Background: an optimization exercise with open tools, aiming at small area, a short achievable clock period and few clock cycles. Do not read the settings as production practice.
Function was checked by simulation only, so behaviour that the tests miss may differ from the original.
Some runs may be left out. An edit can pass the tests and still lose a function that they never use.

==> flow/design.v <==
`default_nettype    none
module subterranean_round
(
    input wire [256:0] a,
    input wire [32:0] din,
    output wire [256:0] o,
    output wire [31:0] dout
);
wire [256:0] a_after_chi_iota;
wire [256:0] a_after_theta;
assign a_after_chi_iota[0]     = ~(a[0]   ^   ((~a[1])     & a[2]));
assign a_after_chi_iota[254:1] = a[254:1] ^   ((~a[255:2]) & a[256:3]);
assign a_after_chi_iota[255]   = a[255]   ^   ((~a[256])   & a[0]);
assign a_after_chi_iota[256]   = a[256]   ^   ((~a[0])     & a[1]);
assign a_after_theta[12]  = a_after_chi_iota[12]  ^ a_after_chi_iota[15]  ^ a_after_chi_iota[20]  ^ din[0];
assign a_after_theta[56]  = a_after_chi_iota[56]  ^ a_after_chi_iota[59]  ^ a_after_chi_iota[64]  ^ din[1];
assign a_after_theta[90]  = a_after_chi_iota[90]  ^ a_after_chi_iota[93]  ^ a_after_chi_iota[98]  ^ din[2];
assign a_after_theta[163] = a_after_chi_iota[163] ^ a_after_chi_iota[166] ^ a_after_chi_iota[171] ^ din[3];
assign a_after_theta[161] = a_after_chi_iota[161] ^ a_after_chi_iota[164] ^ a_after_chi_iota[169] ^ din[4];
assign a_after_theta[66]  = a_after_chi_iota[66]  ^ a_after_chi_iota[69]  ^ a_after_chi_iota[74]  ^ din[5];
assign a_after_theta[51]  = a_after_chi_iota[51]  ^ a_after_chi_iota[54]  ^ a_after_chi_iota[59]  ^ din[6];
assign a_after_theta[238] = a_after_chi_iota[238] ^ a_after_chi_iota[241] ^ a_after_chi_iota[246] ^ din[7];
assign a_after_theta[254] = a_after_chi_iota[254] ^ a_after_chi_iota[0]   ^ a_after_chi_iota[5]   ^ din[8];
assign a_after_theta[243] = a_after_chi_iota[243] ^ a_after_chi_iota[246] ^ a_after_chi_iota[251] ^ din[9];
assign a_after_theta[106] = a_after_chi_iota[106] ^ a_after_chi_iota[109] ^ a_after_chi_iota[114] ^ din[10];
assign a_after_theta[152] = a_after_chi_iota[152] ^ a_after_chi_iota[155] ^ a_after_chi_iota[160] ^ din[11];
assign a_after_theta[24]  = a_after_chi_iota[24]  ^ a_after_chi_iota[27]  ^ a_after_chi_iota[32]  ^ din[12];
assign a_after_theta[112] = a_after_chi_iota[112] ^ a_after_chi_iota[115] ^ a_after_chi_iota[120] ^ din[13];
assign a_after_theta[180] = a_after_chi_iota[180] ^ a_after_chi_iota[183] ^ a_after_chi_iota[188] ^ din[14];
assign a_after_theta[69]  = a_after_chi_iota[69]  ^ a_after_chi_iota[72]  ^ a_after_chi_iota[77]  ^ din[15];
assign a_after_theta[65]  = a_after_chi_iota[65]  ^ a_after_chi_iota[68]  ^ a_after_chi_iota[73]  ^ din[16];
assign a_after_theta[132] = a_after_chi_iota[132] ^ a_after_chi_iota[135] ^ a_after_chi_iota[140] ^ din[17];
assign a_after_theta[102] = a_after_chi_iota[102] ^ a_after_chi_iota[105] ^ a_after_chi_iota[110] ^ din[18];
assign a_after_theta[219] = a_after_chi_iota[219] ^ a_after_chi_iota[222] ^ a_after_chi_iota[227] ^ din[19];
assign a_after_theta[251] = a_after_chi_iota[251] ^ a_after_chi_iota[254] ^ a_after_chi_iota[2]   ^ din[20];
assign a_after_theta[229] = a_after_chi_iota[229] ^ a_after_chi_iota[232] ^ a_after_chi_iota[237] ^ din[21];
assign a_after_theta[212] = a_after_chi_iota[212] ^ a_after_chi_iota[215] ^ a_after_chi_iota[220] ^ din[22];
assign a_after_theta[47]  = a_after_chi_iota[47]  ^ a_after_chi_iota[50]  ^ a_after_chi_iota[55]  ^ din[23];
assign a_after_theta[48]  = a_after_chi_iota[48]  ^ a_after_chi_iota[51]  ^ a_after_chi_iota[56]  ^ din[24];
assign a_after_theta[224] = a_after_chi_iota[224] ^ a_after_chi_iota[227] ^ a_after_chi_iota[232] ^ din[25];
assign a_after_theta[103] = a_after_chi_iota[103] ^ a_after_chi_iota[106] ^ a_after_chi_iota[111] ^ din[26];
assign a_after_theta[138] = a_after_chi_iota[138] ^ a_after_chi_iota[141] ^ a_after_chi_iota[146] ^ din[27];
assign a_after_theta[130] = a_after_chi_iota[130] ^ a_after_chi_iota[133] ^ a_after_chi_iota[138] ^ din[28];
assign a_after_theta[7]   = a_after_chi_iota[7]   ^ a_after_chi_iota[10]  ^ a_after_chi_iota[15]  ^ din[29];
assign a_after_theta[204] = a_after_chi_iota[204] ^ a_after_chi_iota[207] ^ a_after_chi_iota[212] ^ din[30];
assign a_after_theta[181] = a_after_chi_iota[181] ^ a_after_chi_iota[184] ^ a_after_chi_iota[189] ^ din[31];
assign a_after_theta[245] = a_after_chi_iota[245] ^ a_after_chi_iota[248] ^ a_after_chi_iota[253] ^ din[32];
assign a_after_theta[0] = a_after_chi_iota[0] ^ a_after_chi_iota[3] ^ a_after_chi_iota[8];
assign a_after_theta[36] = a_after_chi_iota[36] ^ a_after_chi_iota[39] ^ a_after_chi_iota[44];
assign a_after_theta[60] = a_after_chi_iota[60] ^ a_after_chi_iota[63] ^ a_after_chi_iota[68];
assign a_after_theta[72] = a_after_chi_iota[72] ^ a_after_chi_iota[75] ^ a_after_chi_iota[80];
assign a_after_theta[84] = a_after_chi_iota[84] ^ a_after_chi_iota[87] ^ a_after_chi_iota[92];
assign a_after_theta[96] = a_after_chi_iota[96] ^ a_after_chi_iota[99] ^ a_after_chi_iota[104];
assign a_after_theta[108] = a_after_chi_iota[108] ^ a_after_chi_iota[111] ^ a_after_chi_iota[116];
assign a_after_theta[120] = a_after_chi_iota[120] ^ a_after_chi_iota[123] ^ a_after_chi_iota[128];
assign a_after_theta[144] = a_after_chi_iota[144] ^ a_after_chi_iota[147] ^ a_after_chi_iota[152];
assign a_after_theta[156] = a_after_chi_iota[156] ^ a_after_chi_iota[159] ^ a_after_chi_iota[164];
assign a_after_theta[168] = a_after_chi_iota[168] ^ a_after_chi_iota[171] ^ a_after_chi_iota[176];
assign a_after_theta[192] = a_after_chi_iota[192] ^ a_after_chi_iota[195] ^ a_after_chi_iota[200];
assign a_after_theta[216] = a_after_chi_iota[216] ^ a_after_chi_iota[219] ^ a_after_chi_iota[224];
assign a_after_theta[228] = a_after_chi_iota[228] ^ a_after_chi_iota[231] ^ a_after_chi_iota[236];
assign a_after_theta[240] = a_after_chi_iota[240] ^ a_after_chi_iota[243] ^ a_after_chi_iota[248];
assign a_after_theta[252] = a_after_chi_iota[252] ^ a_after_chi_iota[255] ^ a_after_chi_iota[3];
assign a_after_theta[19] = a_after_chi_iota[19] ^ a_after_chi_iota[22] ^ a_after_chi_iota[27];
assign a_after_theta[31] = a_after_chi_iota[31] ^ a_after_chi_iota[34] ^ a_after_chi_iota[39];
assign a_after_theta[43] = a_after_chi_iota[43] ^ a_after_chi_iota[46] ^ a_after_chi_iota[51];
assign a_after_theta[55] = a_after_chi_iota[55] ^ a_after_chi_iota[58] ^ a_after_chi_iota[63];
assign a_after_theta[67] = a_after_chi_iota[67] ^ a_after_chi_iota[70] ^ a_after_chi_iota[75];
assign a_after_theta[79] = a_after_chi_iota[79] ^ a_after_chi_iota[82] ^ a_after_chi_iota[87];
assign a_after_theta[91] = a_after_chi_iota[91] ^ a_after_chi_iota[94] ^ a_after_chi_iota[99];
assign a_after_theta[115] = a_after_chi_iota[115] ^ a_after_chi_iota[118] ^ a_after_chi_iota[123];
assign a_after_theta[127] = a_after_chi_iota[127] ^ a_after_chi_iota[130] ^ a_after_chi_iota[135];
assign a_after_theta[139] = a_after_chi_iota[139] ^ a_after_chi_iota[142] ^ a_after_chi_iota[147];
assign a_after_theta[151] = a_after_chi_iota[151] ^ a_after_chi_iota[154] ^ a_after_chi_iota[159];
assign a_after_theta[175] = a_after_chi_iota[175] ^ a_after_chi_iota[178] ^ a_after_chi_iota[183];
assign a_after_theta[187] = a_after_chi_iota[187] ^ a_after_chi_iota[190] ^ a_after_chi_iota[195];
assign a_after_theta[199] = a_after_chi_iota[199] ^ a_after_chi_iota[202] ^ a_after_chi_iota[207];
assign a_after_theta[211] = a_after_chi_iota[211] ^ a_after_chi_iota[214] ^ a_after_chi_iota[219];
assign a_after_theta[223] = a_after_chi_iota[223] ^ a_after_chi_iota[226] ^ a_after_chi_iota[231];
assign a_after_theta[235] = a_after_chi_iota[235] ^ a_after_chi_iota[238] ^ a_after_chi_iota[243];
assign a_after_theta[247] = a_after_chi_iota[247] ^ a_after_chi_iota[250] ^ a_after_chi_iota[255];
assign a_after_theta[2] = a_after_chi_iota[2] ^ a_after_chi_iota[5] ^ a_after_chi_iota[10];
assign a_after_theta[14] = a_after_chi_iota[14] ^ a_after_chi_iota[17] ^ a_after_chi_iota[22];
assign a_after_theta[26] = a_after_chi_iota[26] ^ a_after_chi_iota[29] ^ a_after_chi_iota[34];
assign a_after_theta[38] = a_after_chi_iota[38] ^ a_after_chi_iota[41] ^ a_after_chi_iota[46];
assign a_after_theta[50] = a_after_chi_iota[50] ^ a_after_chi_iota[53] ^ a_after_chi_iota[58];
assign a_after_theta[62] = a_after_chi_iota[62] ^ a_after_chi_iota[65] ^ a_after_chi_iota[70];
assign a_after_theta[74] = a_after_chi_iota[74] ^ a_after_chi_iota[77] ^ a_after_chi_iota[82];
assign a_after_theta[86] = a_after_chi_iota[86] ^ a_after_chi_iota[89] ^ a_after_chi_iota[94];
assign a_after_theta[98] = a_after_chi_iota[98] ^ a_after_chi_iota[101] ^ a_after_chi_iota[106];
assign a_after_theta[110] = a_after_chi_iota[110] ^ a_after_chi_iota[113] ^ a_after_chi_iota[118];
assign a_after_theta[122] = a_after_chi_iota[122] ^ a_after_chi_iota[125] ^ a_after_chi_iota[130];
assign a_after_theta[134] = a_after_chi_iota[134] ^ a_after_chi_iota[137] ^ a_after_chi_iota[142];
assign a_after_theta[146] = a_after_chi_iota[146] ^ a_after_chi_iota[149] ^ a_after_chi_iota[154];
assign a_after_theta[158] = a_after_chi_iota[158] ^ a_after_chi_iota[161] ^ a_after_chi_iota[166];
assign a_after_theta[170] = a_after_chi_iota[170] ^ a_after_chi_iota[173] ^ a_after_chi_iota[178];
assign a_after_theta[182] = a_after_chi_iota[182] ^ a_after_chi_iota[185] ^ a_after_chi_iota[190];
assign a_after_theta[194] = a_after_chi_iota[194] ^ a_after_chi_iota[197] ^ a_after_chi_iota[202];
assign a_after_theta[206] = a_after_chi_iota[206] ^ a_after_chi_iota[209] ^ a_after_chi_iota[214];
assign a_after_theta[218] = a_after_chi_iota[218] ^ a_after_chi_iota[221] ^ a_after_chi_iota[226];
assign a_after_theta[230] = a_after_chi_iota[230] ^ a_after_chi_iota[233] ^ a_after_chi_iota[238];
assign a_after_theta[242] = a_after_chi_iota[242] ^ a_after_chi_iota[245] ^ a_after_chi_iota[250];
assign a_after_theta[9] = a_after_chi_iota[9] ^ a_after_chi_iota[12] ^ a_after_chi_iota[17];
assign a_after_theta[21] = a_after_chi_iota[21] ^ a_after_chi_iota[24] ^ a_after_chi_iota[29];
assign a_after_theta[33] = a_after_chi_iota[33] ^ a_after_chi_iota[36] ^ a_after_chi_iota[41];
assign a_after_theta[45] = a_after_chi_iota[45] ^ a_after_chi_iota[48] ^ a_after_chi_iota[53];
assign a_after_theta[57] = a_after_chi_iota[57] ^ a_after_chi_iota[60] ^ a_after_chi_iota[65];
assign a_after_theta[81] = a_after_chi_iota[81] ^ a_after_chi_iota[84] ^ a_after_chi_iota[89];
assign a_after_theta[93] = a_after_chi_iota[93] ^ a_after_chi_iota[96] ^ a_after_chi_iota[101];
assign a_after_theta[105] = a_after_chi_iota[105] ^ a_after_chi_iota[108] ^ a_after_chi_iota[113];
assign a_after_theta[117] = a_after_chi_iota[117] ^ a_after_chi_iota[120] ^ a_after_chi_iota[125];
assign a_after_theta[129] = a_after_chi_iota[129] ^ a_after_chi_iota[132] ^ a_after_chi_iota[137];
assign a_after_theta[141] = a_after_chi_iota[141] ^ a_after_chi_iota[144] ^ a_after_chi_iota[149];
assign a_after_theta[153] = a_after_chi_iota[153] ^ a_after_chi_iota[156] ^ a_after_chi_iota[161];
assign a_after_theta[165] = a_after_chi_iota[165] ^ a_after_chi_iota[168] ^ a_after_chi_iota[173];
assign a_after_theta[177] = a_after_chi_iota[177] ^ a_after_chi_iota[180] ^ a_after_chi_iota[185];
assign a_after_theta[189] = a_after_chi_iota[189] ^ a_after_chi_iota[192] ^ a_after_chi_iota[197];
assign a_after_theta[201] = a_after_chi_iota[201] ^ a_after_chi_iota[204] ^ a_after_chi_iota[209];
assign a_after_theta[213] = a_after_chi_iota[213] ^ a_after_chi_iota[216] ^ a_after_chi_iota[221];
assign a_after_theta[225] = a_after_chi_iota[225] ^ a_after_chi_iota[228] ^ a_after_chi_iota[233];
assign a_after_theta[237] = a_after_chi_iota[237] ^ a_after_chi_iota[240] ^ a_after_chi_iota[245];
assign a_after_theta[249] = a_after_chi_iota[249] ^ a_after_chi_iota[252] ^ a_after_chi_iota[0];
assign a_after_theta[4] = a_after_chi_iota[4] ^ a_after_chi_iota[7] ^ a_after_chi_iota[12];
assign a_after_theta[16] = a_after_chi_iota[16] ^ a_after_chi_iota[19] ^ a_after_chi_iota[24];
assign a_after_theta[28] = a_after_chi_iota[28] ^ a_after_chi_iota[31] ^ a_after_chi_iota[36];
assign a_after_theta[40] = a_after_chi_iota[40] ^ a_after_chi_iota[43] ^ a_after_chi_iota[48];
assign a_after_theta[52] = a_after_chi_iota[52] ^ a_after_chi_iota[55] ^ a_after_chi_iota[60];
assign a_after_theta[64] = a_after_chi_iota[64] ^ a_after_chi_iota[67] ^ a_after_chi_iota[72];
assign a_after_theta[76] = a_after_chi_iota[76] ^ a_after_chi_iota[79] ^ a_after_chi_iota[84];
assign a_after_theta[88] = a_after_chi_iota[88] ^ a_after_chi_iota[91] ^ a_after_chi_iota[96];
assign a_after_theta[100] = a_after_chi_iota[100] ^ a_after_chi_iota[103] ^ a_after_chi_iota[108];
assign a_after_theta[124] = a_after_chi_iota[124] ^ a_after_chi_iota[127] ^ a_after_chi_iota[132];
assign a_after_theta[136] = a_after_chi_iota[136] ^ a_after_chi_iota[139] ^ a_after_chi_iota[144];
assign a_after_theta[148] = a_after_chi_iota[148] ^ a_after_chi_iota[151] ^ a_after_chi_iota[156];
assign a_after_theta[160] = a_after_chi_iota[160] ^ a_after_chi_iota[163] ^ a_after_chi_iota[168];
assign a_after_theta[172] = a_after_chi_iota[172] ^ a_after_chi_iota[175] ^ a_after_chi_iota[180];
assign a_after_theta[184] = a_after_chi_iota[184] ^ a_after_chi_iota[187] ^ a_after_chi_iota[192];
assign a_after_theta[196] = a_after_chi_iota[196] ^ a_after_chi_iota[199] ^ a_after_chi_iota[204];
assign a_after_theta[208] = a_after_chi_iota[208] ^ a_after_chi_iota[211] ^ a_after_chi_iota[216];
assign a_after_theta[220] = a_after_chi_iota[220] ^ a_after_chi_iota[223] ^ a_after_chi_iota[228];
assign a_after_theta[232] = a_after_chi_iota[232] ^ a_after_chi_iota[235] ^ a_after_chi_iota[240];
assign a_after_theta[244] = a_after_chi_iota[244] ^ a_after_chi_iota[247] ^ a_after_chi_iota[252];
assign a_after_theta[256] = a_after_chi_iota[256] ^ a_after_chi_iota[2] ^ a_after_chi_iota[7];
assign a_after_theta[11] = a_after_chi_iota[11] ^ a_after_chi_iota[14] ^ a_after_chi_iota[19];
assign a_after_theta[23] = a_after_chi_iota[23] ^ a_after_chi_iota[26] ^ a_after_chi_iota[31];
assign a_after_theta[35] = a_after_chi_iota[35] ^ a_after_chi_iota[38] ^ a_after_chi_iota[43];
assign a_after_theta[59] = a_after_chi_iota[59] ^ a_after_chi_iota[62] ^ a_after_chi_iota[67];
assign a_after_theta[71] = a_after_chi_iota[71] ^ a_after_chi_iota[74] ^ a_after_chi_iota[79];
assign a_after_theta[83] = a_after_chi_iota[83] ^ a_after_chi_iota[86] ^ a_after_chi_iota[91];
assign a_after_theta[95] = a_after_chi_iota[95] ^ a_after_chi_iota[98] ^ a_after_chi_iota[103];
assign a_after_theta[107] = a_after_chi_iota[107] ^ a_after_chi_iota[110] ^ a_after_chi_iota[115];
assign a_after_theta[119] = a_after_chi_iota[119] ^ a_after_chi_iota[122] ^ a_after_chi_iota[127];
assign a_after_theta[131] = a_after_chi_iota[131] ^ a_after_chi_iota[134] ^ a_after_chi_iota[139];
assign a_after_theta[143] = a_after_chi_iota[143] ^ a_after_chi_iota[146] ^ a_after_chi_iota[151];
assign a_after_theta[155] = a_after_chi_iota[155] ^ a_after_chi_iota[158] ^ a_after_chi_iota[163];
assign a_after_theta[167] = a_after_chi_iota[167] ^ a_after_chi_iota[170] ^ a_after_chi_iota[175];
assign a_after_theta[179] = a_after_chi_iota[179] ^ a_after_chi_iota[182] ^ a_after_chi_iota[187];
assign a_after_theta[191] = a_after_chi_iota[191] ^ a_after_chi_iota[194] ^ a_after_chi_iota[199];
assign a_after_theta[203] = a_after_chi_iota[203] ^ a_after_chi_iota[206] ^ a_after_chi_iota[211];
assign a_after_theta[215] = a_after_chi_iota[215] ^ a_after_chi_iota[218] ^ a_after_chi_iota[223];
assign a_after_theta[227] = a_after_chi_iota[227] ^ a_after_chi_iota[230] ^ a_after_chi_iota[235];
assign a_after_theta[239] = a_after_chi_iota[239] ^ a_after_chi_iota[242] ^ a_after_chi_iota[247];
assign a_after_theta[6] = a_after_chi_iota[6] ^ a_after_chi_iota[9] ^ a_after_chi_iota[14];
assign a_after_theta[18] = a_after_chi_iota[18] ^ a_after_chi_iota[21] ^ a_after_chi_iota[26];
assign a_after_theta[30] = a_after_chi_iota[30] ^ a_after_chi_iota[33] ^ a_after_chi_iota[38];
assign a_after_theta[42] = a_after_chi_iota[42] ^ a_after_chi_iota[45] ^ a_after_chi_iota[50];
assign a_after_theta[54] = a_after_chi_iota[54] ^ a_after_chi_iota[57] ^ a_after_chi_iota[62];
assign a_after_theta[78] = a_after_chi_iota[78] ^ a_after_chi_iota[81] ^ a_after_chi_iota[86];
assign a_after_theta[114] = a_after_chi_iota[114] ^ a_after_chi_iota[117] ^ a_after_chi_iota[122];
assign a_after_theta[126] = a_after_chi_iota[126] ^ a_after_chi_iota[129] ^ a_after_chi_iota[134];
assign a_after_theta[150] = a_after_chi_iota[150] ^ a_after_chi_iota[153] ^ a_after_chi_iota[158];
assign a_after_theta[162] = a_after_chi_iota[162] ^ a_after_chi_iota[165] ^ a_after_chi_iota[170];
assign a_after_theta[174] = a_after_chi_iota[174] ^ a_after_chi_iota[177] ^ a_after_chi_iota[182];
assign a_after_theta[186] = a_after_chi_iota[186] ^ a_after_chi_iota[189] ^ a_after_chi_iota[194];
assign a_after_theta[198] = a_after_chi_iota[198] ^ a_after_chi_iota[201] ^ a_after_chi_iota[206];
assign a_after_theta[210] = a_after_chi_iota[210] ^ a_after_chi_iota[213] ^ a_after_chi_iota[218];
assign a_after_theta[222] = a_after_chi_iota[222] ^ a_after_chi_iota[225] ^ a_after_chi_iota[230];
assign a_after_theta[234] = a_after_chi_iota[234] ^ a_after_chi_iota[237] ^ a_after_chi_iota[242];
assign a_after_theta[246] = a_after_chi_iota[246] ^ a_after_chi_iota[249] ^ a_after_chi_iota[254];
assign a_after_theta[1] = a_after_chi_iota[1] ^ a_after_chi_iota[4] ^ a_after_chi_iota[9];
assign a_after_theta[13] = a_after_chi_iota[13] ^ a_after_chi_iota[16] ^ a_after_chi_iota[21];
assign a_after_theta[25] = a_after_chi_iota[25] ^ a_after_chi_iota[28] ^ a_after_chi_iota[33];
assign a_after_theta[37] = a_after_chi_iota[37] ^ a_after_chi_iota[40] ^ a_after_chi_iota[45];
assign a_after_theta[49] = a_after_chi_iota[49] ^ a_after_chi_iota[52] ^ a_after_chi_iota[57];
assign a_after_theta[61] = a_after_chi_iota[61] ^ a_after_chi_iota[64] ^ a_after_chi_iota[69];
assign a_after_theta[73] = a_after_chi_iota[73] ^ a_after_chi_iota[76] ^ a_after_chi_iota[81];
assign a_after_theta[85] = a_after_chi_iota[85] ^ a_after_chi_iota[88] ^ a_after_chi_iota[93];
assign a_after_theta[97] = a_after_chi_iota[97] ^ a_after_chi_iota[100] ^ a_after_chi_iota[105];
assign a_after_theta[109] = a_after_chi_iota[109] ^ a_after_chi_iota[112] ^ a_after_chi_iota[117];
assign a_after_theta[121] = a_after_chi_iota[121] ^ a_after_chi_iota[124] ^ a_after_chi_iota[129];
assign a_after_theta[133] = a_after_chi_iota[133] ^ a_after_chi_iota[136] ^ a_after_chi_iota[141];
assign a_after_theta[145] = a_after_chi_iota[145] ^ a_after_chi_iota[148] ^ a_after_chi_iota[153];
assign a_after_theta[157] = a_after_chi_iota[157] ^ a_after_chi_iota[160] ^ a_after_chi_iota[165];
assign a_after_theta[169] = a_after_chi_iota[169] ^ a_after_chi_iota[172] ^ a_after_chi_iota[177];
assign a_after_theta[193] = a_after_chi_iota[193] ^ a_after_chi_iota[196] ^ a_after_chi_iota[201];
assign a_after_theta[205] = a_after_chi_iota[205] ^ a_after_chi_iota[208] ^ a_after_chi_iota[213];
assign a_after_theta[217] = a_after_chi_iota[217] ^ a_after_chi_iota[220] ^ a_after_chi_iota[225];
assign a_after_theta[241] = a_after_chi_iota[241] ^ a_after_chi_iota[244] ^ a_after_chi_iota[249];
assign a_after_theta[253] = a_after_chi_iota[253] ^ a_after_chi_iota[256] ^ a_after_chi_iota[4];
assign a_after_theta[8] = a_after_chi_iota[8] ^ a_after_chi_iota[11] ^ a_after_chi_iota[16];
assign a_after_theta[20] = a_after_chi_iota[20] ^ a_after_chi_iota[23] ^ a_after_chi_iota[28];
assign a_after_theta[32] = a_after_chi_iota[32] ^ a_after_chi_iota[35] ^ a_after_chi_iota[40];
assign a_after_theta[44] = a_after_chi_iota[44] ^ a_after_chi_iota[47] ^ a_after_chi_iota[52];
assign a_after_theta[68] = a_after_chi_iota[68] ^ a_after_chi_iota[71] ^ a_after_chi_iota[76];
assign a_after_theta[80] = a_after_chi_iota[80] ^ a_after_chi_iota[83] ^ a_after_chi_iota[88];
assign a_after_theta[92] = a_after_chi_iota[92] ^ a_after_chi_iota[95] ^ a_after_chi_iota[100];
assign a_after_theta[104] = a_after_chi_iota[104] ^ a_after_chi_iota[107] ^ a_after_chi_iota[112];
assign a_after_theta[116] = a_after_chi_iota[116] ^ a_after_chi_iota[119] ^ a_after_chi_iota[124];
assign a_after_theta[128] = a_after_chi_iota[128] ^ a_after_chi_iota[131] ^ a_after_chi_iota[136];
assign a_after_theta[140] = a_after_chi_iota[140] ^ a_after_chi_iota[143] ^ a_after_chi_iota[148];
assign a_after_theta[164] = a_after_chi_iota[164] ^ a_after_chi_iota[167] ^ a_after_chi_iota[172];
assign a_after_theta[176] = a_after_chi_iota[176] ^ a_after_chi_iota[179] ^ a_after_chi_iota[184];
assign a_after_theta[188] = a_after_chi_iota[188] ^ a_after_chi_iota[191] ^ a_after_chi_iota[196];
assign a_after_theta[200] = a_after_chi_iota[200] ^ a_after_chi_iota[203] ^ a_after_chi_iota[208];
assign a_after_theta[236] = a_after_chi_iota[236] ^ a_after_chi_iota[239] ^ a_after_chi_iota[244];
assign a_after_theta[248] = a_after_chi_iota[248] ^ a_after_chi_iota[251] ^ a_after_chi_iota[256];
assign a_after_theta[3] = a_after_chi_iota[3] ^ a_after_chi_iota[6] ^ a_after_chi_iota[11];
assign a_after_theta[15] = a_after_chi_iota[15] ^ a_after_chi_iota[18] ^ a_after_chi_iota[23];
assign a_after_theta[27] = a_after_chi_iota[27] ^ a_after_chi_iota[30] ^ a_after_chi_iota[35];
assign a_after_theta[39] = a_after_chi_iota[39] ^ a_after_chi_iota[42] ^ a_after_chi_iota[47];
assign a_after_theta[63] = a_after_chi_iota[63] ^ a_after_chi_iota[66] ^ a_after_chi_iota[71];
assign a_after_theta[75] = a_after_chi_iota[75] ^ a_after_chi_iota[78] ^ a_after_chi_iota[83];
assign a_after_theta[87] = a_after_chi_iota[87] ^ a_after_chi_iota[90] ^ a_after_chi_iota[95];
assign a_after_theta[99] = a_after_chi_iota[99] ^ a_after_chi_iota[102] ^ a_after_chi_iota[107];
assign a_after_theta[111] = a_after_chi_iota[111] ^ a_after_chi_iota[114] ^ a_after_chi_iota[119];
assign a_after_theta[123] = a_after_chi_iota[123] ^ a_after_chi_iota[126] ^ a_after_chi_iota[131];
assign a_after_theta[135] = a_after_chi_iota[135] ^ a_after_chi_iota[138] ^ a_after_chi_iota[143];
assign a_after_theta[147] = a_after_chi_iota[147] ^ a_after_chi_iota[150] ^ a_after_chi_iota[155];
assign a_after_theta[159] = a_after_chi_iota[159] ^ a_after_chi_iota[162] ^ a_after_chi_iota[167];
assign a_after_theta[171] = a_after_chi_iota[171] ^ a_after_chi_iota[174] ^ a_after_chi_iota[179];
assign a_after_theta[183] = a_after_chi_iota[183] ^ a_after_chi_iota[186] ^ a_after_chi_iota[191];
assign a_after_theta[195] = a_after_chi_iota[195] ^ a_after_chi_iota[198] ^ a_after_chi_iota[203];
assign a_after_theta[207] = a_after_chi_iota[207] ^ a_after_chi_iota[210] ^ a_after_chi_iota[215];
assign a_after_theta[231] = a_after_chi_iota[231] ^ a_after_chi_iota[234] ^ a_after_chi_iota[239];
assign a_after_theta[255] = a_after_chi_iota[255] ^ a_after_chi_iota[1] ^ a_after_chi_iota[6];
assign a_after_theta[10] = a_after_chi_iota[10] ^ a_after_chi_iota[13] ^ a_after_chi_iota[18];
assign a_after_theta[22] = a_after_chi_iota[22] ^ a_after_chi_iota[25] ^ a_after_chi_iota[30];
assign a_after_theta[34] = a_after_chi_iota[34] ^ a_after_chi_iota[37] ^ a_after_chi_iota[42];
assign a_after_theta[46] = a_after_chi_iota[46] ^ a_after_chi_iota[49] ^ a_after_chi_iota[54];
assign a_after_theta[58] = a_after_chi_iota[58] ^ a_after_chi_iota[61] ^ a_after_chi_iota[66];
assign a_after_theta[70] = a_after_chi_iota[70] ^ a_after_chi_iota[73] ^ a_after_chi_iota[78];
assign a_after_theta[82] = a_after_chi_iota[82] ^ a_after_chi_iota[85] ^ a_after_chi_iota[90];
assign a_after_theta[94] = a_after_chi_iota[94] ^ a_after_chi_iota[97] ^ a_after_chi_iota[102];
assign a_after_theta[118] = a_after_chi_iota[118] ^ a_after_chi_iota[121] ^ a_after_chi_iota[126];
assign a_after_theta[142] = a_after_chi_iota[142] ^ a_after_chi_iota[145] ^ a_after_chi_iota[150];
assign a_after_theta[154] = a_after_chi_iota[154] ^ a_after_chi_iota[157] ^ a_after_chi_iota[162];
assign a_after_theta[166] = a_after_chi_iota[166] ^ a_after_chi_iota[169] ^ a_after_chi_iota[174];
assign a_after_theta[178] = a_after_chi_iota[178] ^ a_after_chi_iota[181] ^ a_after_chi_iota[186];
assign a_after_theta[190] = a_after_chi_iota[190] ^ a_after_chi_iota[193] ^ a_after_chi_iota[198];
assign a_after_theta[202] = a_after_chi_iota[202] ^ a_after_chi_iota[205] ^ a_after_chi_iota[210];
assign a_after_theta[214] = a_after_chi_iota[214] ^ a_after_chi_iota[217] ^ a_after_chi_iota[222];
assign a_after_theta[226] = a_after_chi_iota[226] ^ a_after_chi_iota[229] ^ a_after_chi_iota[234];
assign a_after_theta[250] = a_after_chi_iota[250] ^ a_after_chi_iota[253] ^ a_after_chi_iota[1];
assign a_after_theta[5] = a_after_chi_iota[5] ^ a_after_chi_iota[8] ^ a_after_chi_iota[13];
assign a_after_theta[17] = a_after_chi_iota[17] ^ a_after_chi_iota[20] ^ a_after_chi_iota[25];
assign a_after_theta[29] = a_after_chi_iota[29] ^ a_after_chi_iota[32] ^ a_after_chi_iota[37];
assign a_after_theta[41] = a_after_chi_iota[41] ^ a_after_chi_iota[44] ^ a_after_chi_iota[49];
assign a_after_theta[53] = a_after_chi_iota[53] ^ a_after_chi_iota[56] ^ a_after_chi_iota[61];
assign a_after_theta[77] = a_after_chi_iota[77] ^ a_after_chi_iota[80] ^ a_after_chi_iota[85];
assign a_after_theta[89] = a_after_chi_iota[89] ^ a_after_chi_iota[92] ^ a_after_chi_iota[97];
assign a_after_theta[101] = a_after_chi_iota[101] ^ a_after_chi_iota[104] ^ a_after_chi_iota[109];
assign a_after_theta[113] = a_after_chi_iota[113] ^ a_after_chi_iota[116] ^ a_after_chi_iota[121];
assign a_after_theta[125] = a_after_chi_iota[125] ^ a_after_chi_iota[128] ^ a_after_chi_iota[133];
assign a_after_theta[137] = a_after_chi_iota[137] ^ a_after_chi_iota[140] ^ a_after_chi_iota[145];
assign a_after_theta[149] = a_after_chi_iota[149] ^ a_after_chi_iota[152] ^ a_after_chi_iota[157];
assign a_after_theta[173] = a_after_chi_iota[173] ^ a_after_chi_iota[176] ^ a_after_chi_iota[181];
assign a_after_theta[185] = a_after_chi_iota[185] ^ a_after_chi_iota[188] ^ a_after_chi_iota[193];
assign a_after_theta[197] = a_after_chi_iota[197] ^ a_after_chi_iota[200] ^ a_after_chi_iota[205];
assign a_after_theta[209] = a_after_chi_iota[209] ^ a_after_chi_iota[212] ^ a_after_chi_iota[217];
assign a_after_theta[221] = a_after_chi_iota[221] ^ a_after_chi_iota[224] ^ a_after_chi_iota[229];
assign a_after_theta[233] = a_after_chi_iota[233] ^ a_after_chi_iota[236] ^ a_after_chi_iota[241];
generate
    genvar gen_j;
    for (gen_j = 0; gen_j < 257; gen_j = gen_j + 1) begin: pi_step
        assign o[gen_j] = a_after_theta[(12*gen_j) % 257];
    end
endgenerate
assign dout[0]  = a[1]   ^ a[256];
assign dout[1]  = a[176] ^ a[81];
assign dout[2]  = a[136] ^ a[121];
assign dout[3]  = a[35]  ^ a[222];
assign dout[4]  = a[249] ^ a[8];
assign dout[5]  = a[134] ^ a[123];
assign dout[6]  = a[197] ^ a[60];
assign dout[7]  = a[234] ^ a[23];
assign dout[8]  = a[64]  ^ a[193];
assign dout[9]  = a[213] ^ a[44];
assign dout[10] = a[223] ^ a[34];
assign dout[11] = a[184] ^ a[73];
assign dout[12] = a[2]   ^ a[255];
assign dout[13] = a[95]  ^ a[162];
assign dout[14] = a[15]  ^ a[242];
assign dout[15] = a[70]  ^ a[187];
assign dout[16] = a[241] ^ a[16];
assign dout[17] = a[11]  ^ a[246];
assign dout[18] = a[137] ^ a[120];
assign dout[19] = a[211] ^ a[46];
assign dout[20] = a[128] ^ a[129];
assign dout[21] = a[169] ^ a[88];
assign dout[22] = a[189] ^ a[68];
assign dout[23] = a[111] ^ a[146];
assign dout[24] = a[4]   ^ a[253];
assign dout[25] = a[190] ^ a[67];
assign dout[26] = a[30]  ^ a[227];
assign dout[27] = a[140] ^ a[117];
assign dout[28] = a[225] ^ a[32];
assign dout[29] = a[22]  ^ a[235];
assign dout[30] = a[17]  ^ a[240];
assign dout[31] = a[165] ^ a[92];
endmodule
`default_nettype    none
module subterranean_rounds_simple_1
#(parameter ASYNC_RSTN = 1 
)
(
    input wire clk,
    input wire arstn,
    input wire init,
    input wire [1:0] oper,
    input wire [31:0] din,
    input wire [2:0] din_size,
    input wire din_valid,
    output wire din_ready,
    output wire [31:0] dout,
    output wire [2:0] dout_size,
    output wire dout_valid,
    input wire dout_ready
);
reg int_din_ready;
reg int_dout_valid;
wire [31:0] temp_din_1;
wire [31:0] temp_din_1_xor_dout;
reg [31:0] duplex_din_1;
reg [4:0] duplex_din_1_padding;
wire [32:0] duplex_din_1_padded;
wire [256:0] round_1_a;
wire [32:0]  round_1_din;
wire [256:0] round_1_o;
wire [31:0]  round_1_dout;
reg [31:0] round_1_dout_mask;
reg [256:0] reg_state;
reg [256:0] next_state;
reg [31:0] reg_dout, next_dout;
reg [2:0] reg_dout_size, next_dout_size;
wire din_valid_and_ready;
wire dout_valid_and_ready;
assign din_valid_and_ready = din_valid & int_din_ready;
assign dout_valid_and_ready = int_dout_valid & dout_ready;
always @(posedge clk) begin
    reg_state <= next_state;
    reg_dout <= next_dout;
end
generate
    if (ASYNC_RSTN != 0) begin : use_asynchrnous_reset_zero_enable
        always @(posedge clk or negedge arstn) begin
            if (arstn == 1'b0) begin
                reg_dout_size <= 3'b000;
            end else begin
                reg_dout_size <= next_dout_size;
            end
        end
    end else begin
        always @(posedge clk) begin
            if (arstn == 1'b1) begin
                reg_dout_size <= 3'b000;
            end else begin
                reg_dout_size <= next_dout_size;
            end
        end
    end
endgenerate
always @(*) begin
    if(init == 1'b1) begin
        next_state = 257'h0;
    end else if (din_valid_and_ready == 1'b1) begin
        next_state = round_1_o;
    end else begin
        next_state = reg_state;
    end
end
assign temp_din_1 = din[31:0];
always @(*) begin
    if(((oper == 2'b10) || (oper == 2'b11)) && (din_size[2] != 1'b1)) begin
        case(din_size[1:0])
            2'b00 : begin
                round_1_dout_mask = 32'h00000000;
            end
            2'b01 : begin
                round_1_dout_mask = 32'h000000FF;
            end
            2'b10 : begin
                round_1_dout_mask = 32'h0000FFFF;
            end
            default : begin
                round_1_dout_mask = 32'h00FFFFFF;
            end
        endcase
    end else begin
        round_1_dout_mask = 32'hFFFFFFFF;
    end
end
assign temp_din_1_xor_dout = (round_1_dout ^ temp_din_1) & round_1_dout_mask;
always @(*) begin
    if(oper == 2'b11) begin
        duplex_din_1 = temp_din_1_xor_dout;
    end else begin
        duplex_din_1 = temp_din_1;
    end
end
always @(*) begin
    case(din_size[2:0])
        3'b000 : begin
            duplex_din_1_padding = 5'b00001;
        end
        3'b001 : begin
            duplex_din_1_padding = 5'b00010;
        end
        3'b010 : begin
            duplex_din_1_padding = 5'b00100;
        end
        3'b011 : begin
            duplex_din_1_padding = 5'b01000;
        end
        3'b100 : begin
            duplex_din_1_padding = 5'b10000;
        end
        default : begin
            duplex_din_1_padding = 5'b00000;
        end
    endcase
end
assign duplex_din_1_padded[0]     = duplex_din_1[0]   ^ duplex_din_1_padding[0];
assign duplex_din_1_padded[7:1]   = duplex_din_1[7:1];
assign duplex_din_1_padded[8]     = duplex_din_1[8]   ^ duplex_din_1_padding[1];
assign duplex_din_1_padded[15:9]  = duplex_din_1[15:9];
assign duplex_din_1_padded[16]    = duplex_din_1[16]  ^ duplex_din_1_padding[2];
assign duplex_din_1_padded[23:17] = duplex_din_1[23:17];
assign duplex_din_1_padded[24]    = duplex_din_1[24]  ^ duplex_din_1_padding[3];
assign duplex_din_1_padded[31:25] = duplex_din_1[31:25];
assign duplex_din_1_padded[32]    = duplex_din_1_padding[4];
assign round_1_a = reg_state;
assign round_1_din = duplex_din_1_padded;
subterranean_round
round_1 (
    .a(round_1_a),
    .din(round_1_din),
    .o(round_1_o),
    .dout(round_1_dout)
);
always @(*) begin
    if(reg_dout_size != 3'b000) begin
        int_dout_valid = 1'b1;
    end else begin
        int_dout_valid = 1'b0;
    end
end
always @(*) begin
    if((reg_dout_size != 3'b000) && (dout_valid_and_ready != 1'b1)) begin
        int_din_ready = 1'b0;
    end else begin
        int_din_ready = 1'b1;
    end
end
always @(*) begin
    if(din_valid_and_ready == 1'b1) begin
        next_dout = temp_din_1_xor_dout;
    end else begin
        next_dout = reg_dout;
    end
end
always @(*) begin
    if(din_valid_and_ready == 1'b1) begin
        case(oper)
            2'b01 : begin
                next_dout_size = 3'b100;
            end
            2'b10, 2'b11 : begin
                next_dout_size = din_size;
            end
            default : begin
                next_dout_size = 3'b000;
            end
        endcase
    end else if(dout_valid_and_ready == 1'b1) begin
        next_dout_size = 3'b000;
    end else begin
        next_dout_size = reg_dout_size;
    end
end
assign din_ready  = int_din_ready;
assign dout[31:0] = reg_dout;
assign dout_valid = int_dout_valid;
assign dout_size = reg_dout_size;
endmodule
`default_nettype    none
module subterranean_stream_state_machine
#(parameter ASYNC_RSTN = 1)
(
    input wire clk,
    input wire arstn,
    input wire din_last,
    input wire int_din_valid_and_ready,
    output wire reg_buffer_rst,
    output wire [1:0] reg_buffer_oper,
    output wire reg_buffer_din_oper,
    input wire is_reg_buffer_size_equal_zero,
    input wire is_reg_buffer_size_equal_one,
    input wire is_reg_buffer_size_equal_four,
    input wire reg_buffer_last,
    input wire is_reg_ctr_data_equal_one,
    output wire [2:0] reg_ctr_data_oper,
    input wire [3:0] inst,
    input wire inst_valid_and_ready,
    output wire inst_ready,
    input wire [3:0] reg_inst,
    output wire p_core_init,
    output wire [1:0] sm_p_core_oper,
    output wire [2:0] p_core_din_oper,
    output wire reg_compare_tag_rst,
    output wire reg_compare_tag_enable,
    input wire dout_valid_and_ready,
    output wire [2:0] reg_dout_oper,
    input wire p_core_din_ready
);
reg reg_reg_buffer_rst, next_reg_buffer_rst;
reg [1:0] reg_reg_buffer_oper, next_reg_buffer_oper;
reg reg_reg_buffer_din_oper, next_reg_buffer_din_oper;
reg [2:0] reg_reg_ctr_data_oper, next_reg_ctr_data_oper;
reg reg_inst_ready, next_inst_ready;
reg reg_p_core_init, next_p_core_init;
reg [1:0] reg_sm_p_core_oper, next_sm_p_core_oper;
reg [2:0] reg_p_core_din_oper, next_p_core_din_oper;
reg reg_reg_compare_tag_rst, next_reg_compare_tag_rst;
reg reg_reg_compare_tag_enable, next_reg_compare_tag_enable;
reg [2:0] reg_reg_dout_oper, next_reg_dout_oper;
localparam s_reset = 8'h00, s_idle = 8'h01,
           s_key_0 = 8'h10, s_key_1 = 8'h11, s_key_2 = 8'h12,
           s_enc_dec_0 = 8'h20, s_enc_dec_1 = 8'h21, s_enc_dec_2 = 8'h22, s_enc_dec_3 = 8'h23, s_enc_dec_4 = 8'h24, s_enc_dec_5 = 8'h25, s_enc_dec_6 = 8'h26, s_enc_dec_7 = 8'h27, s_enc_dec_8 = 8'h28, s_enc_dec_9 = 8'h29, s_enc_dec_10 = 8'h2A, s_enc_dec_11 = 8'h2B, s_enc_dec_12 = 8'h2C, s_enc_dec_13 = 8'h2D,
           s_enc_14 = 8'h2E, s_enc_15 = 8'h2F,
           s_dec_13 = 8'h3D, s_dec_14 = 8'h3E, s_dec_15 = 8'h3F,
           s_hash_0 = 8'h40, s_hash_1 = 8'h41, s_hash_2 = 8'h42, s_hash_3 = 8'h43, s_hash_4 = 8'h44, s_hash_5 = 8'h45, s_hash_6 = 8'h46, s_hash_7 = 8'h47, s_hash_8 = 8'h48, s_hash_9 = 8'h49, s_hash_10 = 8'h4A, s_hash_11 = 8'h4B
           ;
reg[7:0] actual_state, next_state;
generate
    if (ASYNC_RSTN != 0) begin : use_asynchrnous_reset_zero_enable
        always @(posedge clk or negedge arstn) begin
            if (arstn == 1'b0) begin
                actual_state <= s_reset;
                reg_reg_buffer_rst <= 1'b1;
                reg_reg_buffer_oper <= 2'b00;
                reg_reg_buffer_din_oper <= 1'b0;
                reg_reg_ctr_data_oper <= 3'b000;
                reg_inst_ready <= 1'b0;
                reg_p_core_init <= 1'b1;
                reg_sm_p_core_oper <= 2'b00;
                reg_p_core_din_oper <= 3'b000;
                reg_reg_compare_tag_rst <= 1'b0;
                reg_reg_compare_tag_enable <= 1'b0;
                reg_reg_dout_oper <= 3'b000;
            end else begin
                actual_state <= next_state;
                reg_reg_buffer_rst <= next_reg_buffer_rst;
                reg_reg_buffer_oper <= next_reg_buffer_oper;
                reg_reg_buffer_din_oper <= next_reg_buffer_din_oper;
                reg_reg_ctr_data_oper <= next_reg_ctr_data_oper;
                reg_inst_ready <= next_inst_ready;
                reg_p_core_init <= next_p_core_init;
                reg_sm_p_core_oper <= next_sm_p_core_oper;
                reg_p_core_din_oper <= next_p_core_din_oper;
                reg_reg_compare_tag_rst <= next_reg_compare_tag_rst;
                reg_reg_compare_tag_enable <= next_reg_compare_tag_enable;
                reg_reg_dout_oper <= next_reg_dout_oper;
            end
        end
    end else begin : use_synchrnous_reset
        always @(posedge clk) begin
            if (arstn == 1'b1) begin
                actual_state <= s_reset;
                reg_reg_buffer_rst <= 1'b1;
                reg_reg_buffer_oper <= 2'b00;
                reg_reg_buffer_din_oper <= 1'b0;
                reg_reg_ctr_data_oper <= 3'b000;
                reg_inst_ready <= 1'b0;
                reg_p_core_init <= 1'b1;
                reg_sm_p_core_oper <= 2'b00;
                reg_p_core_din_oper <= 3'b000;
                reg_reg_compare_tag_rst <= 1'b0;
                reg_reg_compare_tag_enable <= 1'b0;
                reg_reg_dout_oper <= 3'b000;
            end else begin
                actual_state <= next_state;
                reg_reg_buffer_rst <= next_reg_buffer_rst;
                reg_reg_buffer_oper <= next_reg_buffer_oper;
                reg_reg_buffer_din_oper <= next_reg_buffer_din_oper;
                reg_reg_ctr_data_oper <= next_reg_ctr_data_oper;
                reg_inst_ready <= next_inst_ready;
                reg_p_core_init <= next_p_core_init;
                reg_sm_p_core_oper <= next_sm_p_core_oper;
                reg_p_core_din_oper <= next_p_core_din_oper;
                reg_reg_compare_tag_rst <= next_reg_compare_tag_rst;
                reg_reg_compare_tag_enable <= next_reg_compare_tag_enable;
                reg_reg_dout_oper <= next_reg_dout_oper;
            end
        end
    end
endgenerate
always @(*) begin
    next_reg_buffer_rst = 1'b0;
    next_reg_buffer_oper = 2'b00;
    next_reg_buffer_din_oper = 1'b0;
    next_reg_ctr_data_oper = 3'b000;
    next_inst_ready = 1'b0;
    next_p_core_init = 1'b0;
    next_sm_p_core_oper = 2'b00;
    next_p_core_din_oper = 3'b000;
    next_reg_compare_tag_rst = 1'b0;
    next_reg_compare_tag_enable = 1'b0;
    next_reg_dout_oper = 3'b000;
    case(next_state)
        s_reset : begin
            next_reg_buffer_rst = 1'b1;
            next_p_core_init = 1'b1;
        end
        s_idle : begin
            next_inst_ready = 1'b1;
            next_reg_buffer_rst = 1'b1;
        end
        s_hash_0 : begin
            next_p_core_init = 1'b1;
            next_p_core_din_oper = 3'b011;
            next_reg_buffer_oper = 2'b10;
            next_reg_buffer_din_oper = 1'b1;
        end
        s_hash_1 : begin
            next_reg_buffer_oper = 2'b01;
            next_p_core_din_oper = 3'b010;
        end
        s_hash_2 : begin
            next_reg_buffer_oper = 2'b01;
            next_p_core_din_oper = 3'b010;
        end
        s_hash_3 : begin
            next_reg_buffer_oper = 2'b10;
            next_p_core_din_oper = 3'b001;
        end
        s_hash_4 : begin
            next_reg_buffer_oper = 2'b10;
            next_reg_buffer_din_oper = 1'b1;
            next_p_core_din_oper = 3'b001;
        end
        s_hash_5 : begin
            next_reg_buffer_oper = 2'b10;
            next_reg_buffer_din_oper = 1'b1;
            next_p_core_din_oper = 3'b011;
        end
        s_hash_6 : begin
            next_reg_buffer_oper = 2'b10;
            next_p_core_din_oper = 3'b001;
        end
        s_hash_7 : begin
            next_reg_buffer_oper = 2'b10;
            next_p_core_din_oper = 3'b001;
        end
        s_hash_8 : begin
            next_reg_ctr_data_oper = 3'b001;
            next_p_core_din_oper = 3'b001;
        end
        s_hash_9 : begin
            next_reg_ctr_data_oper = 3'b100;
            next_p_core_din_oper = 3'b001;
        end
        s_hash_10 : begin
            next_reg_ctr_data_oper = 3'b010;
            next_p_core_din_oper = 3'b001;
        end
        s_hash_11 : begin
            next_reg_ctr_data_oper = 3'b101;
            next_p_core_din_oper = 3'b001;
            next_sm_p_core_oper = 2'b01;
            next_reg_dout_oper = 3'b010;
        end
        s_key_0 : begin
            next_reg_buffer_oper = 2'b11;
            next_reg_buffer_din_oper = 1'b1;
            next_p_core_din_oper = 3'b011;
        end
        s_key_1 : begin
            next_reg_buffer_rst = 1'b1;
            next_p_core_din_oper = 3'b011;
        end
        s_key_2 : begin
            next_p_core_din_oper = 3'b001;
        end
        s_enc_dec_0 : begin
            next_reg_buffer_oper = 2'b11;
            next_reg_buffer_din_oper = 1'b1;
            next_p_core_din_oper = 3'b011;
        end
        s_enc_dec_1 : begin
            next_reg_buffer_rst = 1'b1;
            next_p_core_din_oper = 3'b011;
        end
        s_enc_dec_2 : begin
            next_p_core_din_oper = 3'b001;
        end
        s_enc_dec_3 : begin
            next_reg_ctr_data_oper = 3'b001;
            next_p_core_din_oper = 3'b001;
        end
        s_enc_dec_4 : begin
            next_reg_ctr_data_oper = 3'b100;
            next_p_core_din_oper = 3'b001;
        end
        s_enc_dec_5 : begin
            next_reg_buffer_rst = 1'b1;
            next_p_core_din_oper = 3'b001;
        end
        s_enc_dec_6 : begin
            next_reg_buffer_oper = 2'b11;
            next_reg_buffer_din_oper = 1'b1;
            next_p_core_din_oper = 3'b011;
        end
        s_enc_dec_7 : begin
            next_reg_buffer_rst = 1'b1;
            next_p_core_din_oper = 3'b011;
        end
        s_enc_dec_8 : begin
            next_p_core_din_oper = 3'b001;
        end
        s_enc_dec_9 : begin
            next_reg_buffer_oper = 2'b11;
            next_reg_buffer_din_oper = 1'b1;
            next_reg_dout_oper = 3'b001;
            next_p_core_din_oper = 3'b011;
            next_sm_p_core_oper = 2'b10;
        end
        s_enc_dec_10 : begin
            next_reg_buffer_oper = 2'b11;
            next_reg_dout_oper = 3'b001;
            next_p_core_din_oper = 3'b011;
            next_sm_p_core_oper = 2'b10;
        end
        s_enc_dec_11 : begin
            next_p_core_din_oper = 3'b001;
            next_reg_dout_oper = 3'b001;
        end
        s_enc_dec_12 : begin
            next_reg_ctr_data_oper = 3'b001;
            next_p_core_din_oper = 3'b001;
            next_reg_dout_oper = 3'b001;
        end
        s_enc_dec_13 : begin
            next_reg_ctr_data_oper = 3'b100;
            next_p_core_din_oper = 3'b001;
        end
        s_enc_14 : begin
            next_p_core_din_oper = 3'b001;
            next_reg_buffer_rst = 1'b1;
            next_reg_ctr_data_oper = 3'b011;
        end
        s_enc_15 : begin
            next_reg_ctr_data_oper = 3'b101;
            next_p_core_din_oper = 3'b001;
            next_sm_p_core_oper = 2'b01;
            next_reg_dout_oper = 3'b010;
        end
        s_dec_13 : begin
            next_p_core_din_oper = 3'b001;
            next_reg_buffer_rst = 1'b1;
            next_reg_compare_tag_rst = 1'b1;
        end
        s_dec_14 : begin
            next_reg_buffer_oper = 2'b11;
            next_reg_buffer_din_oper = 1'b1;
            next_p_core_din_oper = 3'b100;
            next_reg_compare_tag_enable = 1'b1;
            next_sm_p_core_oper = 2'b01;
            next_reg_dout_oper = 3'b100;
        end
        s_dec_15 : begin
            next_p_core_din_oper = 3'b011;
            next_reg_dout_oper = 3'b011;
        end
        default : begin
            ;
        end
    endcase
end
always @(*) begin
    case(actual_state)
        s_reset : begin
            next_state = s_idle;
        end
        s_idle : begin
            if(inst_valid_and_ready == 1'b1) begin
                case(inst)
                    4'b0010, 4'b0011: begin
                        next_state = s_enc_dec_0;
                    end
                    4'b0100, 4'b0111: begin
                        next_state = s_key_0;
                    end
                    4'b1000: begin
                        next_state = s_hash_0;
                    end
                    default : begin
                        next_state = s_reset;
                    end
                endcase
            end else begin
                next_state = s_idle;
            end
        end
        s_hash_0 : begin
            if(int_din_valid_and_ready == 1'b1) begin
                next_state = s_hash_1;
            end else begin
                next_state = s_hash_0;
            end
        end
        s_hash_1 : begin
            if((is_reg_buffer_size_equal_zero == 1'b1) && (reg_buffer_last == 1'b1)) begin
                next_state = s_hash_6;
            end else if((is_reg_buffer_size_equal_one == 1'b1) && (reg_buffer_last == 1'b0)) begin 
                next_state = s_hash_4;
            end else begin
                next_state = s_hash_3;
            end
        end
        s_hash_2 : begin
            if((is_reg_buffer_size_equal_zero == 1'b1) && (reg_buffer_last == 1'b1)) begin
                next_state = s_hash_7;
            end else if((is_reg_buffer_size_equal_one == 1'b1) && (reg_buffer_last == 1'b0)) begin 
                next_state = s_hash_4;
            end else begin
                next_state = s_hash_3;
            end
        end
        s_hash_3 : begin
            if((is_reg_buffer_size_equal_zero == 1'b1) && (reg_buffer_last == 1'b1)) begin
                next_state = s_hash_6;
            end else if((is_reg_buffer_size_equal_zero == 1'b1)) begin
                next_state = s_hash_5;
            end else begin
                next_state = s_hash_2;
            end
        end
        s_hash_4 : begin
            if(int_din_valid_and_ready == 1'b1) begin
                next_state = s_hash_2;
            end else begin
                next_state = s_hash_5;
            end
        end
        s_hash_5 : begin
            if(int_din_valid_and_ready == 1'b1) begin
                next_state = s_hash_2;
            end else begin
                next_state = s_hash_5;
            end
        end
        s_hash_6 : begin
            next_state = s_hash_7;
        end
        s_hash_7 : begin
            next_state = s_hash_8;
        end
        s_hash_8 : begin
            next_state = s_hash_9;
        end
        s_hash_9 : begin
            if(is_reg_ctr_data_equal_one == 1'b1) begin
                next_state = s_hash_10;
            end else begin
                next_state = s_hash_9;
            end
        end
        s_hash_10 : begin
            next_state = s_hash_11;
        end
        s_hash_11 : begin
            if((is_reg_ctr_data_equal_one == 1'b1) && (dout_valid_and_ready == 1'b1)) begin
                next_state = s_reset;
            end else begin
                next_state = s_hash_11;
            end
        end
        s_key_0 : begin
            if((din_last == 1'b1) && (int_din_valid_and_ready == 1'b1)) begin
                next_state = s_key_1;
            end else begin
                next_state = s_key_0;
            end
        end
        s_key_1 : begin
            if((is_reg_buffer_size_equal_four == 1'b1) || (is_reg_buffer_size_equal_zero == 1'b1)) begin
                next_state = s_key_2;
            end else begin
                next_state = s_idle;
            end
        end
        s_key_2 : begin
            next_state = s_idle;
        end
        s_enc_dec_0 : begin
            if((din_last == 1'b1) && (int_din_valid_and_ready == 1'b1)) begin
                next_state = s_enc_dec_1;
            end else begin
                next_state = s_enc_dec_0;
            end
        end
        s_enc_dec_1 : begin
            if((is_reg_buffer_size_equal_four == 1'b1) || (is_reg_buffer_size_equal_zero == 1'b1)) begin
                next_state = s_enc_dec_2;
            end else begin
                next_state = s_enc_dec_3;
            end
        end
        s_enc_dec_2 : begin
            next_state = s_enc_dec_3;
        end
        s_enc_dec_3 : begin
            next_state = s_enc_dec_4;
        end
        s_enc_dec_4 : begin
            if(is_reg_ctr_data_equal_one == 1'b1) begin
                next_state = s_enc_dec_5;
            end else begin
                next_state = s_enc_dec_4;
            end
        end
        s_enc_dec_5 : begin
            next_state = s_enc_dec_6;
        end
        s_enc_dec_6 : begin
            if((din_last == 1'b1) && (int_din_valid_and_ready == 1'b1)) begin
                next_state = s_enc_dec_7;
            end else begin
                next_state = s_enc_dec_6;
            end
        end
        s_enc_dec_7 : begin
            if((is_reg_buffer_size_equal_four == 1'b1) || (is_reg_buffer_size_equal_zero == 1'b1)) begin
                next_state = s_enc_dec_8;
            end else begin
                next_state = s_enc_dec_9;
            end
        end
        s_enc_dec_8 : begin
            next_state = s_enc_dec_9;
        end
        s_enc_dec_9 : begin
            if((din_last == 1'b1) && (int_din_valid_and_ready == 1'b1)) begin
                next_state = s_enc_dec_10;
            end else begin
                next_state = s_enc_dec_9;
            end
        end
        s_enc_dec_10 : begin
            if((is_reg_buffer_size_equal_four == 1'b1) || (is_reg_buffer_size_equal_zero == 1'b1)) begin
                next_state = s_enc_dec_11;
            end else begin
                next_state = s_enc_dec_12;
            end
        end
        s_enc_dec_11 : begin
            next_state = s_enc_dec_12;
        end
        s_enc_dec_12 : begin
            next_state = s_enc_dec_13;
        end
        s_enc_dec_13 : begin
            if(is_reg_ctr_data_equal_one == 1'b1) begin
                if(reg_inst == 4'b0010) begin
                    next_state = s_enc_14;
                end else begin
                    next_state = s_dec_13;
                end
            end else begin
                next_state = s_enc_dec_13;
            end
        end
        s_enc_14 : begin
            next_state = s_enc_15;
        end
        s_enc_15 : begin
            if((is_reg_ctr_data_equal_one == 1'b1) && (dout_valid_and_ready == 1'b1)) begin
                next_state = s_reset;
            end else begin
                next_state = s_enc_15;
            end
        end
        s_dec_13 : begin
            next_state = s_dec_14;
        end
        s_dec_14 : begin
            if((din_last == 1'b1) && (int_din_valid_and_ready == 1'b1)) begin
                next_state = s_dec_15;
            end else begin
                next_state = s_dec_14;
            end
        end
        s_dec_15 : begin
            if(dout_valid_and_ready == 1'b1) begin
                next_state = s_reset;
            end else begin
                next_state = s_dec_15;
            end
        end
        default : begin
            next_state = s_reset;
        end
    endcase
    if((p_core_din_ready == 1'b0) && ((actual_state == s_enc_dec_10) || (actual_state == s_enc_dec_11) || (actual_state == s_enc_dec_12) || (actual_state == s_enc_dec_13) || (actual_state == s_enc_14) || (actual_state == s_dec_13))) begin
        next_state = actual_state;
    end
end
assign reg_buffer_rst = reg_reg_buffer_rst;
assign reg_buffer_oper = reg_reg_buffer_oper;
assign reg_buffer_din_oper = reg_reg_buffer_din_oper;
assign reg_ctr_data_oper = reg_reg_ctr_data_oper;
assign inst_ready = reg_inst_ready;
assign p_core_init = reg_p_core_init;
assign sm_p_core_oper = reg_sm_p_core_oper;
assign p_core_din_oper = reg_p_core_din_oper;
assign reg_compare_tag_rst = reg_reg_compare_tag_rst;
assign reg_compare_tag_enable = reg_reg_compare_tag_enable;
assign reg_dout_oper = reg_reg_dout_oper;
endmodule
`default_nettype    none
module subterranean_stream
#(parameter ASYNC_RSTN = 1,    
parameter G_HASH_SIZE_WORDS = 8,
parameter G_TAG_SIZE_WORDS = 4)
(
    input wire clk,
    input wire arstn,
    input wire [31:0] din,
    input wire [2:0] din_size,
    input wire din_last,
    input wire din_valid,
    output wire din_ready,
    input wire [3:0] inst,
    input wire inst_valid,
    output wire inst_ready,
    output wire [31:0] dout,
    output wire [2:0] dout_size,
    output wire dout_last,
    output wire dout_valid,
    input wire dout_ready
);
reg [3:0] reg_inst, next_inst;
wire int_inst_ready;
wire sm_inst_ready;
reg int_din_ready;
reg int_din_valid;
wire int_din_valid_and_ready;
wire inst_valid_and_ready;
wire dout_valid_and_ready;
reg [31:0] int_dout;
reg [2:0] int_dout_size;
reg int_dout_last;
reg int_dout_valid;
reg [31:0] reg_buffer, next_buffer;
wire reg_buffer_rst;
wire reg_buffer_din_oper;
wire [1:0] reg_buffer_oper;
reg [2:0] reg_buffer_size, next_buffer_size;
reg is_reg_buffer_size_equal_zero, is_reg_buffer_size_equal_one, is_reg_buffer_size_equal_four;
reg reg_buffer_last, next_buffer_last;
reg reg_buffer_din_ready;
reg reg_buffer_dout_valid;
reg reg_buffer_dout_ready;
wire reg_buffer_dout_valid_and_ready;
reg [3:0] reg_ctr_data, next_ctr_data;
wire [2:0] reg_ctr_data_oper;
reg is_reg_ctr_data_equal_one;
wire p_core_din_valid_and_ready;
wire [2:0] p_core_din_oper;
wire [1:0] sm_p_core_oper;
wire p_core_init;
reg [1:0] p_core_oper;
reg [31:0] p_core_din;
reg [2:0] p_core_din_size;
reg p_core_din_valid;
wire p_core_din_ready;
wire [31:0] p_core_dout;
wire [2:0] p_core_dout_size;
wire p_core_dout_valid;
reg p_core_dout_ready;
reg reg_p_core_dout_last, next_p_core_dout_last;
wire [2:0] reg_dout_oper;
reg [31:0] reg_compare_tag, next_compare_tag;
wire reg_compare_tag_rst;
wire reg_compare_tag_enable;
reg is_reg_compare_tag_equal_zero;
assign inst_valid_and_ready = int_inst_ready & inst_valid;
always @(posedge clk) begin
    reg_inst <= next_inst;
end
always @(*) begin
    if((inst_valid_and_ready == 1'b1)) begin
        next_inst = inst;
    end else begin
        next_inst = reg_inst;
    end
end
assign int_din_valid_and_ready = int_din_valid & int_din_ready;
assign reg_buffer_dout_valid_and_ready = reg_buffer_dout_valid & reg_buffer_dout_ready;
always @(posedge clk) begin
    reg_buffer <= next_buffer;
    reg_buffer_size <= next_buffer_size;
    reg_buffer_last <= next_buffer_last;
end
always @(*) begin
    if(reg_buffer_din_oper == 1'b1) begin
        int_din_ready = reg_buffer_din_ready;
        int_din_valid = din_valid;
    end else begin
        int_din_ready = 1'b0;
        int_din_valid = 1'b0;
    end
end
always @(*) begin
    case(reg_buffer_oper)
        2'b01 : begin
            if((reg_buffer_dout_valid_and_ready == 1'b1)) begin
                next_buffer[23:0]  = reg_buffer[31:8];
                next_buffer[31:24] = 8'b0;
            end else begin
                next_buffer = reg_buffer;
            end
        end
        2'b10, 2'b11 : begin
            if((int_din_valid_and_ready == 1'b1)) begin
                case(din_size)
                    3'b000 : begin
                        next_buffer = 32'b0;
                    end
                    3'b001 : begin
                        next_buffer[7:0] = din[7:0];
                        next_buffer[31:8] = 24'b0;
                    end
                    3'b010 : begin
                        next_buffer[15:0] = din[15:0];
                        next_buffer[31:16] = 16'b0;
                    end
                    3'b011 : begin
                        next_buffer[23:0] = din[23:0];
                        next_buffer[31:24] = 8'b0;
                    end
                    default : begin
                        next_buffer = din;
                    end
                endcase
            end else begin
                next_buffer = reg_buffer;
            end
        end
        default : begin
            next_buffer = reg_buffer;
        end
    endcase
end
always @(*) begin
    if(reg_buffer_size == 0) begin
        is_reg_buffer_size_equal_zero = 1'b1;
    end else begin
        is_reg_buffer_size_equal_zero = 1'b0;
    end
end
always @(*) begin
    if(reg_buffer_size == 1) begin
        is_reg_buffer_size_equal_one = 1'b1;
    end else begin
        is_reg_buffer_size_equal_one = 1'b0;
    end
end
always @(*) begin
    if(reg_buffer_size == 4) begin
        is_reg_buffer_size_equal_four = 1'b1;
    end else begin
        is_reg_buffer_size_equal_four = 1'b0;
    end
end
always @(*) begin
    if(reg_buffer_rst == 1'b1) begin
        next_buffer_size = 3'b000;
    end else begin
        case(reg_buffer_oper)
            2'b01 : begin
                if(is_reg_buffer_size_equal_zero == 1'b1) begin
                    next_buffer_size = reg_buffer_size;
                end else begin
                    next_buffer_size = reg_buffer_size - 1;
                end
            end
            2'b10, 2'b11 : begin
                if((int_din_valid_and_ready == 1'b1)) begin
                    next_buffer_size = din_size;
                end else begin
                    if(reg_buffer_dout_valid_and_ready == 1'b1) begin
                        next_buffer_size = 0;
                    end else begin
                        next_buffer_size = reg_buffer_size;
                    end
                end
            end
            default : begin
                next_buffer_size = reg_buffer_size;
            end
        endcase
    end
end
always @(*) begin
    if(reg_buffer_rst == 1'b1) begin
        next_buffer_last = 1'b0;
    end else begin
        case(reg_buffer_oper)
            2'b10,2'b11 : begin
                if((int_din_valid_and_ready == 1'b1)) begin
                    next_buffer_last = din_last;
                end else begin
                    next_buffer_last = reg_buffer_last;
                end
            end
            default : begin
                next_buffer_last = reg_buffer_last;
            end
        endcase
    end
end
always @(*) begin
    if((is_reg_buffer_size_equal_zero == 1'b0)) begin
        reg_buffer_dout_valid = 1'b1;
    end else begin
        reg_buffer_dout_valid = 1'b0;
    end
end
always @(*) begin
    case(reg_buffer_oper)
        2'b01 : begin
            if((is_reg_buffer_size_equal_zero == 1'b1)) begin
                reg_buffer_din_ready = 1'b1;
            end else begin
                reg_buffer_din_ready = 1'b0;
            end
        end
        default : begin
            if((is_reg_buffer_size_equal_zero == 1'b1)) begin
                reg_buffer_din_ready = 1'b1;
            end else begin
                if(reg_buffer_dout_valid_and_ready == 1'b1) begin
                    reg_buffer_din_ready = 1'b1;
                end else begin
                    reg_buffer_din_ready = 1'b0;
                end
            end
        end
    endcase
end
assign p_core_din_valid_and_ready = p_core_din_valid & p_core_din_ready;
always @(*) begin
    case(p_core_din_oper)
        3'b001 : begin
            p_core_din = 32'b0;
            p_core_din_size = 3'b000;
            p_core_din_valid = 1'b1;
            reg_buffer_dout_ready = 1'b0;
        end
        3'b010 : begin
            p_core_din[7:0]  = reg_buffer[7:0];
            p_core_din[31:8] = 24'b0;
            p_core_din_valid = reg_buffer_dout_valid;
            reg_buffer_dout_ready = p_core_din_ready;
            if(is_reg_buffer_size_equal_zero == 1'b1) begin
                p_core_din_size  = 3'b000;
            end else begin
                p_core_din_size  = 3'b001;
            end
        end
        3'b011 : begin
            p_core_din = reg_buffer;
            p_core_din_size = reg_buffer_size;
            p_core_din_valid = reg_buffer_dout_valid;
            reg_buffer_dout_ready = p_core_din_ready;
        end
        3'b100 : begin
            p_core_din = 32'b0;
            p_core_din_size = 3'b000;
            p_core_din_valid = reg_buffer_dout_valid;
            reg_buffer_dout_ready = p_core_dout_valid;
        end
        default : begin
            p_core_din = 32'b0;
            p_core_din_size = 3'b000;
            p_core_din_valid = 1'b0;
            reg_buffer_dout_ready = 1'b0;
        end
    endcase
end
always @(*) begin
    if(sm_p_core_oper[1] == 1'b1) begin
        if(reg_inst[0] == 1'b0) begin
            p_core_oper = 2'b10;
        end else begin
            p_core_oper = 2'b11;
        end
    end else begin
        p_core_oper = sm_p_core_oper;
    end
end
subterranean_rounds_simple_1
#(.ASYNC_RSTN(ASYNC_RSTN))
p_core
(
    .clk(clk),
    .arstn(arstn),
    .init(p_core_init),
    .oper(p_core_oper),
    .din(p_core_din),
    .din_size(p_core_din_size),
    .din_valid(p_core_din_valid),
    .din_ready(p_core_din_ready),
    .dout(p_core_dout),
    .dout_size(p_core_dout_size),
    .dout_valid(p_core_dout_valid),
    .dout_ready(p_core_dout_ready)
);
always @(posedge clk) begin
    reg_p_core_dout_last <= next_p_core_dout_last;
end
always @(*) begin
    if(reg_buffer_rst == 1'b1) begin
        next_p_core_dout_last = 1'b0;
    end else begin
        if((p_core_din_valid_and_ready == 1'b1)) begin
            next_p_core_dout_last = reg_buffer_last;
        end else begin
            next_p_core_dout_last = reg_p_core_dout_last;
        end
    end
end
always @(posedge clk) begin
    reg_ctr_data <= next_ctr_data;
end
always @(*) begin
    case(reg_ctr_data_oper)
        3'b001 : begin
            next_ctr_data = 6;
        end
        3'b010 : begin
            next_ctr_data = G_HASH_SIZE_WORDS;
        end
        3'b011 : begin
            next_ctr_data = G_TAG_SIZE_WORDS;
        end
        3'b100 : begin
            if(p_core_din_ready == 1'b1) begin
                next_ctr_data = reg_ctr_data - 1;
            end else begin
                next_ctr_data = reg_ctr_data;
            end
        end
        3'b101 : begin
            if(dout_valid_and_ready == 1'b1) begin
                next_ctr_data = reg_ctr_data - 1;
            end else begin
                next_ctr_data = reg_ctr_data;
            end
        end
        default : begin
            next_ctr_data = reg_ctr_data;
        end
    endcase
end
always @(*) begin
    if(reg_ctr_data == 1) begin
        is_reg_ctr_data_equal_one = 1'b1;
    end else begin
        is_reg_ctr_data_equal_one = 1'b0;
    end
end
assign dout_valid_and_ready = int_dout_valid & dout_ready;
always @(*) begin
    case(reg_dout_oper)
        3'b001 : begin
            int_dout = p_core_dout;
            int_dout_size = p_core_dout_size;
            int_dout_last = reg_p_core_dout_last;
            int_dout_valid = p_core_dout_valid;
            p_core_dout_ready = dout_ready;
        end
        3'b010 : begin
            int_dout = p_core_dout;
            int_dout_size = p_core_dout_size;
            int_dout_last = is_reg_ctr_data_equal_one;
            int_dout_valid = p_core_dout_valid;
            p_core_dout_ready = dout_ready;
        end
        3'b011 : begin
            int_dout[31:4] = 28'b0;
            int_dout[3:1]  = 3'b111;
            int_dout[0]    = ~is_reg_compare_tag_equal_zero;
            int_dout_size = 3'b001;
            int_dout_last = 1'b1;
            int_dout_valid = 1'b1;
            p_core_dout_ready = 1'b0;
        end
        3'b100 : begin
            int_dout = p_core_dout;
            int_dout_size = p_core_dout_size;
            int_dout_last = is_reg_ctr_data_equal_one;
            int_dout_valid = 1'b0;
            p_core_dout_ready = reg_buffer_dout_valid;
        end
        default : begin
            int_dout = 32'b0;
            int_dout_size = 3'b000;
            int_dout_last = 1'b0;
            int_dout_valid = 1'b0;
            p_core_dout_ready = 1'b1;
        end
    endcase
end
always @(posedge clk) begin
    reg_compare_tag <= next_compare_tag;
end
always @(*) begin
    if(reg_compare_tag_rst == 1'b1) begin
        next_compare_tag = 32'b0;
    end else begin
        if((reg_compare_tag_enable == 1'b1) && (reg_buffer_dout_valid == 1'b1) && (p_core_dout_valid == 1'b1)) begin
            next_compare_tag = reg_compare_tag | (p_core_dout ^ reg_buffer);
        end else begin
            next_compare_tag = reg_compare_tag;
        end
    end
end
always @(*) begin
    if(reg_compare_tag == 32'b0) begin
        is_reg_compare_tag_equal_zero = 1'b1;
    end else begin
        is_reg_compare_tag_equal_zero = 1'b0;
    end
end
subterranean_stream_state_machine
#(.ASYNC_RSTN(ASYNC_RSTN))
state_machine
(
    .clk(clk),
    .arstn(arstn),
    .din_last(din_last),
    .int_din_valid_and_ready(int_din_valid_and_ready),
    .reg_buffer_rst(reg_buffer_rst),
    .reg_buffer_oper(reg_buffer_oper),
    .reg_buffer_din_oper(reg_buffer_din_oper),
    .is_reg_buffer_size_equal_zero(is_reg_buffer_size_equal_zero),
    .is_reg_buffer_size_equal_one(is_reg_buffer_size_equal_one),
    .is_reg_buffer_size_equal_four(is_reg_buffer_size_equal_four),
    .reg_buffer_last(reg_buffer_last),
    .is_reg_ctr_data_equal_one(is_reg_ctr_data_equal_one),
    .reg_ctr_data_oper(reg_ctr_data_oper),
    .inst(inst),
    .inst_valid_and_ready(inst_valid_and_ready),
    .inst_ready(sm_inst_ready),
    .reg_inst(reg_inst),
    .p_core_init(p_core_init),
    .sm_p_core_oper(sm_p_core_oper),
    .p_core_din_oper(p_core_din_oper),
    .reg_compare_tag_rst(reg_compare_tag_rst),
    .reg_compare_tag_enable(reg_compare_tag_enable),
    .dout_valid_and_ready(dout_valid_and_ready),
    .reg_dout_oper(reg_dout_oper),
    .p_core_din_ready(p_core_din_ready)
);
assign dout = int_dout;
assign dout_size = int_dout_size;
assign dout_last = int_dout_last;
assign dout_valid = int_dout_valid;
assign din_ready = int_din_ready;
assign int_inst_ready = sm_inst_ready;
assign inst_ready = int_inst_ready;
endmodule
`default_nettype    none
module subterranean_lwc_buffer_in
#(parameter G_WIDTH = 32
)
(
    input wire clk,
    input wire rst,
    input wire [(G_WIDTH-1):0] din,
    input wire din_valid,
    output wire din_ready,
    output wire [(G_WIDTH-1):0] dout,
    output wire dout_valid,
    input wire dout_ready
);
reg [(G_WIDTH-1):0] reg_data, next_data;
reg reg_data_empty, next_data_empty;
reg int_din_ready;
reg int_dout_valid;
wire din_valid_and_ready;
wire dout_valid_and_ready;
assign din_valid_and_ready = din_valid & int_din_ready;
assign dout_valid_and_ready = int_dout_valid & dout_ready;
always @(posedge clk) begin
    reg_data <= next_data;
    reg_data_empty <= next_data_empty;
end
always @(*) begin
    if(din_valid_and_ready == 1'b1) begin
        next_data = din;
    end else begin
        next_data = reg_data;
    end
end
always @(*) begin
    if(rst == 1'b1) begin
        next_data_empty = 1'b1;
    end else begin
        if((din_valid_and_ready == 1'b1)) begin
            if(dout_valid_and_ready == 1'b0) begin
                next_data_empty = 1'b0;
            end else begin
                next_data_empty = reg_data_empty;
            end
        end else begin
            if(dout_valid_and_ready == 1'b1) begin
                next_data_empty = 1'b1;
            end else begin
                next_data_empty = reg_data_empty;
            end
        end
    end
end
always @(*) begin
    if(reg_data_empty == 1'b1) begin
        int_din_ready = 1'b1;
    end else begin
        if(dout_ready == 1'b1) begin
            int_din_ready = 1'b1;
        end else begin
            int_din_ready = 1'b0;
        end
    end
end
always @(*) begin
    if(reg_data_empty == 1'b0) begin
        int_dout_valid = 1'b1;
    end else begin
        int_dout_valid = 1'b0;
    end
end
assign din_ready = int_din_ready;
assign dout = reg_data;
assign dout_valid = int_dout_valid;
endmodule
`default_nettype    none
module subterranean_lwc_buffer_out
#(parameter G_WIDTH = 32
)
(
    input wire clk,
    input wire rst,
    input wire [(G_WIDTH-1):0] din,
    input wire din_last,
    input wire din_valid,
    output wire din_ready,
    output wire [(G_WIDTH-1):0] dout,
    output wire dout_last,
    output wire dout_valid,
    input wire dout_ready
);
reg [G_WIDTH:0] reg_data, next_data;
reg reg_data_empty, next_data_empty;
reg int_din_ready;
reg int_dout_valid;
wire din_valid_and_ready;
wire dout_valid_and_ready;
assign din_valid_and_ready = din_valid & int_din_ready;
assign dout_valid_and_ready = int_dout_valid & dout_ready;
always @(posedge clk) begin
    reg_data <= next_data;
    reg_data_empty <= next_data_empty;
end
always @(*) begin
    if(rst == 1'b1) begin
        next_data = {(G_WIDTH+1){1'b0}};
    end else begin
        if(din_valid_and_ready == 1'b1) begin
            next_data = {din_last,din};
        end else begin
            next_data = reg_data;
        end
    end
end
always @(*) begin
    if(rst == 1'b1) begin
        next_data_empty = 1'b1;
    end else begin
        if((din_valid_and_ready == 1'b1)) begin
            if(dout_valid_and_ready == 1'b0) begin
                next_data_empty = 1'b0;
            end else begin
                next_data_empty = reg_data_empty;
            end
        end else begin
            if(dout_valid_and_ready == 1'b1) begin
                next_data_empty = 1'b1;
            end else begin
                next_data_empty = reg_data_empty;
            end
        end
    end
end
always @(*) begin
    if(reg_data_empty == 1'b1) begin
        int_din_ready = 1'b1;
    end else begin
        if(dout_ready == 1'b1) begin
            int_din_ready = 1'b1;
        end else begin
            int_din_ready = 1'b0;
        end
    end
end
always @(*) begin
    if(reg_data_empty == 1'b0) begin
        int_dout_valid = 1'b1;
    end else begin
        int_dout_valid = 1'b0;
    end
end
assign din_ready = int_din_ready;
assign dout = reg_data[G_WIDTH-1:0]; 
assign dout_last = reg_data[G_WIDTH];
assign dout_valid = int_dout_valid;
endmodule
`default_nettype    none
module subterranean_lwc_state_machine
#(parameter ASYNC_RSTN = 1,
parameter G_PWIDTH = 32,
parameter G_SWIDTH = 32)
(
    input wire clk,
    input wire rst,
    input wire [(G_PWIDTH-1):(G_PWIDTH-4)] pdi_data,
    input wire pdi_valid_and_ready,
    output wire [1:0] pdi_oper,
    output wire sm_pdi_ready,
    output wire pdi_buffer_rst,
    input wire [(G_SWIDTH-1):(G_SWIDTH-4)] sdi_data,
    input wire sdi_valid_and_ready,
    output wire sdi_oper,
    output wire sm_sdi_ready,
    output wire sdi_buffer_rst,
    output wire reg_buffer_dout_size_enable,
    input wire temp_valid_and_ready,
    output wire [1:0] temp_data_oper,
    output wire sm_temp_ready,
    output wire cipher_din_oper,
    input wire cipher_din_ready,
    input wire cipher_inst_ready,
    input wire cipher_dout_last,
    input wire cipher_dout_valid,
    input wire cipher_dout_ready,
    output wire [1:0] reg_data_size_oper,
    input wire is_reg_data_size_less_equal_four,
    input wire is_reg_data_size_load_zero,
    input wire [3:0] reg_inst,
    output wire reg_inst_enable,
    input wire reg_segment_end_of_type,
    output wire reg_segment_end_of_type_enable,
    input wire do_buffer_din_valid_and_ready,
    output wire do_buffer_rst,
    output wire [2:0] do_buffer_din_type,
    input wire do_valid_and_ready
);
reg [1:0] reg_pdi_oper, next_pdi_oper;
reg reg_sm_pdi_ready, next_sm_pdi_ready;
reg reg_pdi_buffer_rst, next_pdi_buffer_rst;
reg reg_sdi_oper, next_sdi_oper;
reg reg_sm_sdi_ready, next_sm_sdi_ready;
reg reg_sdi_buffer_rst, next_sdi_buffer_rst;
reg reg_reg_buffer_dout_size_enable, next_reg_buffer_dout_size_enable;
reg [1:0] reg_temp_data_oper, next_temp_data_oper;
reg reg_cipher_din_oper, next_cipher_din_oper;
reg reg_sm_temp_ready, next_sm_temp_ready;
reg reg_cipher_inst_valid, next_cipher_inst_valid;
reg [1:0] reg_reg_data_size_oper, next_reg_data_size_oper;
reg reg_reg_inst_enable, next_reg_inst_enable;
reg reg_reg_segment_end_of_type_enable, next_reg_segment_end_of_type_enable;
reg reg_do_buffer_rst, next_do_buffer_rst;
reg [2:0] reg_do_buffer_din_type, next_do_buffer_din_type;
localparam LWC_API_INSTRUCTION_AUTHENTICATED_ENCRYPTION = 4'b0010;
localparam LWC_API_INSTRUCTION_AUTHENTICATED_DECRYPTION = 4'b0011;
localparam LWC_API_INSTRUCTION_LOAD_KEY                 = 4'b0100;
localparam LWC_API_INSTRUCTION_ACTIVATE_KEY             = 4'b0111;
localparam LWC_API_INSTRUCTION_HASH                     = 4'b1000;
localparam s_reset = 12'h000, s_instruction = 12'h001,
           s_key_0 = 12'h100, s_key_1 = 12'h101, s_key_2 = 12'h102, s_key_3 = 12'h103, s_key_4 = 12'h104, s_key_5 = 12'h105,
           s_enc_dec_0 = 12'h200, s_enc_dec_1 = 12'h201, s_enc_dec_2 = 12'h202, s_enc_dec_3 = 12'h203, s_enc_dec_4 = 12'h204, s_enc_dec_5 = 12'h205, s_enc_dec_6 = 12'h206, s_enc_dec_7 = 12'h207, s_enc_dec_8 = 12'h208, s_enc_dec_9 = 12'h209, s_enc_dec_10 = 12'h20A, s_enc_dec_11 = 12'h20B, s_enc_dec_12 = 12'h20C, s_enc_dec_13 = 12'h20D, s_enc_dec_14 = 12'h20E, s_enc_dec_15 = 12'h20F,
           s_enc_16 = 12'h210, s_enc_17 = 12'h211, s_enc_18 = 12'h212, s_enc_19 = 12'h213,
           s_dec_16 = 12'h310, s_dec_17 = 12'h311, s_dec_18 = 12'h312, s_dec_19 = 12'h313, s_dec_20 = 12'h314, s_dec_21 = 12'h315, s_dec_22 = 12'h316,
           s_hash_0 = 12'h400, s_hash_1 = 12'h401, s_hash_2 = 12'h402, s_hash_3 = 12'h403, s_hash_4 = 12'h404, s_hash_5 = 12'h405, s_hash_6 = 12'h406, s_hash_7 = 12'h407, s_hash_8 = 12'h408
           ;
reg[11:0] actual_state, next_state;
generate
    if (ASYNC_RSTN != 0) begin : use_asynchrnous_reset_zero_enable
        always @(posedge clk or negedge rst) begin
            if (rst == 1'b0) begin
                actual_state <= s_reset;
                reg_pdi_oper <= 2'b00;
                reg_sm_pdi_ready <= 1'b0;
                reg_pdi_buffer_rst <= 1'b1;
                reg_sdi_oper <= 1'b0;
                reg_sm_sdi_ready <= 1'b0;
                reg_sdi_buffer_rst <= 1'b1;
                reg_reg_buffer_dout_size_enable <= 1'b0;
                reg_sm_temp_ready <= 1'b0;
                reg_temp_data_oper <= 2'b00;
                reg_cipher_din_oper <= 1'b0;
                reg_reg_data_size_oper <= 2'b00;
                reg_reg_inst_enable <= 1'b0;
                reg_reg_segment_end_of_type_enable <= 1'b0;
                reg_do_buffer_rst <= 1'b1;
                reg_do_buffer_din_type <= 3'b000;
            end else begin
                actual_state <= next_state;
                reg_pdi_oper <= next_pdi_oper;
                reg_sm_pdi_ready <= next_sm_pdi_ready;
                reg_pdi_buffer_rst <= next_pdi_buffer_rst;
                reg_sdi_oper <= next_sdi_oper;
                reg_sm_sdi_ready <= next_sm_sdi_ready;
                reg_sdi_buffer_rst <= next_sdi_buffer_rst;
                reg_reg_buffer_dout_size_enable <= next_reg_buffer_dout_size_enable;
                reg_sm_temp_ready <= next_sm_temp_ready;
                reg_temp_data_oper <= next_temp_data_oper;
                reg_cipher_din_oper <= next_cipher_din_oper;
                reg_reg_data_size_oper <= next_reg_data_size_oper;
                reg_reg_inst_enable <= next_reg_inst_enable;
                reg_reg_segment_end_of_type_enable <= next_reg_segment_end_of_type_enable;
                reg_do_buffer_rst <= next_do_buffer_rst;
                reg_do_buffer_din_type <= next_do_buffer_din_type;
            end
        end
    end else begin : use_synchrnous_reset
        always @(posedge clk) begin
            if (rst == 1'b1) begin
                actual_state <= s_reset;
                reg_pdi_oper <= 2'b00;
                reg_sm_pdi_ready <= 1'b0;
                reg_pdi_buffer_rst <= 1'b1;
                reg_sdi_oper <= 1'b0;
                reg_sm_sdi_ready <= 1'b0;
                reg_sdi_buffer_rst <= 1'b1;
                reg_reg_buffer_dout_size_enable <= 1'b0;
                reg_sm_temp_ready <= 1'b0;
                reg_temp_data_oper <= 2'b00;
                reg_cipher_din_oper <= 1'b0;
                reg_reg_data_size_oper <= 2'b00;
                reg_reg_inst_enable <= 1'b0;
                reg_reg_segment_end_of_type_enable <= 1'b0;
                reg_do_buffer_rst <= 1'b1;
                reg_do_buffer_din_type <= 3'b000;
            end else begin
                actual_state <= next_state;
                reg_pdi_oper <= next_pdi_oper;
                reg_sm_pdi_ready <= next_sm_pdi_ready;
                reg_pdi_buffer_rst <= next_pdi_buffer_rst;
                reg_sdi_oper <= next_sdi_oper;
                reg_sm_sdi_ready <= next_sm_sdi_ready;
                reg_sdi_buffer_rst <= next_sdi_buffer_rst;
                reg_reg_buffer_dout_size_enable <= next_reg_buffer_dout_size_enable;
                reg_sm_temp_ready <= next_sm_temp_ready;
                reg_temp_data_oper <= next_temp_data_oper;
                reg_cipher_din_oper <= next_cipher_din_oper;
                reg_reg_data_size_oper <= next_reg_data_size_oper;
                reg_reg_inst_enable <= next_reg_inst_enable;
                reg_reg_segment_end_of_type_enable <= next_reg_segment_end_of_type_enable;
                reg_do_buffer_rst <= next_do_buffer_rst;
                reg_do_buffer_din_type <= next_do_buffer_din_type;
            end
        end
    end
endgenerate
always @(*) begin
    next_pdi_oper = 2'b00;
    next_sm_pdi_ready = 1'b0;
    next_pdi_buffer_rst = 1'b0;
    next_sdi_oper = 1'b0;
    next_sm_sdi_ready = 1'b0;
    next_sdi_buffer_rst = 1'b0;
    next_reg_buffer_dout_size_enable = 1'b0;
    next_sm_temp_ready = 1'b0;
    next_temp_data_oper = 2'b00;
    next_cipher_din_oper = 1'b0;
    next_reg_inst_enable = 1'b0;
    next_reg_data_size_oper = 2'b00;
    next_reg_segment_end_of_type_enable = 1'b0;
    next_do_buffer_rst = 1'b0;
    next_do_buffer_din_type = 3'b000;
    case(next_state)
        s_reset : begin
            next_pdi_buffer_rst = 1'b1;
            next_sdi_buffer_rst = 1'b1;
            next_do_buffer_rst = 1'b1;
        end
        s_instruction : begin
            next_reg_inst_enable = 1'b1;
            next_do_buffer_din_type = 3'b111;
            next_pdi_oper = 2'b01;
            next_pdi_buffer_rst = 1'b1;
            next_sdi_buffer_rst = 1'b1;
            next_do_buffer_rst = 1'b1;
        end
        s_key_0 : begin
            next_sm_sdi_ready = 1'b1;
            next_temp_data_oper = 2'b11;
            next_do_buffer_din_type = 3'b111;
        end
        s_key_1 : begin
            next_sdi_oper = 1'b1;
            next_sm_temp_ready = 1'b1;
            next_temp_data_oper = 2'b11;
            next_reg_data_size_oper = 2'b01;
            next_reg_segment_end_of_type_enable = 1'b1;
            next_do_buffer_din_type = 3'b111;
        end
        s_key_2 : begin
            next_reg_buffer_dout_size_enable = 1'b1;
            next_temp_data_oper = 2'b11;
            next_sm_temp_ready = 1'b1;
            next_reg_data_size_oper = 2'b01;
            next_reg_segment_end_of_type_enable = 1'b1;
            next_do_buffer_din_type = 3'b111;
        end
        s_key_3 : begin
            next_sdi_oper = 1'b1;
            next_reg_buffer_dout_size_enable = 1'b1;
            next_temp_data_oper = 2'b11;
            next_cipher_din_oper = 1'b1;
            next_reg_data_size_oper = 2'b10;
            next_do_buffer_din_type = 3'b111;
        end
        s_key_4 : begin
            next_temp_data_oper = 2'b11;
            next_cipher_din_oper = 1'b1;
            next_reg_data_size_oper = 2'b10;
            next_do_buffer_din_type = 3'b111;
        end
        s_key_5 : begin
            next_sdi_buffer_rst = 1'b1;
            next_temp_data_oper = 2'b01;
            next_cipher_din_oper = 1'b1;
            next_reg_data_size_oper = 2'b10;
            next_do_buffer_din_type = 3'b111;
        end
        s_enc_dec_0 : begin
            next_pdi_oper = 2'b10;
            next_sm_temp_ready = 1'b1;
            next_temp_data_oper = 2'b10;
            next_reg_data_size_oper = 2'b01;
            next_reg_segment_end_of_type_enable = 1'b1;
            next_do_buffer_din_type = 3'b111;
        end
        s_enc_dec_1 : begin
            next_reg_buffer_dout_size_enable = 1'b1;
            next_temp_data_oper = 2'b10;
            next_sm_temp_ready = 1'b1;
            next_reg_data_size_oper = 2'b01;
            next_reg_segment_end_of_type_enable = 1'b1;
            next_do_buffer_din_type = 3'b111;
        end
        s_enc_dec_2 : begin
            next_pdi_oper = 2'b10;
            next_reg_buffer_dout_size_enable = 1'b1;
            next_temp_data_oper = 2'b10;
            next_cipher_din_oper = 1'b1;
            next_reg_data_size_oper = 2'b10;
            next_do_buffer_din_type = 3'b111;
        end
        s_enc_dec_3 : begin
            next_temp_data_oper = 2'b10;
            next_cipher_din_oper = 1'b1;
            next_reg_data_size_oper = 2'b10;
            next_do_buffer_din_type = 3'b111;
        end
        s_enc_dec_4 : begin
            next_temp_data_oper = 2'b01;
            next_cipher_din_oper = 1'b1;
            next_reg_data_size_oper = 2'b10;
            next_do_buffer_din_type = 3'b111;
        end
        s_enc_dec_5 : begin
            next_pdi_oper = 2'b10;
            next_sm_temp_ready = 1'b1;
            next_temp_data_oper = 2'b10;
            next_reg_data_size_oper = 2'b01;
            next_reg_segment_end_of_type_enable = 1'b1;
            next_do_buffer_din_type = 3'b111;
        end
        s_enc_dec_6 : begin
            next_reg_buffer_dout_size_enable = 1'b1;
            next_temp_data_oper = 2'b10;
            next_sm_temp_ready = 1'b1;
            next_reg_data_size_oper = 2'b01;
            next_reg_segment_end_of_type_enable = 1'b1;
            next_do_buffer_din_type = 3'b111;
        end
        s_enc_dec_7 : begin
            next_pdi_oper = 2'b10;
            next_reg_buffer_dout_size_enable = 1'b1;
            next_temp_data_oper = 2'b10;
            next_cipher_din_oper = 1'b1;
            next_reg_data_size_oper = 2'b10;
            next_do_buffer_din_type = 3'b111;
        end
        s_enc_dec_8 : begin
            next_temp_data_oper = 2'b10;
            next_cipher_din_oper = 1'b1;
            next_reg_data_size_oper = 2'b10;
            next_do_buffer_din_type = 3'b111;
        end
        s_enc_dec_9 : begin
            next_temp_data_oper = 2'b01;
            next_cipher_din_oper = 1'b1;
            next_reg_data_size_oper = 2'b10;
            next_do_buffer_din_type = 3'b111;
        end
        s_enc_dec_10 : begin
            next_pdi_oper = 2'b10;
            next_sm_temp_ready = 1'b1;
            next_temp_data_oper = 2'b10;
            next_reg_data_size_oper = 2'b01;
            next_reg_segment_end_of_type_enable = 1'b1;
            next_do_buffer_din_type = 3'b111;
        end
        s_enc_dec_11 : begin
            next_reg_buffer_dout_size_enable = 1'b1;
            next_temp_data_oper = 2'b10;
            next_sm_temp_ready = 1'b1;
            next_reg_data_size_oper = 2'b01;
            next_reg_segment_end_of_type_enable = 1'b1;
            next_do_buffer_din_type = 3'b010;
        end
        s_enc_dec_12 : begin
            next_pdi_oper = 2'b10;
            next_reg_buffer_dout_size_enable = 1'b1;
            next_temp_data_oper = 2'b10;
            next_cipher_din_oper = 1'b1;
            next_reg_data_size_oper = 2'b10;
        end
        s_enc_dec_13 : begin
            next_temp_data_oper = 2'b10;
            next_cipher_din_oper = 1'b1;
            next_reg_data_size_oper = 2'b10;
        end
        s_enc_dec_14 : begin
            next_temp_data_oper = 2'b01;
            next_cipher_din_oper = 1'b1;
            next_reg_data_size_oper = 2'b10;
            next_do_buffer_din_type = 3'b111;
        end
        s_enc_dec_15 : begin
            next_temp_data_oper = 2'b10;
        end
        s_enc_16 : begin
            next_do_buffer_din_type = 3'b100;
        end
        s_enc_17 : begin
        end
        s_enc_18 : begin
            next_do_buffer_din_type = 3'b101;
        end
        s_enc_19 : begin
            next_do_buffer_din_type = 3'b111;
        end
        s_dec_16 : begin
            next_pdi_oper = 2'b10;
            next_sm_temp_ready = 1'b1;
            next_temp_data_oper = 2'b10;
            next_reg_data_size_oper = 2'b01;
            next_reg_segment_end_of_type_enable = 1'b1;
            next_do_buffer_din_type = 3'b111;
        end
        s_dec_17 : begin
            next_reg_buffer_dout_size_enable = 1'b1;
            next_temp_data_oper = 2'b10;
            next_sm_temp_ready = 1'b1;
            next_reg_data_size_oper = 2'b01;
            next_reg_segment_end_of_type_enable = 1'b1;
            next_do_buffer_din_type = 3'b111;
        end
        s_dec_18 : begin
            next_pdi_oper = 2'b10;
            next_reg_buffer_dout_size_enable = 1'b1;
            next_temp_data_oper = 2'b10;
            next_cipher_din_oper = 1'b1;
            next_reg_data_size_oper = 2'b10;
        end
        s_dec_19 : begin
            next_temp_data_oper = 2'b10;
            next_cipher_din_oper = 1'b1;
            next_reg_data_size_oper = 2'b10;
            next_do_buffer_din_type = 3'b111;
        end
        s_dec_20 : begin
            next_pdi_buffer_rst = 1'b1;
            next_temp_data_oper = 2'b01;
            next_cipher_din_oper = 1'b1;
            next_reg_data_size_oper = 2'b10;
        end
        s_dec_21 : begin
            next_do_buffer_din_type = 3'b110;
        end
        s_dec_22 : begin
            next_do_buffer_din_type = 3'b111;
        end
        s_hash_0 : begin
            next_do_buffer_din_type = 3'b001;
        end
        s_hash_1 : begin
            next_pdi_oper = 2'b10;
            next_sm_temp_ready = 1'b1;
            next_temp_data_oper = 2'b10;
            next_reg_data_size_oper = 2'b01;
            next_reg_segment_end_of_type_enable = 1'b1;
        end
        s_hash_2 : begin
            next_reg_buffer_dout_size_enable = 1'b1;
            next_temp_data_oper = 2'b10;
            next_sm_temp_ready = 1'b1;
            next_reg_data_size_oper = 2'b01;
            next_reg_segment_end_of_type_enable = 1'b1;
            next_do_buffer_din_type = 3'b111;
        end
        s_hash_3 : begin
            next_pdi_oper = 2'b10;
            next_reg_buffer_dout_size_enable = 1'b1;
            next_temp_data_oper = 2'b10;
            next_cipher_din_oper = 1'b1;
            next_reg_data_size_oper = 2'b10;
        end
        s_hash_4 : begin
            next_temp_data_oper = 2'b10;
            next_cipher_din_oper = 1'b1;
            next_reg_data_size_oper = 2'b10;
        end
        s_hash_5 : begin
            next_temp_data_oper = 2'b01;
            next_cipher_din_oper = 1'b1;
            next_reg_data_size_oper = 2'b10;
        end
        s_hash_6 : begin
        end
        s_hash_7 : begin
            next_do_buffer_din_type = 3'b101;
        end
        s_hash_8 : begin
            next_do_buffer_din_type = 3'b111;
        end
        default : begin
            ;
        end
    endcase
end
always @(*) begin
    case(actual_state)
        s_reset : begin
            next_state = s_instruction;
        end
        s_instruction : begin
            if((pdi_valid_and_ready == 1'b1) && (cipher_inst_ready == 1'b1)) begin
                case(pdi_data[(G_PWIDTH-1):(G_PWIDTH-4)])
                    LWC_API_INSTRUCTION_AUTHENTICATED_ENCRYPTION, LWC_API_INSTRUCTION_AUTHENTICATED_DECRYPTION : begin
                        next_state = s_enc_dec_0;
                    end
                    LWC_API_INSTRUCTION_ACTIVATE_KEY : begin
                        next_state = s_key_0;
                    end
                    LWC_API_INSTRUCTION_HASH : begin
                        next_state = s_hash_0;
                    end
                    default : begin
                        next_state = s_reset;
                    end
                endcase
            end else begin
                next_state = s_instruction;
            end
        end
        s_key_0 : begin
            if((sdi_valid_and_ready == 1'b1)) begin
                case(sdi_data[(G_PWIDTH-1):(G_PWIDTH-4)])
                    LWC_API_INSTRUCTION_LOAD_KEY : begin
                        next_state = s_key_1;
                    end
                    default : begin
                        next_state = s_reset;
                    end
                endcase
            end else begin
                next_state = s_key_0;
            end
        end
        s_key_1 : begin
            if(sdi_valid_and_ready == 1'b1) begin
                next_state = s_key_2;
            end else begin
                next_state = s_key_1;
            end
        end
        s_key_2 : begin
            if(is_reg_data_size_load_zero == 1'b1) begin
                next_state = s_key_5;
            end else begin
                next_state = s_key_3;
            end
        end
        s_key_3 : begin
            if((sdi_valid_and_ready == 1'b1) && (is_reg_data_size_less_equal_four == 1'b1)) begin
                next_state = s_key_4;
            end else begin
                next_state = s_key_3;
            end
        end
        s_key_4 : begin
            if((temp_valid_and_ready == 1'b1)) begin
                if(reg_segment_end_of_type == 1'b1) begin
                    next_state = s_instruction;
                end else begin
                    next_state = s_key_1;
                end
            end else begin
                next_state = s_key_4;
            end
        end
        s_key_5 : begin
            if((temp_valid_and_ready == 1'b1)) begin
                next_state = s_instruction;
            end else begin
                next_state = s_key_5;
            end
        end
        s_enc_dec_0 : begin
            if(pdi_valid_and_ready == 1'b1) begin
                next_state = s_enc_dec_1;
            end else begin
                next_state = s_enc_dec_0;
            end
        end
        s_enc_dec_1 : begin
            if(is_reg_data_size_load_zero == 1'b1) begin
                next_state = s_enc_dec_4;
            end else begin
                next_state = s_enc_dec_2;
            end
        end
        s_enc_dec_2 : begin
            if((pdi_valid_and_ready == 1'b1) && (is_reg_data_size_less_equal_four == 1'b1)) begin
                next_state = s_enc_dec_3;
            end else begin
                next_state = s_enc_dec_2;
            end
        end
        s_enc_dec_3 : begin
            if((temp_valid_and_ready == 1'b1)) begin
                if(reg_segment_end_of_type == 1'b1) begin
                    next_state = s_enc_dec_5;
                end else begin
                    next_state = s_enc_dec_0;
                end
            end else begin
                next_state = s_enc_dec_3;
            end
        end
        s_enc_dec_4 : begin
            if(temp_valid_and_ready == 1'b1) begin
                next_state = s_enc_dec_5;
            end else begin
                next_state = s_enc_dec_4;
            end
        end
        s_enc_dec_5 : begin
            if(pdi_valid_and_ready == 1'b1) begin
                next_state = s_enc_dec_6;
            end else begin
                next_state = s_enc_dec_5;
            end
        end
        s_enc_dec_6 : begin
            if(is_reg_data_size_load_zero == 1'b1) begin
                next_state = s_enc_dec_9;
            end else begin
                next_state = s_enc_dec_7;
            end
        end
        s_enc_dec_7 : begin
            if((pdi_valid_and_ready == 1'b1) && (is_reg_data_size_less_equal_four == 1'b1)) begin
                next_state = s_enc_dec_8;
            end else begin
                next_state = s_enc_dec_7;
            end
        end
        s_enc_dec_8 : begin
            if(temp_valid_and_ready == 1'b1) begin
                if(reg_segment_end_of_type == 1'b1) begin
                    next_state = s_enc_dec_10;
                end else begin
                    next_state = s_enc_dec_5;
                end
            end else begin
                next_state = s_enc_dec_8;
            end
        end
        s_enc_dec_9 : begin
            if(cipher_din_ready == 1'b1) begin
                next_state = s_enc_dec_10;
            end else begin
                next_state = s_enc_dec_9;
            end
        end
        s_enc_dec_10 : begin
            if(pdi_valid_and_ready == 1'b1) begin
                next_state = s_enc_dec_11;
            end else begin
                next_state = s_enc_dec_10;
            end
        end
        s_enc_dec_11 : begin
            if(is_reg_data_size_load_zero == 1'b1) begin
                next_state = s_enc_dec_14;
            end else begin
                next_state = s_enc_dec_12;
            end
        end
        s_enc_dec_12 : begin
            if((pdi_valid_and_ready == 1'b1) && (is_reg_data_size_less_equal_four == 1'b1)) begin
                next_state = s_enc_dec_13;
            end else begin
                next_state = s_enc_dec_12;
            end
        end
        s_enc_dec_13 : begin
            if(temp_valid_and_ready == 1'b1) begin
                next_state = s_enc_dec_15;
            end else begin
                next_state = s_enc_dec_13;
            end
        end
        s_enc_dec_14 : begin
            if(cipher_din_ready == 1'b1) begin
                if(reg_inst == LWC_API_INSTRUCTION_AUTHENTICATED_ENCRYPTION) begin
                    next_state = s_enc_16;
                end else begin
                    next_state = s_dec_16;
                end
            end else begin
                next_state = s_enc_dec_14;
            end
        end
        s_enc_dec_15 : begin
            if((cipher_dout_valid == 1'b1) && (cipher_dout_ready == 1'b1)  && (cipher_dout_last == 1'b1)) begin
                if(reg_segment_end_of_type == 1'b1) begin
                    if(reg_inst == LWC_API_INSTRUCTION_AUTHENTICATED_ENCRYPTION) begin
                        next_state = s_enc_16;
                    end else begin
                        next_state = s_dec_16;
                    end
                end else begin
                    next_state = s_enc_dec_10;
                end
            end else begin
                next_state = s_enc_dec_15;
            end
        end
        s_enc_16 : begin
            if(do_buffer_din_valid_and_ready == 1'b1) begin
                next_state = s_enc_17;
            end else begin
                next_state = s_enc_16;
            end
        end
        s_enc_17 : begin
            if((cipher_dout_last == 1'b1) && (cipher_dout_valid == 1'b1) && (cipher_dout_ready == 1'b1)) begin
                next_state = s_enc_18;
            end else begin
                next_state = s_enc_17;
            end
        end
        s_enc_18 : begin
            if(do_buffer_din_valid_and_ready == 1'b1) begin
                next_state = s_enc_19;
            end else begin
                next_state = s_enc_18;
            end
        end
        s_enc_19 : begin
            if(do_valid_and_ready == 1'b1) begin
                next_state = s_reset;
            end else begin
                next_state = s_enc_19;
            end
        end
        s_dec_16 : begin
            if(pdi_valid_and_ready == 1'b1) begin
                next_state = s_dec_17;
            end else begin
                next_state = s_dec_16;
            end
        end
        s_dec_17 : begin
            if(is_reg_data_size_load_zero == 1'b1) begin
                next_state = s_dec_20;
            end else begin
                next_state = s_dec_18;
            end
        end
        s_dec_18 : begin
            if((pdi_valid_and_ready == 1'b1) && (is_reg_data_size_less_equal_four == 1'b1)) begin
                next_state = s_dec_19;
            end else begin
                next_state = s_dec_18;
            end
        end
        s_dec_19 : begin
            if(temp_valid_and_ready == 1'b1) begin
                next_state = s_dec_21;
            end else begin
                next_state = s_dec_19;
            end
        end
        s_dec_20 : begin
            if(cipher_din_ready == 1'b1) begin
                next_state = s_dec_21;
            end else begin
                next_state = s_dec_20;
            end
        end
        s_dec_21 : begin
            if(do_buffer_din_valid_and_ready == 1'b1) begin
                next_state = s_dec_22;
            end else begin
                next_state = s_dec_21;
            end
        end
        s_dec_22 : begin
            if(do_valid_and_ready == 1'b1) begin
                next_state = s_reset;
            end else begin
                next_state = s_dec_22;
            end
        end
        s_hash_0 : begin
            if(do_buffer_din_valid_and_ready == 1'b1) begin
                next_state = s_hash_1;
            end else begin
                next_state = s_hash_0;
            end
        end
        s_hash_1 : begin
            if(pdi_valid_and_ready == 1'b1) begin
                next_state = s_hash_2;
            end else begin
                next_state = s_hash_1;
            end
        end
        s_hash_2 : begin
            if (is_reg_data_size_load_zero == 1'b1) begin 
                next_state = s_hash_5;
            end else begin
                next_state = s_hash_3;
            end
        end
        s_hash_3 : begin
            if((pdi_valid_and_ready == 1'b1) && (is_reg_data_size_less_equal_four == 1'b1)) begin
                next_state = s_hash_4;
            end else begin
                next_state = s_hash_3;
            end
        end
        s_hash_4 : begin
            if((temp_valid_and_ready == 1'b1)) begin
                if(reg_segment_end_of_type == 1'b1) begin
                    next_state = s_hash_6;
                end else begin
                    next_state = s_hash_1;
                end
            end else begin
                next_state = s_hash_4;
            end
        end
        s_hash_5 : begin
            if(cipher_din_ready == 1'b1) begin
                next_state = s_hash_6;
            end else begin
                next_state = s_hash_5;
            end
        end
        s_hash_6 : begin
            if((cipher_dout_last == 1'b1) && (cipher_dout_valid == 1'b1) && (cipher_dout_ready == 1'b1)) begin
                next_state = s_hash_7;
            end else begin
                next_state = s_hash_6;
            end
        end
        s_hash_7 : begin
            if(do_buffer_din_valid_and_ready == 1'b1) begin
                next_state = s_hash_8;
            end else begin
                next_state = s_hash_7;
            end
        end
        s_hash_8 : begin
            if(do_valid_and_ready == 1'b1) begin
                next_state = s_reset;
            end else begin
                next_state = s_hash_8;
            end
        end
        default : begin
            next_state = s_reset;
        end
    endcase
end
assign pdi_oper = reg_pdi_oper;
assign sm_pdi_ready = reg_sm_pdi_ready;
assign pdi_buffer_rst = reg_pdi_buffer_rst;
assign sdi_oper = reg_sdi_oper;
assign sm_sdi_ready = reg_sm_sdi_ready;
assign sdi_buffer_rst = reg_sdi_buffer_rst;
assign reg_buffer_dout_size_enable = reg_reg_buffer_dout_size_enable;
assign temp_data_oper = reg_temp_data_oper;
assign cipher_din_oper = reg_cipher_din_oper;
assign sm_temp_ready = reg_sm_temp_ready;
assign reg_data_size_oper = reg_reg_data_size_oper;
assign reg_inst_enable = reg_reg_inst_enable;
assign reg_segment_end_of_type_enable = reg_reg_segment_end_of_type_enable;
assign do_buffer_rst = reg_do_buffer_rst;
assign do_buffer_din_type = reg_do_buffer_din_type;
endmodule
`default_nettype    none
module subterranean_lwc
#(parameter ASYNC_RSTN = 0,   
parameter G_PWIDTH = 32,
parameter G_SWIDTH = 32,
parameter G_SEGMENT_SIZE_BITS = 16,
parameter G_HASH_SIZE_WORDS = 8,
parameter G_TAG_SIZE_WORDS = 4
)
(
    input wire clk,
    input wire rst,
    input wire [(G_PWIDTH-1):0] pdi_data,
    input wire pdi_valid,
    output wire pdi_ready,
    input wire [(G_SWIDTH-1):0] sdi_data,
    input wire sdi_valid,
    output wire sdi_ready,
    output wire [(G_PWIDTH-1):0] do_data,
    output wire do_valid,
    input wire do_ready,
    output wire do_last
);
wire pdi_valid_and_ready;
wire sdi_valid_and_ready;
wire [(G_PWIDTH-1):0] pdi_buffer_din;
reg pdi_buffer_din_valid;
wire pdi_buffer_din_ready;
wire [(G_PWIDTH-1):0] pdi_buffer_dout;
wire pdi_buffer_dout_valid;
reg  pdi_buffer_dout_ready;
wire pdi_buffer_rst;
reg [2:0] reg_pdi_buffer_dout_size, next_pdi_buffer_dout_size;
reg reg_pdi_buffer_dout_last, next_pdi_buffer_dout_last;
wire [1:0] pdi_oper;
wire sm_pdi_ready;
reg int_pdi_ready;
wire [(G_PWIDTH-1):0] sdi_buffer_din;
reg sdi_buffer_din_valid;
wire sdi_buffer_din_ready;
wire [(G_PWIDTH-1):0] sdi_buffer_dout;
wire sdi_buffer_dout_valid;
reg  sdi_buffer_dout_ready;
wire sdi_buffer_rst;
reg [2:0] reg_sdi_buffer_dout_size, next_sdi_buffer_dout_size;
reg reg_sdi_buffer_dout_last, next_sdi_buffer_dout_last;
wire reg_buffer_dout_size_enable;
wire sdi_oper;
wire sm_sdi_ready;
reg int_sdi_ready;
reg [31:0] temp_data;
reg [2:0] temp_data_size;
reg temp_data_last;
reg temp_valid;
reg temp_ready;
wire sm_temp_ready;
wire [1:0] temp_data_oper;
wire temp_valid_and_ready;
wire cipher_din_oper;
wire [31:0] cipher_din;
wire [2:0] cipher_din_size;
wire cipher_din_last;
reg cipher_din_valid;
wire cipher_din_ready;
wire [3:0] cipher_inst;
reg cipher_inst_valid;
wire cipher_inst_ready;
wire [31:0] cipher_dout;
wire [2:0] cipher_dout_size;
wire cipher_dout_last;
wire cipher_dout_valid;
reg cipher_dout_ready;
reg [(G_SEGMENT_SIZE_BITS-1):0] reg_data_size, next_data_size;
wire [1:0] reg_data_size_oper;
reg is_reg_data_size_less_equal_four;
reg is_reg_data_size_load_zero;
reg [3:0] reg_inst, next_inst;
wire reg_inst_enable;
reg reg_segment_end_of_type, next_segment_end_of_type;
wire reg_segment_end_of_type_enable;
wire do_buffer_din_valid_and_ready;
reg [(G_PWIDTH-1):0] do_buffer_din;
reg do_buffer_din_last;
reg do_buffer_din_valid;
wire do_buffer_din_ready;
wire [(G_PWIDTH-1):0] do_buffer_dout;
wire do_buffer_dout_last;
wire do_buffer_dout_valid;
wire do_buffer_dout_ready;
wire do_buffer_rst;
wire [2:0] do_buffer_din_type;
wire do_valid_and_ready;
assign pdi_valid_and_ready = pdi_valid & int_pdi_ready;
assign sdi_valid_and_ready = sdi_valid & int_sdi_ready;
assign pdi_buffer_din = pdi_data;
always @(*) begin
    case(pdi_oper)
        2'b01 : begin
            int_pdi_ready = cipher_inst_ready;
            cipher_inst_valid = pdi_valid;
            pdi_buffer_din_valid = 1'b0;
        end
        2'b10 : begin
            int_pdi_ready = pdi_buffer_din_ready;
            cipher_inst_valid = 1'b0;
            pdi_buffer_din_valid = pdi_valid;
        end
        default : begin
            int_pdi_ready = sm_pdi_ready;
            cipher_inst_valid = 1'b0;
            pdi_buffer_din_valid = 1'b0;
        end
    endcase
end
subterranean_lwc_buffer_in
#(.G_WIDTH(G_PWIDTH)
)
pdi_buffer
(
    .clk(clk),
    .rst(pdi_buffer_rst),
    .din(pdi_buffer_din),
    .din_valid(pdi_buffer_din_valid),
    .din_ready(pdi_buffer_din_ready),
    .dout(pdi_buffer_dout),
    .dout_valid(pdi_buffer_dout_valid),
    .dout_ready(pdi_buffer_dout_ready)
);
assign sdi_buffer_din = sdi_data;
always @(*) begin
    if(sdi_oper == 1'b1) begin
        int_sdi_ready = sdi_buffer_din_ready;
        sdi_buffer_din_valid = sdi_valid;
    end else begin
        int_sdi_ready = sm_sdi_ready;
        sdi_buffer_din_valid = 1'b0;
    end
end
subterranean_lwc_buffer_in
#(.G_WIDTH(G_SWIDTH)
)
sdi_buffer
(
    .clk(clk),
    .rst(sdi_buffer_rst),
    .din(sdi_buffer_din),
    .din_valid(sdi_buffer_din_valid),
    .din_ready(sdi_buffer_din_ready),
    .dout(sdi_buffer_dout),
    .dout_valid(sdi_buffer_dout_valid),
    .dout_ready(sdi_buffer_dout_ready)
);
always @(posedge clk) begin
    reg_pdi_buffer_dout_size <= next_pdi_buffer_dout_size;
    reg_pdi_buffer_dout_last <= next_pdi_buffer_dout_last;
    reg_sdi_buffer_dout_size <= next_sdi_buffer_dout_size;
    reg_sdi_buffer_dout_last <= next_sdi_buffer_dout_last;
end
always @(*) begin
    if((pdi_buffer_din_valid == 1'b1) && (pdi_buffer_din_ready == 1'b1)) begin
        if((is_reg_data_size_less_equal_four == 1'b1) && (reg_buffer_dout_size_enable == 1'b1) && (reg_segment_end_of_type == 1'b1)) begin
            next_pdi_buffer_dout_size = reg_data_size[2:0];
            next_pdi_buffer_dout_last = 1'b1;
        end else begin
            next_pdi_buffer_dout_size = 3'b100;
            next_pdi_buffer_dout_last = 1'b0;
        end
    end else begin
        next_pdi_buffer_dout_size = reg_pdi_buffer_dout_size;
        next_pdi_buffer_dout_last = reg_pdi_buffer_dout_last;
    end
end
always @(*) begin
    if((sdi_buffer_din_valid == 1'b1) && (sdi_buffer_din_ready == 1'b1)) begin
        if((is_reg_data_size_less_equal_four == 1'b1) && (reg_buffer_dout_size_enable == 1'b1)) begin
            next_sdi_buffer_dout_size = reg_data_size[2:0];
            next_sdi_buffer_dout_last = 1'b1;
        end else begin
            next_sdi_buffer_dout_size = 3'b100;
            next_sdi_buffer_dout_last = 1'b0;
        end
    end else begin
        next_sdi_buffer_dout_size = reg_sdi_buffer_dout_size;
        next_sdi_buffer_dout_last = reg_sdi_buffer_dout_last;
    end
end
assign temp_valid_and_ready = temp_valid & temp_ready;
always @(*) begin
    case(temp_data_oper)
        2'b01 : begin
            temp_data = 32'b0;
            temp_valid = 1'b1;
            temp_data_size = 3'b000; 
            temp_data_last = 1'b1;
            pdi_buffer_dout_ready = 1'b0;
            sdi_buffer_dout_ready = 1'b0;
        end
        2'b10 : begin
            temp_data = pdi_buffer_dout;
            temp_valid = pdi_buffer_dout_valid;
            temp_data_size = reg_pdi_buffer_dout_size;
            temp_data_last = reg_pdi_buffer_dout_last;
            pdi_buffer_dout_ready = temp_ready;
            sdi_buffer_dout_ready = 1'b0;
        end
        2'b11 : begin
            temp_data  = sdi_buffer_dout;
            temp_valid = sdi_buffer_dout_valid;
            temp_data_size = reg_sdi_buffer_dout_size; 
            temp_data_last = reg_sdi_buffer_dout_last;
            sdi_buffer_dout_ready = temp_ready;
            pdi_buffer_dout_ready = 1'b0;
        end
        default : begin
            temp_data = 32'b0;
            temp_valid = 1'b0;
            temp_data_size = 3'b000; 
            temp_data_last = 1'b0;
            pdi_buffer_dout_ready = 1'b0;
            sdi_buffer_dout_ready = 1'b0;
        end
    endcase
end
always @(*) begin
    if(temp_data[(G_SEGMENT_SIZE_BITS-1):0] == 0) begin
        is_reg_data_size_load_zero = 1'b1;
    end else begin
        is_reg_data_size_load_zero = 1'b0;
    end
end
always @(*) begin
    if(cipher_din_oper == 1'b1) begin
        cipher_din_valid = temp_valid;
        temp_ready = cipher_din_ready;
    end else begin
        cipher_din_valid = 1'b0;
        temp_ready = sm_temp_ready;
    end
end
assign cipher_din[7:0]   = temp_data[31:24];
assign cipher_din[15:8]  = temp_data[23:16];
assign cipher_din[23:16] = temp_data[15:8];
assign cipher_din[31:24] = temp_data[7:0];
assign cipher_din_last = temp_data_last;
assign cipher_din_size = temp_data_size;
assign cipher_inst = pdi_data[(G_PWIDTH-1):(G_PWIDTH-4)];
subterranean_stream
#(.ASYNC_RSTN(ASYNC_RSTN),
.G_HASH_SIZE_WORDS(G_HASH_SIZE_WORDS),
.G_TAG_SIZE_WORDS(G_TAG_SIZE_WORDS))
cipher
(
    .clk(clk),
    .arstn(rst),
    .din(cipher_din),
    .din_size(cipher_din_size),
    .din_last(cipher_din_last),
    .din_valid(cipher_din_valid),
    .din_ready(cipher_din_ready),
    .inst(cipher_inst),
    .inst_valid(cipher_inst_valid),
    .inst_ready(cipher_inst_ready),
    .dout(cipher_dout),
    .dout_size(cipher_dout_size),
    .dout_last(cipher_dout_last),
    .dout_valid(cipher_dout_valid),
    .dout_ready(cipher_dout_ready)
);
always @(posedge clk) begin
    reg_data_size <= next_data_size;
end
always @(*) begin
    case(reg_data_size_oper)
        2'b01 : begin
            next_data_size = temp_data[(G_SEGMENT_SIZE_BITS-1):0];
        end
        2'b10 : begin
            if((pdi_valid_and_ready == 1'b1) || (sdi_valid_and_ready == 1'b1)) begin
                if(is_reg_data_size_less_equal_four == 1'b1) begin
                    next_data_size = 0;
                end else begin
                    next_data_size = reg_data_size - 4;
                end
            end else begin
                next_data_size = reg_data_size;
            end
        end
    default : begin
        next_data_size = reg_data_size;
    end
    endcase
end
always @(*) begin
    if(reg_data_size <= 4) begin
        is_reg_data_size_less_equal_four = 1'b1;
    end else begin
        is_reg_data_size_less_equal_four = 1'b0;
    end
end
always @(posedge clk) begin
    reg_inst <= next_inst;
end
always @(*) begin
    if((cipher_inst_valid == 1'b1) && (cipher_inst_ready == 1'b1)) begin
        next_inst = pdi_data[31:28];
    end else begin
        next_inst = reg_inst;
    end
end
always @(posedge clk) begin
    reg_segment_end_of_type <= next_segment_end_of_type;
end
always @(*) begin
    if((temp_valid == 1'b1) && reg_segment_end_of_type_enable == 1'b1) begin
        next_segment_end_of_type = temp_data[25];
    end else begin
        next_segment_end_of_type = reg_segment_end_of_type;
    end
end
assign do_buffer_din_valid_and_ready = do_buffer_din_valid & do_buffer_din_ready;
always @(*) begin
    case(do_buffer_din_type)
        3'b001 : begin
            do_buffer_din[31:28] = 4'b1001;
            do_buffer_din[27:24] = 4'b0011;
            do_buffer_din[23:16] = 8'h00;
            do_buffer_din[15:0]  = G_HASH_SIZE_WORDS*4;
            do_buffer_din_valid  = 1'b1;
            do_buffer_din_last   = 1'b0;
            cipher_dout_ready    = 1'b0;
        end
        3'b010 : begin
            if(reg_inst[0] == 1'b0)begin
                do_buffer_din[31:28] = 4'b0101;
                do_buffer_din[27:24] = {2'b00, temp_data[25], 1'b0};
                do_buffer_din[23:G_SEGMENT_SIZE_BITS]  = {(23+1-G_SEGMENT_SIZE_BITS){1'b0}};
                do_buffer_din[G_SEGMENT_SIZE_BITS-1:0] = temp_data[G_SEGMENT_SIZE_BITS-1:0];
                do_buffer_din_valid  = 1'b1;
                do_buffer_din_last   = 1'b0;
                cipher_dout_ready    = 1'b0;
            end else begin
                do_buffer_din[31:28] = 4'b0100;
                do_buffer_din[27:24] = {2'b00, temp_data[25], temp_data[25]};
                do_buffer_din[23:G_SEGMENT_SIZE_BITS]  = {(23+1-G_SEGMENT_SIZE_BITS){1'b0}};
                do_buffer_din[G_SEGMENT_SIZE_BITS-1:0] = temp_data[G_SEGMENT_SIZE_BITS-1:0];
                do_buffer_din_valid  = 1'b1;
                do_buffer_din_last   = 1'b0;
                cipher_dout_ready    = 1'b0;
            end
        end
        3'b100 : begin
            do_buffer_din[31:28] = 4'b1000;
            do_buffer_din[27:24] = 4'b0011;
            do_buffer_din[23:16] = 8'h00;
            do_buffer_din[15:0]  = G_TAG_SIZE_WORDS*4;
            do_buffer_din_valid  = 1'b1;
            do_buffer_din_last   = 1'b0;
            cipher_dout_ready    = 1'b0;
        end
        3'b101 : begin
            do_buffer_din[31:28] = 4'b1110;
            do_buffer_din[27:24] = 4'b0000;
            do_buffer_din[23:16] = 8'h00;
            do_buffer_din[15:0]  = 16'h0000;
            do_buffer_din_valid  = 1'b1;
            do_buffer_din_last   = 1'b1;
            cipher_dout_ready    = 1'b0;
        end
        3'b110 : begin
            do_buffer_din[31:28] = cipher_dout[3:0];
            do_buffer_din[27:24] = 4'b0000;
            do_buffer_din[23:16] = 8'h00;
            do_buffer_din[15:0]  = 16'h0000;
            do_buffer_din_valid  = cipher_dout_valid;
            do_buffer_din_last   = 1'b1;
            cipher_dout_ready    = do_buffer_din_ready;
        end
        3'b111 : begin
            do_buffer_din = {32{1'b0}};
            do_buffer_din_valid = 1'b0;
            do_buffer_din_last  = 1'b0;
            cipher_dout_ready    = 1'b0;
        end
        default : begin
            do_buffer_din[31:24] = cipher_dout[7:0];
            do_buffer_din[23:16] = cipher_dout[15:8];
            do_buffer_din[15:8]  = cipher_dout[23:16];
            do_buffer_din[7:0]   = cipher_dout[31:24];
            do_buffer_din_valid  = cipher_dout_valid;
            do_buffer_din_last   = cipher_dout_last;
            cipher_dout_ready    = do_buffer_din_ready;
        end
    endcase
end
assign do_buffer_dout_ready = do_ready;
assign do_valid_and_ready = do_buffer_dout_valid & do_ready;
subterranean_lwc_buffer_out
#(.G_WIDTH(G_PWIDTH)
)
do_buffer
(
    .clk(clk),
    .rst(do_buffer_rst),
    .din(do_buffer_din),
    .din_last(do_buffer_din_last),
    .din_valid(do_buffer_din_valid),
    .din_ready(do_buffer_din_ready),
    .dout(do_buffer_dout),
    .dout_last(do_buffer_dout_last),
    .dout_valid(do_buffer_dout_valid),
    .dout_ready(do_buffer_dout_ready)
);
subterranean_lwc_state_machine
#(.ASYNC_RSTN(ASYNC_RSTN),
.G_PWIDTH(G_PWIDTH),
.G_SWIDTH(G_SWIDTH))
state_machine
(
    .clk(clk),
    .rst(rst),
    .pdi_data(pdi_data[(G_PWIDTH-1):(G_PWIDTH-4)]),
    .pdi_valid_and_ready(pdi_valid_and_ready),
    .pdi_oper(pdi_oper),
    .sm_pdi_ready(sm_pdi_ready),
    .pdi_buffer_rst(pdi_buffer_rst),
    .sdi_data(sdi_data[(G_SWIDTH-1):(G_SWIDTH-4)]),
    .sdi_valid_and_ready(sdi_valid_and_ready),
    .sdi_oper(sdi_oper),
    .sm_sdi_ready(sm_sdi_ready),
    .sdi_buffer_rst(sdi_buffer_rst),
    .reg_buffer_dout_size_enable(reg_buffer_dout_size_enable),
    .temp_valid_and_ready(temp_valid_and_ready),
    .temp_data_oper(temp_data_oper),
    .sm_temp_ready(sm_temp_ready),
    .cipher_din_oper(cipher_din_oper),
    .cipher_din_ready(cipher_din_ready),
    .cipher_inst_ready(cipher_inst_ready),
    .cipher_dout_last(cipher_dout_last),
    .cipher_dout_valid(cipher_dout_valid),
    .cipher_dout_ready(cipher_dout_ready),
    .reg_data_size_oper(reg_data_size_oper),
    .is_reg_data_size_less_equal_four(is_reg_data_size_less_equal_four),
    .is_reg_data_size_load_zero(is_reg_data_size_load_zero),
    .reg_inst(reg_inst),
    .reg_inst_enable(reg_inst_enable),
    .reg_segment_end_of_type(reg_segment_end_of_type),
    .reg_segment_end_of_type_enable(reg_segment_end_of_type_enable),
    .do_buffer_din_valid_and_ready(do_buffer_din_valid_and_ready),
    .do_buffer_rst(do_buffer_rst),
    .do_buffer_din_type(do_buffer_din_type),
    .do_valid_and_ready(do_valid_and_ready)
);
assign pdi_ready = int_pdi_ready;
assign sdi_ready = int_sdi_ready;
assign do_data  = do_buffer_dout;
assign do_valid = do_buffer_dout_valid;
assign do_last  = do_buffer_dout_last;
endmodule
==> flow/run.sh <==
#!/bin/bash
# synth_recipe.tcl (not shown) runs the flow's synth.tcl, then flattens the netlist and writes it again
# the make line also repeats each setting of config.mk as NAME=value (left out here)
make -C /OpenROAD-flow-scripts/flow DESIGN_CONFIG=/design/flow/config.mk WORK_HOME=/design/flow/orfs CLKGATE_MAP_FILE= SYNTH_SCRIPT=/design/flow/synth_recipe.tcl finish
==> flow/config.mk <==
export PLATFORM = sky130hd
export DESIGN_NAME = subterranean_lwc
export DESIGN_NICKNAME = subterranean_lwc
export VERILOG_FILES = /design/flow/design.v
export SDC_FILE = /design/flow/constraint.sdc
export NUM_CORES = 4
export LEC_CHECK = 0
export CAP_MARGIN = 20
export CORE_MARGIN = 2
export CORE_UTILIZATION = 40
export SLEW_MARGIN = 20
==> flow/constraint.sdc <==
create_clock -name core_clock -period 5.0 [get_ports {clk}]
set_input_delay 1.0000 -clock core_clock [delete_from_list [all_inputs] [get_ports {clk}]]
set_output_delay 1.0000 -clock core_clock [all_outputs]
set_load 0.01 [all_outputs]
Fig. 1: run 1, final layout
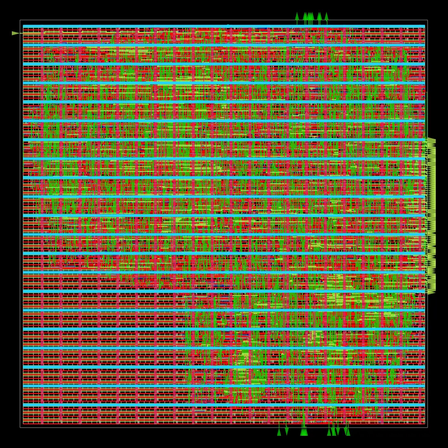
Post-Route Utilization: 46.1%
number of placement rows: 105
die extent in x: 293 µm
Die Ht: 293 µm

Fig. 2: run 1, clock distribution
Scale bar: 100 µm.
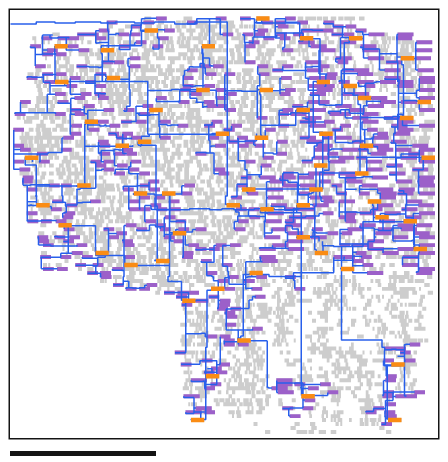
- blue: clock wires (length 7,850 µm)
- purple: flip-flops (count 544)
- orange: clock drivers (count 60)
- flops lie: all over the die
worst clock skew: 0.0740 ns
latest clock arrival within the worst-skew pair: 0.67 ns

==> results.rst, run 1 <==
.. list-table::
   :header-rows: 1

   * - Metric
     - Value
   * - Outcome
     - timing/DRC/antenna clean
   * - Number of ordinary and repair buffers in the finished layout
     - 208
   * - Via density per instance
     - 5.49
   * - Finish-stage setup viols
     - 0
   * - Inserted Clock Buffers
     - 60
   * - Met2 wire len
     - 50,900 µm
   * - Highest achievable clock rate
     - 207 MHz
   * - Data arrival at the endpoint of the critical path
     - 3.84 ns
   * - Worst hold path class
     - register to register
   * - Clk tree area frac
     - 5.19%
   * - Sequential share of cell area
     - 33.0%
   * - Worst Setup End Kind
     - output pin
   * - Distinct cell type count of the synthesized netlist
     - 94
   * - Weighted congestion reported at the end of routability-driven placement
     - 0.949
   * - Max Root-Sink Buffers
     - 3
   * - Mapped cell area
     - 0.0333 mm²
   * - TritonCTS clock tree
     - built
   * - Number of flip-flops and latches
     - 544
   * - Non-clock inverter count in the final layout
     - 57
   * - Worst-Margin Slew
     - 0.882 ns
   * - Number of synthesized flops with an enable pin
     - 161
   * - Placed inst area
     - 0.0360 mm²
   * - WL per Instance
     - 23.0 µm
   * - Post-synthesis net count
     - 3,837
   * - Share of synthesized cell area in and, or, nand and nor gates
     - 18.9%
   * - Cell class ranked first by area
     - multi-input gates
   * - Quantity of hold-fixing buffers added after cts
     - 0
   * - Post-synthesis cell count
     - 3,750
   * - Wire length on met3
     - 7020 µm
   * - Dominant combinational cell family by area after synthesis
     - XOR/XNOR gates
   * - Count of port buffers added during placement
     - 104
   * - Total number of multi-input combinational cells
     - 2,955
   * - Final Hold Fails
     - 0
   * - Kind of cell adding the most delay to the critical path
     - buffers and inverters
   * - Maximum number of pins on one net before global-route repair
     - 169
   * - Number of storage elements in the synthesis netlist
     - 544
   * - Slack of the critical path
     - 0.158 ns
   * - Synthesized-area fraction occupied by ao, oa, aoi and oai cells
     - 14.0%
   * - Top reg by flops
     - cipher.p_core.reg_state
   * - Maximum Capacitance Violations
     - 0
   * - Kind of start point of the critical path
     - input pin
   * - Sink count of the clock tree
     - 544
   * - Flip-flop count of the largest register after layout
     - 257
   * - Final net count
     - 3,913
   * - Synth top cells by count
     - xnor2_1 (879), nor2_1 (517), dfxtp_1 (383)
   * - Most common cell after layout, fill and taps aside
     - xnor2_1
   * - Top Ports
     - 105
   * - Count of unresolved DRC violations after routing
     - 0
   * - Most utilized layer in the global route result
     - met2
   * - Count of placed standard cells in the final layout, fillers left out
     - 4,948
   * - Reg2Reg Launch Point
     - reg_data_size[3]
   * - Number of global-route vias before repair
     - 25,600
   * - Slowest cell on the critical path
     - clkdlybuf4s50_1
   * - Synth area leaders
     - xnor2_1 (23%), dfxtp_1 (23%), edfxtp_1 (14%)
   * - Number of violations reported at the end of detailed-routing iteration 0
     - 2,277
   * - Storage element area
     - 0.0125 mm²
   * - Final ANT Viol Nets
     - 0
   * - Met1 Wirelength
     - 52,600 µm
   * - Pre-CTS WS
     - 0.00927 ns
   * - Clock transition at the registers of the reported paths
     - 0.06 ns
   * - Number of buffers and inverters on the critical path
     - 2
   * - Largest registers
     - cipher.p_core.reg_state: 257 flops, do_buffer.reg_data: 33 flops
   * - Top cell type by total area after synthesis
     - xnor2_1
   * - Multi-input logic area
     - 0.0200 mm²
   * - Most numerous cell in the Yosys netlist
     - xnor2_1
   * - Starting utilization of the core area
     - 40.5%
   * - Top Layer Used
     - met4
   * - Overall routing resource usage
     - 25.9%
   * - Endpoint of the worst setup timing path
     - sdi_ready
   * - Number of logic stages on the critical path including buffering
     - 9
   * - Core Area
     - 0.0824 mm²
   * - Critical path peak fanout
     - 8
   * - Share of flip-flops with an asynchronous set or reset after synthesis
     - 0%
   * - Cell depth of the worst min-delay path
     - 1
   * - Library cell appearing most often on the critical path
     - clkdlybuf4s50_1
   * - Root Driver
     - clkbuf_16
   * - Multi-input gate share of total cell area
     - 52.6%
   * - Final slew viol count
     - 0
   * - Post-synthesis share of cell area spent on full adders, half adders and majority gates
     - 0.675%
   * - Primary FF master, synth
     - dfxtp_1
   * - Number of filler instances in the final layout
     - 8,005
   * - Non-clock buffering overhead
     - 5.13%
   * - Post-CTS setup buffer count
     - 0
   * - Number of levels the H-tree was split into
     - 2
   * - Post-Synth XOR/XNOR Area
     - 24.2%
   * - Detailed-router iteration count before antenna repair
     - 6
   * - Met2 track demand over resource
     - 41.3%
   * - List of cells traversed by the critical path
     - clkdlybuf4s50_1, or2_0, nand3_1, a31oi_4, o21ai_4, nand2_1, a31oi_1, a21oi_1, clkdlybuf4s50_1
   * - Post-Layout Inst Area
     - 0.0379 mm²
   * - Synth warn
     - 7
   * - Post-DP HPWL
     - 89,000 µm
   * - Required time worst endpoint
     - 4.00 ns
   * - Mean cell area of the mapped netlist
     - 8.89 µm²
   * - Delay of the slowest cell on the worst path
     - 0.63 ns
   * - Hold Path Origin
     - state_machine.reg_sdi_buffer_rst
   * - Worst Setup Path Type
     - input pin to output pin
   * - Fraction of synthesized area in multiplexers
     - 1.76%
   * - GRT Residual Overflow
     - 0
   * - Number of tapcells
     - 1,070
   * - Placed cells
     - 4,834
   * - Final sum of negative setup slack
     - 0 ns
   * - Number of antenna violations at the first check in global routing
     - 0
   * - RSZ-0062 raised after global routing
     - no
   * - Worst hold margin
     - 0.413 ns
   * - Endpoint of the worst hold-timing path
     - sdi_buffer.reg_data_empty
   * - Post-route fraction of the period consumed by the critical path
     - 96.8%
   * - Number of diodes
     - 0
   * - Layout cell share with drive strength beyond 1
     - 7.40%
   * - Crit Reg-Reg Endpoint
     - state_machine.reg_do_buffer_din_type[1]
   * - Layout clock buffers
     - 80
   * - Met3 Usage GRT
     - 2.93%
   * - Max_slew headroom
     - 41.1%
   * - R2R cell count
     - 16
   * - Resized cells post-CTS
     - 0
   * - Sequential fraction of the synthesis area
     - 37.5%
   * - Minimum period implied by the final worst setup slack
     - 4.84 ns
   * - Overall die area
     - 0.0857 mm²
   * - Reg2reg setup slack
     - 0.51 ns
   * - Highest-count cells in the layout ignoring fill and taps
     - xnor2_1 (879), nor2_1 (516), dfxtp_1 (381)
   * - Area added between synthesis and finish
     - 13.8%
   * - Global-route wire length before repair
     - 169,000 µm
   * - Beginning of the critical path
     - do_ready
   * - Area share of the largest cell type after synthesis
     - 23.1%
Testbench counts for the RTL of run 1, summed over its fixed seeds: cycles 16,082.
Fig. 3: run 1, met1 routing
Supply wires on this layer in gray.
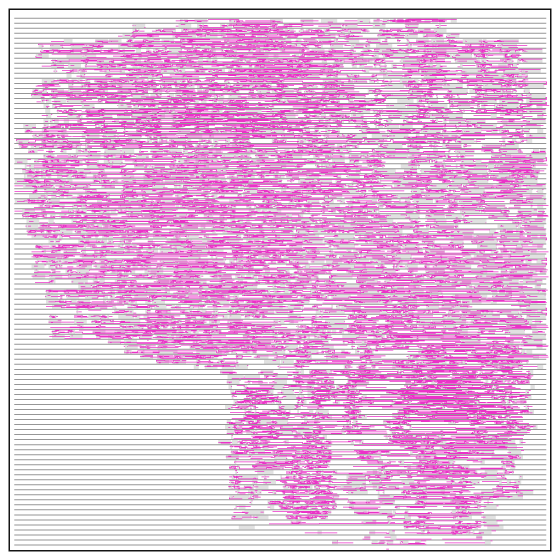
- longest straight run: 94.8 µm
- nets with wire on the layer: 3,717
fraction of met1 tracks used by global routing: 37.1%
wirelength, routed: 114,000 µm
vias after detailed routing: 27,200

## Run 2: files that changed since run 1, shown whole
==> flow/design.v <==
`default_nettype    none
module subterranean_round
(
    input wire [256:0] a,
    input wire [32:0] din,
    output wire [256:0] o,
    output wire [31:0] dout
);
wire [256:0] a_after_chi_iota;
wire [256:0] a_after_theta;
assign a_after_chi_iota[0]     = ~(a[0]   ^   ((~a[1])     & a[2]));
assign a_after_chi_iota[254:1] = a[254:1] ^   ((~a[255:2]) & a[256:3]);
assign a_after_chi_iota[255]   = a[255]   ^   ((~a[256])   & a[0]);
assign a_after_chi_iota[256]   = a[256]   ^   ((~a[0])     & a[1]);
assign a_after_theta[12]  = a_after_chi_iota[12]  ^ a_after_chi_iota[15]  ^ a_after_chi_iota[20]  ^ din[0];
assign a_after_theta[56]  = a_after_chi_iota[56]  ^ a_after_chi_iota[59]  ^ a_after_chi_iota[64]  ^ din[1];
assign a_after_theta[90]  = a_after_chi_iota[90]  ^ a_after_chi_iota[93]  ^ a_after_chi_iota[98]  ^ din[2];
assign a_after_theta[163] = a_after_chi_iota[163] ^ a_after_chi_iota[166] ^ a_after_chi_iota[171] ^ din[3];
assign a_after_theta[161] = a_after_chi_iota[161] ^ a_after_chi_iota[164] ^ a_after_chi_iota[169] ^ din[4];
assign a_after_theta[66]  = a_after_chi_iota[66]  ^ a_after_chi_iota[69]  ^ a_after_chi_iota[74]  ^ din[5];
assign a_after_theta[51]  = a_after_chi_iota[51]  ^ a_after_chi_iota[54]  ^ a_after_chi_iota[59]  ^ din[6];
assign a_after_theta[238] = a_after_chi_iota[238] ^ a_after_chi_iota[241] ^ a_after_chi_iota[246] ^ din[7];
assign a_after_theta[254] = a_after_chi_iota[254] ^ a_after_chi_iota[0]   ^ a_after_chi_iota[5]   ^ din[8];
assign a_after_theta[243] = a_after_chi_iota[243] ^ a_after_chi_iota[246] ^ a_after_chi_iota[251] ^ din[9];
assign a_after_theta[106] = a_after_chi_iota[106] ^ a_after_chi_iota[109] ^ a_after_chi_iota[114] ^ din[10];
assign a_after_theta[152] = a_after_chi_iota[152] ^ a_after_chi_iota[155] ^ a_after_chi_iota[160] ^ din[11];
assign a_after_theta[24]  = a_after_chi_iota[24]  ^ a_after_chi_iota[27]  ^ a_after_chi_iota[32]  ^ din[12];
assign a_after_theta[112] = a_after_chi_iota[112] ^ a_after_chi_iota[115] ^ a_after_chi_iota[120] ^ din[13];
assign a_after_theta[180] = a_after_chi_iota[180] ^ a_after_chi_iota[183] ^ a_after_chi_iota[188] ^ din[14];
assign a_after_theta[69]  = a_after_chi_iota[69]  ^ a_after_chi_iota[72]  ^ a_after_chi_iota[77]  ^ din[15];
assign a_after_theta[65]  = a_after_chi_iota[65]  ^ a_after_chi_iota[68]  ^ a_after_chi_iota[73]  ^ din[16];
assign a_after_theta[132] = a_after_chi_iota[132] ^ a_after_chi_iota[135] ^ a_after_chi_iota[140] ^ din[17];
assign a_after_theta[102] = a_after_chi_iota[102] ^ a_after_chi_iota[105] ^ a_after_chi_iota[110] ^ din[18];
assign a_after_theta[219] = a_after_chi_iota[219] ^ a_after_chi_iota[222] ^ a_after_chi_iota[227] ^ din[19];
assign a_after_theta[251] = a_after_chi_iota[251] ^ a_after_chi_iota[254] ^ a_after_chi_iota[2]   ^ din[20];
assign a_after_theta[229] = a_after_chi_iota[229] ^ a_after_chi_iota[232] ^ a_after_chi_iota[237] ^ din[21];
assign a_after_theta[212] = a_after_chi_iota[212] ^ a_after_chi_iota[215] ^ a_after_chi_iota[220] ^ din[22];
assign a_after_theta[47]  = a_after_chi_iota[47]  ^ a_after_chi_iota[50]  ^ a_after_chi_iota[55]  ^ din[23];
assign a_after_theta[48]  = a_after_chi_iota[48]  ^ a_after_chi_iota[51]  ^ a_after_chi_iota[56]  ^ din[24];
assign a_after_theta[224] = a_after_chi_iota[224] ^ a_after_chi_iota[227] ^ a_after_chi_iota[232] ^ din[25];
assign a_after_theta[103] = a_after_chi_iota[103] ^ a_after_chi_iota[106] ^ a_after_chi_iota[111] ^ din[26];
assign a_after_theta[138] = a_after_chi_iota[138] ^ a_after_chi_iota[141] ^ a_after_chi_iota[146] ^ din[27];
assign a_after_theta[130] = a_after_chi_iota[130] ^ a_after_chi_iota[133] ^ a_after_chi_iota[138] ^ din[28];
assign a_after_theta[7]   = a_after_chi_iota[7]   ^ a_after_chi_iota[10]  ^ a_after_chi_iota[15]  ^ din[29];
assign a_after_theta[204] = a_after_chi_iota[204] ^ a_after_chi_iota[207] ^ a_after_chi_iota[212] ^ din[30];
assign a_after_theta[181] = a_after_chi_iota[181] ^ a_after_chi_iota[184] ^ a_after_chi_iota[189] ^ din[31];
assign a_after_theta[245] = a_after_chi_iota[245] ^ a_after_chi_iota[248] ^ a_after_chi_iota[253] ^ din[32];
assign a_after_theta[0] = a_after_chi_iota[0] ^ a_after_chi_iota[3] ^ a_after_chi_iota[8];
assign a_after_theta[36] = a_after_chi_iota[36] ^ a_after_chi_iota[39] ^ a_after_chi_iota[44];
assign a_after_theta[60] = a_after_chi_iota[60] ^ a_after_chi_iota[63] ^ a_after_chi_iota[68];
assign a_after_theta[72] = a_after_chi_iota[72] ^ a_after_chi_iota[75] ^ a_after_chi_iota[80];
assign a_after_theta[84] = a_after_chi_iota[84] ^ a_after_chi_iota[87] ^ a_after_chi_iota[92];
assign a_after_theta[96] = a_after_chi_iota[96] ^ a_after_chi_iota[99] ^ a_after_chi_iota[104];
assign a_after_theta[108] = a_after_chi_iota[108] ^ a_after_chi_iota[111] ^ a_after_chi_iota[116];
assign a_after_theta[120] = a_after_chi_iota[120] ^ a_after_chi_iota[123] ^ a_after_chi_iota[128];
assign a_after_theta[144] = a_after_chi_iota[144] ^ a_after_chi_iota[147] ^ a_after_chi_iota[152];
assign a_after_theta[156] = a_after_chi_iota[156] ^ a_after_chi_iota[159] ^ a_after_chi_iota[164];
assign a_after_theta[168] = a_after_chi_iota[168] ^ a_after_chi_iota[171] ^ a_after_chi_iota[176];
assign a_after_theta[192] = a_after_chi_iota[192] ^ a_after_chi_iota[195] ^ a_after_chi_iota[200];
assign a_after_theta[216] = a_after_chi_iota[216] ^ a_after_chi_iota[219] ^ a_after_chi_iota[224];
assign a_after_theta[228] = a_after_chi_iota[228] ^ a_after_chi_iota[231] ^ a_after_chi_iota[236];
assign a_after_theta[240] = a_after_chi_iota[240] ^ a_after_chi_iota[243] ^ a_after_chi_iota[248];
assign a_after_theta[252] = a_after_chi_iota[252] ^ a_after_chi_iota[255] ^ a_after_chi_iota[3];
assign a_after_theta[19] = a_after_chi_iota[19] ^ a_after_chi_iota[22] ^ a_after_chi_iota[27];
assign a_after_theta[31] = a_after_chi_iota[31] ^ a_after_chi_iota[34] ^ a_after_chi_iota[39];
assign a_after_theta[43] = a_after_chi_iota[43] ^ a_after_chi_iota[46] ^ a_after_chi_iota[51];
assign a_after_theta[55] = a_after_chi_iota[55] ^ a_after_chi_iota[58] ^ a_after_chi_iota[63];
assign a_after_theta[67] = a_after_chi_iota[67] ^ a_after_chi_iota[70] ^ a_after_chi_iota[75];
assign a_after_theta[79] = a_after_chi_iota[79] ^ a_after_chi_iota[82] ^ a_after_chi_iota[87];
assign a_after_theta[91] = a_after_chi_iota[91] ^ a_after_chi_iota[94] ^ a_after_chi_iota[99];
assign a_after_theta[115] = a_after_chi_iota[115] ^ a_after_chi_iota[118] ^ a_after_chi_iota[123];
assign a_after_theta[127] = a_after_chi_iota[127] ^ a_after_chi_iota[130] ^ a_after_chi_iota[135];
assign a_after_theta[139] = a_after_chi_iota[139] ^ a_after_chi_iota[142] ^ a_after_chi_iota[147];
assign a_after_theta[151] = a_after_chi_iota[151] ^ a_after_chi_iota[154] ^ a_after_chi_iota[159];
assign a_after_theta[175] = a_after_chi_iota[175] ^ a_after_chi_iota[178] ^ a_after_chi_iota[183];
assign a_after_theta[187] = a_after_chi_iota[187] ^ a_after_chi_iota[190] ^ a_after_chi_iota[195];
assign a_after_theta[199] = a_after_chi_iota[199] ^ a_after_chi_iota[202] ^ a_after_chi_iota[207];
assign a_after_theta[211] = a_after_chi_iota[211] ^ a_after_chi_iota[214] ^ a_after_chi_iota[219];
assign a_after_theta[223] = a_after_chi_iota[223] ^ a_after_chi_iota[226] ^ a_after_chi_iota[231];
assign a_after_theta[235] = a_after_chi_iota[235] ^ a_after_chi_iota[238] ^ a_after_chi_iota[243];
assign a_after_theta[247] = a_after_chi_iota[247] ^ a_after_chi_iota[250] ^ a_after_chi_iota[255];
assign a_after_theta[2] = a_after_chi_iota[2] ^ a_after_chi_iota[5] ^ a_after_chi_iota[10];
assign a_after_theta[14] = a_after_chi_iota[14] ^ a_after_chi_iota[17] ^ a_after_chi_iota[22];
assign a_after_theta[26] = a_after_chi_iota[26] ^ a_after_chi_iota[29] ^ a_after_chi_iota[34];
assign a_after_theta[38] = a_after_chi_iota[38] ^ a_after_chi_iota[41] ^ a_after_chi_iota[46];
assign a_after_theta[50] = a_after_chi_iota[50] ^ a_after_chi_iota[53] ^ a_after_chi_iota[58];
assign a_after_theta[62] = a_after_chi_iota[62] ^ a_after_chi_iota[65] ^ a_after_chi_iota[70];
assign a_after_theta[74] = a_after_chi_iota[74] ^ a_after_chi_iota[77] ^ a_after_chi_iota[82];
assign a_after_theta[86] = a_after_chi_iota[86] ^ a_after_chi_iota[89] ^ a_after_chi_iota[94];
assign a_after_theta[98] = a_after_chi_iota[98] ^ a_after_chi_iota[101] ^ a_after_chi_iota[106];
assign a_after_theta[110] = a_after_chi_iota[110] ^ a_after_chi_iota[113] ^ a_after_chi_iota[118];
assign a_after_theta[122] = a_after_chi_iota[122] ^ a_after_chi_iota[125] ^ a_after_chi_iota[130];
assign a_after_theta[134] = a_after_chi_iota[134] ^ a_after_chi_iota[137] ^ a_after_chi_iota[142];
assign a_after_theta[146] = a_after_chi_iota[146] ^ a_after_chi_iota[149] ^ a_after_chi_iota[154];
assign a_after_theta[158] = a_after_chi_iota[158] ^ a_after_chi_iota[161] ^ a_after_chi_iota[166];
assign a_after_theta[170] = a_after_chi_iota[170] ^ a_after_chi_iota[173] ^ a_after_chi_iota[178];
assign a_after_theta[182] = a_after_chi_iota[182] ^ a_after_chi_iota[185] ^ a_after_chi_iota[190];
assign a_after_theta[194] = a_after_chi_iota[194] ^ a_after_chi_iota[197] ^ a_after_chi_iota[202];
assign a_after_theta[206] = a_after_chi_iota[206] ^ a_after_chi_iota[209] ^ a_after_chi_iota[214];
assign a_after_theta[218] = a_after_chi_iota[218] ^ a_after_chi_iota[221] ^ a_after_chi_iota[226];
assign a_after_theta[230] = a_after_chi_iota[230] ^ a_after_chi_iota[233] ^ a_after_chi_iota[238];
assign a_after_theta[242] = a_after_chi_iota[242] ^ a_after_chi_iota[245] ^ a_after_chi_iota[250];
assign a_after_theta[9] = a_after_chi_iota[9] ^ a_after_chi_iota[12] ^ a_after_chi_iota[17];
assign a_after_theta[21] = a_after_chi_iota[21] ^ a_after_chi_iota[24] ^ a_after_chi_iota[29];
assign a_after_theta[33] = a_after_chi_iota[33] ^ a_after_chi_iota[36] ^ a_after_chi_iota[41];
assign a_after_theta[45] = a_after_chi_iota[45] ^ a_after_chi_iota[48] ^ a_after_chi_iota[53];
assign a_after_theta[57] = a_after_chi_iota[57] ^ a_after_chi_iota[60] ^ a_after_chi_iota[65];
assign a_after_theta[81] = a_after_chi_iota[81] ^ a_after_chi_iota[84] ^ a_after_chi_iota[89];
assign a_after_theta[93] = a_after_chi_iota[93] ^ a_after_chi_iota[96] ^ a_after_chi_iota[101];
assign a_after_theta[105] = a_after_chi_iota[105] ^ a_after_chi_iota[108] ^ a_after_chi_iota[113];
assign a_after_theta[117] = a_after_chi_iota[117] ^ a_after_chi_iota[120] ^ a_after_chi_iota[125];
assign a_after_theta[129] = a_after_chi_iota[129] ^ a_after_chi_iota[132] ^ a_after_chi_iota[137];
assign a_after_theta[141] = a_after_chi_iota[141] ^ a_after_chi_iota[144] ^ a_after_chi_iota[149];
assign a_after_theta[153] = a_after_chi_iota[153] ^ a_after_chi_iota[156] ^ a_after_chi_iota[161];
assign a_after_theta[165] = a_after_chi_iota[165] ^ a_after_chi_iota[168] ^ a_after_chi_iota[173];
assign a_after_theta[177] = a_after_chi_iota[177] ^ a_after_chi_iota[180] ^ a_after_chi_iota[185];
assign a_after_theta[189] = a_after_chi_iota[189] ^ a_after_chi_iota[192] ^ a_after_chi_iota[197];
assign a_after_theta[201] = a_after_chi_iota[201] ^ a_after_chi_iota[204] ^ a_after_chi_iota[209];
assign a_after_theta[213] = a_after_chi_iota[213] ^ a_after_chi_iota[216] ^ a_after_chi_iota[221];
assign a_after_theta[225] = a_after_chi_iota[225] ^ a_after_chi_iota[228] ^ a_after_chi_iota[233];
assign a_after_theta[237] = a_after_chi_iota[237] ^ a_after_chi_iota[240] ^ a_after_chi_iota[245];
assign a_after_theta[249] = a_after_chi_iota[249] ^ a_after_chi_iota[252] ^ a_after_chi_iota[0];
assign a_after_theta[4] = a_after_chi_iota[4] ^ a_after_chi_iota[7] ^ a_after_chi_iota[12];
assign a_after_theta[16] = a_after_chi_iota[16] ^ a_after_chi_iota[19] ^ a_after_chi_iota[24];
assign a_after_theta[28] = a_after_chi_iota[28] ^ a_after_chi_iota[31] ^ a_after_chi_iota[36];
assign a_after_theta[40] = a_after_chi_iota[40] ^ a_after_chi_iota[43] ^ a_after_chi_iota[48];
assign a_after_theta[52] = a_after_chi_iota[52] ^ a_after_chi_iota[55] ^ a_after_chi_iota[60];
assign a_after_theta[64] = a_after_chi_iota[64] ^ a_after_chi_iota[67] ^ a_after_chi_iota[72];
assign a_after_theta[76] = a_after_chi_iota[76] ^ a_after_chi_iota[79] ^ a_after_chi_iota[84];
assign a_after_theta[88] = a_after_chi_iota[88] ^ a_after_chi_iota[91] ^ a_after_chi_iota[96];
assign a_after_theta[100] = a_after_chi_iota[100] ^ a_after_chi_iota[103] ^ a_after_chi_iota[108];
assign a_after_theta[124] = a_after_chi_iota[124] ^ a_after_chi_iota[127] ^ a_after_chi_iota[132];
assign a_after_theta[136] = a_after_chi_iota[136] ^ a_after_chi_iota[139] ^ a_after_chi_iota[144];
assign a_after_theta[148] = a_after_chi_iota[148] ^ a_after_chi_iota[151] ^ a_after_chi_iota[156];
assign a_after_theta[160] = a_after_chi_iota[160] ^ a_after_chi_iota[163] ^ a_after_chi_iota[168];
assign a_after_theta[172] = a_after_chi_iota[172] ^ a_after_chi_iota[175] ^ a_after_chi_iota[180];
assign a_after_theta[184] = a_after_chi_iota[184] ^ a_after_chi_iota[187] ^ a_after_chi_iota[192];
assign a_after_theta[196] = a_after_chi_iota[196] ^ a_after_chi_iota[199] ^ a_after_chi_iota[204];
assign a_after_theta[208] = a_after_chi_iota[208] ^ a_after_chi_iota[211] ^ a_after_chi_iota[216];
assign a_after_theta[220] = a_after_chi_iota[220] ^ a_after_chi_iota[223] ^ a_after_chi_iota[228];
assign a_after_theta[232] = a_after_chi_iota[232] ^ a_after_chi_iota[235] ^ a_after_chi_iota[240];
assign a_after_theta[244] = a_after_chi_iota[244] ^ a_after_chi_iota[247] ^ a_after_chi_iota[252];
assign a_after_theta[256] = a_after_chi_iota[256] ^ a_after_chi_iota[2] ^ a_after_chi_iota[7];
assign a_after_theta[11] = a_after_chi_iota[11] ^ a_after_chi_iota[14] ^ a_after_chi_iota[19];
assign a_after_theta[23] = a_after_chi_iota[23] ^ a_after_chi_iota[26] ^ a_after_chi_iota[31];
assign a_after_theta[35] = a_after_chi_iota[35] ^ a_after_chi_iota[38] ^ a_after_chi_iota[43];
assign a_after_theta[59] = a_after_chi_iota[59] ^ a_after_chi_iota[62] ^ a_after_chi_iota[67];
assign a_after_theta[71] = a_after_chi_iota[71] ^ a_after_chi_iota[74] ^ a_after_chi_iota[79];
assign a_after_theta[83] = a_after_chi_iota[83] ^ a_after_chi_iota[86] ^ a_after_chi_iota[91];
assign a_after_theta[95] = a_after_chi_iota[95] ^ a_after_chi_iota[98] ^ a_after_chi_iota[103];
assign a_after_theta[107] = a_after_chi_iota[107] ^ a_after_chi_iota[110] ^ a_after_chi_iota[115];
assign a_after_theta[119] = a_after_chi_iota[119] ^ a_after_chi_iota[122] ^ a_after_chi_iota[127];
assign a_after_theta[131] = a_after_chi_iota[131] ^ a_after_chi_iota[134] ^ a_after_chi_iota[139];
assign a_after_theta[143] = a_after_chi_iota[143] ^ a_after_chi_iota[146] ^ a_after_chi_iota[151];
assign a_after_theta[155] = a_after_chi_iota[155] ^ a_after_chi_iota[158] ^ a_after_chi_iota[163];
assign a_after_theta[167] = a_after_chi_iota[167] ^ a_after_chi_iota[170] ^ a_after_chi_iota[175];
assign a_after_theta[179] = a_after_chi_iota[179] ^ a_after_chi_iota[182] ^ a_after_chi_iota[187];
assign a_after_theta[191] = a_after_chi_iota[191] ^ a_after_chi_iota[194] ^ a_after_chi_iota[199];
assign a_after_theta[203] = a_after_chi_iota[203] ^ a_after_chi_iota[206] ^ a_after_chi_iota[211];
assign a_after_theta[215] = a_after_chi_iota[215] ^ a_after_chi_iota[218] ^ a_after_chi_iota[223];
assign a_after_theta[227] = a_after_chi_iota[227] ^ a_after_chi_iota[230] ^ a_after_chi_iota[235];
assign a_after_theta[239] = a_after_chi_iota[239] ^ a_after_chi_iota[242] ^ a_after_chi_iota[247];
assign a_after_theta[6] = a_after_chi_iota[6] ^ a_after_chi_iota[9] ^ a_after_chi_iota[14];
assign a_after_theta[18] = a_after_chi_iota[18] ^ a_after_chi_iota[21] ^ a_after_chi_iota[26];
assign a_after_theta[30] = a_after_chi_iota[30] ^ a_after_chi_iota[33] ^ a_after_chi_iota[38];
assign a_after_theta[42] = a_after_chi_iota[42] ^ a_after_chi_iota[45] ^ a_after_chi_iota[50];
assign a_after_theta[54] = a_after_chi_iota[54] ^ a_after_chi_iota[57] ^ a_after_chi_iota[62];
assign a_after_theta[78] = a_after_chi_iota[78] ^ a_after_chi_iota[81] ^ a_after_chi_iota[86];
assign a_after_theta[114] = a_after_chi_iota[114] ^ a_after_chi_iota[117] ^ a_after_chi_iota[122];
assign a_after_theta[126] = a_after_chi_iota[126] ^ a_after_chi_iota[129] ^ a_after_chi_iota[134];
assign a_after_theta[150] = a_after_chi_iota[150] ^ a_after_chi_iota[153] ^ a_after_chi_iota[158];
assign a_after_theta[162] = a_after_chi_iota[162] ^ a_after_chi_iota[165] ^ a_after_chi_iota[170];
assign a_after_theta[174] = a_after_chi_iota[174] ^ a_after_chi_iota[177] ^ a_after_chi_iota[182];
assign a_after_theta[186] = a_after_chi_iota[186] ^ a_after_chi_iota[189] ^ a_after_chi_iota[194];
assign a_after_theta[198] = a_after_chi_iota[198] ^ a_after_chi_iota[201] ^ a_after_chi_iota[206];
assign a_after_theta[210] = a_after_chi_iota[210] ^ a_after_chi_iota[213] ^ a_after_chi_iota[218];
assign a_after_theta[222] = a_after_chi_iota[222] ^ a_after_chi_iota[225] ^ a_after_chi_iota[230];
assign a_after_theta[234] = a_after_chi_iota[234] ^ a_after_chi_iota[237] ^ a_after_chi_iota[242];
assign a_after_theta[246] = a_after_chi_iota[246] ^ a_after_chi_iota[249] ^ a_after_chi_iota[254];
assign a_after_theta[1] = a_after_chi_iota[1] ^ a_after_chi_iota[4] ^ a_after_chi_iota[9];
assign a_after_theta[13] = a_after_chi_iota[13] ^ a_after_chi_iota[16] ^ a_after_chi_iota[21];
assign a_after_theta[25] = a_after_chi_iota[25] ^ a_after_chi_iota[28] ^ a_after_chi_iota[33];
assign a_after_theta[37] = a_after_chi_iota[37] ^ a_after_chi_iota[40] ^ a_after_chi_iota[45];
assign a_after_theta[49] = a_after_chi_iota[49] ^ a_after_chi_iota[52] ^ a_after_chi_iota[57];
assign a_after_theta[61] = a_after_chi_iota[61] ^ a_after_chi_iota[64] ^ a_after_chi_iota[69];
assign a_after_theta[73] = a_after_chi_iota[73] ^ a_after_chi_iota[76] ^ a_after_chi_iota[81];
assign a_after_theta[85] = a_after_chi_iota[85] ^ a_after_chi_iota[88] ^ a_after_chi_iota[93];
assign a_after_theta[97] = a_after_chi_iota[97] ^ a_after_chi_iota[100] ^ a_after_chi_iota[105];
assign a_after_theta[109] = a_after_chi_iota[109] ^ a_after_chi_iota[112] ^ a_after_chi_iota[117];
assign a_after_theta[121] = a_after_chi_iota[121] ^ a_after_chi_iota[124] ^ a_after_chi_iota[129];
assign a_after_theta[133] = a_after_chi_iota[133] ^ a_after_chi_iota[136] ^ a_after_chi_iota[141];
assign a_after_theta[145] = a_after_chi_iota[145] ^ a_after_chi_iota[148] ^ a_after_chi_iota[153];
assign a_after_theta[157] = a_after_chi_iota[157] ^ a_after_chi_iota[160] ^ a_after_chi_iota[165];
assign a_after_theta[169] = a_after_chi_iota[169] ^ a_after_chi_iota[172] ^ a_after_chi_iota[177];
assign a_after_theta[193] = a_after_chi_iota[193] ^ a_after_chi_iota[196] ^ a_after_chi_iota[201];
assign a_after_theta[205] = a_after_chi_iota[205] ^ a_after_chi_iota[208] ^ a_after_chi_iota[213];
assign a_after_theta[217] = a_after_chi_iota[217] ^ a_after_chi_iota[220] ^ a_after_chi_iota[225];
assign a_after_theta[241] = a_after_chi_iota[241] ^ a_after_chi_iota[244] ^ a_after_chi_iota[249];
assign a_after_theta[253] = a_after_chi_iota[253] ^ a_after_chi_iota[256] ^ a_after_chi_iota[4];
assign a_after_theta[8] = a_after_chi_iota[8] ^ a_after_chi_iota[11] ^ a_after_chi_iota[16];
assign a_after_theta[20] = a_after_chi_iota[20] ^ a_after_chi_iota[23] ^ a_after_chi_iota[28];
assign a_after_theta[32] = a_after_chi_iota[32] ^ a_after_chi_iota[35] ^ a_after_chi_iota[40];
assign a_after_theta[44] = a_after_chi_iota[44] ^ a_after_chi_iota[47] ^ a_after_chi_iota[52];
assign a_after_theta[68] = a_after_chi_iota[68] ^ a_after_chi_iota[71] ^ a_after_chi_iota[76];
assign a_after_theta[80] = a_after_chi_iota[80] ^ a_after_chi_iota[83] ^ a_after_chi_iota[88];
assign a_after_theta[92] = a_after_chi_iota[92] ^ a_after_chi_iota[95] ^ a_after_chi_iota[100];
assign a_after_theta[104] = a_after_chi_iota[104] ^ a_after_chi_iota[107] ^ a_after_chi_iota[112];
assign a_after_theta[116] = a_after_chi_iota[116] ^ a_after_chi_iota[119] ^ a_after_chi_iota[124];
assign a_after_theta[128] = a_after_chi_iota[128] ^ a_after_chi_iota[131] ^ a_after_chi_iota[136];
assign a_after_theta[140] = a_after_chi_iota[140] ^ a_after_chi_iota[143] ^ a_after_chi_iota[148];
assign a_after_theta[164] = a_after_chi_iota[164] ^ a_after_chi_iota[167] ^ a_after_chi_iota[172];
assign a_after_theta[176] = a_after_chi_iota[176] ^ a_after_chi_iota[179] ^ a_after_chi_iota[184];
assign a_after_theta[188] = a_after_chi_iota[188] ^ a_after_chi_iota[191] ^ a_after_chi_iota[196];
assign a_after_theta[200] = a_after_chi_iota[200] ^ a_after_chi_iota[203] ^ a_after_chi_iota[208];
assign a_after_theta[236] = a_after_chi_iota[236] ^ a_after_chi_iota[239] ^ a_after_chi_iota[244];
assign a_after_theta[248] = a_after_chi_iota[248] ^ a_after_chi_iota[251] ^ a_after_chi_iota[256];
assign a_after_theta[3] = a_after_chi_iota[3] ^ a_after_chi_iota[6] ^ a_after_chi_iota[11];
assign a_after_theta[15] = a_after_chi_iota[15] ^ a_after_chi_iota[18] ^ a_after_chi_iota[23];
assign a_after_theta[27] = a_after_chi_iota[27] ^ a_after_chi_iota[30] ^ a_after_chi_iota[35];
assign a_after_theta[39] = a_after_chi_iota[39] ^ a_after_chi_iota[42] ^ a_after_chi_iota[47];
assign a_after_theta[63] = a_after_chi_iota[63] ^ a_after_chi_iota[66] ^ a_after_chi_iota[71];
assign a_after_theta[75] = a_after_chi_iota[75] ^ a_after_chi_iota[78] ^ a_after_chi_iota[83];
assign a_after_theta[87] = a_after_chi_iota[87] ^ a_after_chi_iota[90] ^ a_after_chi_iota[95];
assign a_after_theta[99] = a_after_chi_iota[99] ^ a_after_chi_iota[102] ^ a_after_chi_iota[107];
assign a_after_theta[111] = a_after_chi_iota[111] ^ a_after_chi_iota[114] ^ a_after_chi_iota[119];
assign a_after_theta[123] = a_after_chi_iota[123] ^ a_after_chi_iota[126] ^ a_after_chi_iota[131];
assign a_after_theta[135] = a_after_chi_iota[135] ^ a_after_chi_iota[138] ^ a_after_chi_iota[143];
assign a_after_theta[147] = a_after_chi_iota[147] ^ a_after_chi_iota[150] ^ a_after_chi_iota[155];
assign a_after_theta[159] = a_after_chi_iota[159] ^ a_after_chi_iota[162] ^ a_after_chi_iota[167];
assign a_after_theta[171] = a_after_chi_iota[171] ^ a_after_chi_iota[174] ^ a_after_chi_iota[179];
assign a_after_theta[183] = a_after_chi_iota[183] ^ a_after_chi_iota[186] ^ a_after_chi_iota[191];
assign a_after_theta[195] = a_after_chi_iota[195] ^ a_after_chi_iota[198] ^ a_after_chi_iota[203];
assign a_after_theta[207] = a_after_chi_iota[207] ^ a_after_chi_iota[210] ^ a_after_chi_iota[215];
assign a_after_theta[231] = a_after_chi_iota[231] ^ a_after_chi_iota[234] ^ a_after_chi_iota[239];
assign a_after_theta[255] = a_after_chi_iota[255] ^ a_after_chi_iota[1] ^ a_after_chi_iota[6];
assign a_after_theta[10] = a_after_chi_iota[10] ^ a_after_chi_iota[13] ^ a_after_chi_iota[18];
assign a_after_theta[22] = a_after_chi_iota[22] ^ a_after_chi_iota[25] ^ a_after_chi_iota[30];
assign a_after_theta[34] = a_after_chi_iota[34] ^ a_after_chi_iota[37] ^ a_after_chi_iota[42];
assign a_after_theta[46] = a_after_chi_iota[46] ^ a_after_chi_iota[49] ^ a_after_chi_iota[54];
assign a_after_theta[58] = a_after_chi_iota[58] ^ a_after_chi_iota[61] ^ a_after_chi_iota[66];
assign a_after_theta[70] = a_after_chi_iota[70] ^ a_after_chi_iota[73] ^ a_after_chi_iota[78];
assign a_after_theta[82] = a_after_chi_iota[82] ^ a_after_chi_iota[85] ^ a_after_chi_iota[90];
assign a_after_theta[94] = a_after_chi_iota[94] ^ a_after_chi_iota[97] ^ a_after_chi_iota[102];
assign a_after_theta[118] = a_after_chi_iota[118] ^ a_after_chi_iota[121] ^ a_after_chi_iota[126];
assign a_after_theta[142] = a_after_chi_iota[142] ^ a_after_chi_iota[145] ^ a_after_chi_iota[150];
assign a_after_theta[154] = a_after_chi_iota[154] ^ a_after_chi_iota[157] ^ a_after_chi_iota[162];
assign a_after_theta[166] = a_after_chi_iota[166] ^ a_after_chi_iota[169] ^ a_after_chi_iota[174];
assign a_after_theta[178] = a_after_chi_iota[178] ^ a_after_chi_iota[181] ^ a_after_chi_iota[186];
assign a_after_theta[190] = a_after_chi_iota[190] ^ a_after_chi_iota[193] ^ a_after_chi_iota[198];
assign a_after_theta[202] = a_after_chi_iota[202] ^ a_after_chi_iota[205] ^ a_after_chi_iota[210];
assign a_after_theta[214] = a_after_chi_iota[214] ^ a_after_chi_iota[217] ^ a_after_chi_iota[222];
assign a_after_theta[226] = a_after_chi_iota[226] ^ a_after_chi_iota[229] ^ a_after_chi_iota[234];
assign a_after_theta[250] = a_after_chi_iota[250] ^ a_after_chi_iota[253] ^ a_after_chi_iota[1];
assign a_after_theta[5] = a_after_chi_iota[5] ^ a_after_chi_iota[8] ^ a_after_chi_iota[13];
assign a_after_theta[17] = a_after_chi_iota[17] ^ a_after_chi_iota[20] ^ a_after_chi_iota[25];
assign a_after_theta[29] = a_after_chi_iota[29] ^ a_after_chi_iota[32] ^ a_after_chi_iota[37];
assign a_after_theta[41] = a_after_chi_iota[41] ^ a_after_chi_iota[44] ^ a_after_chi_iota[49];
assign a_after_theta[53] = a_after_chi_iota[53] ^ a_after_chi_iota[56] ^ a_after_chi_iota[61];
assign a_after_theta[77] = a_after_chi_iota[77] ^ a_after_chi_iota[80] ^ a_after_chi_iota[85];
assign a_after_theta[89] = a_after_chi_iota[89] ^ a_after_chi_iota[92] ^ a_after_chi_iota[97];
assign a_after_theta[101] = a_after_chi_iota[101] ^ a_after_chi_iota[104] ^ a_after_chi_iota[109];
assign a_after_theta[113] = a_after_chi_iota[113] ^ a_after_chi_iota[116] ^ a_after_chi_iota[121];
assign a_after_theta[125] = a_after_chi_iota[125] ^ a_after_chi_iota[128] ^ a_after_chi_iota[133];
assign a_after_theta[137] = a_after_chi_iota[137] ^ a_after_chi_iota[140] ^ a_after_chi_iota[145];
assign a_after_theta[149] = a_after_chi_iota[149] ^ a_after_chi_iota[152] ^ a_after_chi_iota[157];
assign a_after_theta[173] = a_after_chi_iota[173] ^ a_after_chi_iota[176] ^ a_after_chi_iota[181];
assign a_after_theta[185] = a_after_chi_iota[185] ^ a_after_chi_iota[188] ^ a_after_chi_iota[193];
assign a_after_theta[197] = a_after_chi_iota[197] ^ a_after_chi_iota[200] ^ a_after_chi_iota[205];
assign a_after_theta[209] = a_after_chi_iota[209] ^ a_after_chi_iota[212] ^ a_after_chi_iota[217];
assign a_after_theta[221] = a_after_chi_iota[221] ^ a_after_chi_iota[224] ^ a_after_chi_iota[229];
assign a_after_theta[233] = a_after_chi_iota[233] ^ a_after_chi_iota[236] ^ a_after_chi_iota[241];
generate
    genvar gen_j;
    for (gen_j = 0; gen_j < 257; gen_j = gen_j + 1) begin: pi_step
        assign o[gen_j] = a_after_theta[(12*gen_j) % 257];
    end
endgenerate
assign dout[0]  = a[1]   ^ a[256];
assign dout[1]  = a[176] ^ a[81];
assign dout[2]  = a[136] ^ a[121];
assign dout[3]  = a[35]  ^ a[222];
assign dout[4]  = a[249] ^ a[8];
assign dout[5]  = a[134] ^ a[123];
assign dout[6]  = a[197] ^ a[60];
assign dout[7]  = a[234] ^ a[23];
assign dout[8]  = a[64]  ^ a[193];
assign dout[9]  = a[213] ^ a[44];
assign dout[10] = a[223] ^ a[34];
assign dout[11] = a[184] ^ a[73];
assign dout[12] = a[2]   ^ a[255];
assign dout[13] = a[95]  ^ a[162];
assign dout[14] = a[15]  ^ a[242];
assign dout[15] = a[70]  ^ a[187];
assign dout[16] = a[241] ^ a[16];
assign dout[17] = a[11]  ^ a[246];
assign dout[18] = a[137] ^ a[120];
assign dout[19] = a[211] ^ a[46];
assign dout[20] = a[128] ^ a[129];
assign dout[21] = a[169] ^ a[88];
assign dout[22] = a[189] ^ a[68];
assign dout[23] = a[111] ^ a[146];
assign dout[24] = a[4]   ^ a[253];
assign dout[25] = a[190] ^ a[67];
assign dout[26] = a[30]  ^ a[227];
assign dout[27] = a[140] ^ a[117];
assign dout[28] = a[225] ^ a[32];
assign dout[29] = a[22]  ^ a[235];
assign dout[30] = a[17]  ^ a[240];
assign dout[31] = a[165] ^ a[92];
endmodule
`default_nettype    none
module subterranean_lwc
#(parameter ASYNC_RSTN = 0,
parameter G_PWIDTH = 32,
parameter G_SWIDTH = 32,
parameter G_SEGMENT_SIZE_BITS = 16,
parameter G_HASH_SIZE_WORDS = 8,
parameter G_TAG_SIZE_WORDS = 4
)
(
    input wire clk,
    input wire rst,
    input wire [(G_PWIDTH-1):0] pdi_data,
    input wire pdi_valid,
    output wire pdi_ready,
    input wire [(G_SWIDTH-1):0] sdi_data,
    input wire sdi_valid,
    output wire sdi_ready,
    output wire [(G_PWIDTH-1):0] do_data,
    output wire do_valid,
    input wire do_ready,
    output wire do_last
);
localparam P_IDLE = 4'd0,  P_NHDR = 4'd1,  P_NDAT = 4'd2,  P_AHDR = 4'd3,
           P_ADAT = 4'd4,  P_PHDR = 4'd5,  P_PDAT = 4'd6,  P_TAG  = 4'd7,
           P_THDR = 4'd8,  P_TDAT = 4'd9,  P_SQ   = 4'd10, P_STAT = 4'd11,
           P_HHDR = 4'd12, P_HDAT = 4'd13;
function [31:0] bswap(input [31:0] x);
    bswap = {x[7:0], x[15:8], x[23:16], x[31:24]};
endfunction
reg [3:0] ph;
reg [256:0] st;
reg [4:0] nr;           
reg [3:0] cnt;          
reg [15:0] len;         
reg eot;
reg dec;
reg fail;
reg [1:0] bidx;         
reg [1:0] sph;          
reg [1:0] kcnt;
reg kact;               
reg [32:0] o0, o1;
reg v0, v1;
wire wr_ok = ~v1;
wire nz = (nr == 5'd0);
wire lastw = (len[15:3] == 13'd0) && ((len[2:0] == 3'd0) || (len[2] == 1'b0) || (len[1:0] == 2'b00));
wire [2:0] wsize = lastw ? len[2:0] : 3'd4;
reg pdi_rdy;
always @(*) begin
    case (ph)
        P_IDLE : pdi_rdy = wr_ok;
        P_NHDR : pdi_rdy = 1'b1;
        P_NDAT : pdi_rdy = ~kact & nz;
        P_AHDR : pdi_rdy = 1'b1;
        P_ADAT : pdi_rdy = nz;
        P_PHDR : pdi_rdy = wr_ok;
        P_PDAT : pdi_rdy = nz & wr_ok;
        P_THDR : pdi_rdy = 1'b1;
        P_TDAT : pdi_rdy = nz;
        P_HHDR : pdi_rdy = 1'b1;
        P_HDAT : pdi_rdy = nz & (bidx == (wsize[1:0] - 2'd1));
        default: pdi_rdy = 1'b0;
    endcase
end
wire sdi_rdy = (sph != 2'd2) | (kact & nz);
wire ptake = pdi_valid & pdi_rdy;
wire stake = sdi_valid & sdi_rdy;
wire key_abs = stake & (sph == 2'd2);
wire n_abs = ptake & (ph == P_NDAT);
wire a_abs = ptake & (ph == P_ADAT);
wire p_abs = ptake & (ph == P_PDAT);
wire t_abs = ptake & (ph == P_TDAT);
wire h_abs = pdi_valid & nz & (ph == P_HDAT);
wire sq_go = nz & wr_ok & (ph == P_SQ);
wire [31:0] z;
wire [256:0] st_next;
reg [32:0] din;
wire [31:0] src = key_abs ? sdi_data : pdi_data;
wire [31:0] src_c = bswap(src);
wire [2:0] dsize = (key_abs | n_abs | t_abs) ? 3'd4 : wsize;
reg [31:0] mask;
always @(*) begin
    case (dsize)
        3'd0 : mask = 32'h00000000;
        3'd1 : mask = 32'h000000FF;
        3'd2 : mask = 32'h0000FFFF;
        3'd3 : mask = 32'h00FFFFFF;
        default : mask = 32'hFFFFFFFF;
    endcase
end
wire [31:0] x = src_c & mask;
wire [31:0] y = (z ^ x) & mask;
reg [7:0] hbyte;
always @(*) begin
    case (bidx)
        2'd0 : hbyte = pdi_data[31:24];
        2'd1 : hbyte = pdi_data[23:16];
        2'd2 : hbyte = pdi_data[15:8];
        default : hbyte = pdi_data[7:0];
    endcase
end
always @(*) begin
    if (key_abs | n_abs | a_abs | p_abs) begin
        din[31:0] = (p_abs & dec) ? y : x;
        din[32] = 1'b0;
        case (dsize)
            3'd0 : din[0]  = din[0]  ^ 1'b1;
            3'd1 : din[8]  = din[8]  ^ 1'b1;
            3'd2 : din[16] = din[16] ^ 1'b1;
            3'd3 : din[24] = din[24] ^ 1'b1;
            default : din[32] = 1'b1;
        endcase
    end else if (h_abs) begin
        din = {24'd0, 1'b1, hbyte};
    end else begin
        din = 33'd1;
    end
end
subterranean_round round (
    .a(st),
    .din(din),
    .o(st_next),
    .dout(z)
);
wire do_round = ~nz | key_abs | n_abs | a_abs | p_abs | t_abs | h_abs | sq_go;
wire init = ptake & (ph == P_IDLE) & ((pdi_data[31:28] == 4'h7) | (pdi_data[31:28] == 4'h8));
always @(posedge clk) begin
    if (init)
        st <= 257'd0;
    else if (do_round)
        st <= st_next;
end
reg push;
reg [32:0] pw;
always @(*) begin
    push = 1'b0;
    pw = 33'd0;
    case (ph)
        P_IDLE : begin
            push = ptake & (pdi_data[31:28] == 4'h8);
            pw = {1'b0, 4'h9, 4'h3, 8'h00, 16'd32};
        end
        P_PHDR : begin
            push = ptake;
            pw = {1'b0, dec ? 4'h4 : 4'h5, 2'b00, pdi_data[25], dec & pdi_data[25], 8'h00, pdi_data[15:0]};
        end
        P_PDAT : begin
            push = p_abs;
            pw = {lastw & eot, bswap(y)};
        end
        P_TAG : begin
            push = wr_ok;
            pw = {1'b0, 32'h83000010};
        end
        P_SQ : begin
            push = sq_go;
            pw = {cnt == 4'd1, bswap(z)};
        end
        P_STAT : begin
            push = wr_ok;
            pw = {1'b1, fail ? 4'hF : 4'hE, 28'd0};
        end
        default : ;
    endcase
end
wire pop = v0 & do_ready;
always @(posedge clk) begin
    if (rst) begin
        v0 <= 1'b0;
        v1 <= 1'b0;
    end else begin
        if (v1) begin
            if (pop) begin
                v1 <= 1'b0;
            end
        end else if (push) begin
            if (v0 & ~pop) v1 <= 1'b1;
            else v0 <= 1'b1;
        end else if (pop) begin
            v0 <= 1'b0;
        end
    end
end
always @(posedge clk) begin
    if (v1) begin
        if (pop) o0 <= o1;
    end else if (push) begin
        if (v0 & ~pop) o1 <= pw;
        else o0 <= pw;
    end
end
wire [4:0] nr_dec = nz ? 5'd0 : (nr - 5'd1);
always @(posedge clk) begin
    if (rst) begin
        ph <= P_IDLE;
        nr <= 5'd0;
        sph <= 2'd0;
        kact <= 1'b0;
    end else begin
        nr <= nr_dec;
        if (stake) begin
            case (sph)
                2'd0 : sph <= 2'd1;
                2'd1 : begin sph <= 2'd2; kcnt <= 2'd0; end
                default : begin
                    kcnt <= kcnt + 2'd1;
                    if (kcnt == 2'd3) begin
                        sph <= 2'd0;
                        kact <= 1'b0;
                        nr <= 5'd1;
                    end
                end
            endcase
        end
        case (ph)
            P_IDLE : if (ptake) begin
                case (pdi_data[31:28])
                    4'h7 : kact <= 1'b1;
                    4'h2, 4'h3 : begin
                        dec <= pdi_data[28];
                        fail <= 1'b0;
                        ph <= P_NHDR;
                    end
                    4'h8 : begin
                        fail <= 1'b0;
                        ph <= P_HHDR;
                    end
                    default : ;
                endcase
            end
            P_NHDR : if (ptake) begin
                cnt <= 4'd4;
                ph <= P_NDAT;
            end
            P_NDAT : if (ptake) begin
                cnt <= cnt - 4'd1;
                if (cnt == 4'd1) begin
                    nr <= 5'd9;
                    ph <= P_AHDR;
                end
            end
            P_AHDR : if (ptake) begin
                len <= pdi_data[15:0];
                eot <= pdi_data[25];
                if (pdi_data[15:0] == 16'd0) begin
                    nr <= nr_dec + 5'd1;
                    ph <= P_PHDR;
                end else
                    ph <= P_ADAT;
            end
            P_ADAT : if (ptake) begin
                len <= len - 16'd4;
                if (lastw) begin
                    if (eot) begin
                        if (wsize == 3'd4) nr <= 5'd1;
                        ph <= P_PHDR;
                    end else
                        ph <= P_AHDR;
                end
            end
            P_PHDR : if (ptake) begin
                len <= pdi_data[15:0];
                eot <= pdi_data[25];
                if (pdi_data[15:0] == 16'd0) begin
                    nr <= nr_dec + 5'd9;
                    ph <= dec ? P_THDR : P_TAG;
                end else
                    ph <= P_PDAT;
            end
            P_PDAT : if (ptake) begin
                len <= len - 16'd4;
                if (lastw) begin
                    if (eot) begin
                        nr <= (wsize == 3'd4) ? 5'd9 : 5'd8;
                        ph <= dec ? P_THDR : P_TAG;
                    end else
                        ph <= P_PHDR;
                end
            end
            P_TAG : if (wr_ok) begin
                cnt <= 4'd4;
                ph <= P_SQ;
            end
            P_THDR : if (ptake) begin
                cnt <= 4'd4;
                ph <= P_TDAT;
            end
            P_TDAT : if (ptake) begin
                if ((y != 32'd0) && (cnt != 4'd1)) fail <= 1'b1;
                cnt <= cnt - 4'd1;
                if (cnt == 4'd1) ph <= P_STAT;
            end
            P_SQ : if (sq_go) begin
                cnt <= cnt - 4'd1;
                if (cnt == 4'd1) ph <= P_STAT;
            end
            P_STAT : if (wr_ok) begin
                ph <= P_IDLE;
            end
            P_HHDR : if (ptake) begin
                len <= pdi_data[15:0];
                eot <= pdi_data[25];
                bidx <= 2'd0;
                if (pdi_data[15:0] == 16'd0) begin
                    nr <= nr_dec + 5'd10;
                    cnt <= 4'd8;
                    ph <= P_SQ;
                end else
                    ph <= P_HDAT;
            end
            P_HDAT : if (h_abs) begin
                nr <= 5'd1;
                bidx <= bidx + 2'd1;
                if (ptake) begin
                    bidx <= 2'd0;
                    len <= len - 16'd4;
                    if (lastw) begin
                        if (eot) begin
                            nr <= 5'd11;
                            cnt <= 4'd8;
                            ph <= P_SQ;
                        end else
                            ph <= P_HHDR;
                    end
                end
            end
            default : ph <= P_IDLE;
        endcase
    end
end
assign pdi_ready = pdi_rdy;
assign sdi_ready = sdi_rdy;
assign do_data = o0[31:0];
assign do_last = o0[32];
assign do_valid = v0;
endmodule
==> run 2 against run 1 <==
Compared with the run above: count of clock-buffer cells in the layout down 29; routed wire length down 18%; largest cell class unchanged; sequential share of layout area down 4.9 points; still clean; global-route usage up 1.6 points; hold slack better by 0.13 ns.
==> results.rst, run 2 <==
.. list-table::
   :header-rows: 1

   * - Metric
     - Value
   * - Largest registers
     - st: 257 flops, o0: 33 flops, o1: 33 flops
   * - Max_slew headroom
     - 24.4%
   * - Number of filler instances in the final layout
     - 6,113
   * - Crit Reg-Reg Endpoint
     - st[161]
   * - Top cell type by total area after synthesis
     - xnor2_1
   * - Share of flip-flops with an asynchronous set or reset after synthesis
     - 0%
   * - Count of unresolved DRC violations after routing
     - 0
   * - Kind of cell adding the most delay to the critical path
     - simple AND/OR/NAND/NOR gates
   * - Weighted congestion reported at the end of routability-driven placement
     - 0.973
   * - Max Root-Sink Buffers
     - 3
   * - Storage element area
     - 0.00822 mm²
   * - Number of violations reported at the end of detailed-routing iteration 0
     - 2,272
   * - Layout clock buffers
     - 51
   * - Met2 wire len
     - 38,600 µm
   * - Slowest cell on the critical path
     - clkdlybuf4s50_1
   * - Core Area
     - 0.0633 mm²
   * - Highest achievable clock rate
     - 204 MHz
   * - Delay of the slowest cell on the worst path
     - 0.61 ns
   * - Met1 Wirelength
     - 43,400 µm
   * - Highest-count cells in the layout ignoring fill and taps
     - xnor2_1 (811), nor2_1 (315), dfxtp_1 (270)
   * - Mean cell area of the mapped netlist
     - 9.01 µm²
   * - Via density per instance
     - 5.61
   * - Wire length on met3
     - 7380 µm
   * - R2R cell count
     - 14
   * - Outcome
     - timing/DRC/antenna clean
   * - Share of synthesized cell area in and, or, nand and nor gates
     - 16.2%
   * - Endpoint of the worst setup timing path
     - pdi_ready
   * - Number of global-route vias before repair
     - 20,000
   * - Starting utilization of the core area
     - 40.6%
   * - Hold Path Origin
     - st[203]
   * - Clk tree area frac
     - 5.55%
   * - Dominant combinational cell family by area after synthesis
     - XOR/XNOR gates
   * - Worst-Margin Slew
     - 1.13 ns
   * - Met2 track demand over resource
     - 39.6%
   * - Minimum period implied by the final worst setup slack
     - 4.90 ns
   * - Global-route wire length before repair
     - 136,000 µm
   * - Top reg by flops
     - st
   * - Post-Synth XOR/XNOR Area
     - 30.3%
   * - Maximum number of pins on one net before global-route repair
     - 107
   * - Maximum Capacitance Violations
     - 0
   * - Final slew viol count
     - 0
   * - Finish-stage setup viols
     - 0
   * - Detailed-router iteration count before antenna repair
     - 8
   * - Post-CTS setup buffer count
     - 0
   * - Placed cells
     - 3,716
   * - Fraction of synthesized area in multiplexers
     - 2.86%
   * - Total number of multi-input combinational cells
     - 2,322
   * - Final Hold Fails
     - 0
   * - Number of placement rows
     - 92
   * - Number of antenna violations at the first check in global routing
     - 2
   * - Resized cells post-CTS
     - 2
   * - Root Driver
     - clkbuf_16
   * - Post-Route Utilization
     - 46.3%
   * - GRT Residual Overflow
     - 0
   * - Number of tapcells
     - 846
   * - Endpoint of the worst hold-timing path
     - st[203]
   * - Primary FF master, synth
     - dfxtp_1
   * - Quantity of hold-fixing buffers added after cts
     - 0
   * - Distinct cell type count of the synthesized netlist
     - 86
   * - Top Layer Used
     - met4
   * - Required time worst endpoint
     - 4.00 ns
Testbench counts for the RTL of run 2, summed over its fixed seeds: cycles 13,485.
Fig. 4: run 2, cell sizes after repair
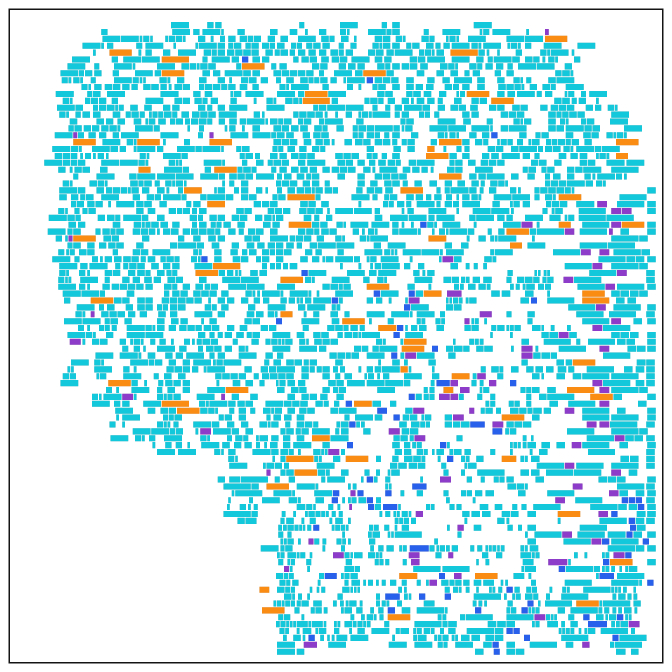
- purple: _2 cells (cells 84)
- blue: _3 and _4 cells (cells 74)
- orange: _6 and larger (cells 73)
- cyan: _0 and _1 cells (cells 2,723)
Post-Layout Inst Area: 0.0293 mm²
slack of the critical path: 0.104 ns

Fig. 5: run 2, met1 routing
Supply wires on this layer in gray.
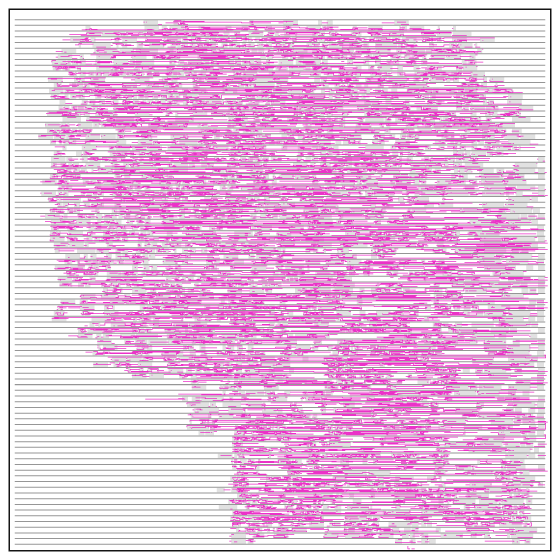
- main direction: horizontal
- share of all routed wire: 46%
- longest straight run: 120 µm
- wire length on this layer: 43.4 mm
- nets with wire on the layer: 2,793
fraction of met1 tracks used by global routing: 40.8%
wirelength, routed: 93,400 µm
vias after detailed routing: 21,300

Fig. 6: run 2, final layout
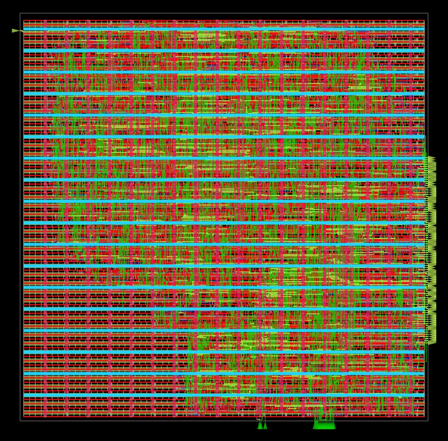
count of placed standard cells in the final layout, fillers left out: 3,802
die extent in x: 258 µm
Top Ports: 105
Die Ht: 258 µm

Fig. 7: run 2, clock distribution
Scale bar: 100 µm.
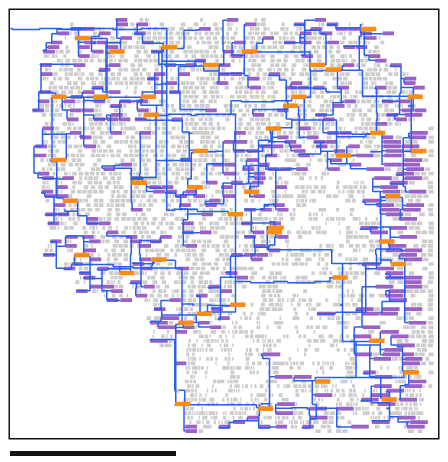
- purple: flip-flops (count 364)
- orange: clock drivers (count 44)
- blue: clock wires (length 5,600 µm)
- routed clock nets: 45
worst clock skew: 0.0302 ns

--- run 3 (diff from run 2) ---
--- a/flow/config.mk
+++ b/flow/config.mk
@@ -5,7 +5,9 @@
 export SDC_FILE = /design/flow/constraint.sdc
 export NUM_CORES = 4
 export LEC_CHECK = 0
+export ABC_CLOCK_PERIOD_IN_PS = 2000
 export CAP_MARGIN = 20
 export CORE_MARGIN = 2
 export CORE_UTILIZATION = 40
+export SETUP_SLACK_MARGIN = 3.0
 export SLEW_MARGIN = 20
==> run 3 against run 2 <==
Compared with the run above: still clean on timing, DRC and antenna; core utilization up 7.9 points; via count up 11%; synthesized cell count unchanged; final cell count up 5.7%; critical path depth unchanged; critical endpoint unchanged; largest cell class unchanged; highest routed layer unchanged.
==> results.rst, run 3 <==
.. list-table::
   :header-rows: 1

   * - Metric
     - Value
   * - WL per Instance
     - 27.7 µm
   * - Post-route fraction of the period consumed by the critical path
     - 78.1%
   * - TritonCTS clock tree
     - built
   * - Sink count of the clock tree
     - 364
   * - Crit Reg-Reg Endpoint
     - o0[0]
   * - Synth area leaders
     - xnor2_1 (28%), dfxtp_1 (21%), edfxtp_1 (11%)
   * - Layout clock buffers
     - 48
   * - Global-route wire length before repair
     - 145,000 µm
   * - Number of antenna violations at the first check in global routing
     - 3
   * - Root Driver
     - clkbuf_16
   * - Detailed-router iteration count before antenna repair
     - 5
   * - Cell depth of the worst min-delay path
     - 2
   * - Share of synthesized cell area in and, or, nand and nor gates
     - 16.2%
   * - Resized cells post-CTS
     - 266
   * - Worst Setup Path Type
     - register to output pin
   * - Quantity of hold-fixing buffers added after cts
     - 0
   * - Number of filler instances in the final layout
     - 5,571
   * - Kind of cell adding the most delay to the critical path
     - simple AND/OR/NAND/NOR gates
   * - Cell class ranked first by area
     - multi-input gates
   * - Count of port buffers added during placement
     - 104
   * - Worst Setup End Kind
     - output pin
   * - Non-clock inverter count in the final layout
     - 21
   * - Delay of the slowest cell on the worst path
     - 0.45 ns
   * - Kind of start point of the critical path
     - register
   * - Post-synthesis net count
     - 2,935
   * - Worst hold path class
     - register to register
   * - Multi-input logic area
     - 0.0185 mm²
   * - List of cells traversed by the critical path
     - nor4_4, and3_4, and2_4, nand2_2, ha_4, xnor2_2, o22ai_2, o211ai_1, o21a_2, inv_8, buf_6
   * - Final ANT Viol Nets
     - 0
   * - Number of logic stages on the critical path including buffering
     - 11
   * - Slack of the critical path
     - 1.10 ns
   * - Minimum period implied by the final worst setup slack
     - 3.90 ns
   * - Critical path peak fanout
     - 3
   * - Overall die area
     - 0.0663 mm²
   * - Distinct cell type count of the synthesized netlist
     - 86
   * - Multi-input gate share of total cell area
     - 53.9%
   * - Synth warn
     - 1
   * - Met3 Usage GRT
     - 5.52%
   * - Top Layer Used
     - met4
   * - Wire length on met3
     - 12,200 µm
   * - Endpoint of the worst hold-timing path
     - o0[32]
   * - Count of placed standard cells in the final layout, fillers left out
     - 4,018
   * - Inserted Clock Buffers
     - 42
   * - Most common cell after layout, fill and taps aside
     - xnor2_1
   * - Endpoint of the worst setup timing path
     - pdi_ready
   * - Top reg by flops
     - st
   * - Worst-Margin Slew
     - 1.10 ns
   * - Finish-stage setup viols
     - 0
   * - Number of ordinary and repair buffers in the finished layout
     - 374
   * - Number of global-route vias before repair
     - 21,100
   * - Highest achievable clock rate
     - 256 MHz
   * - Sequential fraction of the synthesis area
     - 32.0%
   * - Max_slew headroom
     - 25.7%
   * - Met1 Wirelength
     - 47,500 µm
   * - Number of tapcells
     - 846
   * - Area added between synthesis and finish
     - 33.5%
   * - Area share of the largest cell type after synthesis
     - 27.6%
   * - Largest registers
     - st: 257 flops, o0: 33 flops, o1: 33 flops
   * - Die extent in x
     - 258 µm
   * - Max Root-Sink Buffers
     - 3
   * - Outcome
     - timing/DRC/antenna clean
   * - Worst hold margin
     - 0.539 ns
   * - Number of levels the H-tree was split into
     - 2
   * - Overall routing resource usage
     - 29.5%
   * - Reg2reg setup slack
     - 1.12 ns
   * - Number of violations reported at the end of detailed-routing iteration 0
     - 3,043
   * - RSZ-0062 raised after global routing
     - yes
   * - Post-synthesis share of cell area spent on full adders, half adders and majority gates
     - 0.632%
   * - Number of flip-flops and latches
     - 364
   * - Weighted congestion reported at the end of routability-driven placement
     - 0.976
   * - Met2 wire len
     - 46,800 µm
   * - Final Hold Fails
     - 0
   * - Met2 track demand over resource
     - 42.6%
   * - Post-CTS setup buffer count
     - 58
   * - Dominant combinational cell family by area after synthesis
     - XOR/XNOR gates
   * - Number of diodes
     - 2
   * - Maximum Capacitance Violations
     - 0
   * - Clk tree area frac
     - 4.37%
   * - Die Ht
     - 258 µm
   * - Placed inst area
     - 0.0279 mm²
   * - Final slew viol count
     - 0
   * - Synthesized-area fraction occupied by ao, oa, aoi and oai cells
     - 15.0%
   * - Beginning of the critical path
     - len[5]
   * - Most utilized layer in the global route result
     - met1
   * - Fraction of synthesized area in multiplexers
     - 2.86%
   * - Slowest cell on the critical path
     - edfxtp_1
   * - Clock transition at the registers of the reported paths
     - 0.06 ns
   * - Number of placement rows
     - 92
   * - Number of buffers and inverters on the critical path
     - 2
   * - Reg2Reg Launch Point
     - len[5]
   * - Synth top cells by count
     - xnor2_1 (811), nor2_1 (315), dfxtp_1 (271)
   * - Placed cells
     - 3,710
   * - Latest clock arrival within the worst-skew pair
     - 0.61 ns
   * - Sequential share of cell area
     - 24.0%
   * - Total number of multi-input combinational cells
     - 2,333
Fig. 8: run 3, clock distribution
Scale bar: 100 µm.
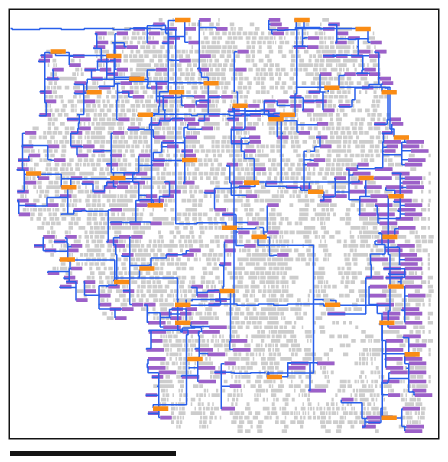
- blue: clock wires (length 5,480 µm)
- orange: clock drivers (count 42)
- purple: flip-flops (count 364)
- routed clock nets: 43
worst clock skew: 0.0487 ns

Fig. 9: run 3, met1 routing
Supply wires on this layer in gray.
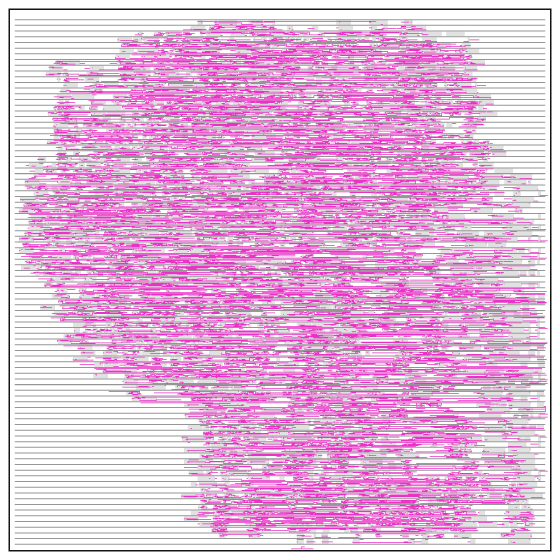
- wire length on this layer: 47.5 mm
- longest straight run: 96.1 µm
vias after detailed routing: 23,700
wirelength, routed: 111,000 µm

Fig. 10: run 3, local utilization
The die is cut into 26 by 26 equal tiles; dark blue is low, red is high, 0 to 100% covered.
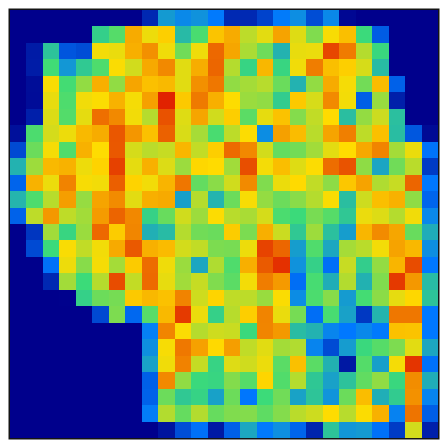
- mean over tiles: 50%
- fullest tile: 96%
- tiles over 75% full: 23%
- nearly empty tiles: 16%
- emptiest ninth of the die: south-west
Post-Route Utilization: 54.2%
Core Area: 0.0633 mm²
starting utilization of the core area: 40.6%

Fig. 11: run 3, supply voltage drop heat map
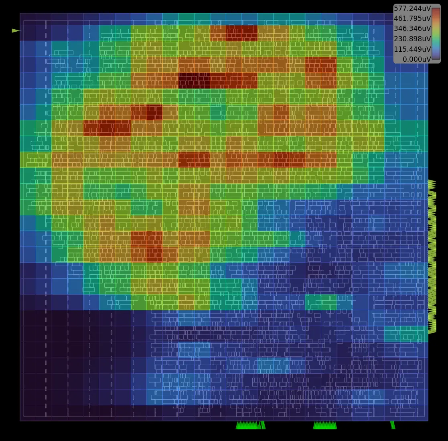

--- run 4 (diff from run 3) ---
--- a/flow/design.v
+++ b/flow/design.v
@@ -341,8 +341,11 @@
 reg [3:0] ph;
 reg [256:0] st;
 reg [4:0] nr;           
+reg nz;                 
 reg [3:0] cnt;          
 reg [15:0] len;         
+reg lastw;              
+reg [2:0] wsize;        
 reg eot;
 reg dec;
 reg fail;
@@ -352,43 +355,282 @@
 reg kact;               
 reg [32:0] o0, o1;
 reg v0, v1;
+reg prdy, srdy;         
+reg m_key;              
+reg m_word;             
+reg m_hash;             
+reg m_sq;               
+reg m_t;                
+reg dfull;              
+reg [3:0] ph_n;
+reg [4:0] nr_n;
+reg [3:0] cnt_n;
+reg [15:0] len_n;
+reg eot_n, dec_n, fail_n, kact_n;
+reg [1:0] bidx_n, sph_n, kcnt_n;
+reg push;
+reg [32:0] pw;
+wire ptake = pdi_valid & prdy;
+wire stake = sdi_valid & srdy;
+wire [4:0] nr_dec = nz ? 5'd0 : (nr - 5'd1);
 wire wr_ok = ~v1;
-wire nz = (nr == 5'd0);
-wire lastw = (len[15:3] == 13'd0) && ((len[2:0] == 3'd0) || (len[2] == 1'b0) || (len[1:0] == 2'b00));
-wire [2:0] wsize = lastw ? len[2:0] : 3'd4;
-reg pdi_rdy;
+wire pop = v0 & do_ready;
+wire [31:0] z;
+wire [31:0] y;
 always @(*) begin
+    ph_n = ph;
+    nr_n = nr_dec;
+    cnt_n = cnt;
+    len_n = len;
+    eot_n = eot;
+    dec_n = dec;
+    fail_n = fail;
+    kact_n = kact;
+    bidx_n = bidx;
+    sph_n = sph;
+    kcnt_n = kcnt;
+    push = 1'b0;
+    pw = 33'd0;
+    if (stake) begin
+        case (sph)
+            2'd0 : sph_n = 2'd1;
+            2'd1 : begin sph_n = 2'd2; kcnt_n = 2'd0; end
+            default : begin
+                kcnt_n = kcnt + 2'd1;
+                if (kcnt == 2'd3) begin
+                    sph_n = 2'd0;
+                    kact_n = 1'b0;
+                    nr_n = 5'd1;
+                end
+            end
+        endcase
+    end
     case (ph)
-        P_IDLE : pdi_rdy = wr_ok;
-        P_NHDR : pdi_rdy = 1'b1;
-        P_NDAT : pdi_rdy = ~kact & nz;
-        P_AHDR : pdi_rdy = 1'b1;
-        P_ADAT : pdi_rdy = nz;
-        P_PHDR : pdi_rdy = wr_ok;
-        P_PDAT : pdi_rdy = nz & wr_ok;
-        P_THDR : pdi_rdy = 1'b1;
-        P_TDAT : pdi_rdy = nz;
-        P_HHDR : pdi_rdy = 1'b1;
-        P_HDAT : pdi_rdy = nz & (bidx == (wsize[1:0] - 2'd1));
-        default: pdi_rdy = 1'b0;
+        P_IDLE : if (ptake) begin
+            case (pdi_data[31:28])
+                4'h7 : kact_n = 1'b1;
+                4'h2, 4'h3 : begin
+                    dec_n = pdi_data[28];
+                    fail_n = 1'b0;
+                    ph_n = P_NHDR;
+                end
+                4'h8 : begin
+                    fail_n = 1'b0;
+                    ph_n = P_HHDR;
+                    push = 1'b1;
+                    pw = {1'b0, 4'h9, 4'h3, 8'h00, 16'd32};
+                end
+                default : ;
+            endcase
+        end
+        P_NHDR : if (ptake) begin
+            cnt_n = 4'd4;
+            ph_n = P_NDAT;
+        end
+        P_NDAT : if (ptake) begin
+            cnt_n = cnt - 4'd1;
+            if (cnt == 4'd1) begin
+                nr_n = 5'd9;
+                ph_n = P_AHDR;
+            end
+        end
+        P_AHDR : if (ptake) begin
+            len_n = pdi_data[15:0];
+            eot_n = pdi_data[25];
+            if (pdi_data[15:0] == 16'd0) begin
+                nr_n = nr_dec + 5'd1;
+                ph_n = P_PHDR;
+            end else
+                ph_n = P_ADAT;
+        end
+        P_ADAT : if (ptake) begin
+            len_n = len - 16'd4;
+            if (lastw) begin
+                if (eot) begin
+                    if (wsize == 3'd4) nr_n = 5'd1;
+                    ph_n = P_PHDR;
+                end else
+                    ph_n = P_AHDR;
+            end
+        end
+        P_PHDR : if (ptake) begin
+            push = 1'b1;
+            pw = {1'b0, dec ? 4'h4 : 4'h5, 2'b00, pdi_data[25], dec & pdi_data[25], 8'h00, pdi_data[15:0]};
+            len_n = pdi_data[15:0];
+            eot_n = pdi_data[25];
+            if (pdi_data[15:0] == 16'd0) begin
+                nr_n = nr_dec + 5'd9;
+                ph_n = dec ? P_THDR : P_TAG;
+            end else
+                ph_n = P_PDAT;
+        end
+        P_PDAT : if (ptake) begin
+            push = 1'b1;
+            pw = {lastw & eot, bswap(y)};
+            len_n = len - 16'd4;
+            if (lastw) begin
+                if (eot) begin
+                    nr_n = (wsize == 3'd4) ? 5'd9 : 5'd8;
+                    ph_n = dec ? P_THDR : P_TAG;
+                end else
+                    ph_n = P_PHDR;
+            end
+        end
+        P_TAG : if (wr_ok) begin
+            push = 1'b1;
+            pw = {1'b0, 32'h83000010};
+            cnt_n = 4'd4;
+            ph_n = P_SQ;
+        end
+        P_THDR : if (ptake) begin
+            cnt_n = 4'd4;
+            ph_n = P_TDAT;
+        end
+        P_TDAT : if (ptake) begin
+            if ((y != 32'd0) && (cnt != 4'd1)) fail_n = 1'b1;
+            cnt_n = cnt - 4'd1;
+            if (cnt == 4'd1) ph_n = P_STAT;
+        end
+        P_SQ : if (m_sq) begin
+            push = 1'b1;
+            pw = {cnt == 4'd1, bswap(z)};
+            cnt_n = cnt - 4'd1;
+            if (cnt == 4'd1) ph_n = P_STAT;
+        end
+        P_STAT : if (wr_ok) begin
+            push = 1'b1;
+            pw = {1'b1, fail ? 4'hF : 4'hE, 28'd0};
+            ph_n = P_IDLE;
+        end
+        P_HHDR : if (ptake) begin
+            len_n = pdi_data[15:0];
+            eot_n = pdi_data[25];
+            bidx_n = 2'd0;
+            if (pdi_data[15:0] == 16'd0) begin
+                nr_n = nr_dec + 5'd10;
+                cnt_n = 4'd8;
+                ph_n = P_SQ;
+            end else
+                ph_n = P_HDAT;
+        end
+        P_HDAT : if (pdi_valid & m_hash) begin
+            nr_n = 5'd1;
+            bidx_n = bidx + 2'd1;
+            if (ptake) begin
+                bidx_n = 2'd0;
+                len_n = len - 16'd4;
+                if (lastw) begin
+                    if (eot) begin
+                        nr_n = 5'd11;
+                        cnt_n = 4'd8;
+                        ph_n = P_SQ;
+                    end else
+                        ph_n = P_HHDR;
+                end
+            end
+        end
+        default : ph_n = P_IDLE;
     endcase
 end
-wire sdi_rdy = (sph != 2'd2) | (kact & nz);
-wire ptake = pdi_valid & pdi_rdy;
-wire stake = sdi_valid & sdi_rdy;
-wire key_abs = stake & (sph == 2'd2);
-wire n_abs = ptake & (ph == P_NDAT);
-wire a_abs = ptake & (ph == P_ADAT);
-wire p_abs = ptake & (ph == P_PDAT);
-wire t_abs = ptake & (ph == P_TDAT);
-wire h_abs = pdi_valid & nz & (ph == P_HDAT);
-wire sq_go = nz & wr_ok & (ph == P_SQ);
-wire [31:0] z;
+reg v0_n, v1_n;
+always @(*) begin
+    v0_n = v0;
+    v1_n = v1;
+    if (v1) begin
+        if (pop) v1_n = 1'b0;
+    end else if (push) begin
+        if (v0 & ~pop) v1_n = 1'b1;
+        else v0_n = 1'b1;
+    end else if (pop) begin
+        v0_n = 1'b0;
+    end
+end
+wire nz_n = (nr_n == 5'd0);
+wire lastw_n = (len_n[15:3] == 13'd0) && ((len_n[2] == 1'b0) || (len_n[1:0] == 2'b00));
+wire [2:0] wsize_n = lastw_n ? len_n[2:0] : 3'd4;
+wire hlast_n = (bidx_n == (wsize_n[1:0] - 2'd1));
+wire wr_ok_n = ~v1_n;
+reg prdy_n, m_word_n, m_hash_n, m_sq_n;
+always @(*) begin
+    prdy_n = 1'b0;
+    m_word_n = 1'b0;
+    m_hash_n = 1'b0;
+    m_sq_n = 1'b0;
+    case (ph_n)
+        P_IDLE : prdy_n = wr_ok_n;
+        P_NHDR, P_AHDR, P_THDR, P_HHDR : prdy_n = 1'b1;
+        P_NDAT : begin prdy_n = ~kact_n & nz_n; m_word_n = prdy_n; end
+        P_ADAT : begin prdy_n = nz_n; m_word_n = prdy_n; end
+        P_PHDR : prdy_n = wr_ok_n;
+        P_PDAT : begin prdy_n = nz_n & wr_ok_n; m_word_n = prdy_n; end
+        P_TDAT : prdy_n = nz_n;
+        P_SQ   : m_sq_n = nz_n & wr_ok_n;
+        P_HDAT : begin prdy_n = nz_n & hlast_n; m_hash_n = nz_n; end
+        default : ;
+    endcase
+end
+wire srdy_n = (sph_n != 2'd2) | (kact_n & nz_n);
+wire m_key_n = (sph_n == 2'd2) & kact_n & nz_n;
+wire m_t_n = (ph_n == P_TDAT) & nz_n;
+wire dfull_n = m_key_n | (ph_n == P_NDAT) | (ph_n == P_TDAT);
+always @(posedge clk) begin
+    if (rst) begin
+        ph <= P_IDLE;
+        nr <= 5'd0;
+        nz <= 1'b1;
+        sph <= 2'd0;
+        kact <= 1'b0;
+        v0 <= 1'b0;
+        v1 <= 1'b0;
+        prdy <= 1'b0;
+        srdy <= 1'b0;
+        m_key <= 1'b0;
+        m_word <= 1'b0;
+        m_hash <= 1'b0;
+        m_sq <= 1'b0;
+        m_t <= 1'b0;
+        dfull <= 1'b0;
+    end else begin
+        ph <= ph_n;
+        nr <= nr_n;
+        nz <= nz_n;
+        sph <= sph_n;
+        kact <= kact_n;
+        v0 <= v0_n;
+        v1 <= v1_n;
+        prdy <= prdy_n;
+        srdy <= srdy_n;
+        m_key <= m_key_n;
+        m_word <= m_word_n;
+        m_hash <= m_hash_n;
+        m_sq <= m_sq_n;
+        m_t <= m_t_n;
+        dfull <= dfull_n;
+    end
+end
+always @(posedge clk) begin
+    cnt <= cnt_n;
+    len <= len_n;
+    lastw <= lastw_n;
+    wsize <= wsize_n;
+    eot <= eot_n;
+    dec <= dec_n;
+    fail <= fail_n;
+    bidx <= bidx_n;
+    kcnt <= kcnt_n;
+end
+always @(posedge clk) begin
+    if (v1) begin
+        if (pop) o0 <= o1;
+    end else if (push) begin
+        if (v0 & ~pop) o1 <= pw;
+        else o0 <= pw;
+    end
+end
 wire [256:0] st_next;
 reg [32:0] din;
-wire [31:0] src = key_abs ? sdi_data : pdi_data;
-wire [31:0] src_c = bswap(src);
-wire [2:0] dsize = (key_abs | n_abs | t_abs) ? 3'd4 : wsize;
+wire [31:0] src_c = bswap(m_key ? sdi_data : pdi_data);
+wire [2:0] dsize = dfull ? 3'd4 : wsize;
 reg [31:0] mask;
 always @(*) begin
     case (dsize)
@@ -400,7 +642,7 @@
     endcase
 end
 wire [31:0] x = src_c & mask;
-wire [31:0] y = (z ^ x) & mask;
+assign y = (z ^ x) & mask;
 reg [7:0] hbyte;
 always @(*) begin
     case (bidx)
@@ -411,8 +653,8 @@
     endcase
 end
 always @(*) begin
-    if (key_abs | n_abs | a_abs | p_abs) begin
-        din[31:0] = (p_abs & dec) ? y : x;
+    if (m_key | m_word) begin
+        din[31:0] = (dec & (ph == P_PDAT)) ? y : x;
         din[32] = 1'b0;
         case (dsize)
             3'd0 : din[0]  = din[0]  ^ 1'b1;
@@ -421,7 +663,7 @@
             3'd3 : din[24] = din[24] ^ 1'b1;
             default : din[32] = 1'b1;
         endcase
-    end else if (h_abs) begin
+    end else if (m_hash) begin
         din = {24'd0, 1'b1, hbyte};
     end else begin
         din = 33'd1;
@@ -433,7 +675,7 @@
     .o(st_next),
     .dout(z)
 );
-wire do_round = ~nz | key_abs | n_abs | a_abs | p_abs | t_abs | h_abs | sq_go;
+wire do_round = ~nz | (sdi_valid & m_key) | (pdi_valid & (m_word | m_hash | m_t)) | m_sq;
 wire init = ptake & (ph == P_IDLE) & ((pdi_data[31:28] == 4'h7) | (pdi_data[31:28] == 4'h8));
 always @(posedge clk) begin
     if (init)
@@ -441,206 +683,8 @@
     else if (do_round)
         st <= st_next;
 end
-reg push;
-reg [32:0] pw;
-always @(*) begin
-    push = 1'b0;
-    pw = 33'd0;
-    case (ph)
-        P_IDLE : begin
-            push = ptake & (pdi_data[31:28] == 4'h8);
-            pw = {1'b0, 4'h9, 4'h3, 8'h00, 16'd32};
-        end
-        P_PHDR : begin
-            push = ptake;
-            pw = {1'b0, dec ? 4'h4 : 4'h5, 2'b00, pdi_data[25], dec & pdi_data[25], 8'h00, pdi_data[15:0]};
-        end
-        P_PDAT : begin
-            push = p_abs;
-            pw = {lastw & eot, bswap(y)};
-        end
-        P_TAG : begin
-            push = wr_ok;
-            pw = {1'b0, 32'h83000010};
-        end
-        P_SQ : begin
-            push = sq_go;
-            pw = {cnt == 4'd1, bswap(z)};
-        end
-        P_STAT : begin
-            push = wr_ok;
-            pw = {1'b1, fail ? 4'hF : 4'hE, 28'd0};
-        end
-        default : ;
-    endcase
-end
-wire pop = v0 & do_ready;
-always @(posedge clk) begin
-    if (rst) begin
-        v0 <= 1'b0;
-        v1 <= 1'b0;
-    end else begin
-        if (v1) begin
-            if (pop) begin
-                v1 <= 1'b0;
-            end
-        end else if (push) begin
-            if (v0 & ~pop) v1 <= 1'b1;
-            else v0 <= 1'b1;
-        end else if (pop) begin
-            v0 <= 1'b0;
-        end
-    end
-end
-always @(posedge clk) begin
-    if (v1) begin
-        if (pop) o0 <= o1;
-    end else if (push) begin
-        if (v0 & ~pop) o1 <= pw;
-        else o0 <= pw;
-    end
-end
-wire [4:0] nr_dec = nz ? 5'd0 : (nr - 5'd1);
-always @(posedge clk) begin
-    if (rst) begin
-        ph <= P_IDLE;
-        nr <= 5'd0;
-        sph <= 2'd0;
-        kact <= 1'b0;
-    end else begin
-        nr <= nr_dec;
-        if (stake) begin
-            case (sph)
-                2'd0 : sph <= 2'd1;
-                2'd1 : begin sph <= 2'd2; kcnt <= 2'd0; end
-                default : begin
-                    kcnt <= kcnt + 2'd1;
-                    if (kcnt == 2'd3) begin
-                        sph <= 2'd0;
-                        kact <= 1'b0;
-                        nr <= 5'd1;
-                    end
-                end
-            endcase
-        end
-        case (ph)
-            P_IDLE : if (ptake) begin
-                case (pdi_data[31:28])
-                    4'h7 : kact <= 1'b1;
-                    4'h2, 4'h3 : begin
-                        dec <= pdi_data[28];
-                        fail <= 1'b0;
-                        ph <= P_NHDR;
-                    end
-                    4'h8 : begin
-                        fail <= 1'b0;
-                        ph <= P_HHDR;
-                    end
-                    default : ;
-                endcase
-            end
-            P_NHDR : if (ptake) begin
-                cnt <= 4'd4;
-                ph <= P_NDAT;
-            end
-            P_NDAT : if (ptake) begin
-                cnt <= cnt - 4'd1;
-                if (cnt == 4'd1) begin
-                    nr <= 5'd9;
-                    ph <= P_AHDR;
-                end
-            end
-            P_AHDR : if (ptake) begin
-                len <= pdi_data[15:0];
-                eot <= pdi_data[25];
-                if (pdi_data[15:0] == 16'd0) begin
-                    nr <= nr_dec + 5'd1;
-                    ph <= P_PHDR;
-                end else
-                    ph <= P_ADAT;
-            end
-            P_ADAT : if (ptake) begin
-                len <= len - 16'd4;
-                if (lastw) begin
-                    if (eot) begin
-                        if (wsize == 3'd4) nr <= 5'd1;
-                        ph <= P_PHDR;
-                    end else
-                        ph <= P_AHDR;
-                end
-            end
-            P_PHDR : if (ptake) begin
-                len <= pdi_data[15:0];
-                eot <= pdi_data[25];
-                if (pdi_data[15:0] == 16'd0) begin
-                    nr <= nr_dec + 5'd9;
-                    ph <= dec ? P_THDR : P_TAG;
-                end else
-                    ph <= P_PDAT;
-            end
-            P_PDAT : if (ptake) begin
-                len <= len - 16'd4;
-                if (lastw) begin
-                    if (eot) begin
-                        nr <= (wsize == 3'd4) ? 5'd9 : 5'd8;
-                        ph <= dec ? P_THDR : P_TAG;
-                    end else
-                        ph <= P_PHDR;
-                end
-            end
-            P_TAG : if (wr_ok) begin
-                cnt <= 4'd4;
-                ph <= P_SQ;
-            end
-            P_THDR : if (ptake) begin
-                cnt <= 4'd4;
-                ph <= P_TDAT;
-            end
-            P_TDAT : if (ptake) begin
-                if ((y != 32'd0) && (cnt != 4'd1)) fail <= 1'b1;
-                cnt <= cnt - 4'd1;
-                if (cnt == 4'd1) ph <= P_STAT;
-            end
-            P_SQ : if (sq_go) begin
-                cnt <= cnt - 4'd1;
-                if (cnt == 4'd1) ph <= P_STAT;
-            end
-            P_STAT : if (wr_ok) begin
-                ph <= P_IDLE;
-            end
-            P_HHDR : if (ptake) begin
-                len <= pdi_data[15:0];
-                eot <= pdi_data[25];
-                bidx <= 2'd0;
-                if (pdi_data[15:0] == 16'd0) begin
-                    nr <= nr_dec + 5'd10;
-                    cnt <= 4'd8;
-                    ph <= P_SQ;
-                end else
-                    ph <= P_HDAT;
-            end
-            P_HDAT : if (h_abs) begin
-                nr <= 5'd1;
-                bidx <= bidx + 2'd1;
-                if (ptake) begin
-                    bidx <= 2'd0;
-                    len <= len - 16'd4;
-                    if (lastw) begin
-                        if (eot) begin
-                            nr <= 5'd11;
-                            cnt <= 4'd8;
-                            ph <= P_SQ;
-                        end else
-                            ph <= P_HHDR;
-                    end
-                end
-            end
-            default : ph <= P_IDLE;
-        endcase
-    end
-end
-assign pdi_ready = pdi_rdy;
-assign sdi_ready = sdi_rdy;
+assign pdi_ready = prdy;
+assign sdi_ready = srdy;
 assign do_data = o0[31:0];
 assign do_last = o0[32];
 assign do_valid = v0;
==> run 4 against run 3 <==
Compared with the run above: count of clock-buffer cells in the layout rose by 7; synthesized cell count rose by 2.7%; via count rose by 2.0%; core utilization rose by 3.1 points; routed wire length fell by 1.6%; design area rose by 7.7%; first-iteration DRC count fell by 2.7%; hold slack got worse by 0.0094 ns; sequential share of layout area fell by 1.4 points; clock skew fell by 0.012 ns; critical endpoint is now prdy; highest routed layer unchanged.
==> results.rst, run 4 <==
.. list-table::
   :header-rows: 1

   * - Metric
     - Value
   * - Outcome
     - timing/DRC/antenna clean
   * - List of cells traversed by the critical path
     - nand2_2, o22ai_4, a211oi_2, or4_4, or4_4, nor3b_2, a21o_1, a311oi_2
   * - Largest registers
     - st: 257 flops, o0: 33 flops, o1: 33 flops
   * - Number of flip-flops and latches
     - 377
   * - Placed inst area
     - 0.0295 mm²
   * - Overall routing resource usage
     - 29.6%
   * - Total number of multi-input combinational cells
     - 2,365
   * - Top reg by flops
     - st
   * - Count of port buffers added during placement
     - 104
   * - Via density per instance
     - 5.82
   * - Post-route fraction of the period consumed by the critical path
     - 57.6%
   * - Number of storage elements in the synthesis netlist
     - 377
   * - Number of diodes
     - 1
   * - Mean cell area of the mapped netlist
     - 8.91 µm²
   * - Slowest cell on the critical path
     - dfxtp_1
   * - Highest achievable clock rate
     - 347 MHz
   * - Post-DP HPWL
     - 76,500 µm
   * - Critical path peak fanout
     - 7
   * - Resized cells post-CTS
     - 576
   * - Cell depth of the worst min-delay path
     - 2
   * - R2R cell count
     - 8
   * - Post-synthesis share of cell area spent on full adders, half adders and majority gates
     - 0.652%
   * - Dominant combinational cell family by area after synthesis
     - XOR/XNOR gates
   * - Number of levels the H-tree was split into
     - 2
   * - Number of synthesized flops with an enable pin
     - 75
   * - Met3 Usage GRT
     - 4.49%
   * - Crit Reg-Reg Endpoint
     - prdy
   * - Share of synthesized cell area in and, or, nand and nor gates
     - 16.8%
   * - Highest-count cells in the layout ignoring fill and taps
     - xnor2_1 (778), nor2_1 (308), dfxtp_1 (283)
   * - Non-clock buffering overhead
     - 13.4%
   * - Top Layer Used
     - met4
   * - Sink count of the clock tree
     - 377
   * - Worst clock skew
     - 0.0370 ns
   * - Maximum number of pins on one net before global-route repair
     - 85
   * - Final sum of negative setup slack
     - 0 ns
   * - Sequential share of cell area
     - 22.6%
   * - Final Hold Fails
     - 0
   * - Wire length on met3
     - 11,200 µm
   * - Number of tapcells
     - 855
   * - Post-CTS setup buffer count
     - 117
   * - GRT Residual Overflow
     - 0
   * - Quantity of hold-fixing buffers added after cts
     - 0
   * - Minimum period implied by the final worst setup slack
     - 2.88 ns
   * - Kind of cell adding the most delay to the critical path
     - simple AND/OR/NAND/NOR gates
   * - Synth area leaders
     - xnor2_1 (28%), dfxtp_1 (23%), edfxtp_1 (8.6%)
   * - Number of global-route vias before repair
     - 22,000
   * - Delay of the slowest cell on the worst path
     - 0.67 ns
   * - Mapped cell area
     - 0.0261 mm²
   * - Number of buffers and inverters on the critical path
     - 0
   * - Number of logic stages on the critical path including buffering
     - 8
   * - Post-Synth XOR/XNOR Area
     - 30.5%
   * - Max_slew headroom
     - 42.9%
   * - Most utilized layer in the global route result
     - met2
   * - Latest clock arrival within the worst-skew pair
     - 0.61 ns
   * - Worst hold margin
     - 0.529 ns
   * - Synth warn
     - 1
   * - Worst-Margin Slew
     - 0.857 ns
   * - Layout cell share with drive strength beyond 1
     - 33.1%
   * - Endpoint of the worst setup timing path
     - prdy
   * - Met2 wire len
     - 46,200 µm
   * - Data arrival at the endpoint of the critical path
     - 3.35 ns
   * - Post-synthesis net count
     - 3,010
   * - Primary FF master, synth
     - dfxtp_1
   * - Number of antenna violations at the first check in global routing
     - 3
   * - Clock transition at the registers of the reported paths
     - 0.07 ns
   * - Worst hold path class
     - register to register
   * - Count of placed standard cells in the final layout, fillers left out
     - 4,160
   * - Reg2Reg Launch Point
     - m_hash
   * - Clk tree area frac
     - 4.34%
   * - Beginning of the critical path
     - m_hash
   * - Inserted Clock Buffers
     - 46
   * - Endpoint of the worst hold-timing path
     - sph[0]
   * - Most numerous cell in the Yosys netlist
     - xnor2_1
   * - Number of placement rows
     - 93
   * - Post-synthesis cell count
     - 2,929
   * - TritonCTS clock tree
     - built
   * - Fraction of synthesized area in multiplexers
     - 3.04%
   * - Worst Setup Path Type
     - register to register
   * - Overall die area
     - 0.0673 mm²
   * - Count of unresolved DRC violations after routing
     - 0
   * - Area share of the largest cell type after synthesis
     - 27.9%
   * - Final slew viol count
     - 0
   * - Maximum Capacitance Violations
     - 0
   * - Finish-stage setup viols
     - 0
   * - Final net count
     - 3,350
   * - Flip-flop count of the largest register after layout
     - 257
   * - Die Ht
     - 259 µm
   * - Hold Path Origin
     - sph[0]
   * - Library cell appearing most often on the critical path
     - or4_4
   * - Synth top cells by count
     - xnor2_1 (833), nor2_1 (347), dfxtp_1 (302)
   * - Detailed-router iteration count before antenna repair
     - 7
   * - Die extent in x
     - 259 µm
   * - Reg2reg setup slack
     - 2.12 ns
   * - Max Root-Sink Buffers
     - 3
   * - Number of filler instances in the final layout
     - 5,478
   * - Required time worst endpoint
     - 5.47 ns
   * - Layout clock buffers
     - 55
   * - Non-clock inverter count in the final layout
     - 39
   * - Sequential fraction of the synthesis area
     - 31.8%
   * - Pre-CTS WS
     - 0.721 ns
   * - Multi-input gate share of total cell area
     - 56.4%
   * - Met1 Wirelength
     - 47,800 µm
   * - Synthesized-area fraction occupied by ao, oa, aoi and oai cells
     - 14.2%
   * - Global-route wire length before repair
     - 149,000 µm
   * - Placed cells
     - 3,798
   * - Share of flip-flops with an asynchronous set or reset after synthesis
     - 0%
   * - WL per Instance
     - 26.3 µm
   * - Top cell type by total area after synthesis
     - xnor2_1
   * - Cell class ranked first by area
     - multi-input gates
   * - Root Driver
     - clkbuf_16
   * - Kind of start point of the critical path
     - register
   * - Storage element area
     - 0.00835 mm²
   * - Weighted congestion reported at the end of routability-driven placement
     - 0.984
   * - Worst Setup End Kind
     - register
   * - Top Ports
     - 105
   * - Most common cell after layout, fill and taps aside
     - xnor2_1
   * - RSZ-0062 raised after global routing
     - yes
   * - Met2 track demand over resource
     - 44.3%
   * - Distinct cell type count of the synthesized netlist
     - 91
   * - Number of violations reported at the end of detailed-routing iteration 0
     - 2,961
   * - Final ANT Viol Nets
     - 0
   * - Multi-input logic area
     - 0.0209 mm²
Testbench counts for the RTL of run 4, summed over its fixed seeds: cycles 13,493.
Fig. 12: run 4, local utilization
The die is cut into 26 by 26 equal tiles; dark blue is low, red is high, 0 to 100% covered.
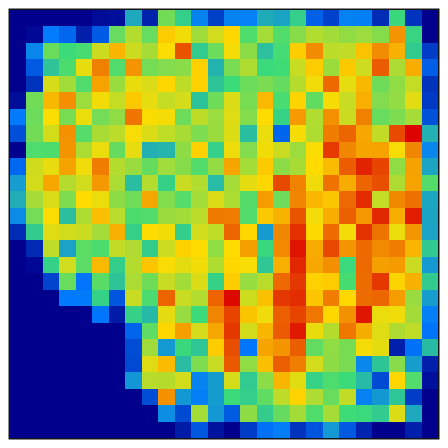
- emptiest ninth of the die: south-west
- fullest tile: 100%
- nearly empty tiles: 13%
- mean over tiles: 53%
- tiles over 75% full: 25%
starting utilization of the core area: 40.5%
Post-Route Utilization: 57.3%
Core Area: 0.0645 mm²

Fig. 13: run 4, met1 routing
Supply wires on this layer in gray.
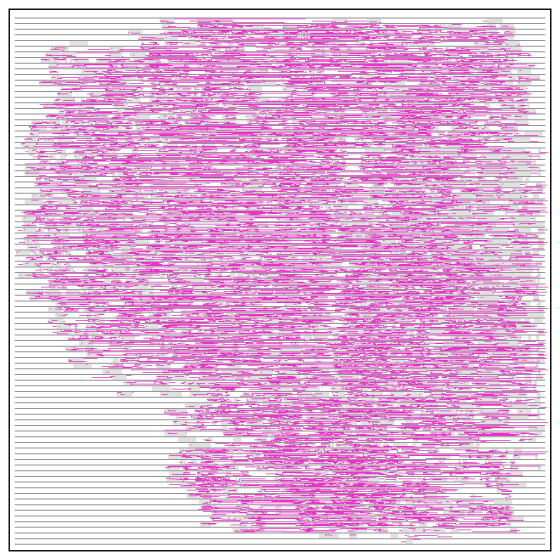
- longest straight run: 86.5 µm
- share of all routed wire: 44%
- main direction: horizontal
- wire length on this layer: 47.8 mm
vias after detailed routing: 24,200
wirelength, routed: 109,000 µm
fraction of met1 tracks used by global routing: 44.1%

Fig. 14: run 4, supply voltage drop heat map
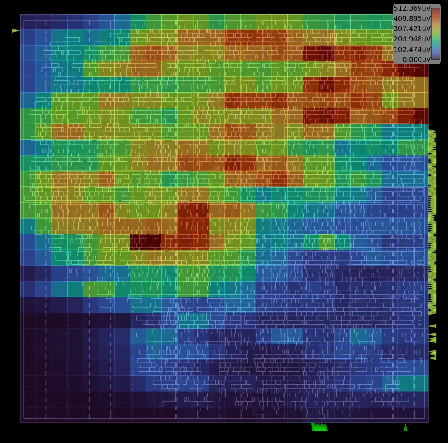

Fig. 15: run 4, cell sizes after repair
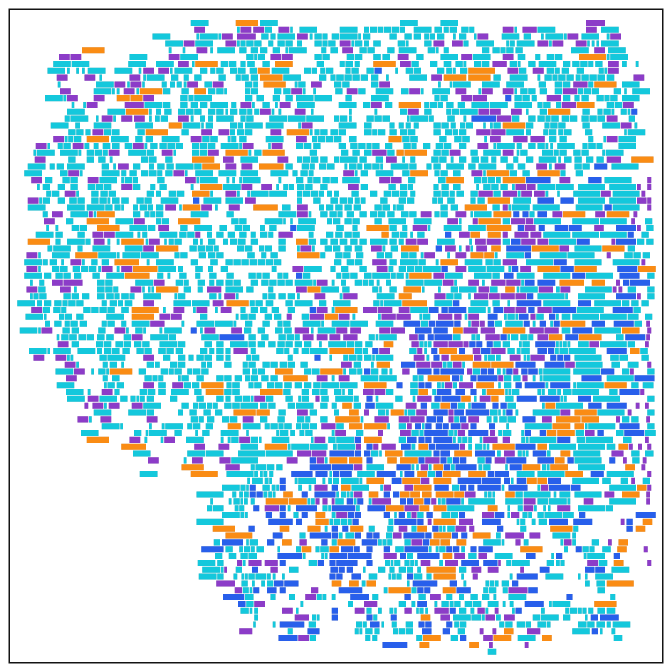
- blue: _3 and _4 cells (cells 357)
- orange: _6 and larger (cells 231)
- cyan: _0 and _1 cells (cells 2,212)
- purple: _2 cells (cells 504)
area added between synthesis and finish: 41.6%
number of ordinary and repair buffers in the finished layout: 440
slack of the critical path: 2.12 ns
Post-Layout Inst Area: 0.0370 mm²

--- run 5 (diff from run 4) ---
--- a/flow/design.v
+++ b/flow/design.v
@@ -334,7 +334,7 @@
 localparam P_IDLE = 4'd0,  P_NHDR = 4'd1,  P_NDAT = 4'd2,  P_AHDR = 4'd3,
            P_ADAT = 4'd4,  P_PHDR = 4'd5,  P_PDAT = 4'd6,  P_TAG  = 4'd7,
            P_THDR = 4'd8,  P_TDAT = 4'd9,  P_SQ   = 4'd10, P_STAT = 4'd11,
-           P_HHDR = 4'd12, P_HDAT = 4'd13;
+           P_HHDR = 4'd12, P_HDAT = 4'd13, P_INST = 4'd14;
 function [31:0] bswap(input [31:0] x);
     bswap = {x[7:0], x[15:8], x[23:16], x[31:24]};
 endfunction
@@ -353,6 +353,8 @@
 reg [1:0] sph;          
 reg [1:0] kcnt;
 reg kact;               
+reg hfirst;             
+reg pv, pc;             
 reg [32:0] o0, o1;
 reg v0, v1;
 reg prdy, srdy;         
@@ -366,12 +368,13 @@
 reg [4:0] nr_n;
 reg [3:0] cnt_n;
 reg [15:0] len_n;
-reg eot_n, dec_n, fail_n, kact_n;
+reg eot_n, dec_n, fail_n, kact_n, hfirst_n;
 reg [1:0] bidx_n, sph_n, kcnt_n;
 reg push;
 reg [32:0] pw;
 wire ptake = pdi_valid & prdy;
 wire stake = sdi_valid & srdy;
+wire qpush = (pdi_valid & pv) | pc;
 wire [4:0] nr_dec = nz ? 5'd0 : (nr - 5'd1);
 wire wr_ok = ~v1;
 wire pop = v0 & do_ready;
@@ -386,6 +389,7 @@
     dec_n = dec;
     fail_n = fail;
     kact_n = kact;
+    hfirst_n = hfirst;
     bidx_n = bidx;
     sph_n = sph;
     kcnt_n = kcnt;
@@ -407,22 +411,21 @@
     end
     case (ph)
         P_IDLE : if (ptake) begin
+            fail_n = 1'b0;
+            hfirst_n = 1'b1;
             case (pdi_data[31:28])
-                4'h7 : kact_n = 1'b1;
-                4'h2, 4'h3 : begin
-                    dec_n = pdi_data[28];
-                    fail_n = 1'b0;
-                    ph_n = P_NHDR;
-                end
-                4'h8 : begin
-                    fail_n = 1'b0;
-                    ph_n = P_HHDR;
-                    push = 1'b1;
-                    pw = {1'b0, 4'h9, 4'h3, 8'h00, 16'd32};
+                4'h7 : begin
+                    kact_n = 1'b1;
+                    ph_n = P_INST;
                 end
+                4'h8 : ph_n = P_HHDR;
                 default : ;
             endcase
         end
+        P_INST : if (ptake) begin
+            dec_n = pdi_data[28];
+            ph_n = P_NHDR;
+        end
         P_NHDR : if (ptake) begin
             cnt_n = 4'd4;
             ph_n = P_NDAT;
@@ -503,6 +506,11 @@
             ph_n = P_IDLE;
         end
         P_HHDR : if (ptake) begin
+            hfirst_n = 1'b0;
+            if (hfirst) begin
+                push = 1'b1;
+                pw = {1'b0, 4'h9, 4'h3, 8'h00, 16'd32};
+            end
             len_n = pdi_data[15:0];
             eot_n = pdi_data[25];
             bidx_n = 2'd0;
@@ -538,7 +546,7 @@
     v1_n = v1;
     if (v1) begin
         if (pop) v1_n = 1'b0;
-    end else if (push) begin
+    end else if (qpush) begin
         if (v0 & ~pop) v1_n = 1'b1;
         else v0_n = 1'b1;
     end else if (pop) begin
@@ -557,8 +565,8 @@
     m_hash_n = 1'b0;
     m_sq_n = 1'b0;
     case (ph_n)
-        P_IDLE : prdy_n = wr_ok_n;
-        P_NHDR, P_AHDR, P_THDR, P_HHDR : prdy_n = 1'b1;
+        P_IDLE, P_INST, P_NHDR, P_AHDR, P_THDR : prdy_n = 1'b1;
+        P_HHDR : prdy_n = wr_ok_n;
         P_NDAT : begin prdy_n = ~kact_n & nz_n; m_word_n = prdy_n; end
         P_ADAT : begin prdy_n = nz_n; m_word_n = prdy_n; end
         P_PHDR : prdy_n = wr_ok_n;
@@ -570,6 +578,8 @@
     endcase
 end
 wire srdy_n = (sph_n != 2'd2) | (kact_n & nz_n);
+wire pv_n = prdy_n & ((ph_n == P_PHDR) | (ph_n == P_PDAT) | ((ph_n == P_HHDR) & hfirst_n));
+wire pc_n = m_sq_n | (((ph_n == P_TAG) | (ph_n == P_STAT)) & wr_ok_n);
 wire m_key_n = (sph_n == 2'd2) & kact_n & nz_n;
 wire m_t_n = (ph_n == P_TDAT) & nz_n;
 wire dfull_n = m_key_n | (ph_n == P_NDAT) | (ph_n == P_TDAT);
@@ -588,6 +598,8 @@
         m_word <= 1'b0;
         m_hash <= 1'b0;
         m_sq <= 1'b0;
+        pv <= 1'b0;
+        pc <= 1'b0;
         m_t <= 1'b0;
         dfull <= 1'b0;
     end else begin
@@ -604,6 +616,8 @@
         m_word <= m_word_n;
         m_hash <= m_hash_n;
         m_sq <= m_sq_n;
+        pv <= pv_n;
+        pc <= pc_n;
         m_t <= m_t_n;
         dfull <= dfull_n;
     end
@@ -618,11 +632,12 @@
     fail <= fail_n;
     bidx <= bidx_n;
     kcnt <= kcnt_n;
+    hfirst <= hfirst_n;
 end
 always @(posedge clk) begin
     if (v1) begin
         if (pop) o0 <= o1;
-    end else if (push) begin
+    end else if (qpush) begin
         if (v0 & ~pop) o1 <= pw;
         else o0 <= pw;
     end
@@ -676,7 +691,7 @@
     .dout(z)
 );
 wire do_round = ~nz | (sdi_valid & m_key) | (pdi_valid & (m_word | m_hash | m_t)) | m_sq;
-wire init = ptake & (ph == P_IDLE) & ((pdi_data[31:28] == 4'h7) | (pdi_data[31:28] == 4'h8));
+wire init = ptake & (ph == P_IDLE);
 always @(posedge clk) begin
     if (init)
         st <= 257'd0;
==> run 5 against run 4 <==
Compared with the run above: clock skew increased by 0.0071 ns; maximum frequency decreased by 6.9%; routed wire length increased by 6.1%; count of clock-buffer cells in the layout increased by 6; register-to-register slack got worse by 0.21 ns; first-iteration DRC count increased by 4.4%; sequential share of layout area about the same; final cell count increased by 0.79%; critical endpoint is now pv; worst setup slack got worse by 0.21 ns.
==> results.rst, run 5 <==
.. list-table::
   :header-rows: 1

   * - Metric
     - Value
   * - Clock transition at the registers of the reported paths
     - 0.06 ns
   * - Final Hold Fails
     - 0
   * - Kind of start point of the critical path
     - register
   * - Flip-flop count of the largest register after layout
     - 257
   * - Via density per instance
     - 5.93
   * - Non-clock buffering overhead
     - 12.2%
   * - Share of flip-flops with an asynchronous set or reset after synthesis
     - 0%
   * - WL per Instance
     - 27.7 µm
   * - Final slew viol count
     - 0
   * - Distinct cell type count of the synthesized netlist
     - 77
   * - Post-DP HPWL
     - 76,700 µm
   * - Number of synthesized flops with an enable pin
     - 75
   * - Endpoint of the worst hold-timing path
     - st[238]
   * - Overall die area
     - 0.0676 mm²
   * - Clk tree area frac
     - 4.35%
   * - Number of storage elements in the synthesis netlist
     - 380
   * - Top Layer Used
     - met5
   * - Sequential share of cell area
     - 22.6%
   * - Number of filler instances in the final layout
     - 5,468
   * - Sink count of the clock tree
     - 380
   * - Post-Synth XOR/XNOR Area
     - 30.4%
   * - Post-CTS setup buffer count
     - 124
   * - Critical path peak fanout
     - 7
   * - Vias after detailed routing
     - 24,800
   * - Area share of the largest cell type after synthesis
     - 27.8%
   * - Number of antenna violations at the first check in global routing
     - 3
   * - Mapped cell area
     - 0.0262 mm²
   * - R2R cell count
     - 10
   * - Global-route wire length before repair
     - 155,000 µm
   * - GRT Residual Overflow
     - 0
   * - Fraction of synthesized area in multiplexers
     - 2.91%
   * - Data arrival at the endpoint of the critical path
     - 3.61 ns
   * - Max_slew headroom
     - 39.7%
   * - Reg2Reg Launch Point
     - ph[2]
   * - Kind of cell adding the most delay to the critical path
     - compound AO/OA/AOI/OAI gates
   * - Largest registers
     - st: 257 flops, o0: 33 flops, o1: 33 flops
   * - Final sum of negative setup slack
     - 0 ns
   * - Met1 Wirelength
     - 50,800 µm
   * - Crit Reg-Reg Endpoint
     - pv
   * - Worst-Margin Slew
     - 0.902 ns
   * - Cell depth of the worst min-delay path
     - 2
   * - Multi-input logic area
     - 0.0214 mm²
   * - Worst hold margin
     - 0.533 ns
   * - Non-clock inverter count in the final layout
     - 32
   * - Required time worst endpoint
     - 5.52 ns
   * - Hold Path Origin
     - st[238]
   * - Post-synthesis cell count
     - 2,988
   * - Dominant combinational cell family by area after synthesis
     - XOR/XNOR gates
   * - Final net count
     - 3,381
   * - Count of unresolved DRC violations after routing
     - 0
   * - Number of violations reported at the end of detailed-routing iteration 0
     - 3,092
   * - Fraction of met1 tracks used by global routing
     - 46.2%
   * - Weighted congestion reported at the end of routability-driven placement
     - 0.973
   * - Resized cells post-CTS
     - 589
   * - Synth warn
     - 1
   * - Most numerous cell in the Yosys netlist
     - xnor2_1
   * - Placed inst area
     - 0.0294 mm²
   * - Post-synthesis net count
     - 3,069
   * - Most common cell after layout, fill and taps aside
     - xnor2_1
   * - Sequential fraction of the synthesis area
     - 31.9%
   * - Number of flip-flops and latches
     - 380
   * - Placed cells
     - 3,859
   * - Number of buffers and inverters on the critical path
     - 1
   * - Endpoint of the worst setup timing path
     - pv
   * - Highest achievable clock rate
     - 323 MHz
   * - Synth top cells by count
     - xnor2_1 (833), nor2_1 (384), dfxtp_1 (305)
   * - Total number of multi-input combinational cells
     - 2,435
   * - Highest-count cells in the layout ignoring fill and taps
     - xnor2_1 (760), dfxtp_1 (284), nor2b_1 (263)
   * - Final ANT Viol Nets
     - 0
   * - Top Ports
     - 105
   * - Delay of the slowest cell on the worst path
     - 0.38 ns
   * - Number of placement rows
     - 93
   * - Mean cell area of the mapped netlist
     - 8.77 µm²
   * - Inserted Clock Buffers
     - 46
   * - Detailed-router iteration count before antenna repair
     - 6
   * - Pre-CTS WS
     - 0.537 ns
   * - Number of diodes
     - 1
   * - Most utilized layer in the global route result
     - met1
   * - Number of global-route vias before repair
     - 22,600
   * - Reg2reg setup slack
     - 1.91 ns
   * - Quantity of hold-fixing buffers added after cts
     - 0
   * - Overall routing resource usage
     - 31.1%
   * - Die extent in x
     - 260 µm
   * - Maximum Capacitance Violations
     - 0
   * - Multi-input gate share of total cell area
     - 57.6%
   * - Met3 Usage GRT
     - 5.38%
   * - Storage element area
     - 0.00841 mm²
   * - Layout cell share with drive strength beyond 1
     - 32.7%
   * - Post-synthesis share of cell area spent on full adders, half adders and majority gates
     - 0.573%
   * - Maximum number of pins on one net before global-route repair
     - 64
   * - Wire length on met3
     - 12,000 µm
   * - Worst hold path class
     - register to register
   * - List of cells traversed by the critical path
     - buf_12, a21o_1, a221o_1, or3_4, a211o_1, nor4_2, nand4_1, a21o_1, o211a_1, a211oi_2
   * - Slowest cell on the critical path
     - or3_4
   * - Number of logic stages on the critical path including buffering
     - 10
   * - Synthesized-area fraction occupied by ao, oa, aoi and oai cells
     - 14.3%
   * - Cell class ranked first by area
     - multi-input gates
   * - Number of levels the H-tree was split into
     - 2
   * - Number of tapcells
     - 855
   * - Top cell type by total area after synthesis
     - xnor2_1
   * - Worst Setup Path Type
     - register to register
   * - Minimum period implied by the final worst setup slack
     - 3.09 ns
   * - Finish-stage setup viols
     - 0
   * - Library cell appearing most often on the critical path
     - a21o_1
   * - Post-route fraction of the period consumed by the critical path
     - 61.9%
   * - Met2 track demand over resource
     - 44.9%
   * - Synth area leaders
     - xnor2_1 (28%), dfxtp_1 (23%), edfxtp_1 (8.6%)
   * - Met2 wire len
     - 48,500 µm
   * - Layout clock buffers
     - 61
   * - Max Root-Sink Buffers
     - 3
   * - Outcome
     - timing/DRC/antenna clean
   * - Beginning of the critical path
     - ph[2]
   * - Worst Setup End Kind
     - register
   * - Primary FF master, synth
     - dfxtp_1
   * - Area added between synthesis and finish
     - 41.8%
   * - RSZ-0062 raised after global routing
     - yes
   * - TritonCTS clock tree
     - built
   * - Count of port buffers added during placement
     - 104
   * - Root Driver
     - clkbuf_16
   * - Share of synthesized cell area in and, or, nand and nor gates
     - 17.3%
   * - Top reg by flops
     - st
Testbench counts for the RTL of run 5, summed over its fixed seeds: cycles 13,493.
Fig. 16: run 5, local utilization
The die is cut into 26 by 26 equal tiles; dark blue is low, red is high, 0 to 100% covered.
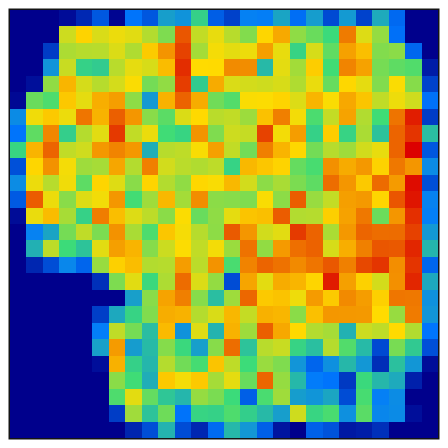
- nearly empty tiles: 13%
- emptiest ninth of the die: south-west
- fullest tile: 100%
- mean over tiles: 53%
- tiles over 75% full: 28%
Core Area: 0.0646 mm²
starting utilization of the core area: 40.6%

Fig. 17: run 5, clock distribution
Scale bar: 100 µm.
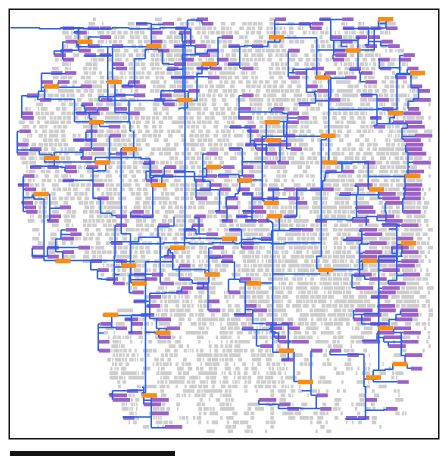
- blue: clock wires (length 5,770 µm)
- purple: flip-flops (count 380)
- orange: clock drivers (count 46)
- routed clock nets: 47
worst clock skew: 0.0441 ns
latest clock arrival within the worst-skew pair: 0.63 ns

Fig. 18: run 5, final layout
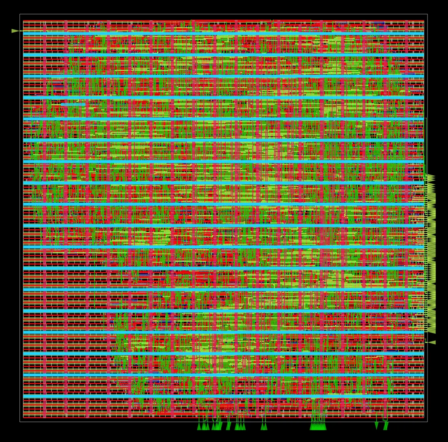
count of placed standard cells in the final layout, fillers left out: 4,193
Die Ht: 260 µm
wirelength, routed: 116,000 µm

Fig. 19: run 5, cell sizes after repair
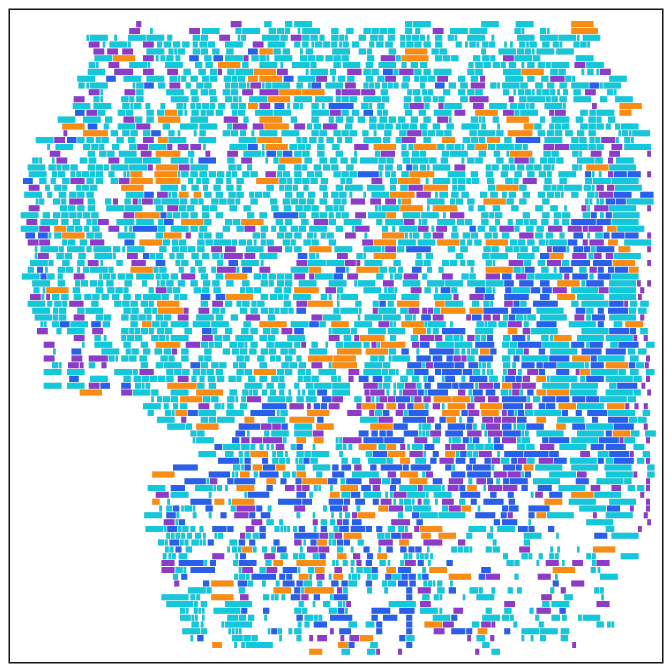
- purple: _2 cells (cells 449)
- cyan: _0 and _1 cells (cells 2,247)
- orange: _6 and larger (cells 205)
- blue: _3 and _4 cells (cells 436)
slack of the critical path: 1.91 ns
Post-Layout Inst Area: 0.0372 mm²
number of ordinary and repair buffers in the finished layout: 405

--- run 6 (diff from run 5) ---
--- a/flow/design.v
+++ b/flow/design.v
@@ -350,6 +350,7 @@
 reg dec;
 reg fail;
 reg [1:0] bidx;         
+reg hlast;              
 reg [1:0] sph;          
 reg [1:0] kcnt;
 reg kact;               
@@ -368,7 +369,7 @@
 reg [4:0] nr_n;
 reg [3:0] cnt_n;
 reg [15:0] len_n;
-reg eot_n, dec_n, fail_n, kact_n, hfirst_n;
+reg eot_n, dec_n, fail_n, kact_n, hfirst_n, nz_n, hlast_n;
 reg [1:0] bidx_n, sph_n, kcnt_n;
 reg push;
 reg [32:0] pw;
@@ -383,6 +384,8 @@
 always @(*) begin
     ph_n = ph;
     nr_n = nr_dec;
+    nz_n = (nr[4:1] == 4'd0);
+    hlast_n = hlast;
     cnt_n = cnt;
     len_n = len;
     eot_n = eot;
@@ -405,6 +408,7 @@
                     sph_n = 2'd0;
                     kact_n = 1'b0;
                     nr_n = 5'd1;
+                    nz_n = 1'b0;
                 end
             end
         endcase
@@ -434,6 +438,7 @@
             cnt_n = cnt - 4'd1;
             if (cnt == 4'd1) begin
                 nr_n = 5'd9;
+                nz_n = 1'b0;
                 ph_n = P_AHDR;
             end
         end
@@ -442,6 +447,7 @@
             eot_n = pdi_data[25];
             if (pdi_data[15:0] == 16'd0) begin
                 nr_n = nr_dec + 5'd1;
+                nz_n = 1'b0;
                 ph_n = P_PHDR;
             end else
                 ph_n = P_ADAT;
@@ -450,7 +456,7 @@
             len_n = len - 16'd4;
             if (lastw) begin
                 if (eot) begin
-                    if (wsize == 3'd4) nr_n = 5'd1;
+                    if (wsize == 3'd4) begin nr_n = 5'd1; nz_n = 1'b0; end
                     ph_n = P_PHDR;
                 end else
                     ph_n = P_AHDR;
@@ -463,6 +469,7 @@
             eot_n = pdi_data[25];
             if (pdi_data[15:0] == 16'd0) begin
                 nr_n = nr_dec + 5'd9;
+                nz_n = 1'b0;
                 ph_n = dec ? P_THDR : P_TAG;
             end else
                 ph_n = P_PDAT;
@@ -474,6 +481,7 @@
             if (lastw) begin
                 if (eot) begin
                     nr_n = (wsize == 3'd4) ? 5'd9 : 5'd8;
+                    nz_n = 1'b0;
                     ph_n = dec ? P_THDR : P_TAG;
                 end else
                     ph_n = P_PHDR;
@@ -514,8 +522,10 @@
             len_n = pdi_data[15:0];
             eot_n = pdi_data[25];
             bidx_n = 2'd0;
+            hlast_n = (pdi_data[15:0] == 16'd1);
             if (pdi_data[15:0] == 16'd0) begin
                 nr_n = nr_dec + 5'd10;
+                nz_n = 1'b0;
                 cnt_n = 4'd8;
                 ph_n = P_SQ;
             end else
@@ -523,13 +533,17 @@
         end
         P_HDAT : if (pdi_valid & m_hash) begin
             nr_n = 5'd1;
+            nz_n = 1'b0;
             bidx_n = bidx + 2'd1;
+            hlast_n = ((bidx + 3'd2) == wsize);
             if (ptake) begin
                 bidx_n = 2'd0;
+                hlast_n = (len == 16'd5);
                 len_n = len - 16'd4;
                 if (lastw) begin
                     if (eot) begin
                         nr_n = 5'd11;
+                        nz_n = 1'b0;
                         cnt_n = 4'd8;
                         ph_n = P_SQ;
                     end else
@@ -553,10 +567,8 @@
         v0_n = 1'b0;
     end
 end
-wire nz_n = (nr_n == 5'd0);
 wire lastw_n = (len_n[15:3] == 13'd0) && ((len_n[2] == 1'b0) || (len_n[1:0] == 2'b00));
 wire [2:0] wsize_n = lastw_n ? len_n[2:0] : 3'd4;
-wire hlast_n = (bidx_n == (wsize_n[1:0] - 2'd1));
 wire wr_ok_n = ~v1_n;
 reg prdy_n, m_word_n, m_hash_n, m_sq_n;
 always @(*) begin
@@ -631,6 +643,7 @@
     dec <= dec_n;
     fail <= fail_n;
     bidx <= bidx_n;
+    hlast <= hlast_n;
     kcnt <= kcnt_n;
     hfirst <= hfirst_n;
 end
--- a/flow/config.mk
+++ b/flow/config.mk
@@ -11,3 +11,4 @@
 export CORE_UTILIZATION = 40
 export SETUP_SLACK_MARGIN = 3.0
 export SLEW_MARGIN = 20
+export TNS_END_PERCENT = 5
==> run 6 against run 5 <==
Compared with the run above: still clean; design area shrank 15%; routed wire length decreased by 13%; area after synthesis down 0.42%; die area fell by 0.41%; critical endpoint is now dfull; critical path depth grew 2; clock skew is 0.0028 ns lower; global-route usage is 1.9 points lower; first-iteration DRC count fell by 9.0%; highest routed layer unchanged.
==> results.rst, run 6 <==
.. list-table::
   :header-rows: 1

   * - Metric
     - Value
   * - Maximum Capacitance Violations
     - 0
   * - Number of buffers and inverters on the critical path
     - 4
   * - Max Root-Sink Buffers
     - 3
   * - Top Ports
     - 105
   * - Layout cell share with drive strength beyond 1
     - 12.1%
   * - Number of placement rows
     - 93
   * - Number of flip-flops and latches
     - 381
   * - Most common cell after layout, fill and taps aside
     - xnor2_1
   * - Pre-CTS WS
     - 0.631 ns
   * - Delay of the slowest cell on the worst path
     - 0.53 ns
   * - Final net count
     - 3,160
   * - Multi-input gate share of total cell area
     - 56.7%
   * - Endpoint of the worst setup timing path
     - dfull
   * - Overall die area
     - 0.0673 mm²
   * - Number of diodes
     - 2
   * - Primary FF master, synth
     - dfxtp_1
   * - Total number of multi-input combinational cells
     - 2,397
   * - Non-clock buffering overhead
     - 7.64%
   * - Top cell type by total area after synthesis
     - xnor2_1
   * - Distinct cell type count of the synthesized netlist
     - 79
   * - Kind of start point of the critical path
     - input pin
   * - Met2 wire len
     - 41,900 µm
   * - Number of levels the H-tree was split into
     - 2
   * - Slowest cell on the critical path
     - or4_4
   * - Placed cells
     - 3,815
   * - Slack of the critical path
     - 1.90 ns
   * - Maximum number of pins on one net before global-route repair
     - 91
   * - Inserted Clock Buffers
     - 46
   * - Clk tree area frac
     - 5.11%
   * - Hold Path Origin
     - len[0]
   * - R2R cell count
     - 9
   * - Flip-flop count of the largest register after layout
     - 257
   * - Via density per instance
     - 5.73
   * - Sequential share of cell area
     - 26.8%
   * - Post-CTS setup buffer count
     - 35
   * - Synth warn
     - 1
   * - Number of global-route vias before repair
     - 21,100
   * - Number of synthesized flops with an enable pin
     - 77
   * - Share of flip-flops with an asynchronous set or reset after synthesis
     - 0%
   * - Mapped cell area
     - 0.0261 mm²
   * - Finish-stage setup viols
     - 0
   * - Area share of the largest cell type after synthesis
     - 28.2%
   * - Overall routing resource usage
     - 29.2%
   * - Post-DP HPWL
     - 73,900 µm
   * - Library cell appearing most often on the critical path
     - buf_6
   * - Number of filler instances in the final layout
     - 6,096
   * - Mean cell area of the mapped netlist
     - 8.84 µm²
   * - Top Layer Used
     - met5
   * - Count of unresolved DRC violations after routing
     - 0
   * - Non-clock inverter count in the final layout
     - 27
   * - Die extent in x
     - 259 µm
   * - Worst hold path class
     - register to register
   * - Cell class ranked first by area
     - multi-input gates
   * - Worst Setup End Kind
     - register
   * - TritonCTS clock tree
     - built
   * - RSZ-0062 raised after global routing
     - yes
   * - Die Ht
     - 259 µm
   * - Final sum of negative setup slack
     - 0 ns
   * - Worst clock skew
     - 0.0413 ns
   * - Post-synthesis cell count
     - 2,952
   * - Count of placed standard cells in the final layout, fillers left out
     - 3,972
   * - Sink count of the clock tree
     - 381
   * - Critical path peak fanout
     - 3
   * - Multi-input logic area
     - 0.0178 mm²
   * - Met2 track demand over resource
     - 42.6%
   * - Synthesized-area fraction occupied by ao, oa, aoi and oai cells
     - 14.3%
   * - Required time worst endpoint
     - 5.55 ns
   * - Share of synthesized cell area in and, or, nand and nor gates
     - 17.2%
   * - Beginning of the critical path
     - pdi_data[8]
   * - Number of violations reported at the end of detailed-routing iteration 0
     - 2,813
   * - Highest achievable clock rate
     - 322 MHz
   * - Count of port buffers added during placement
     - 104
   * - Most utilized layer in the global route result
     - met1
   * - Global-route wire length before repair
     - 145,000 µm
   * - Post-route fraction of the period consumed by the critical path
     - 62.1%
   * - Post-Synth XOR/XNOR Area
     - 30.3%
   * - Cell depth of the worst min-delay path
     - 1
   * - Max_slew headroom
     - 39.5%
   * - Highest-count cells in the layout ignoring fill and taps
     - xnor2_1 (834), nor2_1 (335), dfxtp_1 (294)
   * - Data arrival at the endpoint of the critical path
     - 3.65 ns
   * - WL per Instance
     - 25.4 µm
   * - Number of storage elements in the synthesis netlist
     - 381
   * - Kind of cell adding the most delay to the critical path
     - simple AND/OR/NAND/NOR gates
   * - Largest registers
     - st: 257 flops, o0: 33 flops, o1: 33 flops
   * - Latest clock arrival within the worst-skew pair
     - 0.61 ns
   * - Number of antenna violations at the first check in global routing
     - 7
   * - Resized cells post-CTS
     - 162
   * - Top reg by flops
     - st
   * - GRT Residual Overflow
     - 0
   * - Final ANT Viol Nets
     - 0
   * - Crit Reg-Reg Endpoint
     - prdy
   * - Wire length on met3
     - 9580 µm
   * - Synth area leaders
     - xnor2_1 (28%), dfxtp_1 (23%), edfxtp_1 (8.9%)
   * - Outcome
     - timing/DRC/antenna clean
   * - Fraction of synthesized area in multiplexers
     - 2.86%
   * - Clock transition at the registers of the reported paths
     - 0.06 ns
   * - Weighted congestion reported at the end of routability-driven placement
     - 0.988
   * - Reg2Reg Launch Point
     - ph[0]
   * - Post-Layout Inst Area
     - 0.0314 mm²
   * - Storage element area
     - 0.00843 mm²
Testbench counts for the RTL of run 6, summed over its fixed seeds: cycles 13,493.
Fig. 20: run 6, met1 routing
Supply wires on this layer in gray.
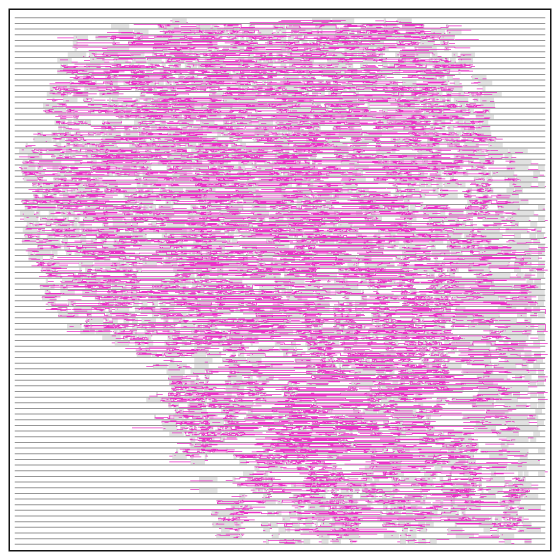
- main direction: horizontal
- wire length on this layer: 45.4 mm
wirelength, routed: 101,000 µm
fraction of met1 tracks used by global routing: 42.7%
vias after detailed routing: 22,700

Fig. 21: run 6, cell sizes after repair
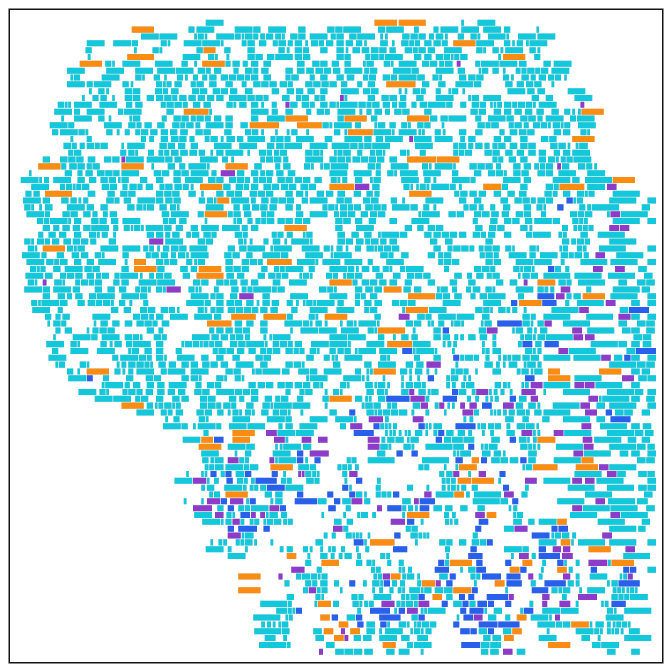
- blue: _3 and _4 cells (cells 138)
- orange: _6 and larger (cells 107)
- cyan: _0 and _1 cells (cells 2,738)
- purple: _2 cells (cells 132)
area added between synthesis and finish: 20.4%
number of ordinary and repair buffers in the finished layout: 225

Fig. 22: run 6, local utilization
The die is cut into 26 by 26 equal tiles; dark blue is low, red is high, 0 to 100% covered.
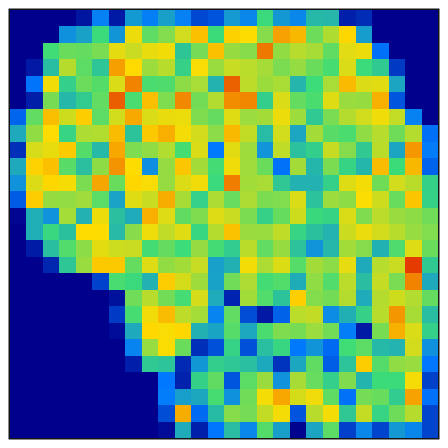
- tiles over 75% full: 8.6%
- nearly empty tiles: 16%
- fullest tile: 93%
starting utilization of the core area: 40.5%
Post-Route Utilization: 48.7%
Core Area: 0.0645 mm²

Fig. 23: run 6, supply voltage drop heat map
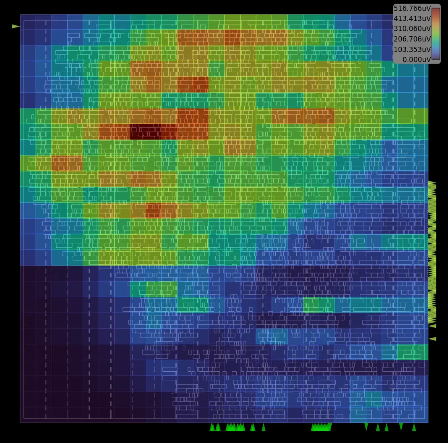

--- run 7 (diff from run 6) ---
--- a/flow/config.mk
+++ b/flow/config.mk
@@ -5,10 +5,10 @@
 export SDC_FILE = /design/flow/constraint.sdc
 export NUM_CORES = 4
 export LEC_CHECK = 0
-export ABC_CLOCK_PERIOD_IN_PS = 2000
+export ABC_CLOCK_PERIOD_IN_PS = 2500
 export CAP_MARGIN = 20
 export CORE_MARGIN = 2
 export CORE_UTILIZATION = 40
-export SETUP_SLACK_MARGIN = 3.0
+export SETUP_SLACK_MARGIN = 2.4
 export SLEW_MARGIN = 20
 export TNS_END_PERCENT = 5
==> run 7 against run 6 <==
Compared with the run above: worst setup slack worse by 0.031 ns; register-to-register slack worse by 0.17 ns; design area down 3.5%; clock skew down 0.0045 ns; critical path depth down 4; largest cell class unchanged; core utilization down 1.7 points; global-route usage down 1.3 points; critical endpoint is now fail; routed wire length down 5.1%.
==> results.rst, run 7 <==
.. list-table::
   :header-rows: 1

   * - Metric
     - Value
   * - Cell class ranked first by area
     - multi-input gates
   * - Number of synthesized flops with an enable pin
     - 77
   * - Multi-input gate share of total cell area
     - 57.2%
   * - Via density per instance
     - 5.63
   * - Top reg by flops
     - st
   * - Root Driver
     - clkbuf_16
   * - Clk tree area frac
     - 5.30%
   * - Count of placed standard cells in the final layout, fillers left out
     - 3,932
   * - Reg2reg setup slack
     - 1.99 ns
   * - Critical path peak fanout
     - 5
   * - Multi-input logic area
     - 0.0173 mm²
   * - Placed inst area
     - 0.0281 mm²
   * - Share of synthesized cell area in and, or, nand and nor gates
     - 17.2%
   * - Post-Route Utilization
     - 47.0%
   * - Kind of start point of the critical path
     - input pin
   * - Worst hold path class
     - register to register
   * - Placed cells
     - 3,815
   * - Endpoint of the worst setup timing path
     - fail
   * - Delay of the slowest cell on the worst path
     - 0.71 ns
   * - Number of storage elements in the synthesis netlist
     - 381
   * - Number of antenna violations at the first check in global routing
     - 6
   * - Post-Synth XOR/XNOR Area
     - 30.3%
   * - Layout clock buffers
     - 59
   * - Maximum number of pins on one net before global-route repair
     - 182
   * - Count of port buffers added during placement
     - 104
   * - Number of buffers and inverters on the critical path
     - 1
   * - Starting utilization of the core area
     - 40.5%
   * - Sequential share of cell area
     - 27.7%
   * - Required time worst endpoint
     - 5.38 ns
   * - Post-DP HPWL
     - 73,900 µm
   * - Dominant combinational cell family by area after synthesis
     - XOR/XNOR gates
   * - Area share of the largest cell type after synthesis
     - 28.2%
   * - Number of global-route vias before repair
     - 20,500
   * - Layout cell share with drive strength beyond 1
     - 8.68%
   * - Share of flip-flops with an asynchronous set or reset after synthesis
     - 0%
   * - Wire length on met3
     - 8120 µm
   * - Count of unresolved DRC violations after routing
     - 0
   * - Mapped cell area
     - 0.0261 mm²
   * - Hold Path Origin
     - len[0]
   * - Weighted congestion reported at the end of routability-driven placement
     - 0.988
   * - Post-synthesis share of cell area spent on full adders, half adders and majority gates
     - 0.662%
   * - Highest achievable clock rate
     - 319 MHz
   * - Number of placement rows
     - 93
   * - Post-CTS setup buffer count
     - 22
   * - Overall die area
     - 0.0673 mm²
   * - Worst clock skew
     - 0.0368 ns
   * - Number of levels the H-tree was split into
     - 2
   * - Inserted Clock Buffers
     - 46
   * - Resized cells post-CTS
     - 91
   * - R2R cell count
     - 7
   * - Worst Setup Path Type
     - input pin to register
   * - Post-synthesis cell count
     - 2,952
   * - Minimum period implied by the final worst setup slack
     - 3.13 ns
   * - Post-synthesis net count
     - 3,034
   * - Final sum of negative setup slack
     - 0 ns
   * - Total number of multi-input combinational cells
     - 2,396
   * - Finish-stage setup viols
     - 0
   * - Final net count
     - 3,122
   * - Sequential fraction of the synthesis area
     - 32.2%
   * - Most numerous cell in the Yosys netlist
     - xnor2_1
   * - Met2 wire len
     - 39,800 µm
   * - Reg2Reg Launch Point
     - st[60]
   * - Maximum Capacitance Violations
     - 0
   * - Global-route wire length before repair
     - 139,000 µm
   * - Crit Reg-Reg Endpoint
     - fail
   * - Worst hold margin
     - 0.513 ns
   * - Met1 Wirelength
     - 44,200 µm
   * - GRT Residual Overflow
     - 0
   * - Max_slew headroom
     - 28.5%
   * - Number of diodes
     - 0
   * - RSZ-0062 raised after global routing
     - yes
   * - Post-route fraction of the period consumed by the critical path
     - 62.7%
   * - Number of tapcells
     - 855
   * - Clock transition at the registers of the reported paths
     - 0.06 ns
   * - Worst Setup End Kind
     - register
   * - Mean cell area of the mapped netlist
     - 8.84 µm²
   * - Pre-CTS WS
     - 0.631 ns
   * - Core Area
     - 0.0645 mm²
   * - Number of ordinary and repair buffers in the finished layout
     - 188
   * - Endpoint of the worst hold-timing path
     - len[0]
   * - Most common cell after layout, fill and taps aside
     - xnor2_1
   * - Final ANT Viol Nets
     - 0
   * - Detailed-router iteration count before antenna repair
     - 6
   * - Synth area leaders
     - xnor2_1 (28%), dfxtp_1 (23%), edfxtp_1 (8.9%)
   * - Met3 Usage GRT
     - 4.76%
   * - Top Layer Used
     - met5
   * - Most utilized layer in the global route result
     - met2
   * - Area added between synthesis and finish
     - 16.2%
   * - Cell depth of the worst min-delay path
     - 1
   * - Flip-flop count of the largest register after layout
     - 257
   * - Synthesized-area fraction occupied by ao, oa, aoi and oai cells
     - 14.3%
   * - Kind of cell adding the most delay to the critical path
     - compound AO/OA/AOI/OAI gates
   * - Synth top cells by count
     - xnor2_1 (840), nor2_1 (347), dfxtp_1 (304)
   * - Non-clock inverter count in the final layout
     - 27
   * - Top cell type by total area after synthesis
     - xnor2_1
   * - Final Hold Fails
     - 0
   * - Largest registers
     - st: 257 flops, o0: 33 flops, o1: 33 flops
   * - Number of logic stages on the critical path including buffering
     - 8
   * - Non-clock buffering overhead
     - 5.92%
   * - List of cells traversed by the critical path
     - clkdlybuf4s50_1, mux2i_2, xnor2_1, nor3_1, nand3_1, a211oi_1, o21ai_0, a31o_2
   * - Sink count of the clock tree
     - 381
   * - Met2 track demand over resource
     - 40.9%
   * - Distinct cell type count of the synthesized netlist
     - 79
   * - Highest-count cells in the layout ignoring fill and taps
     - xnor2_1 (840), nor2_1 (343), dfxtp_1 (298)
   * - Slack of the critical path
     - 1.87 ns
   * - Quantity of hold-fixing buffers added after cts
     - 0
   * - TritonCTS clock tree
     - built
   * - Number of filler instances in the final layout
     - 6,209
   * - Overall routing resource usage
     - 27.8%
   * - Number of flip-flops and latches
     - 381
   * - Max Root-Sink Buffers
     - 3
   * - Number of violations reported at the end of detailed-routing iteration 0
     - 2,618
   * - Slowest cell on the critical path
     - clkdlybuf4s50_1
   * - Synth warn
     - 1
   * - Storage element area
     - 0.00842 mm²
   * - Data arrival at the endpoint of the critical path
     - 3.51 ns
   * - Final slew viol count
     - 0
   * - WL per Instance
     - 24.4 µm
   * - Top Ports
     - 105
   * - Outcome
     - timing/DRC/antenna clean
   * - Worst-Margin Slew
     - 1.07 ns
   * - Fraction of synthesized area in multiplexers
     - 2.86%
   * - Primary FF master, synth
     - dfxtp_1
Fig. 24: run 7, met1 routing
Supply wires on this layer in gray.
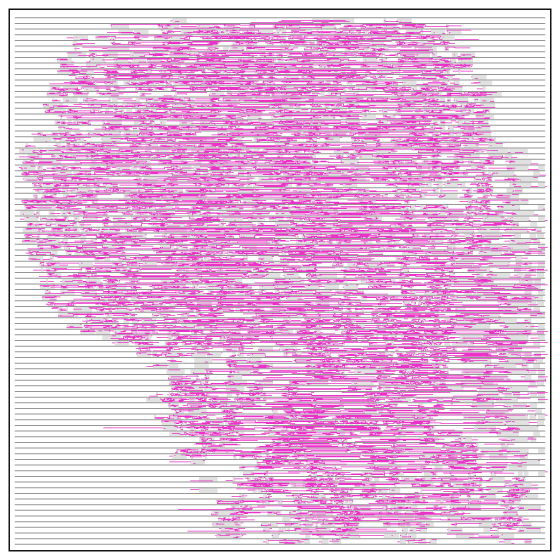
- main direction: horizontal
- wire length on this layer: 44.2 mm
- longest straight run: 129 µm
wirelength, routed: 95,800 µm
vias after detailed routing: 22,100
fraction of met1 tracks used by global routing: 40.8%

Fig. 25: run 7, supply voltage drop heat map
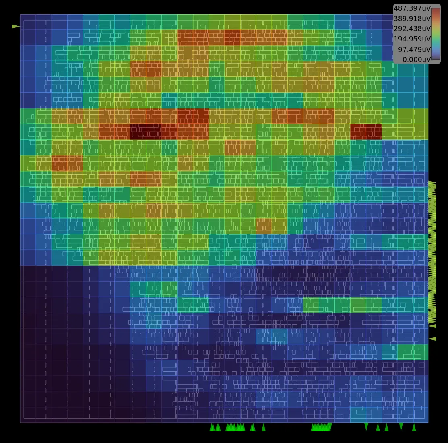

Fig. 26: run 7, clock distribution
Scale bar: 100 µm.
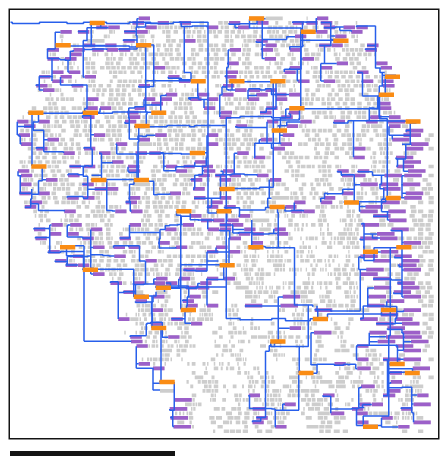
- purple: flip-flops (count 381)
- orange: clock drivers (count 46)
- blue: clock wires (length 5,970 µm)
- routed clock nets: 47
latest clock arrival within the worst-skew pair: 0.61 ns

Fig. 27: run 7, final layout
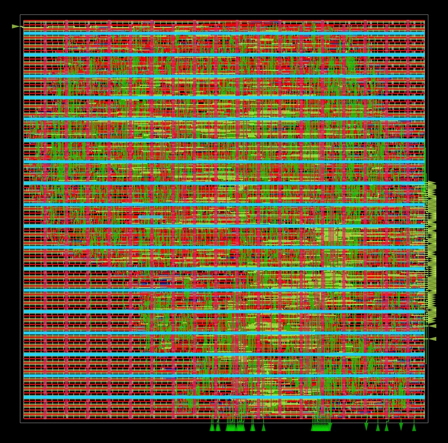
Post-Layout Inst Area: 0.0303 mm²
die extent in x: 259 µm


## Gallery

Cell sizes after repair.
image #1
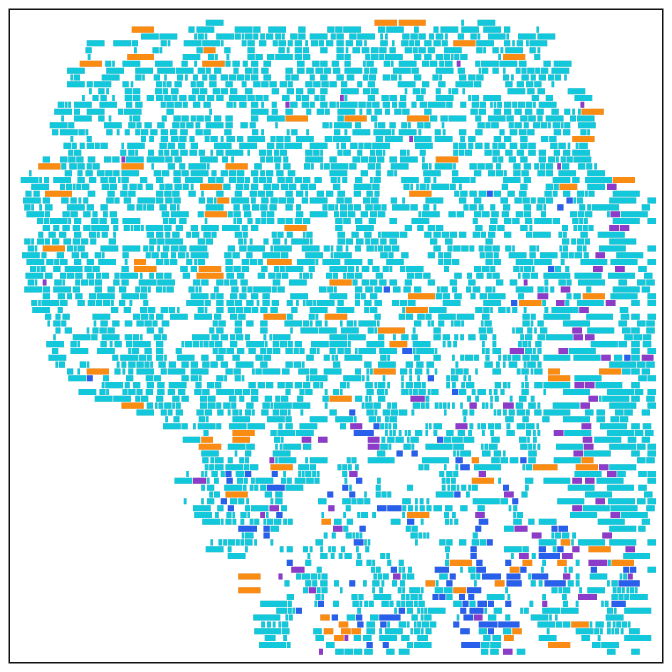
image #2
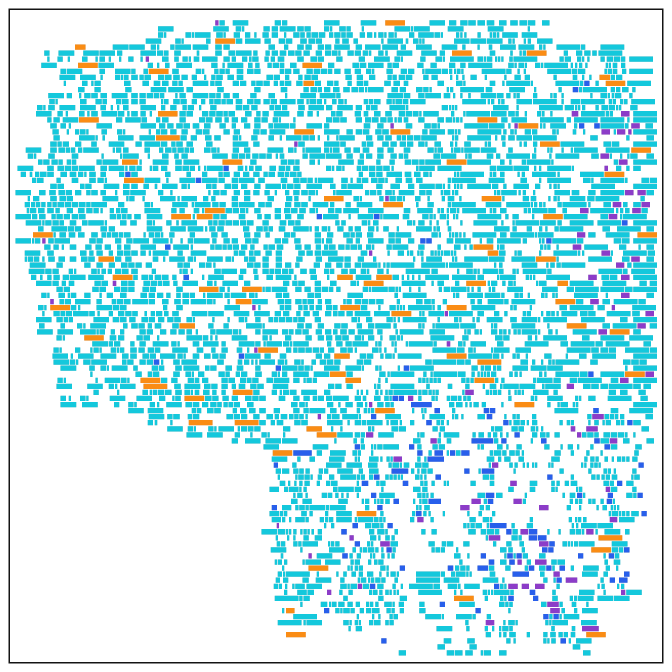
run 7 -> image #1
run 1 -> image #2

Key to image #2:
- cyan: _0 and _1 cells (cells 3,591)
- blue: _3 and _4 cells (cells 115)
- purple: _2 cells (cells 89)
- orange: _6 and larger (cells 83)


==> gallery <==
Local utilization.
Plate I
The die is cut into 26 by 26 equal tiles; dark blue is low, red is high, 0 to 100% covered.
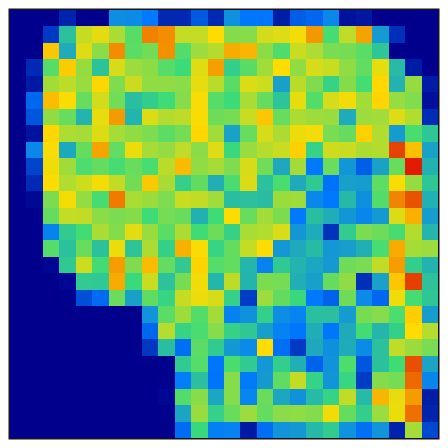
Plate II
The die is cut into 29 by 29 equal tiles; dark blue is low, red is high, 0 to 100% covered.
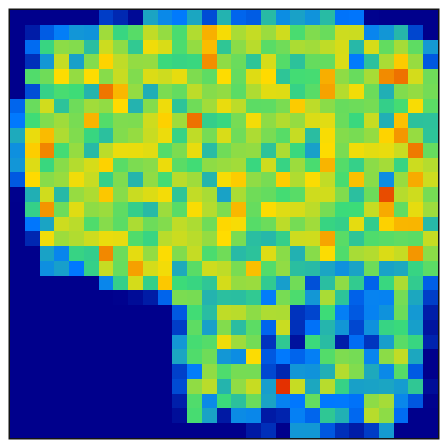
Plate I -> run 2
Plate II -> run 1

Key to Plate I:
- fullest tile: 97%
- tiles over 75% full: 7.1%
- nearly empty tiles: 18%
- mean over tiles: 43%
- emptiest ninth of the die: south-west

static timing again, ports no longer ideal:
The results above use ideal ports. As a check the final layouts listed here were re-extracted and re-timed, cells and wires unchanged.
Step 1 sets driving cells, clkbuf_16 on the clock port and buf_2 on the other inputs (assumed; they add their load-dependent delay and slew).
Step 2 adds t to the input delays and takes it off the output delays; t is the mean of the earliest and latest rising clock arrival at the registers after step 1. Input paths then give back, and output paths get back, about the clock's delay inside the block.
a / b / c = ideal / step 1 / step 2; a / b = the first two.
run	t (ns)	setup WS [ns]	worst hold slack (ns)	clock arrival spread, ns
run 1	0.702	0.158 / 0.116 / -0.067	0.413 / 0.413 / 0.413	0.074 / 0.075
run 2	0.652	0.104 / 0.040 / 0.273	0.538 / 0.538 / 0.538	0.030 / 0.030
run 3	0.657	1.097 / 1.029 / 0.647	0.539 / 0.539 / 0.539	0.048 / 0.049
run 4	0.655	2.118 / 2.118 / 1.525	0.529 / 0.529 / 0.529	0.037 / 0.037
run 5	0.670	1.906 / 1.906 / 1.269	0.533 / 0.533 / 0.533	0.051 / 0.051
run 6	0.657	1.896 / 1.927 / 1.270	0.511 / 0.511 / 0.511	0.042 / 0.041
run 7	0.657	1.865 / 1.904 / 1.248	0.513 / 0.513 / 0.513	0.037 / 0.037
With both steps, setup timing fails in run 1, where it was met with ideal ports. The setup slack of run 5, which loses most, moves by 0.000 ns with the drivers and by -0.637 ns with both steps.
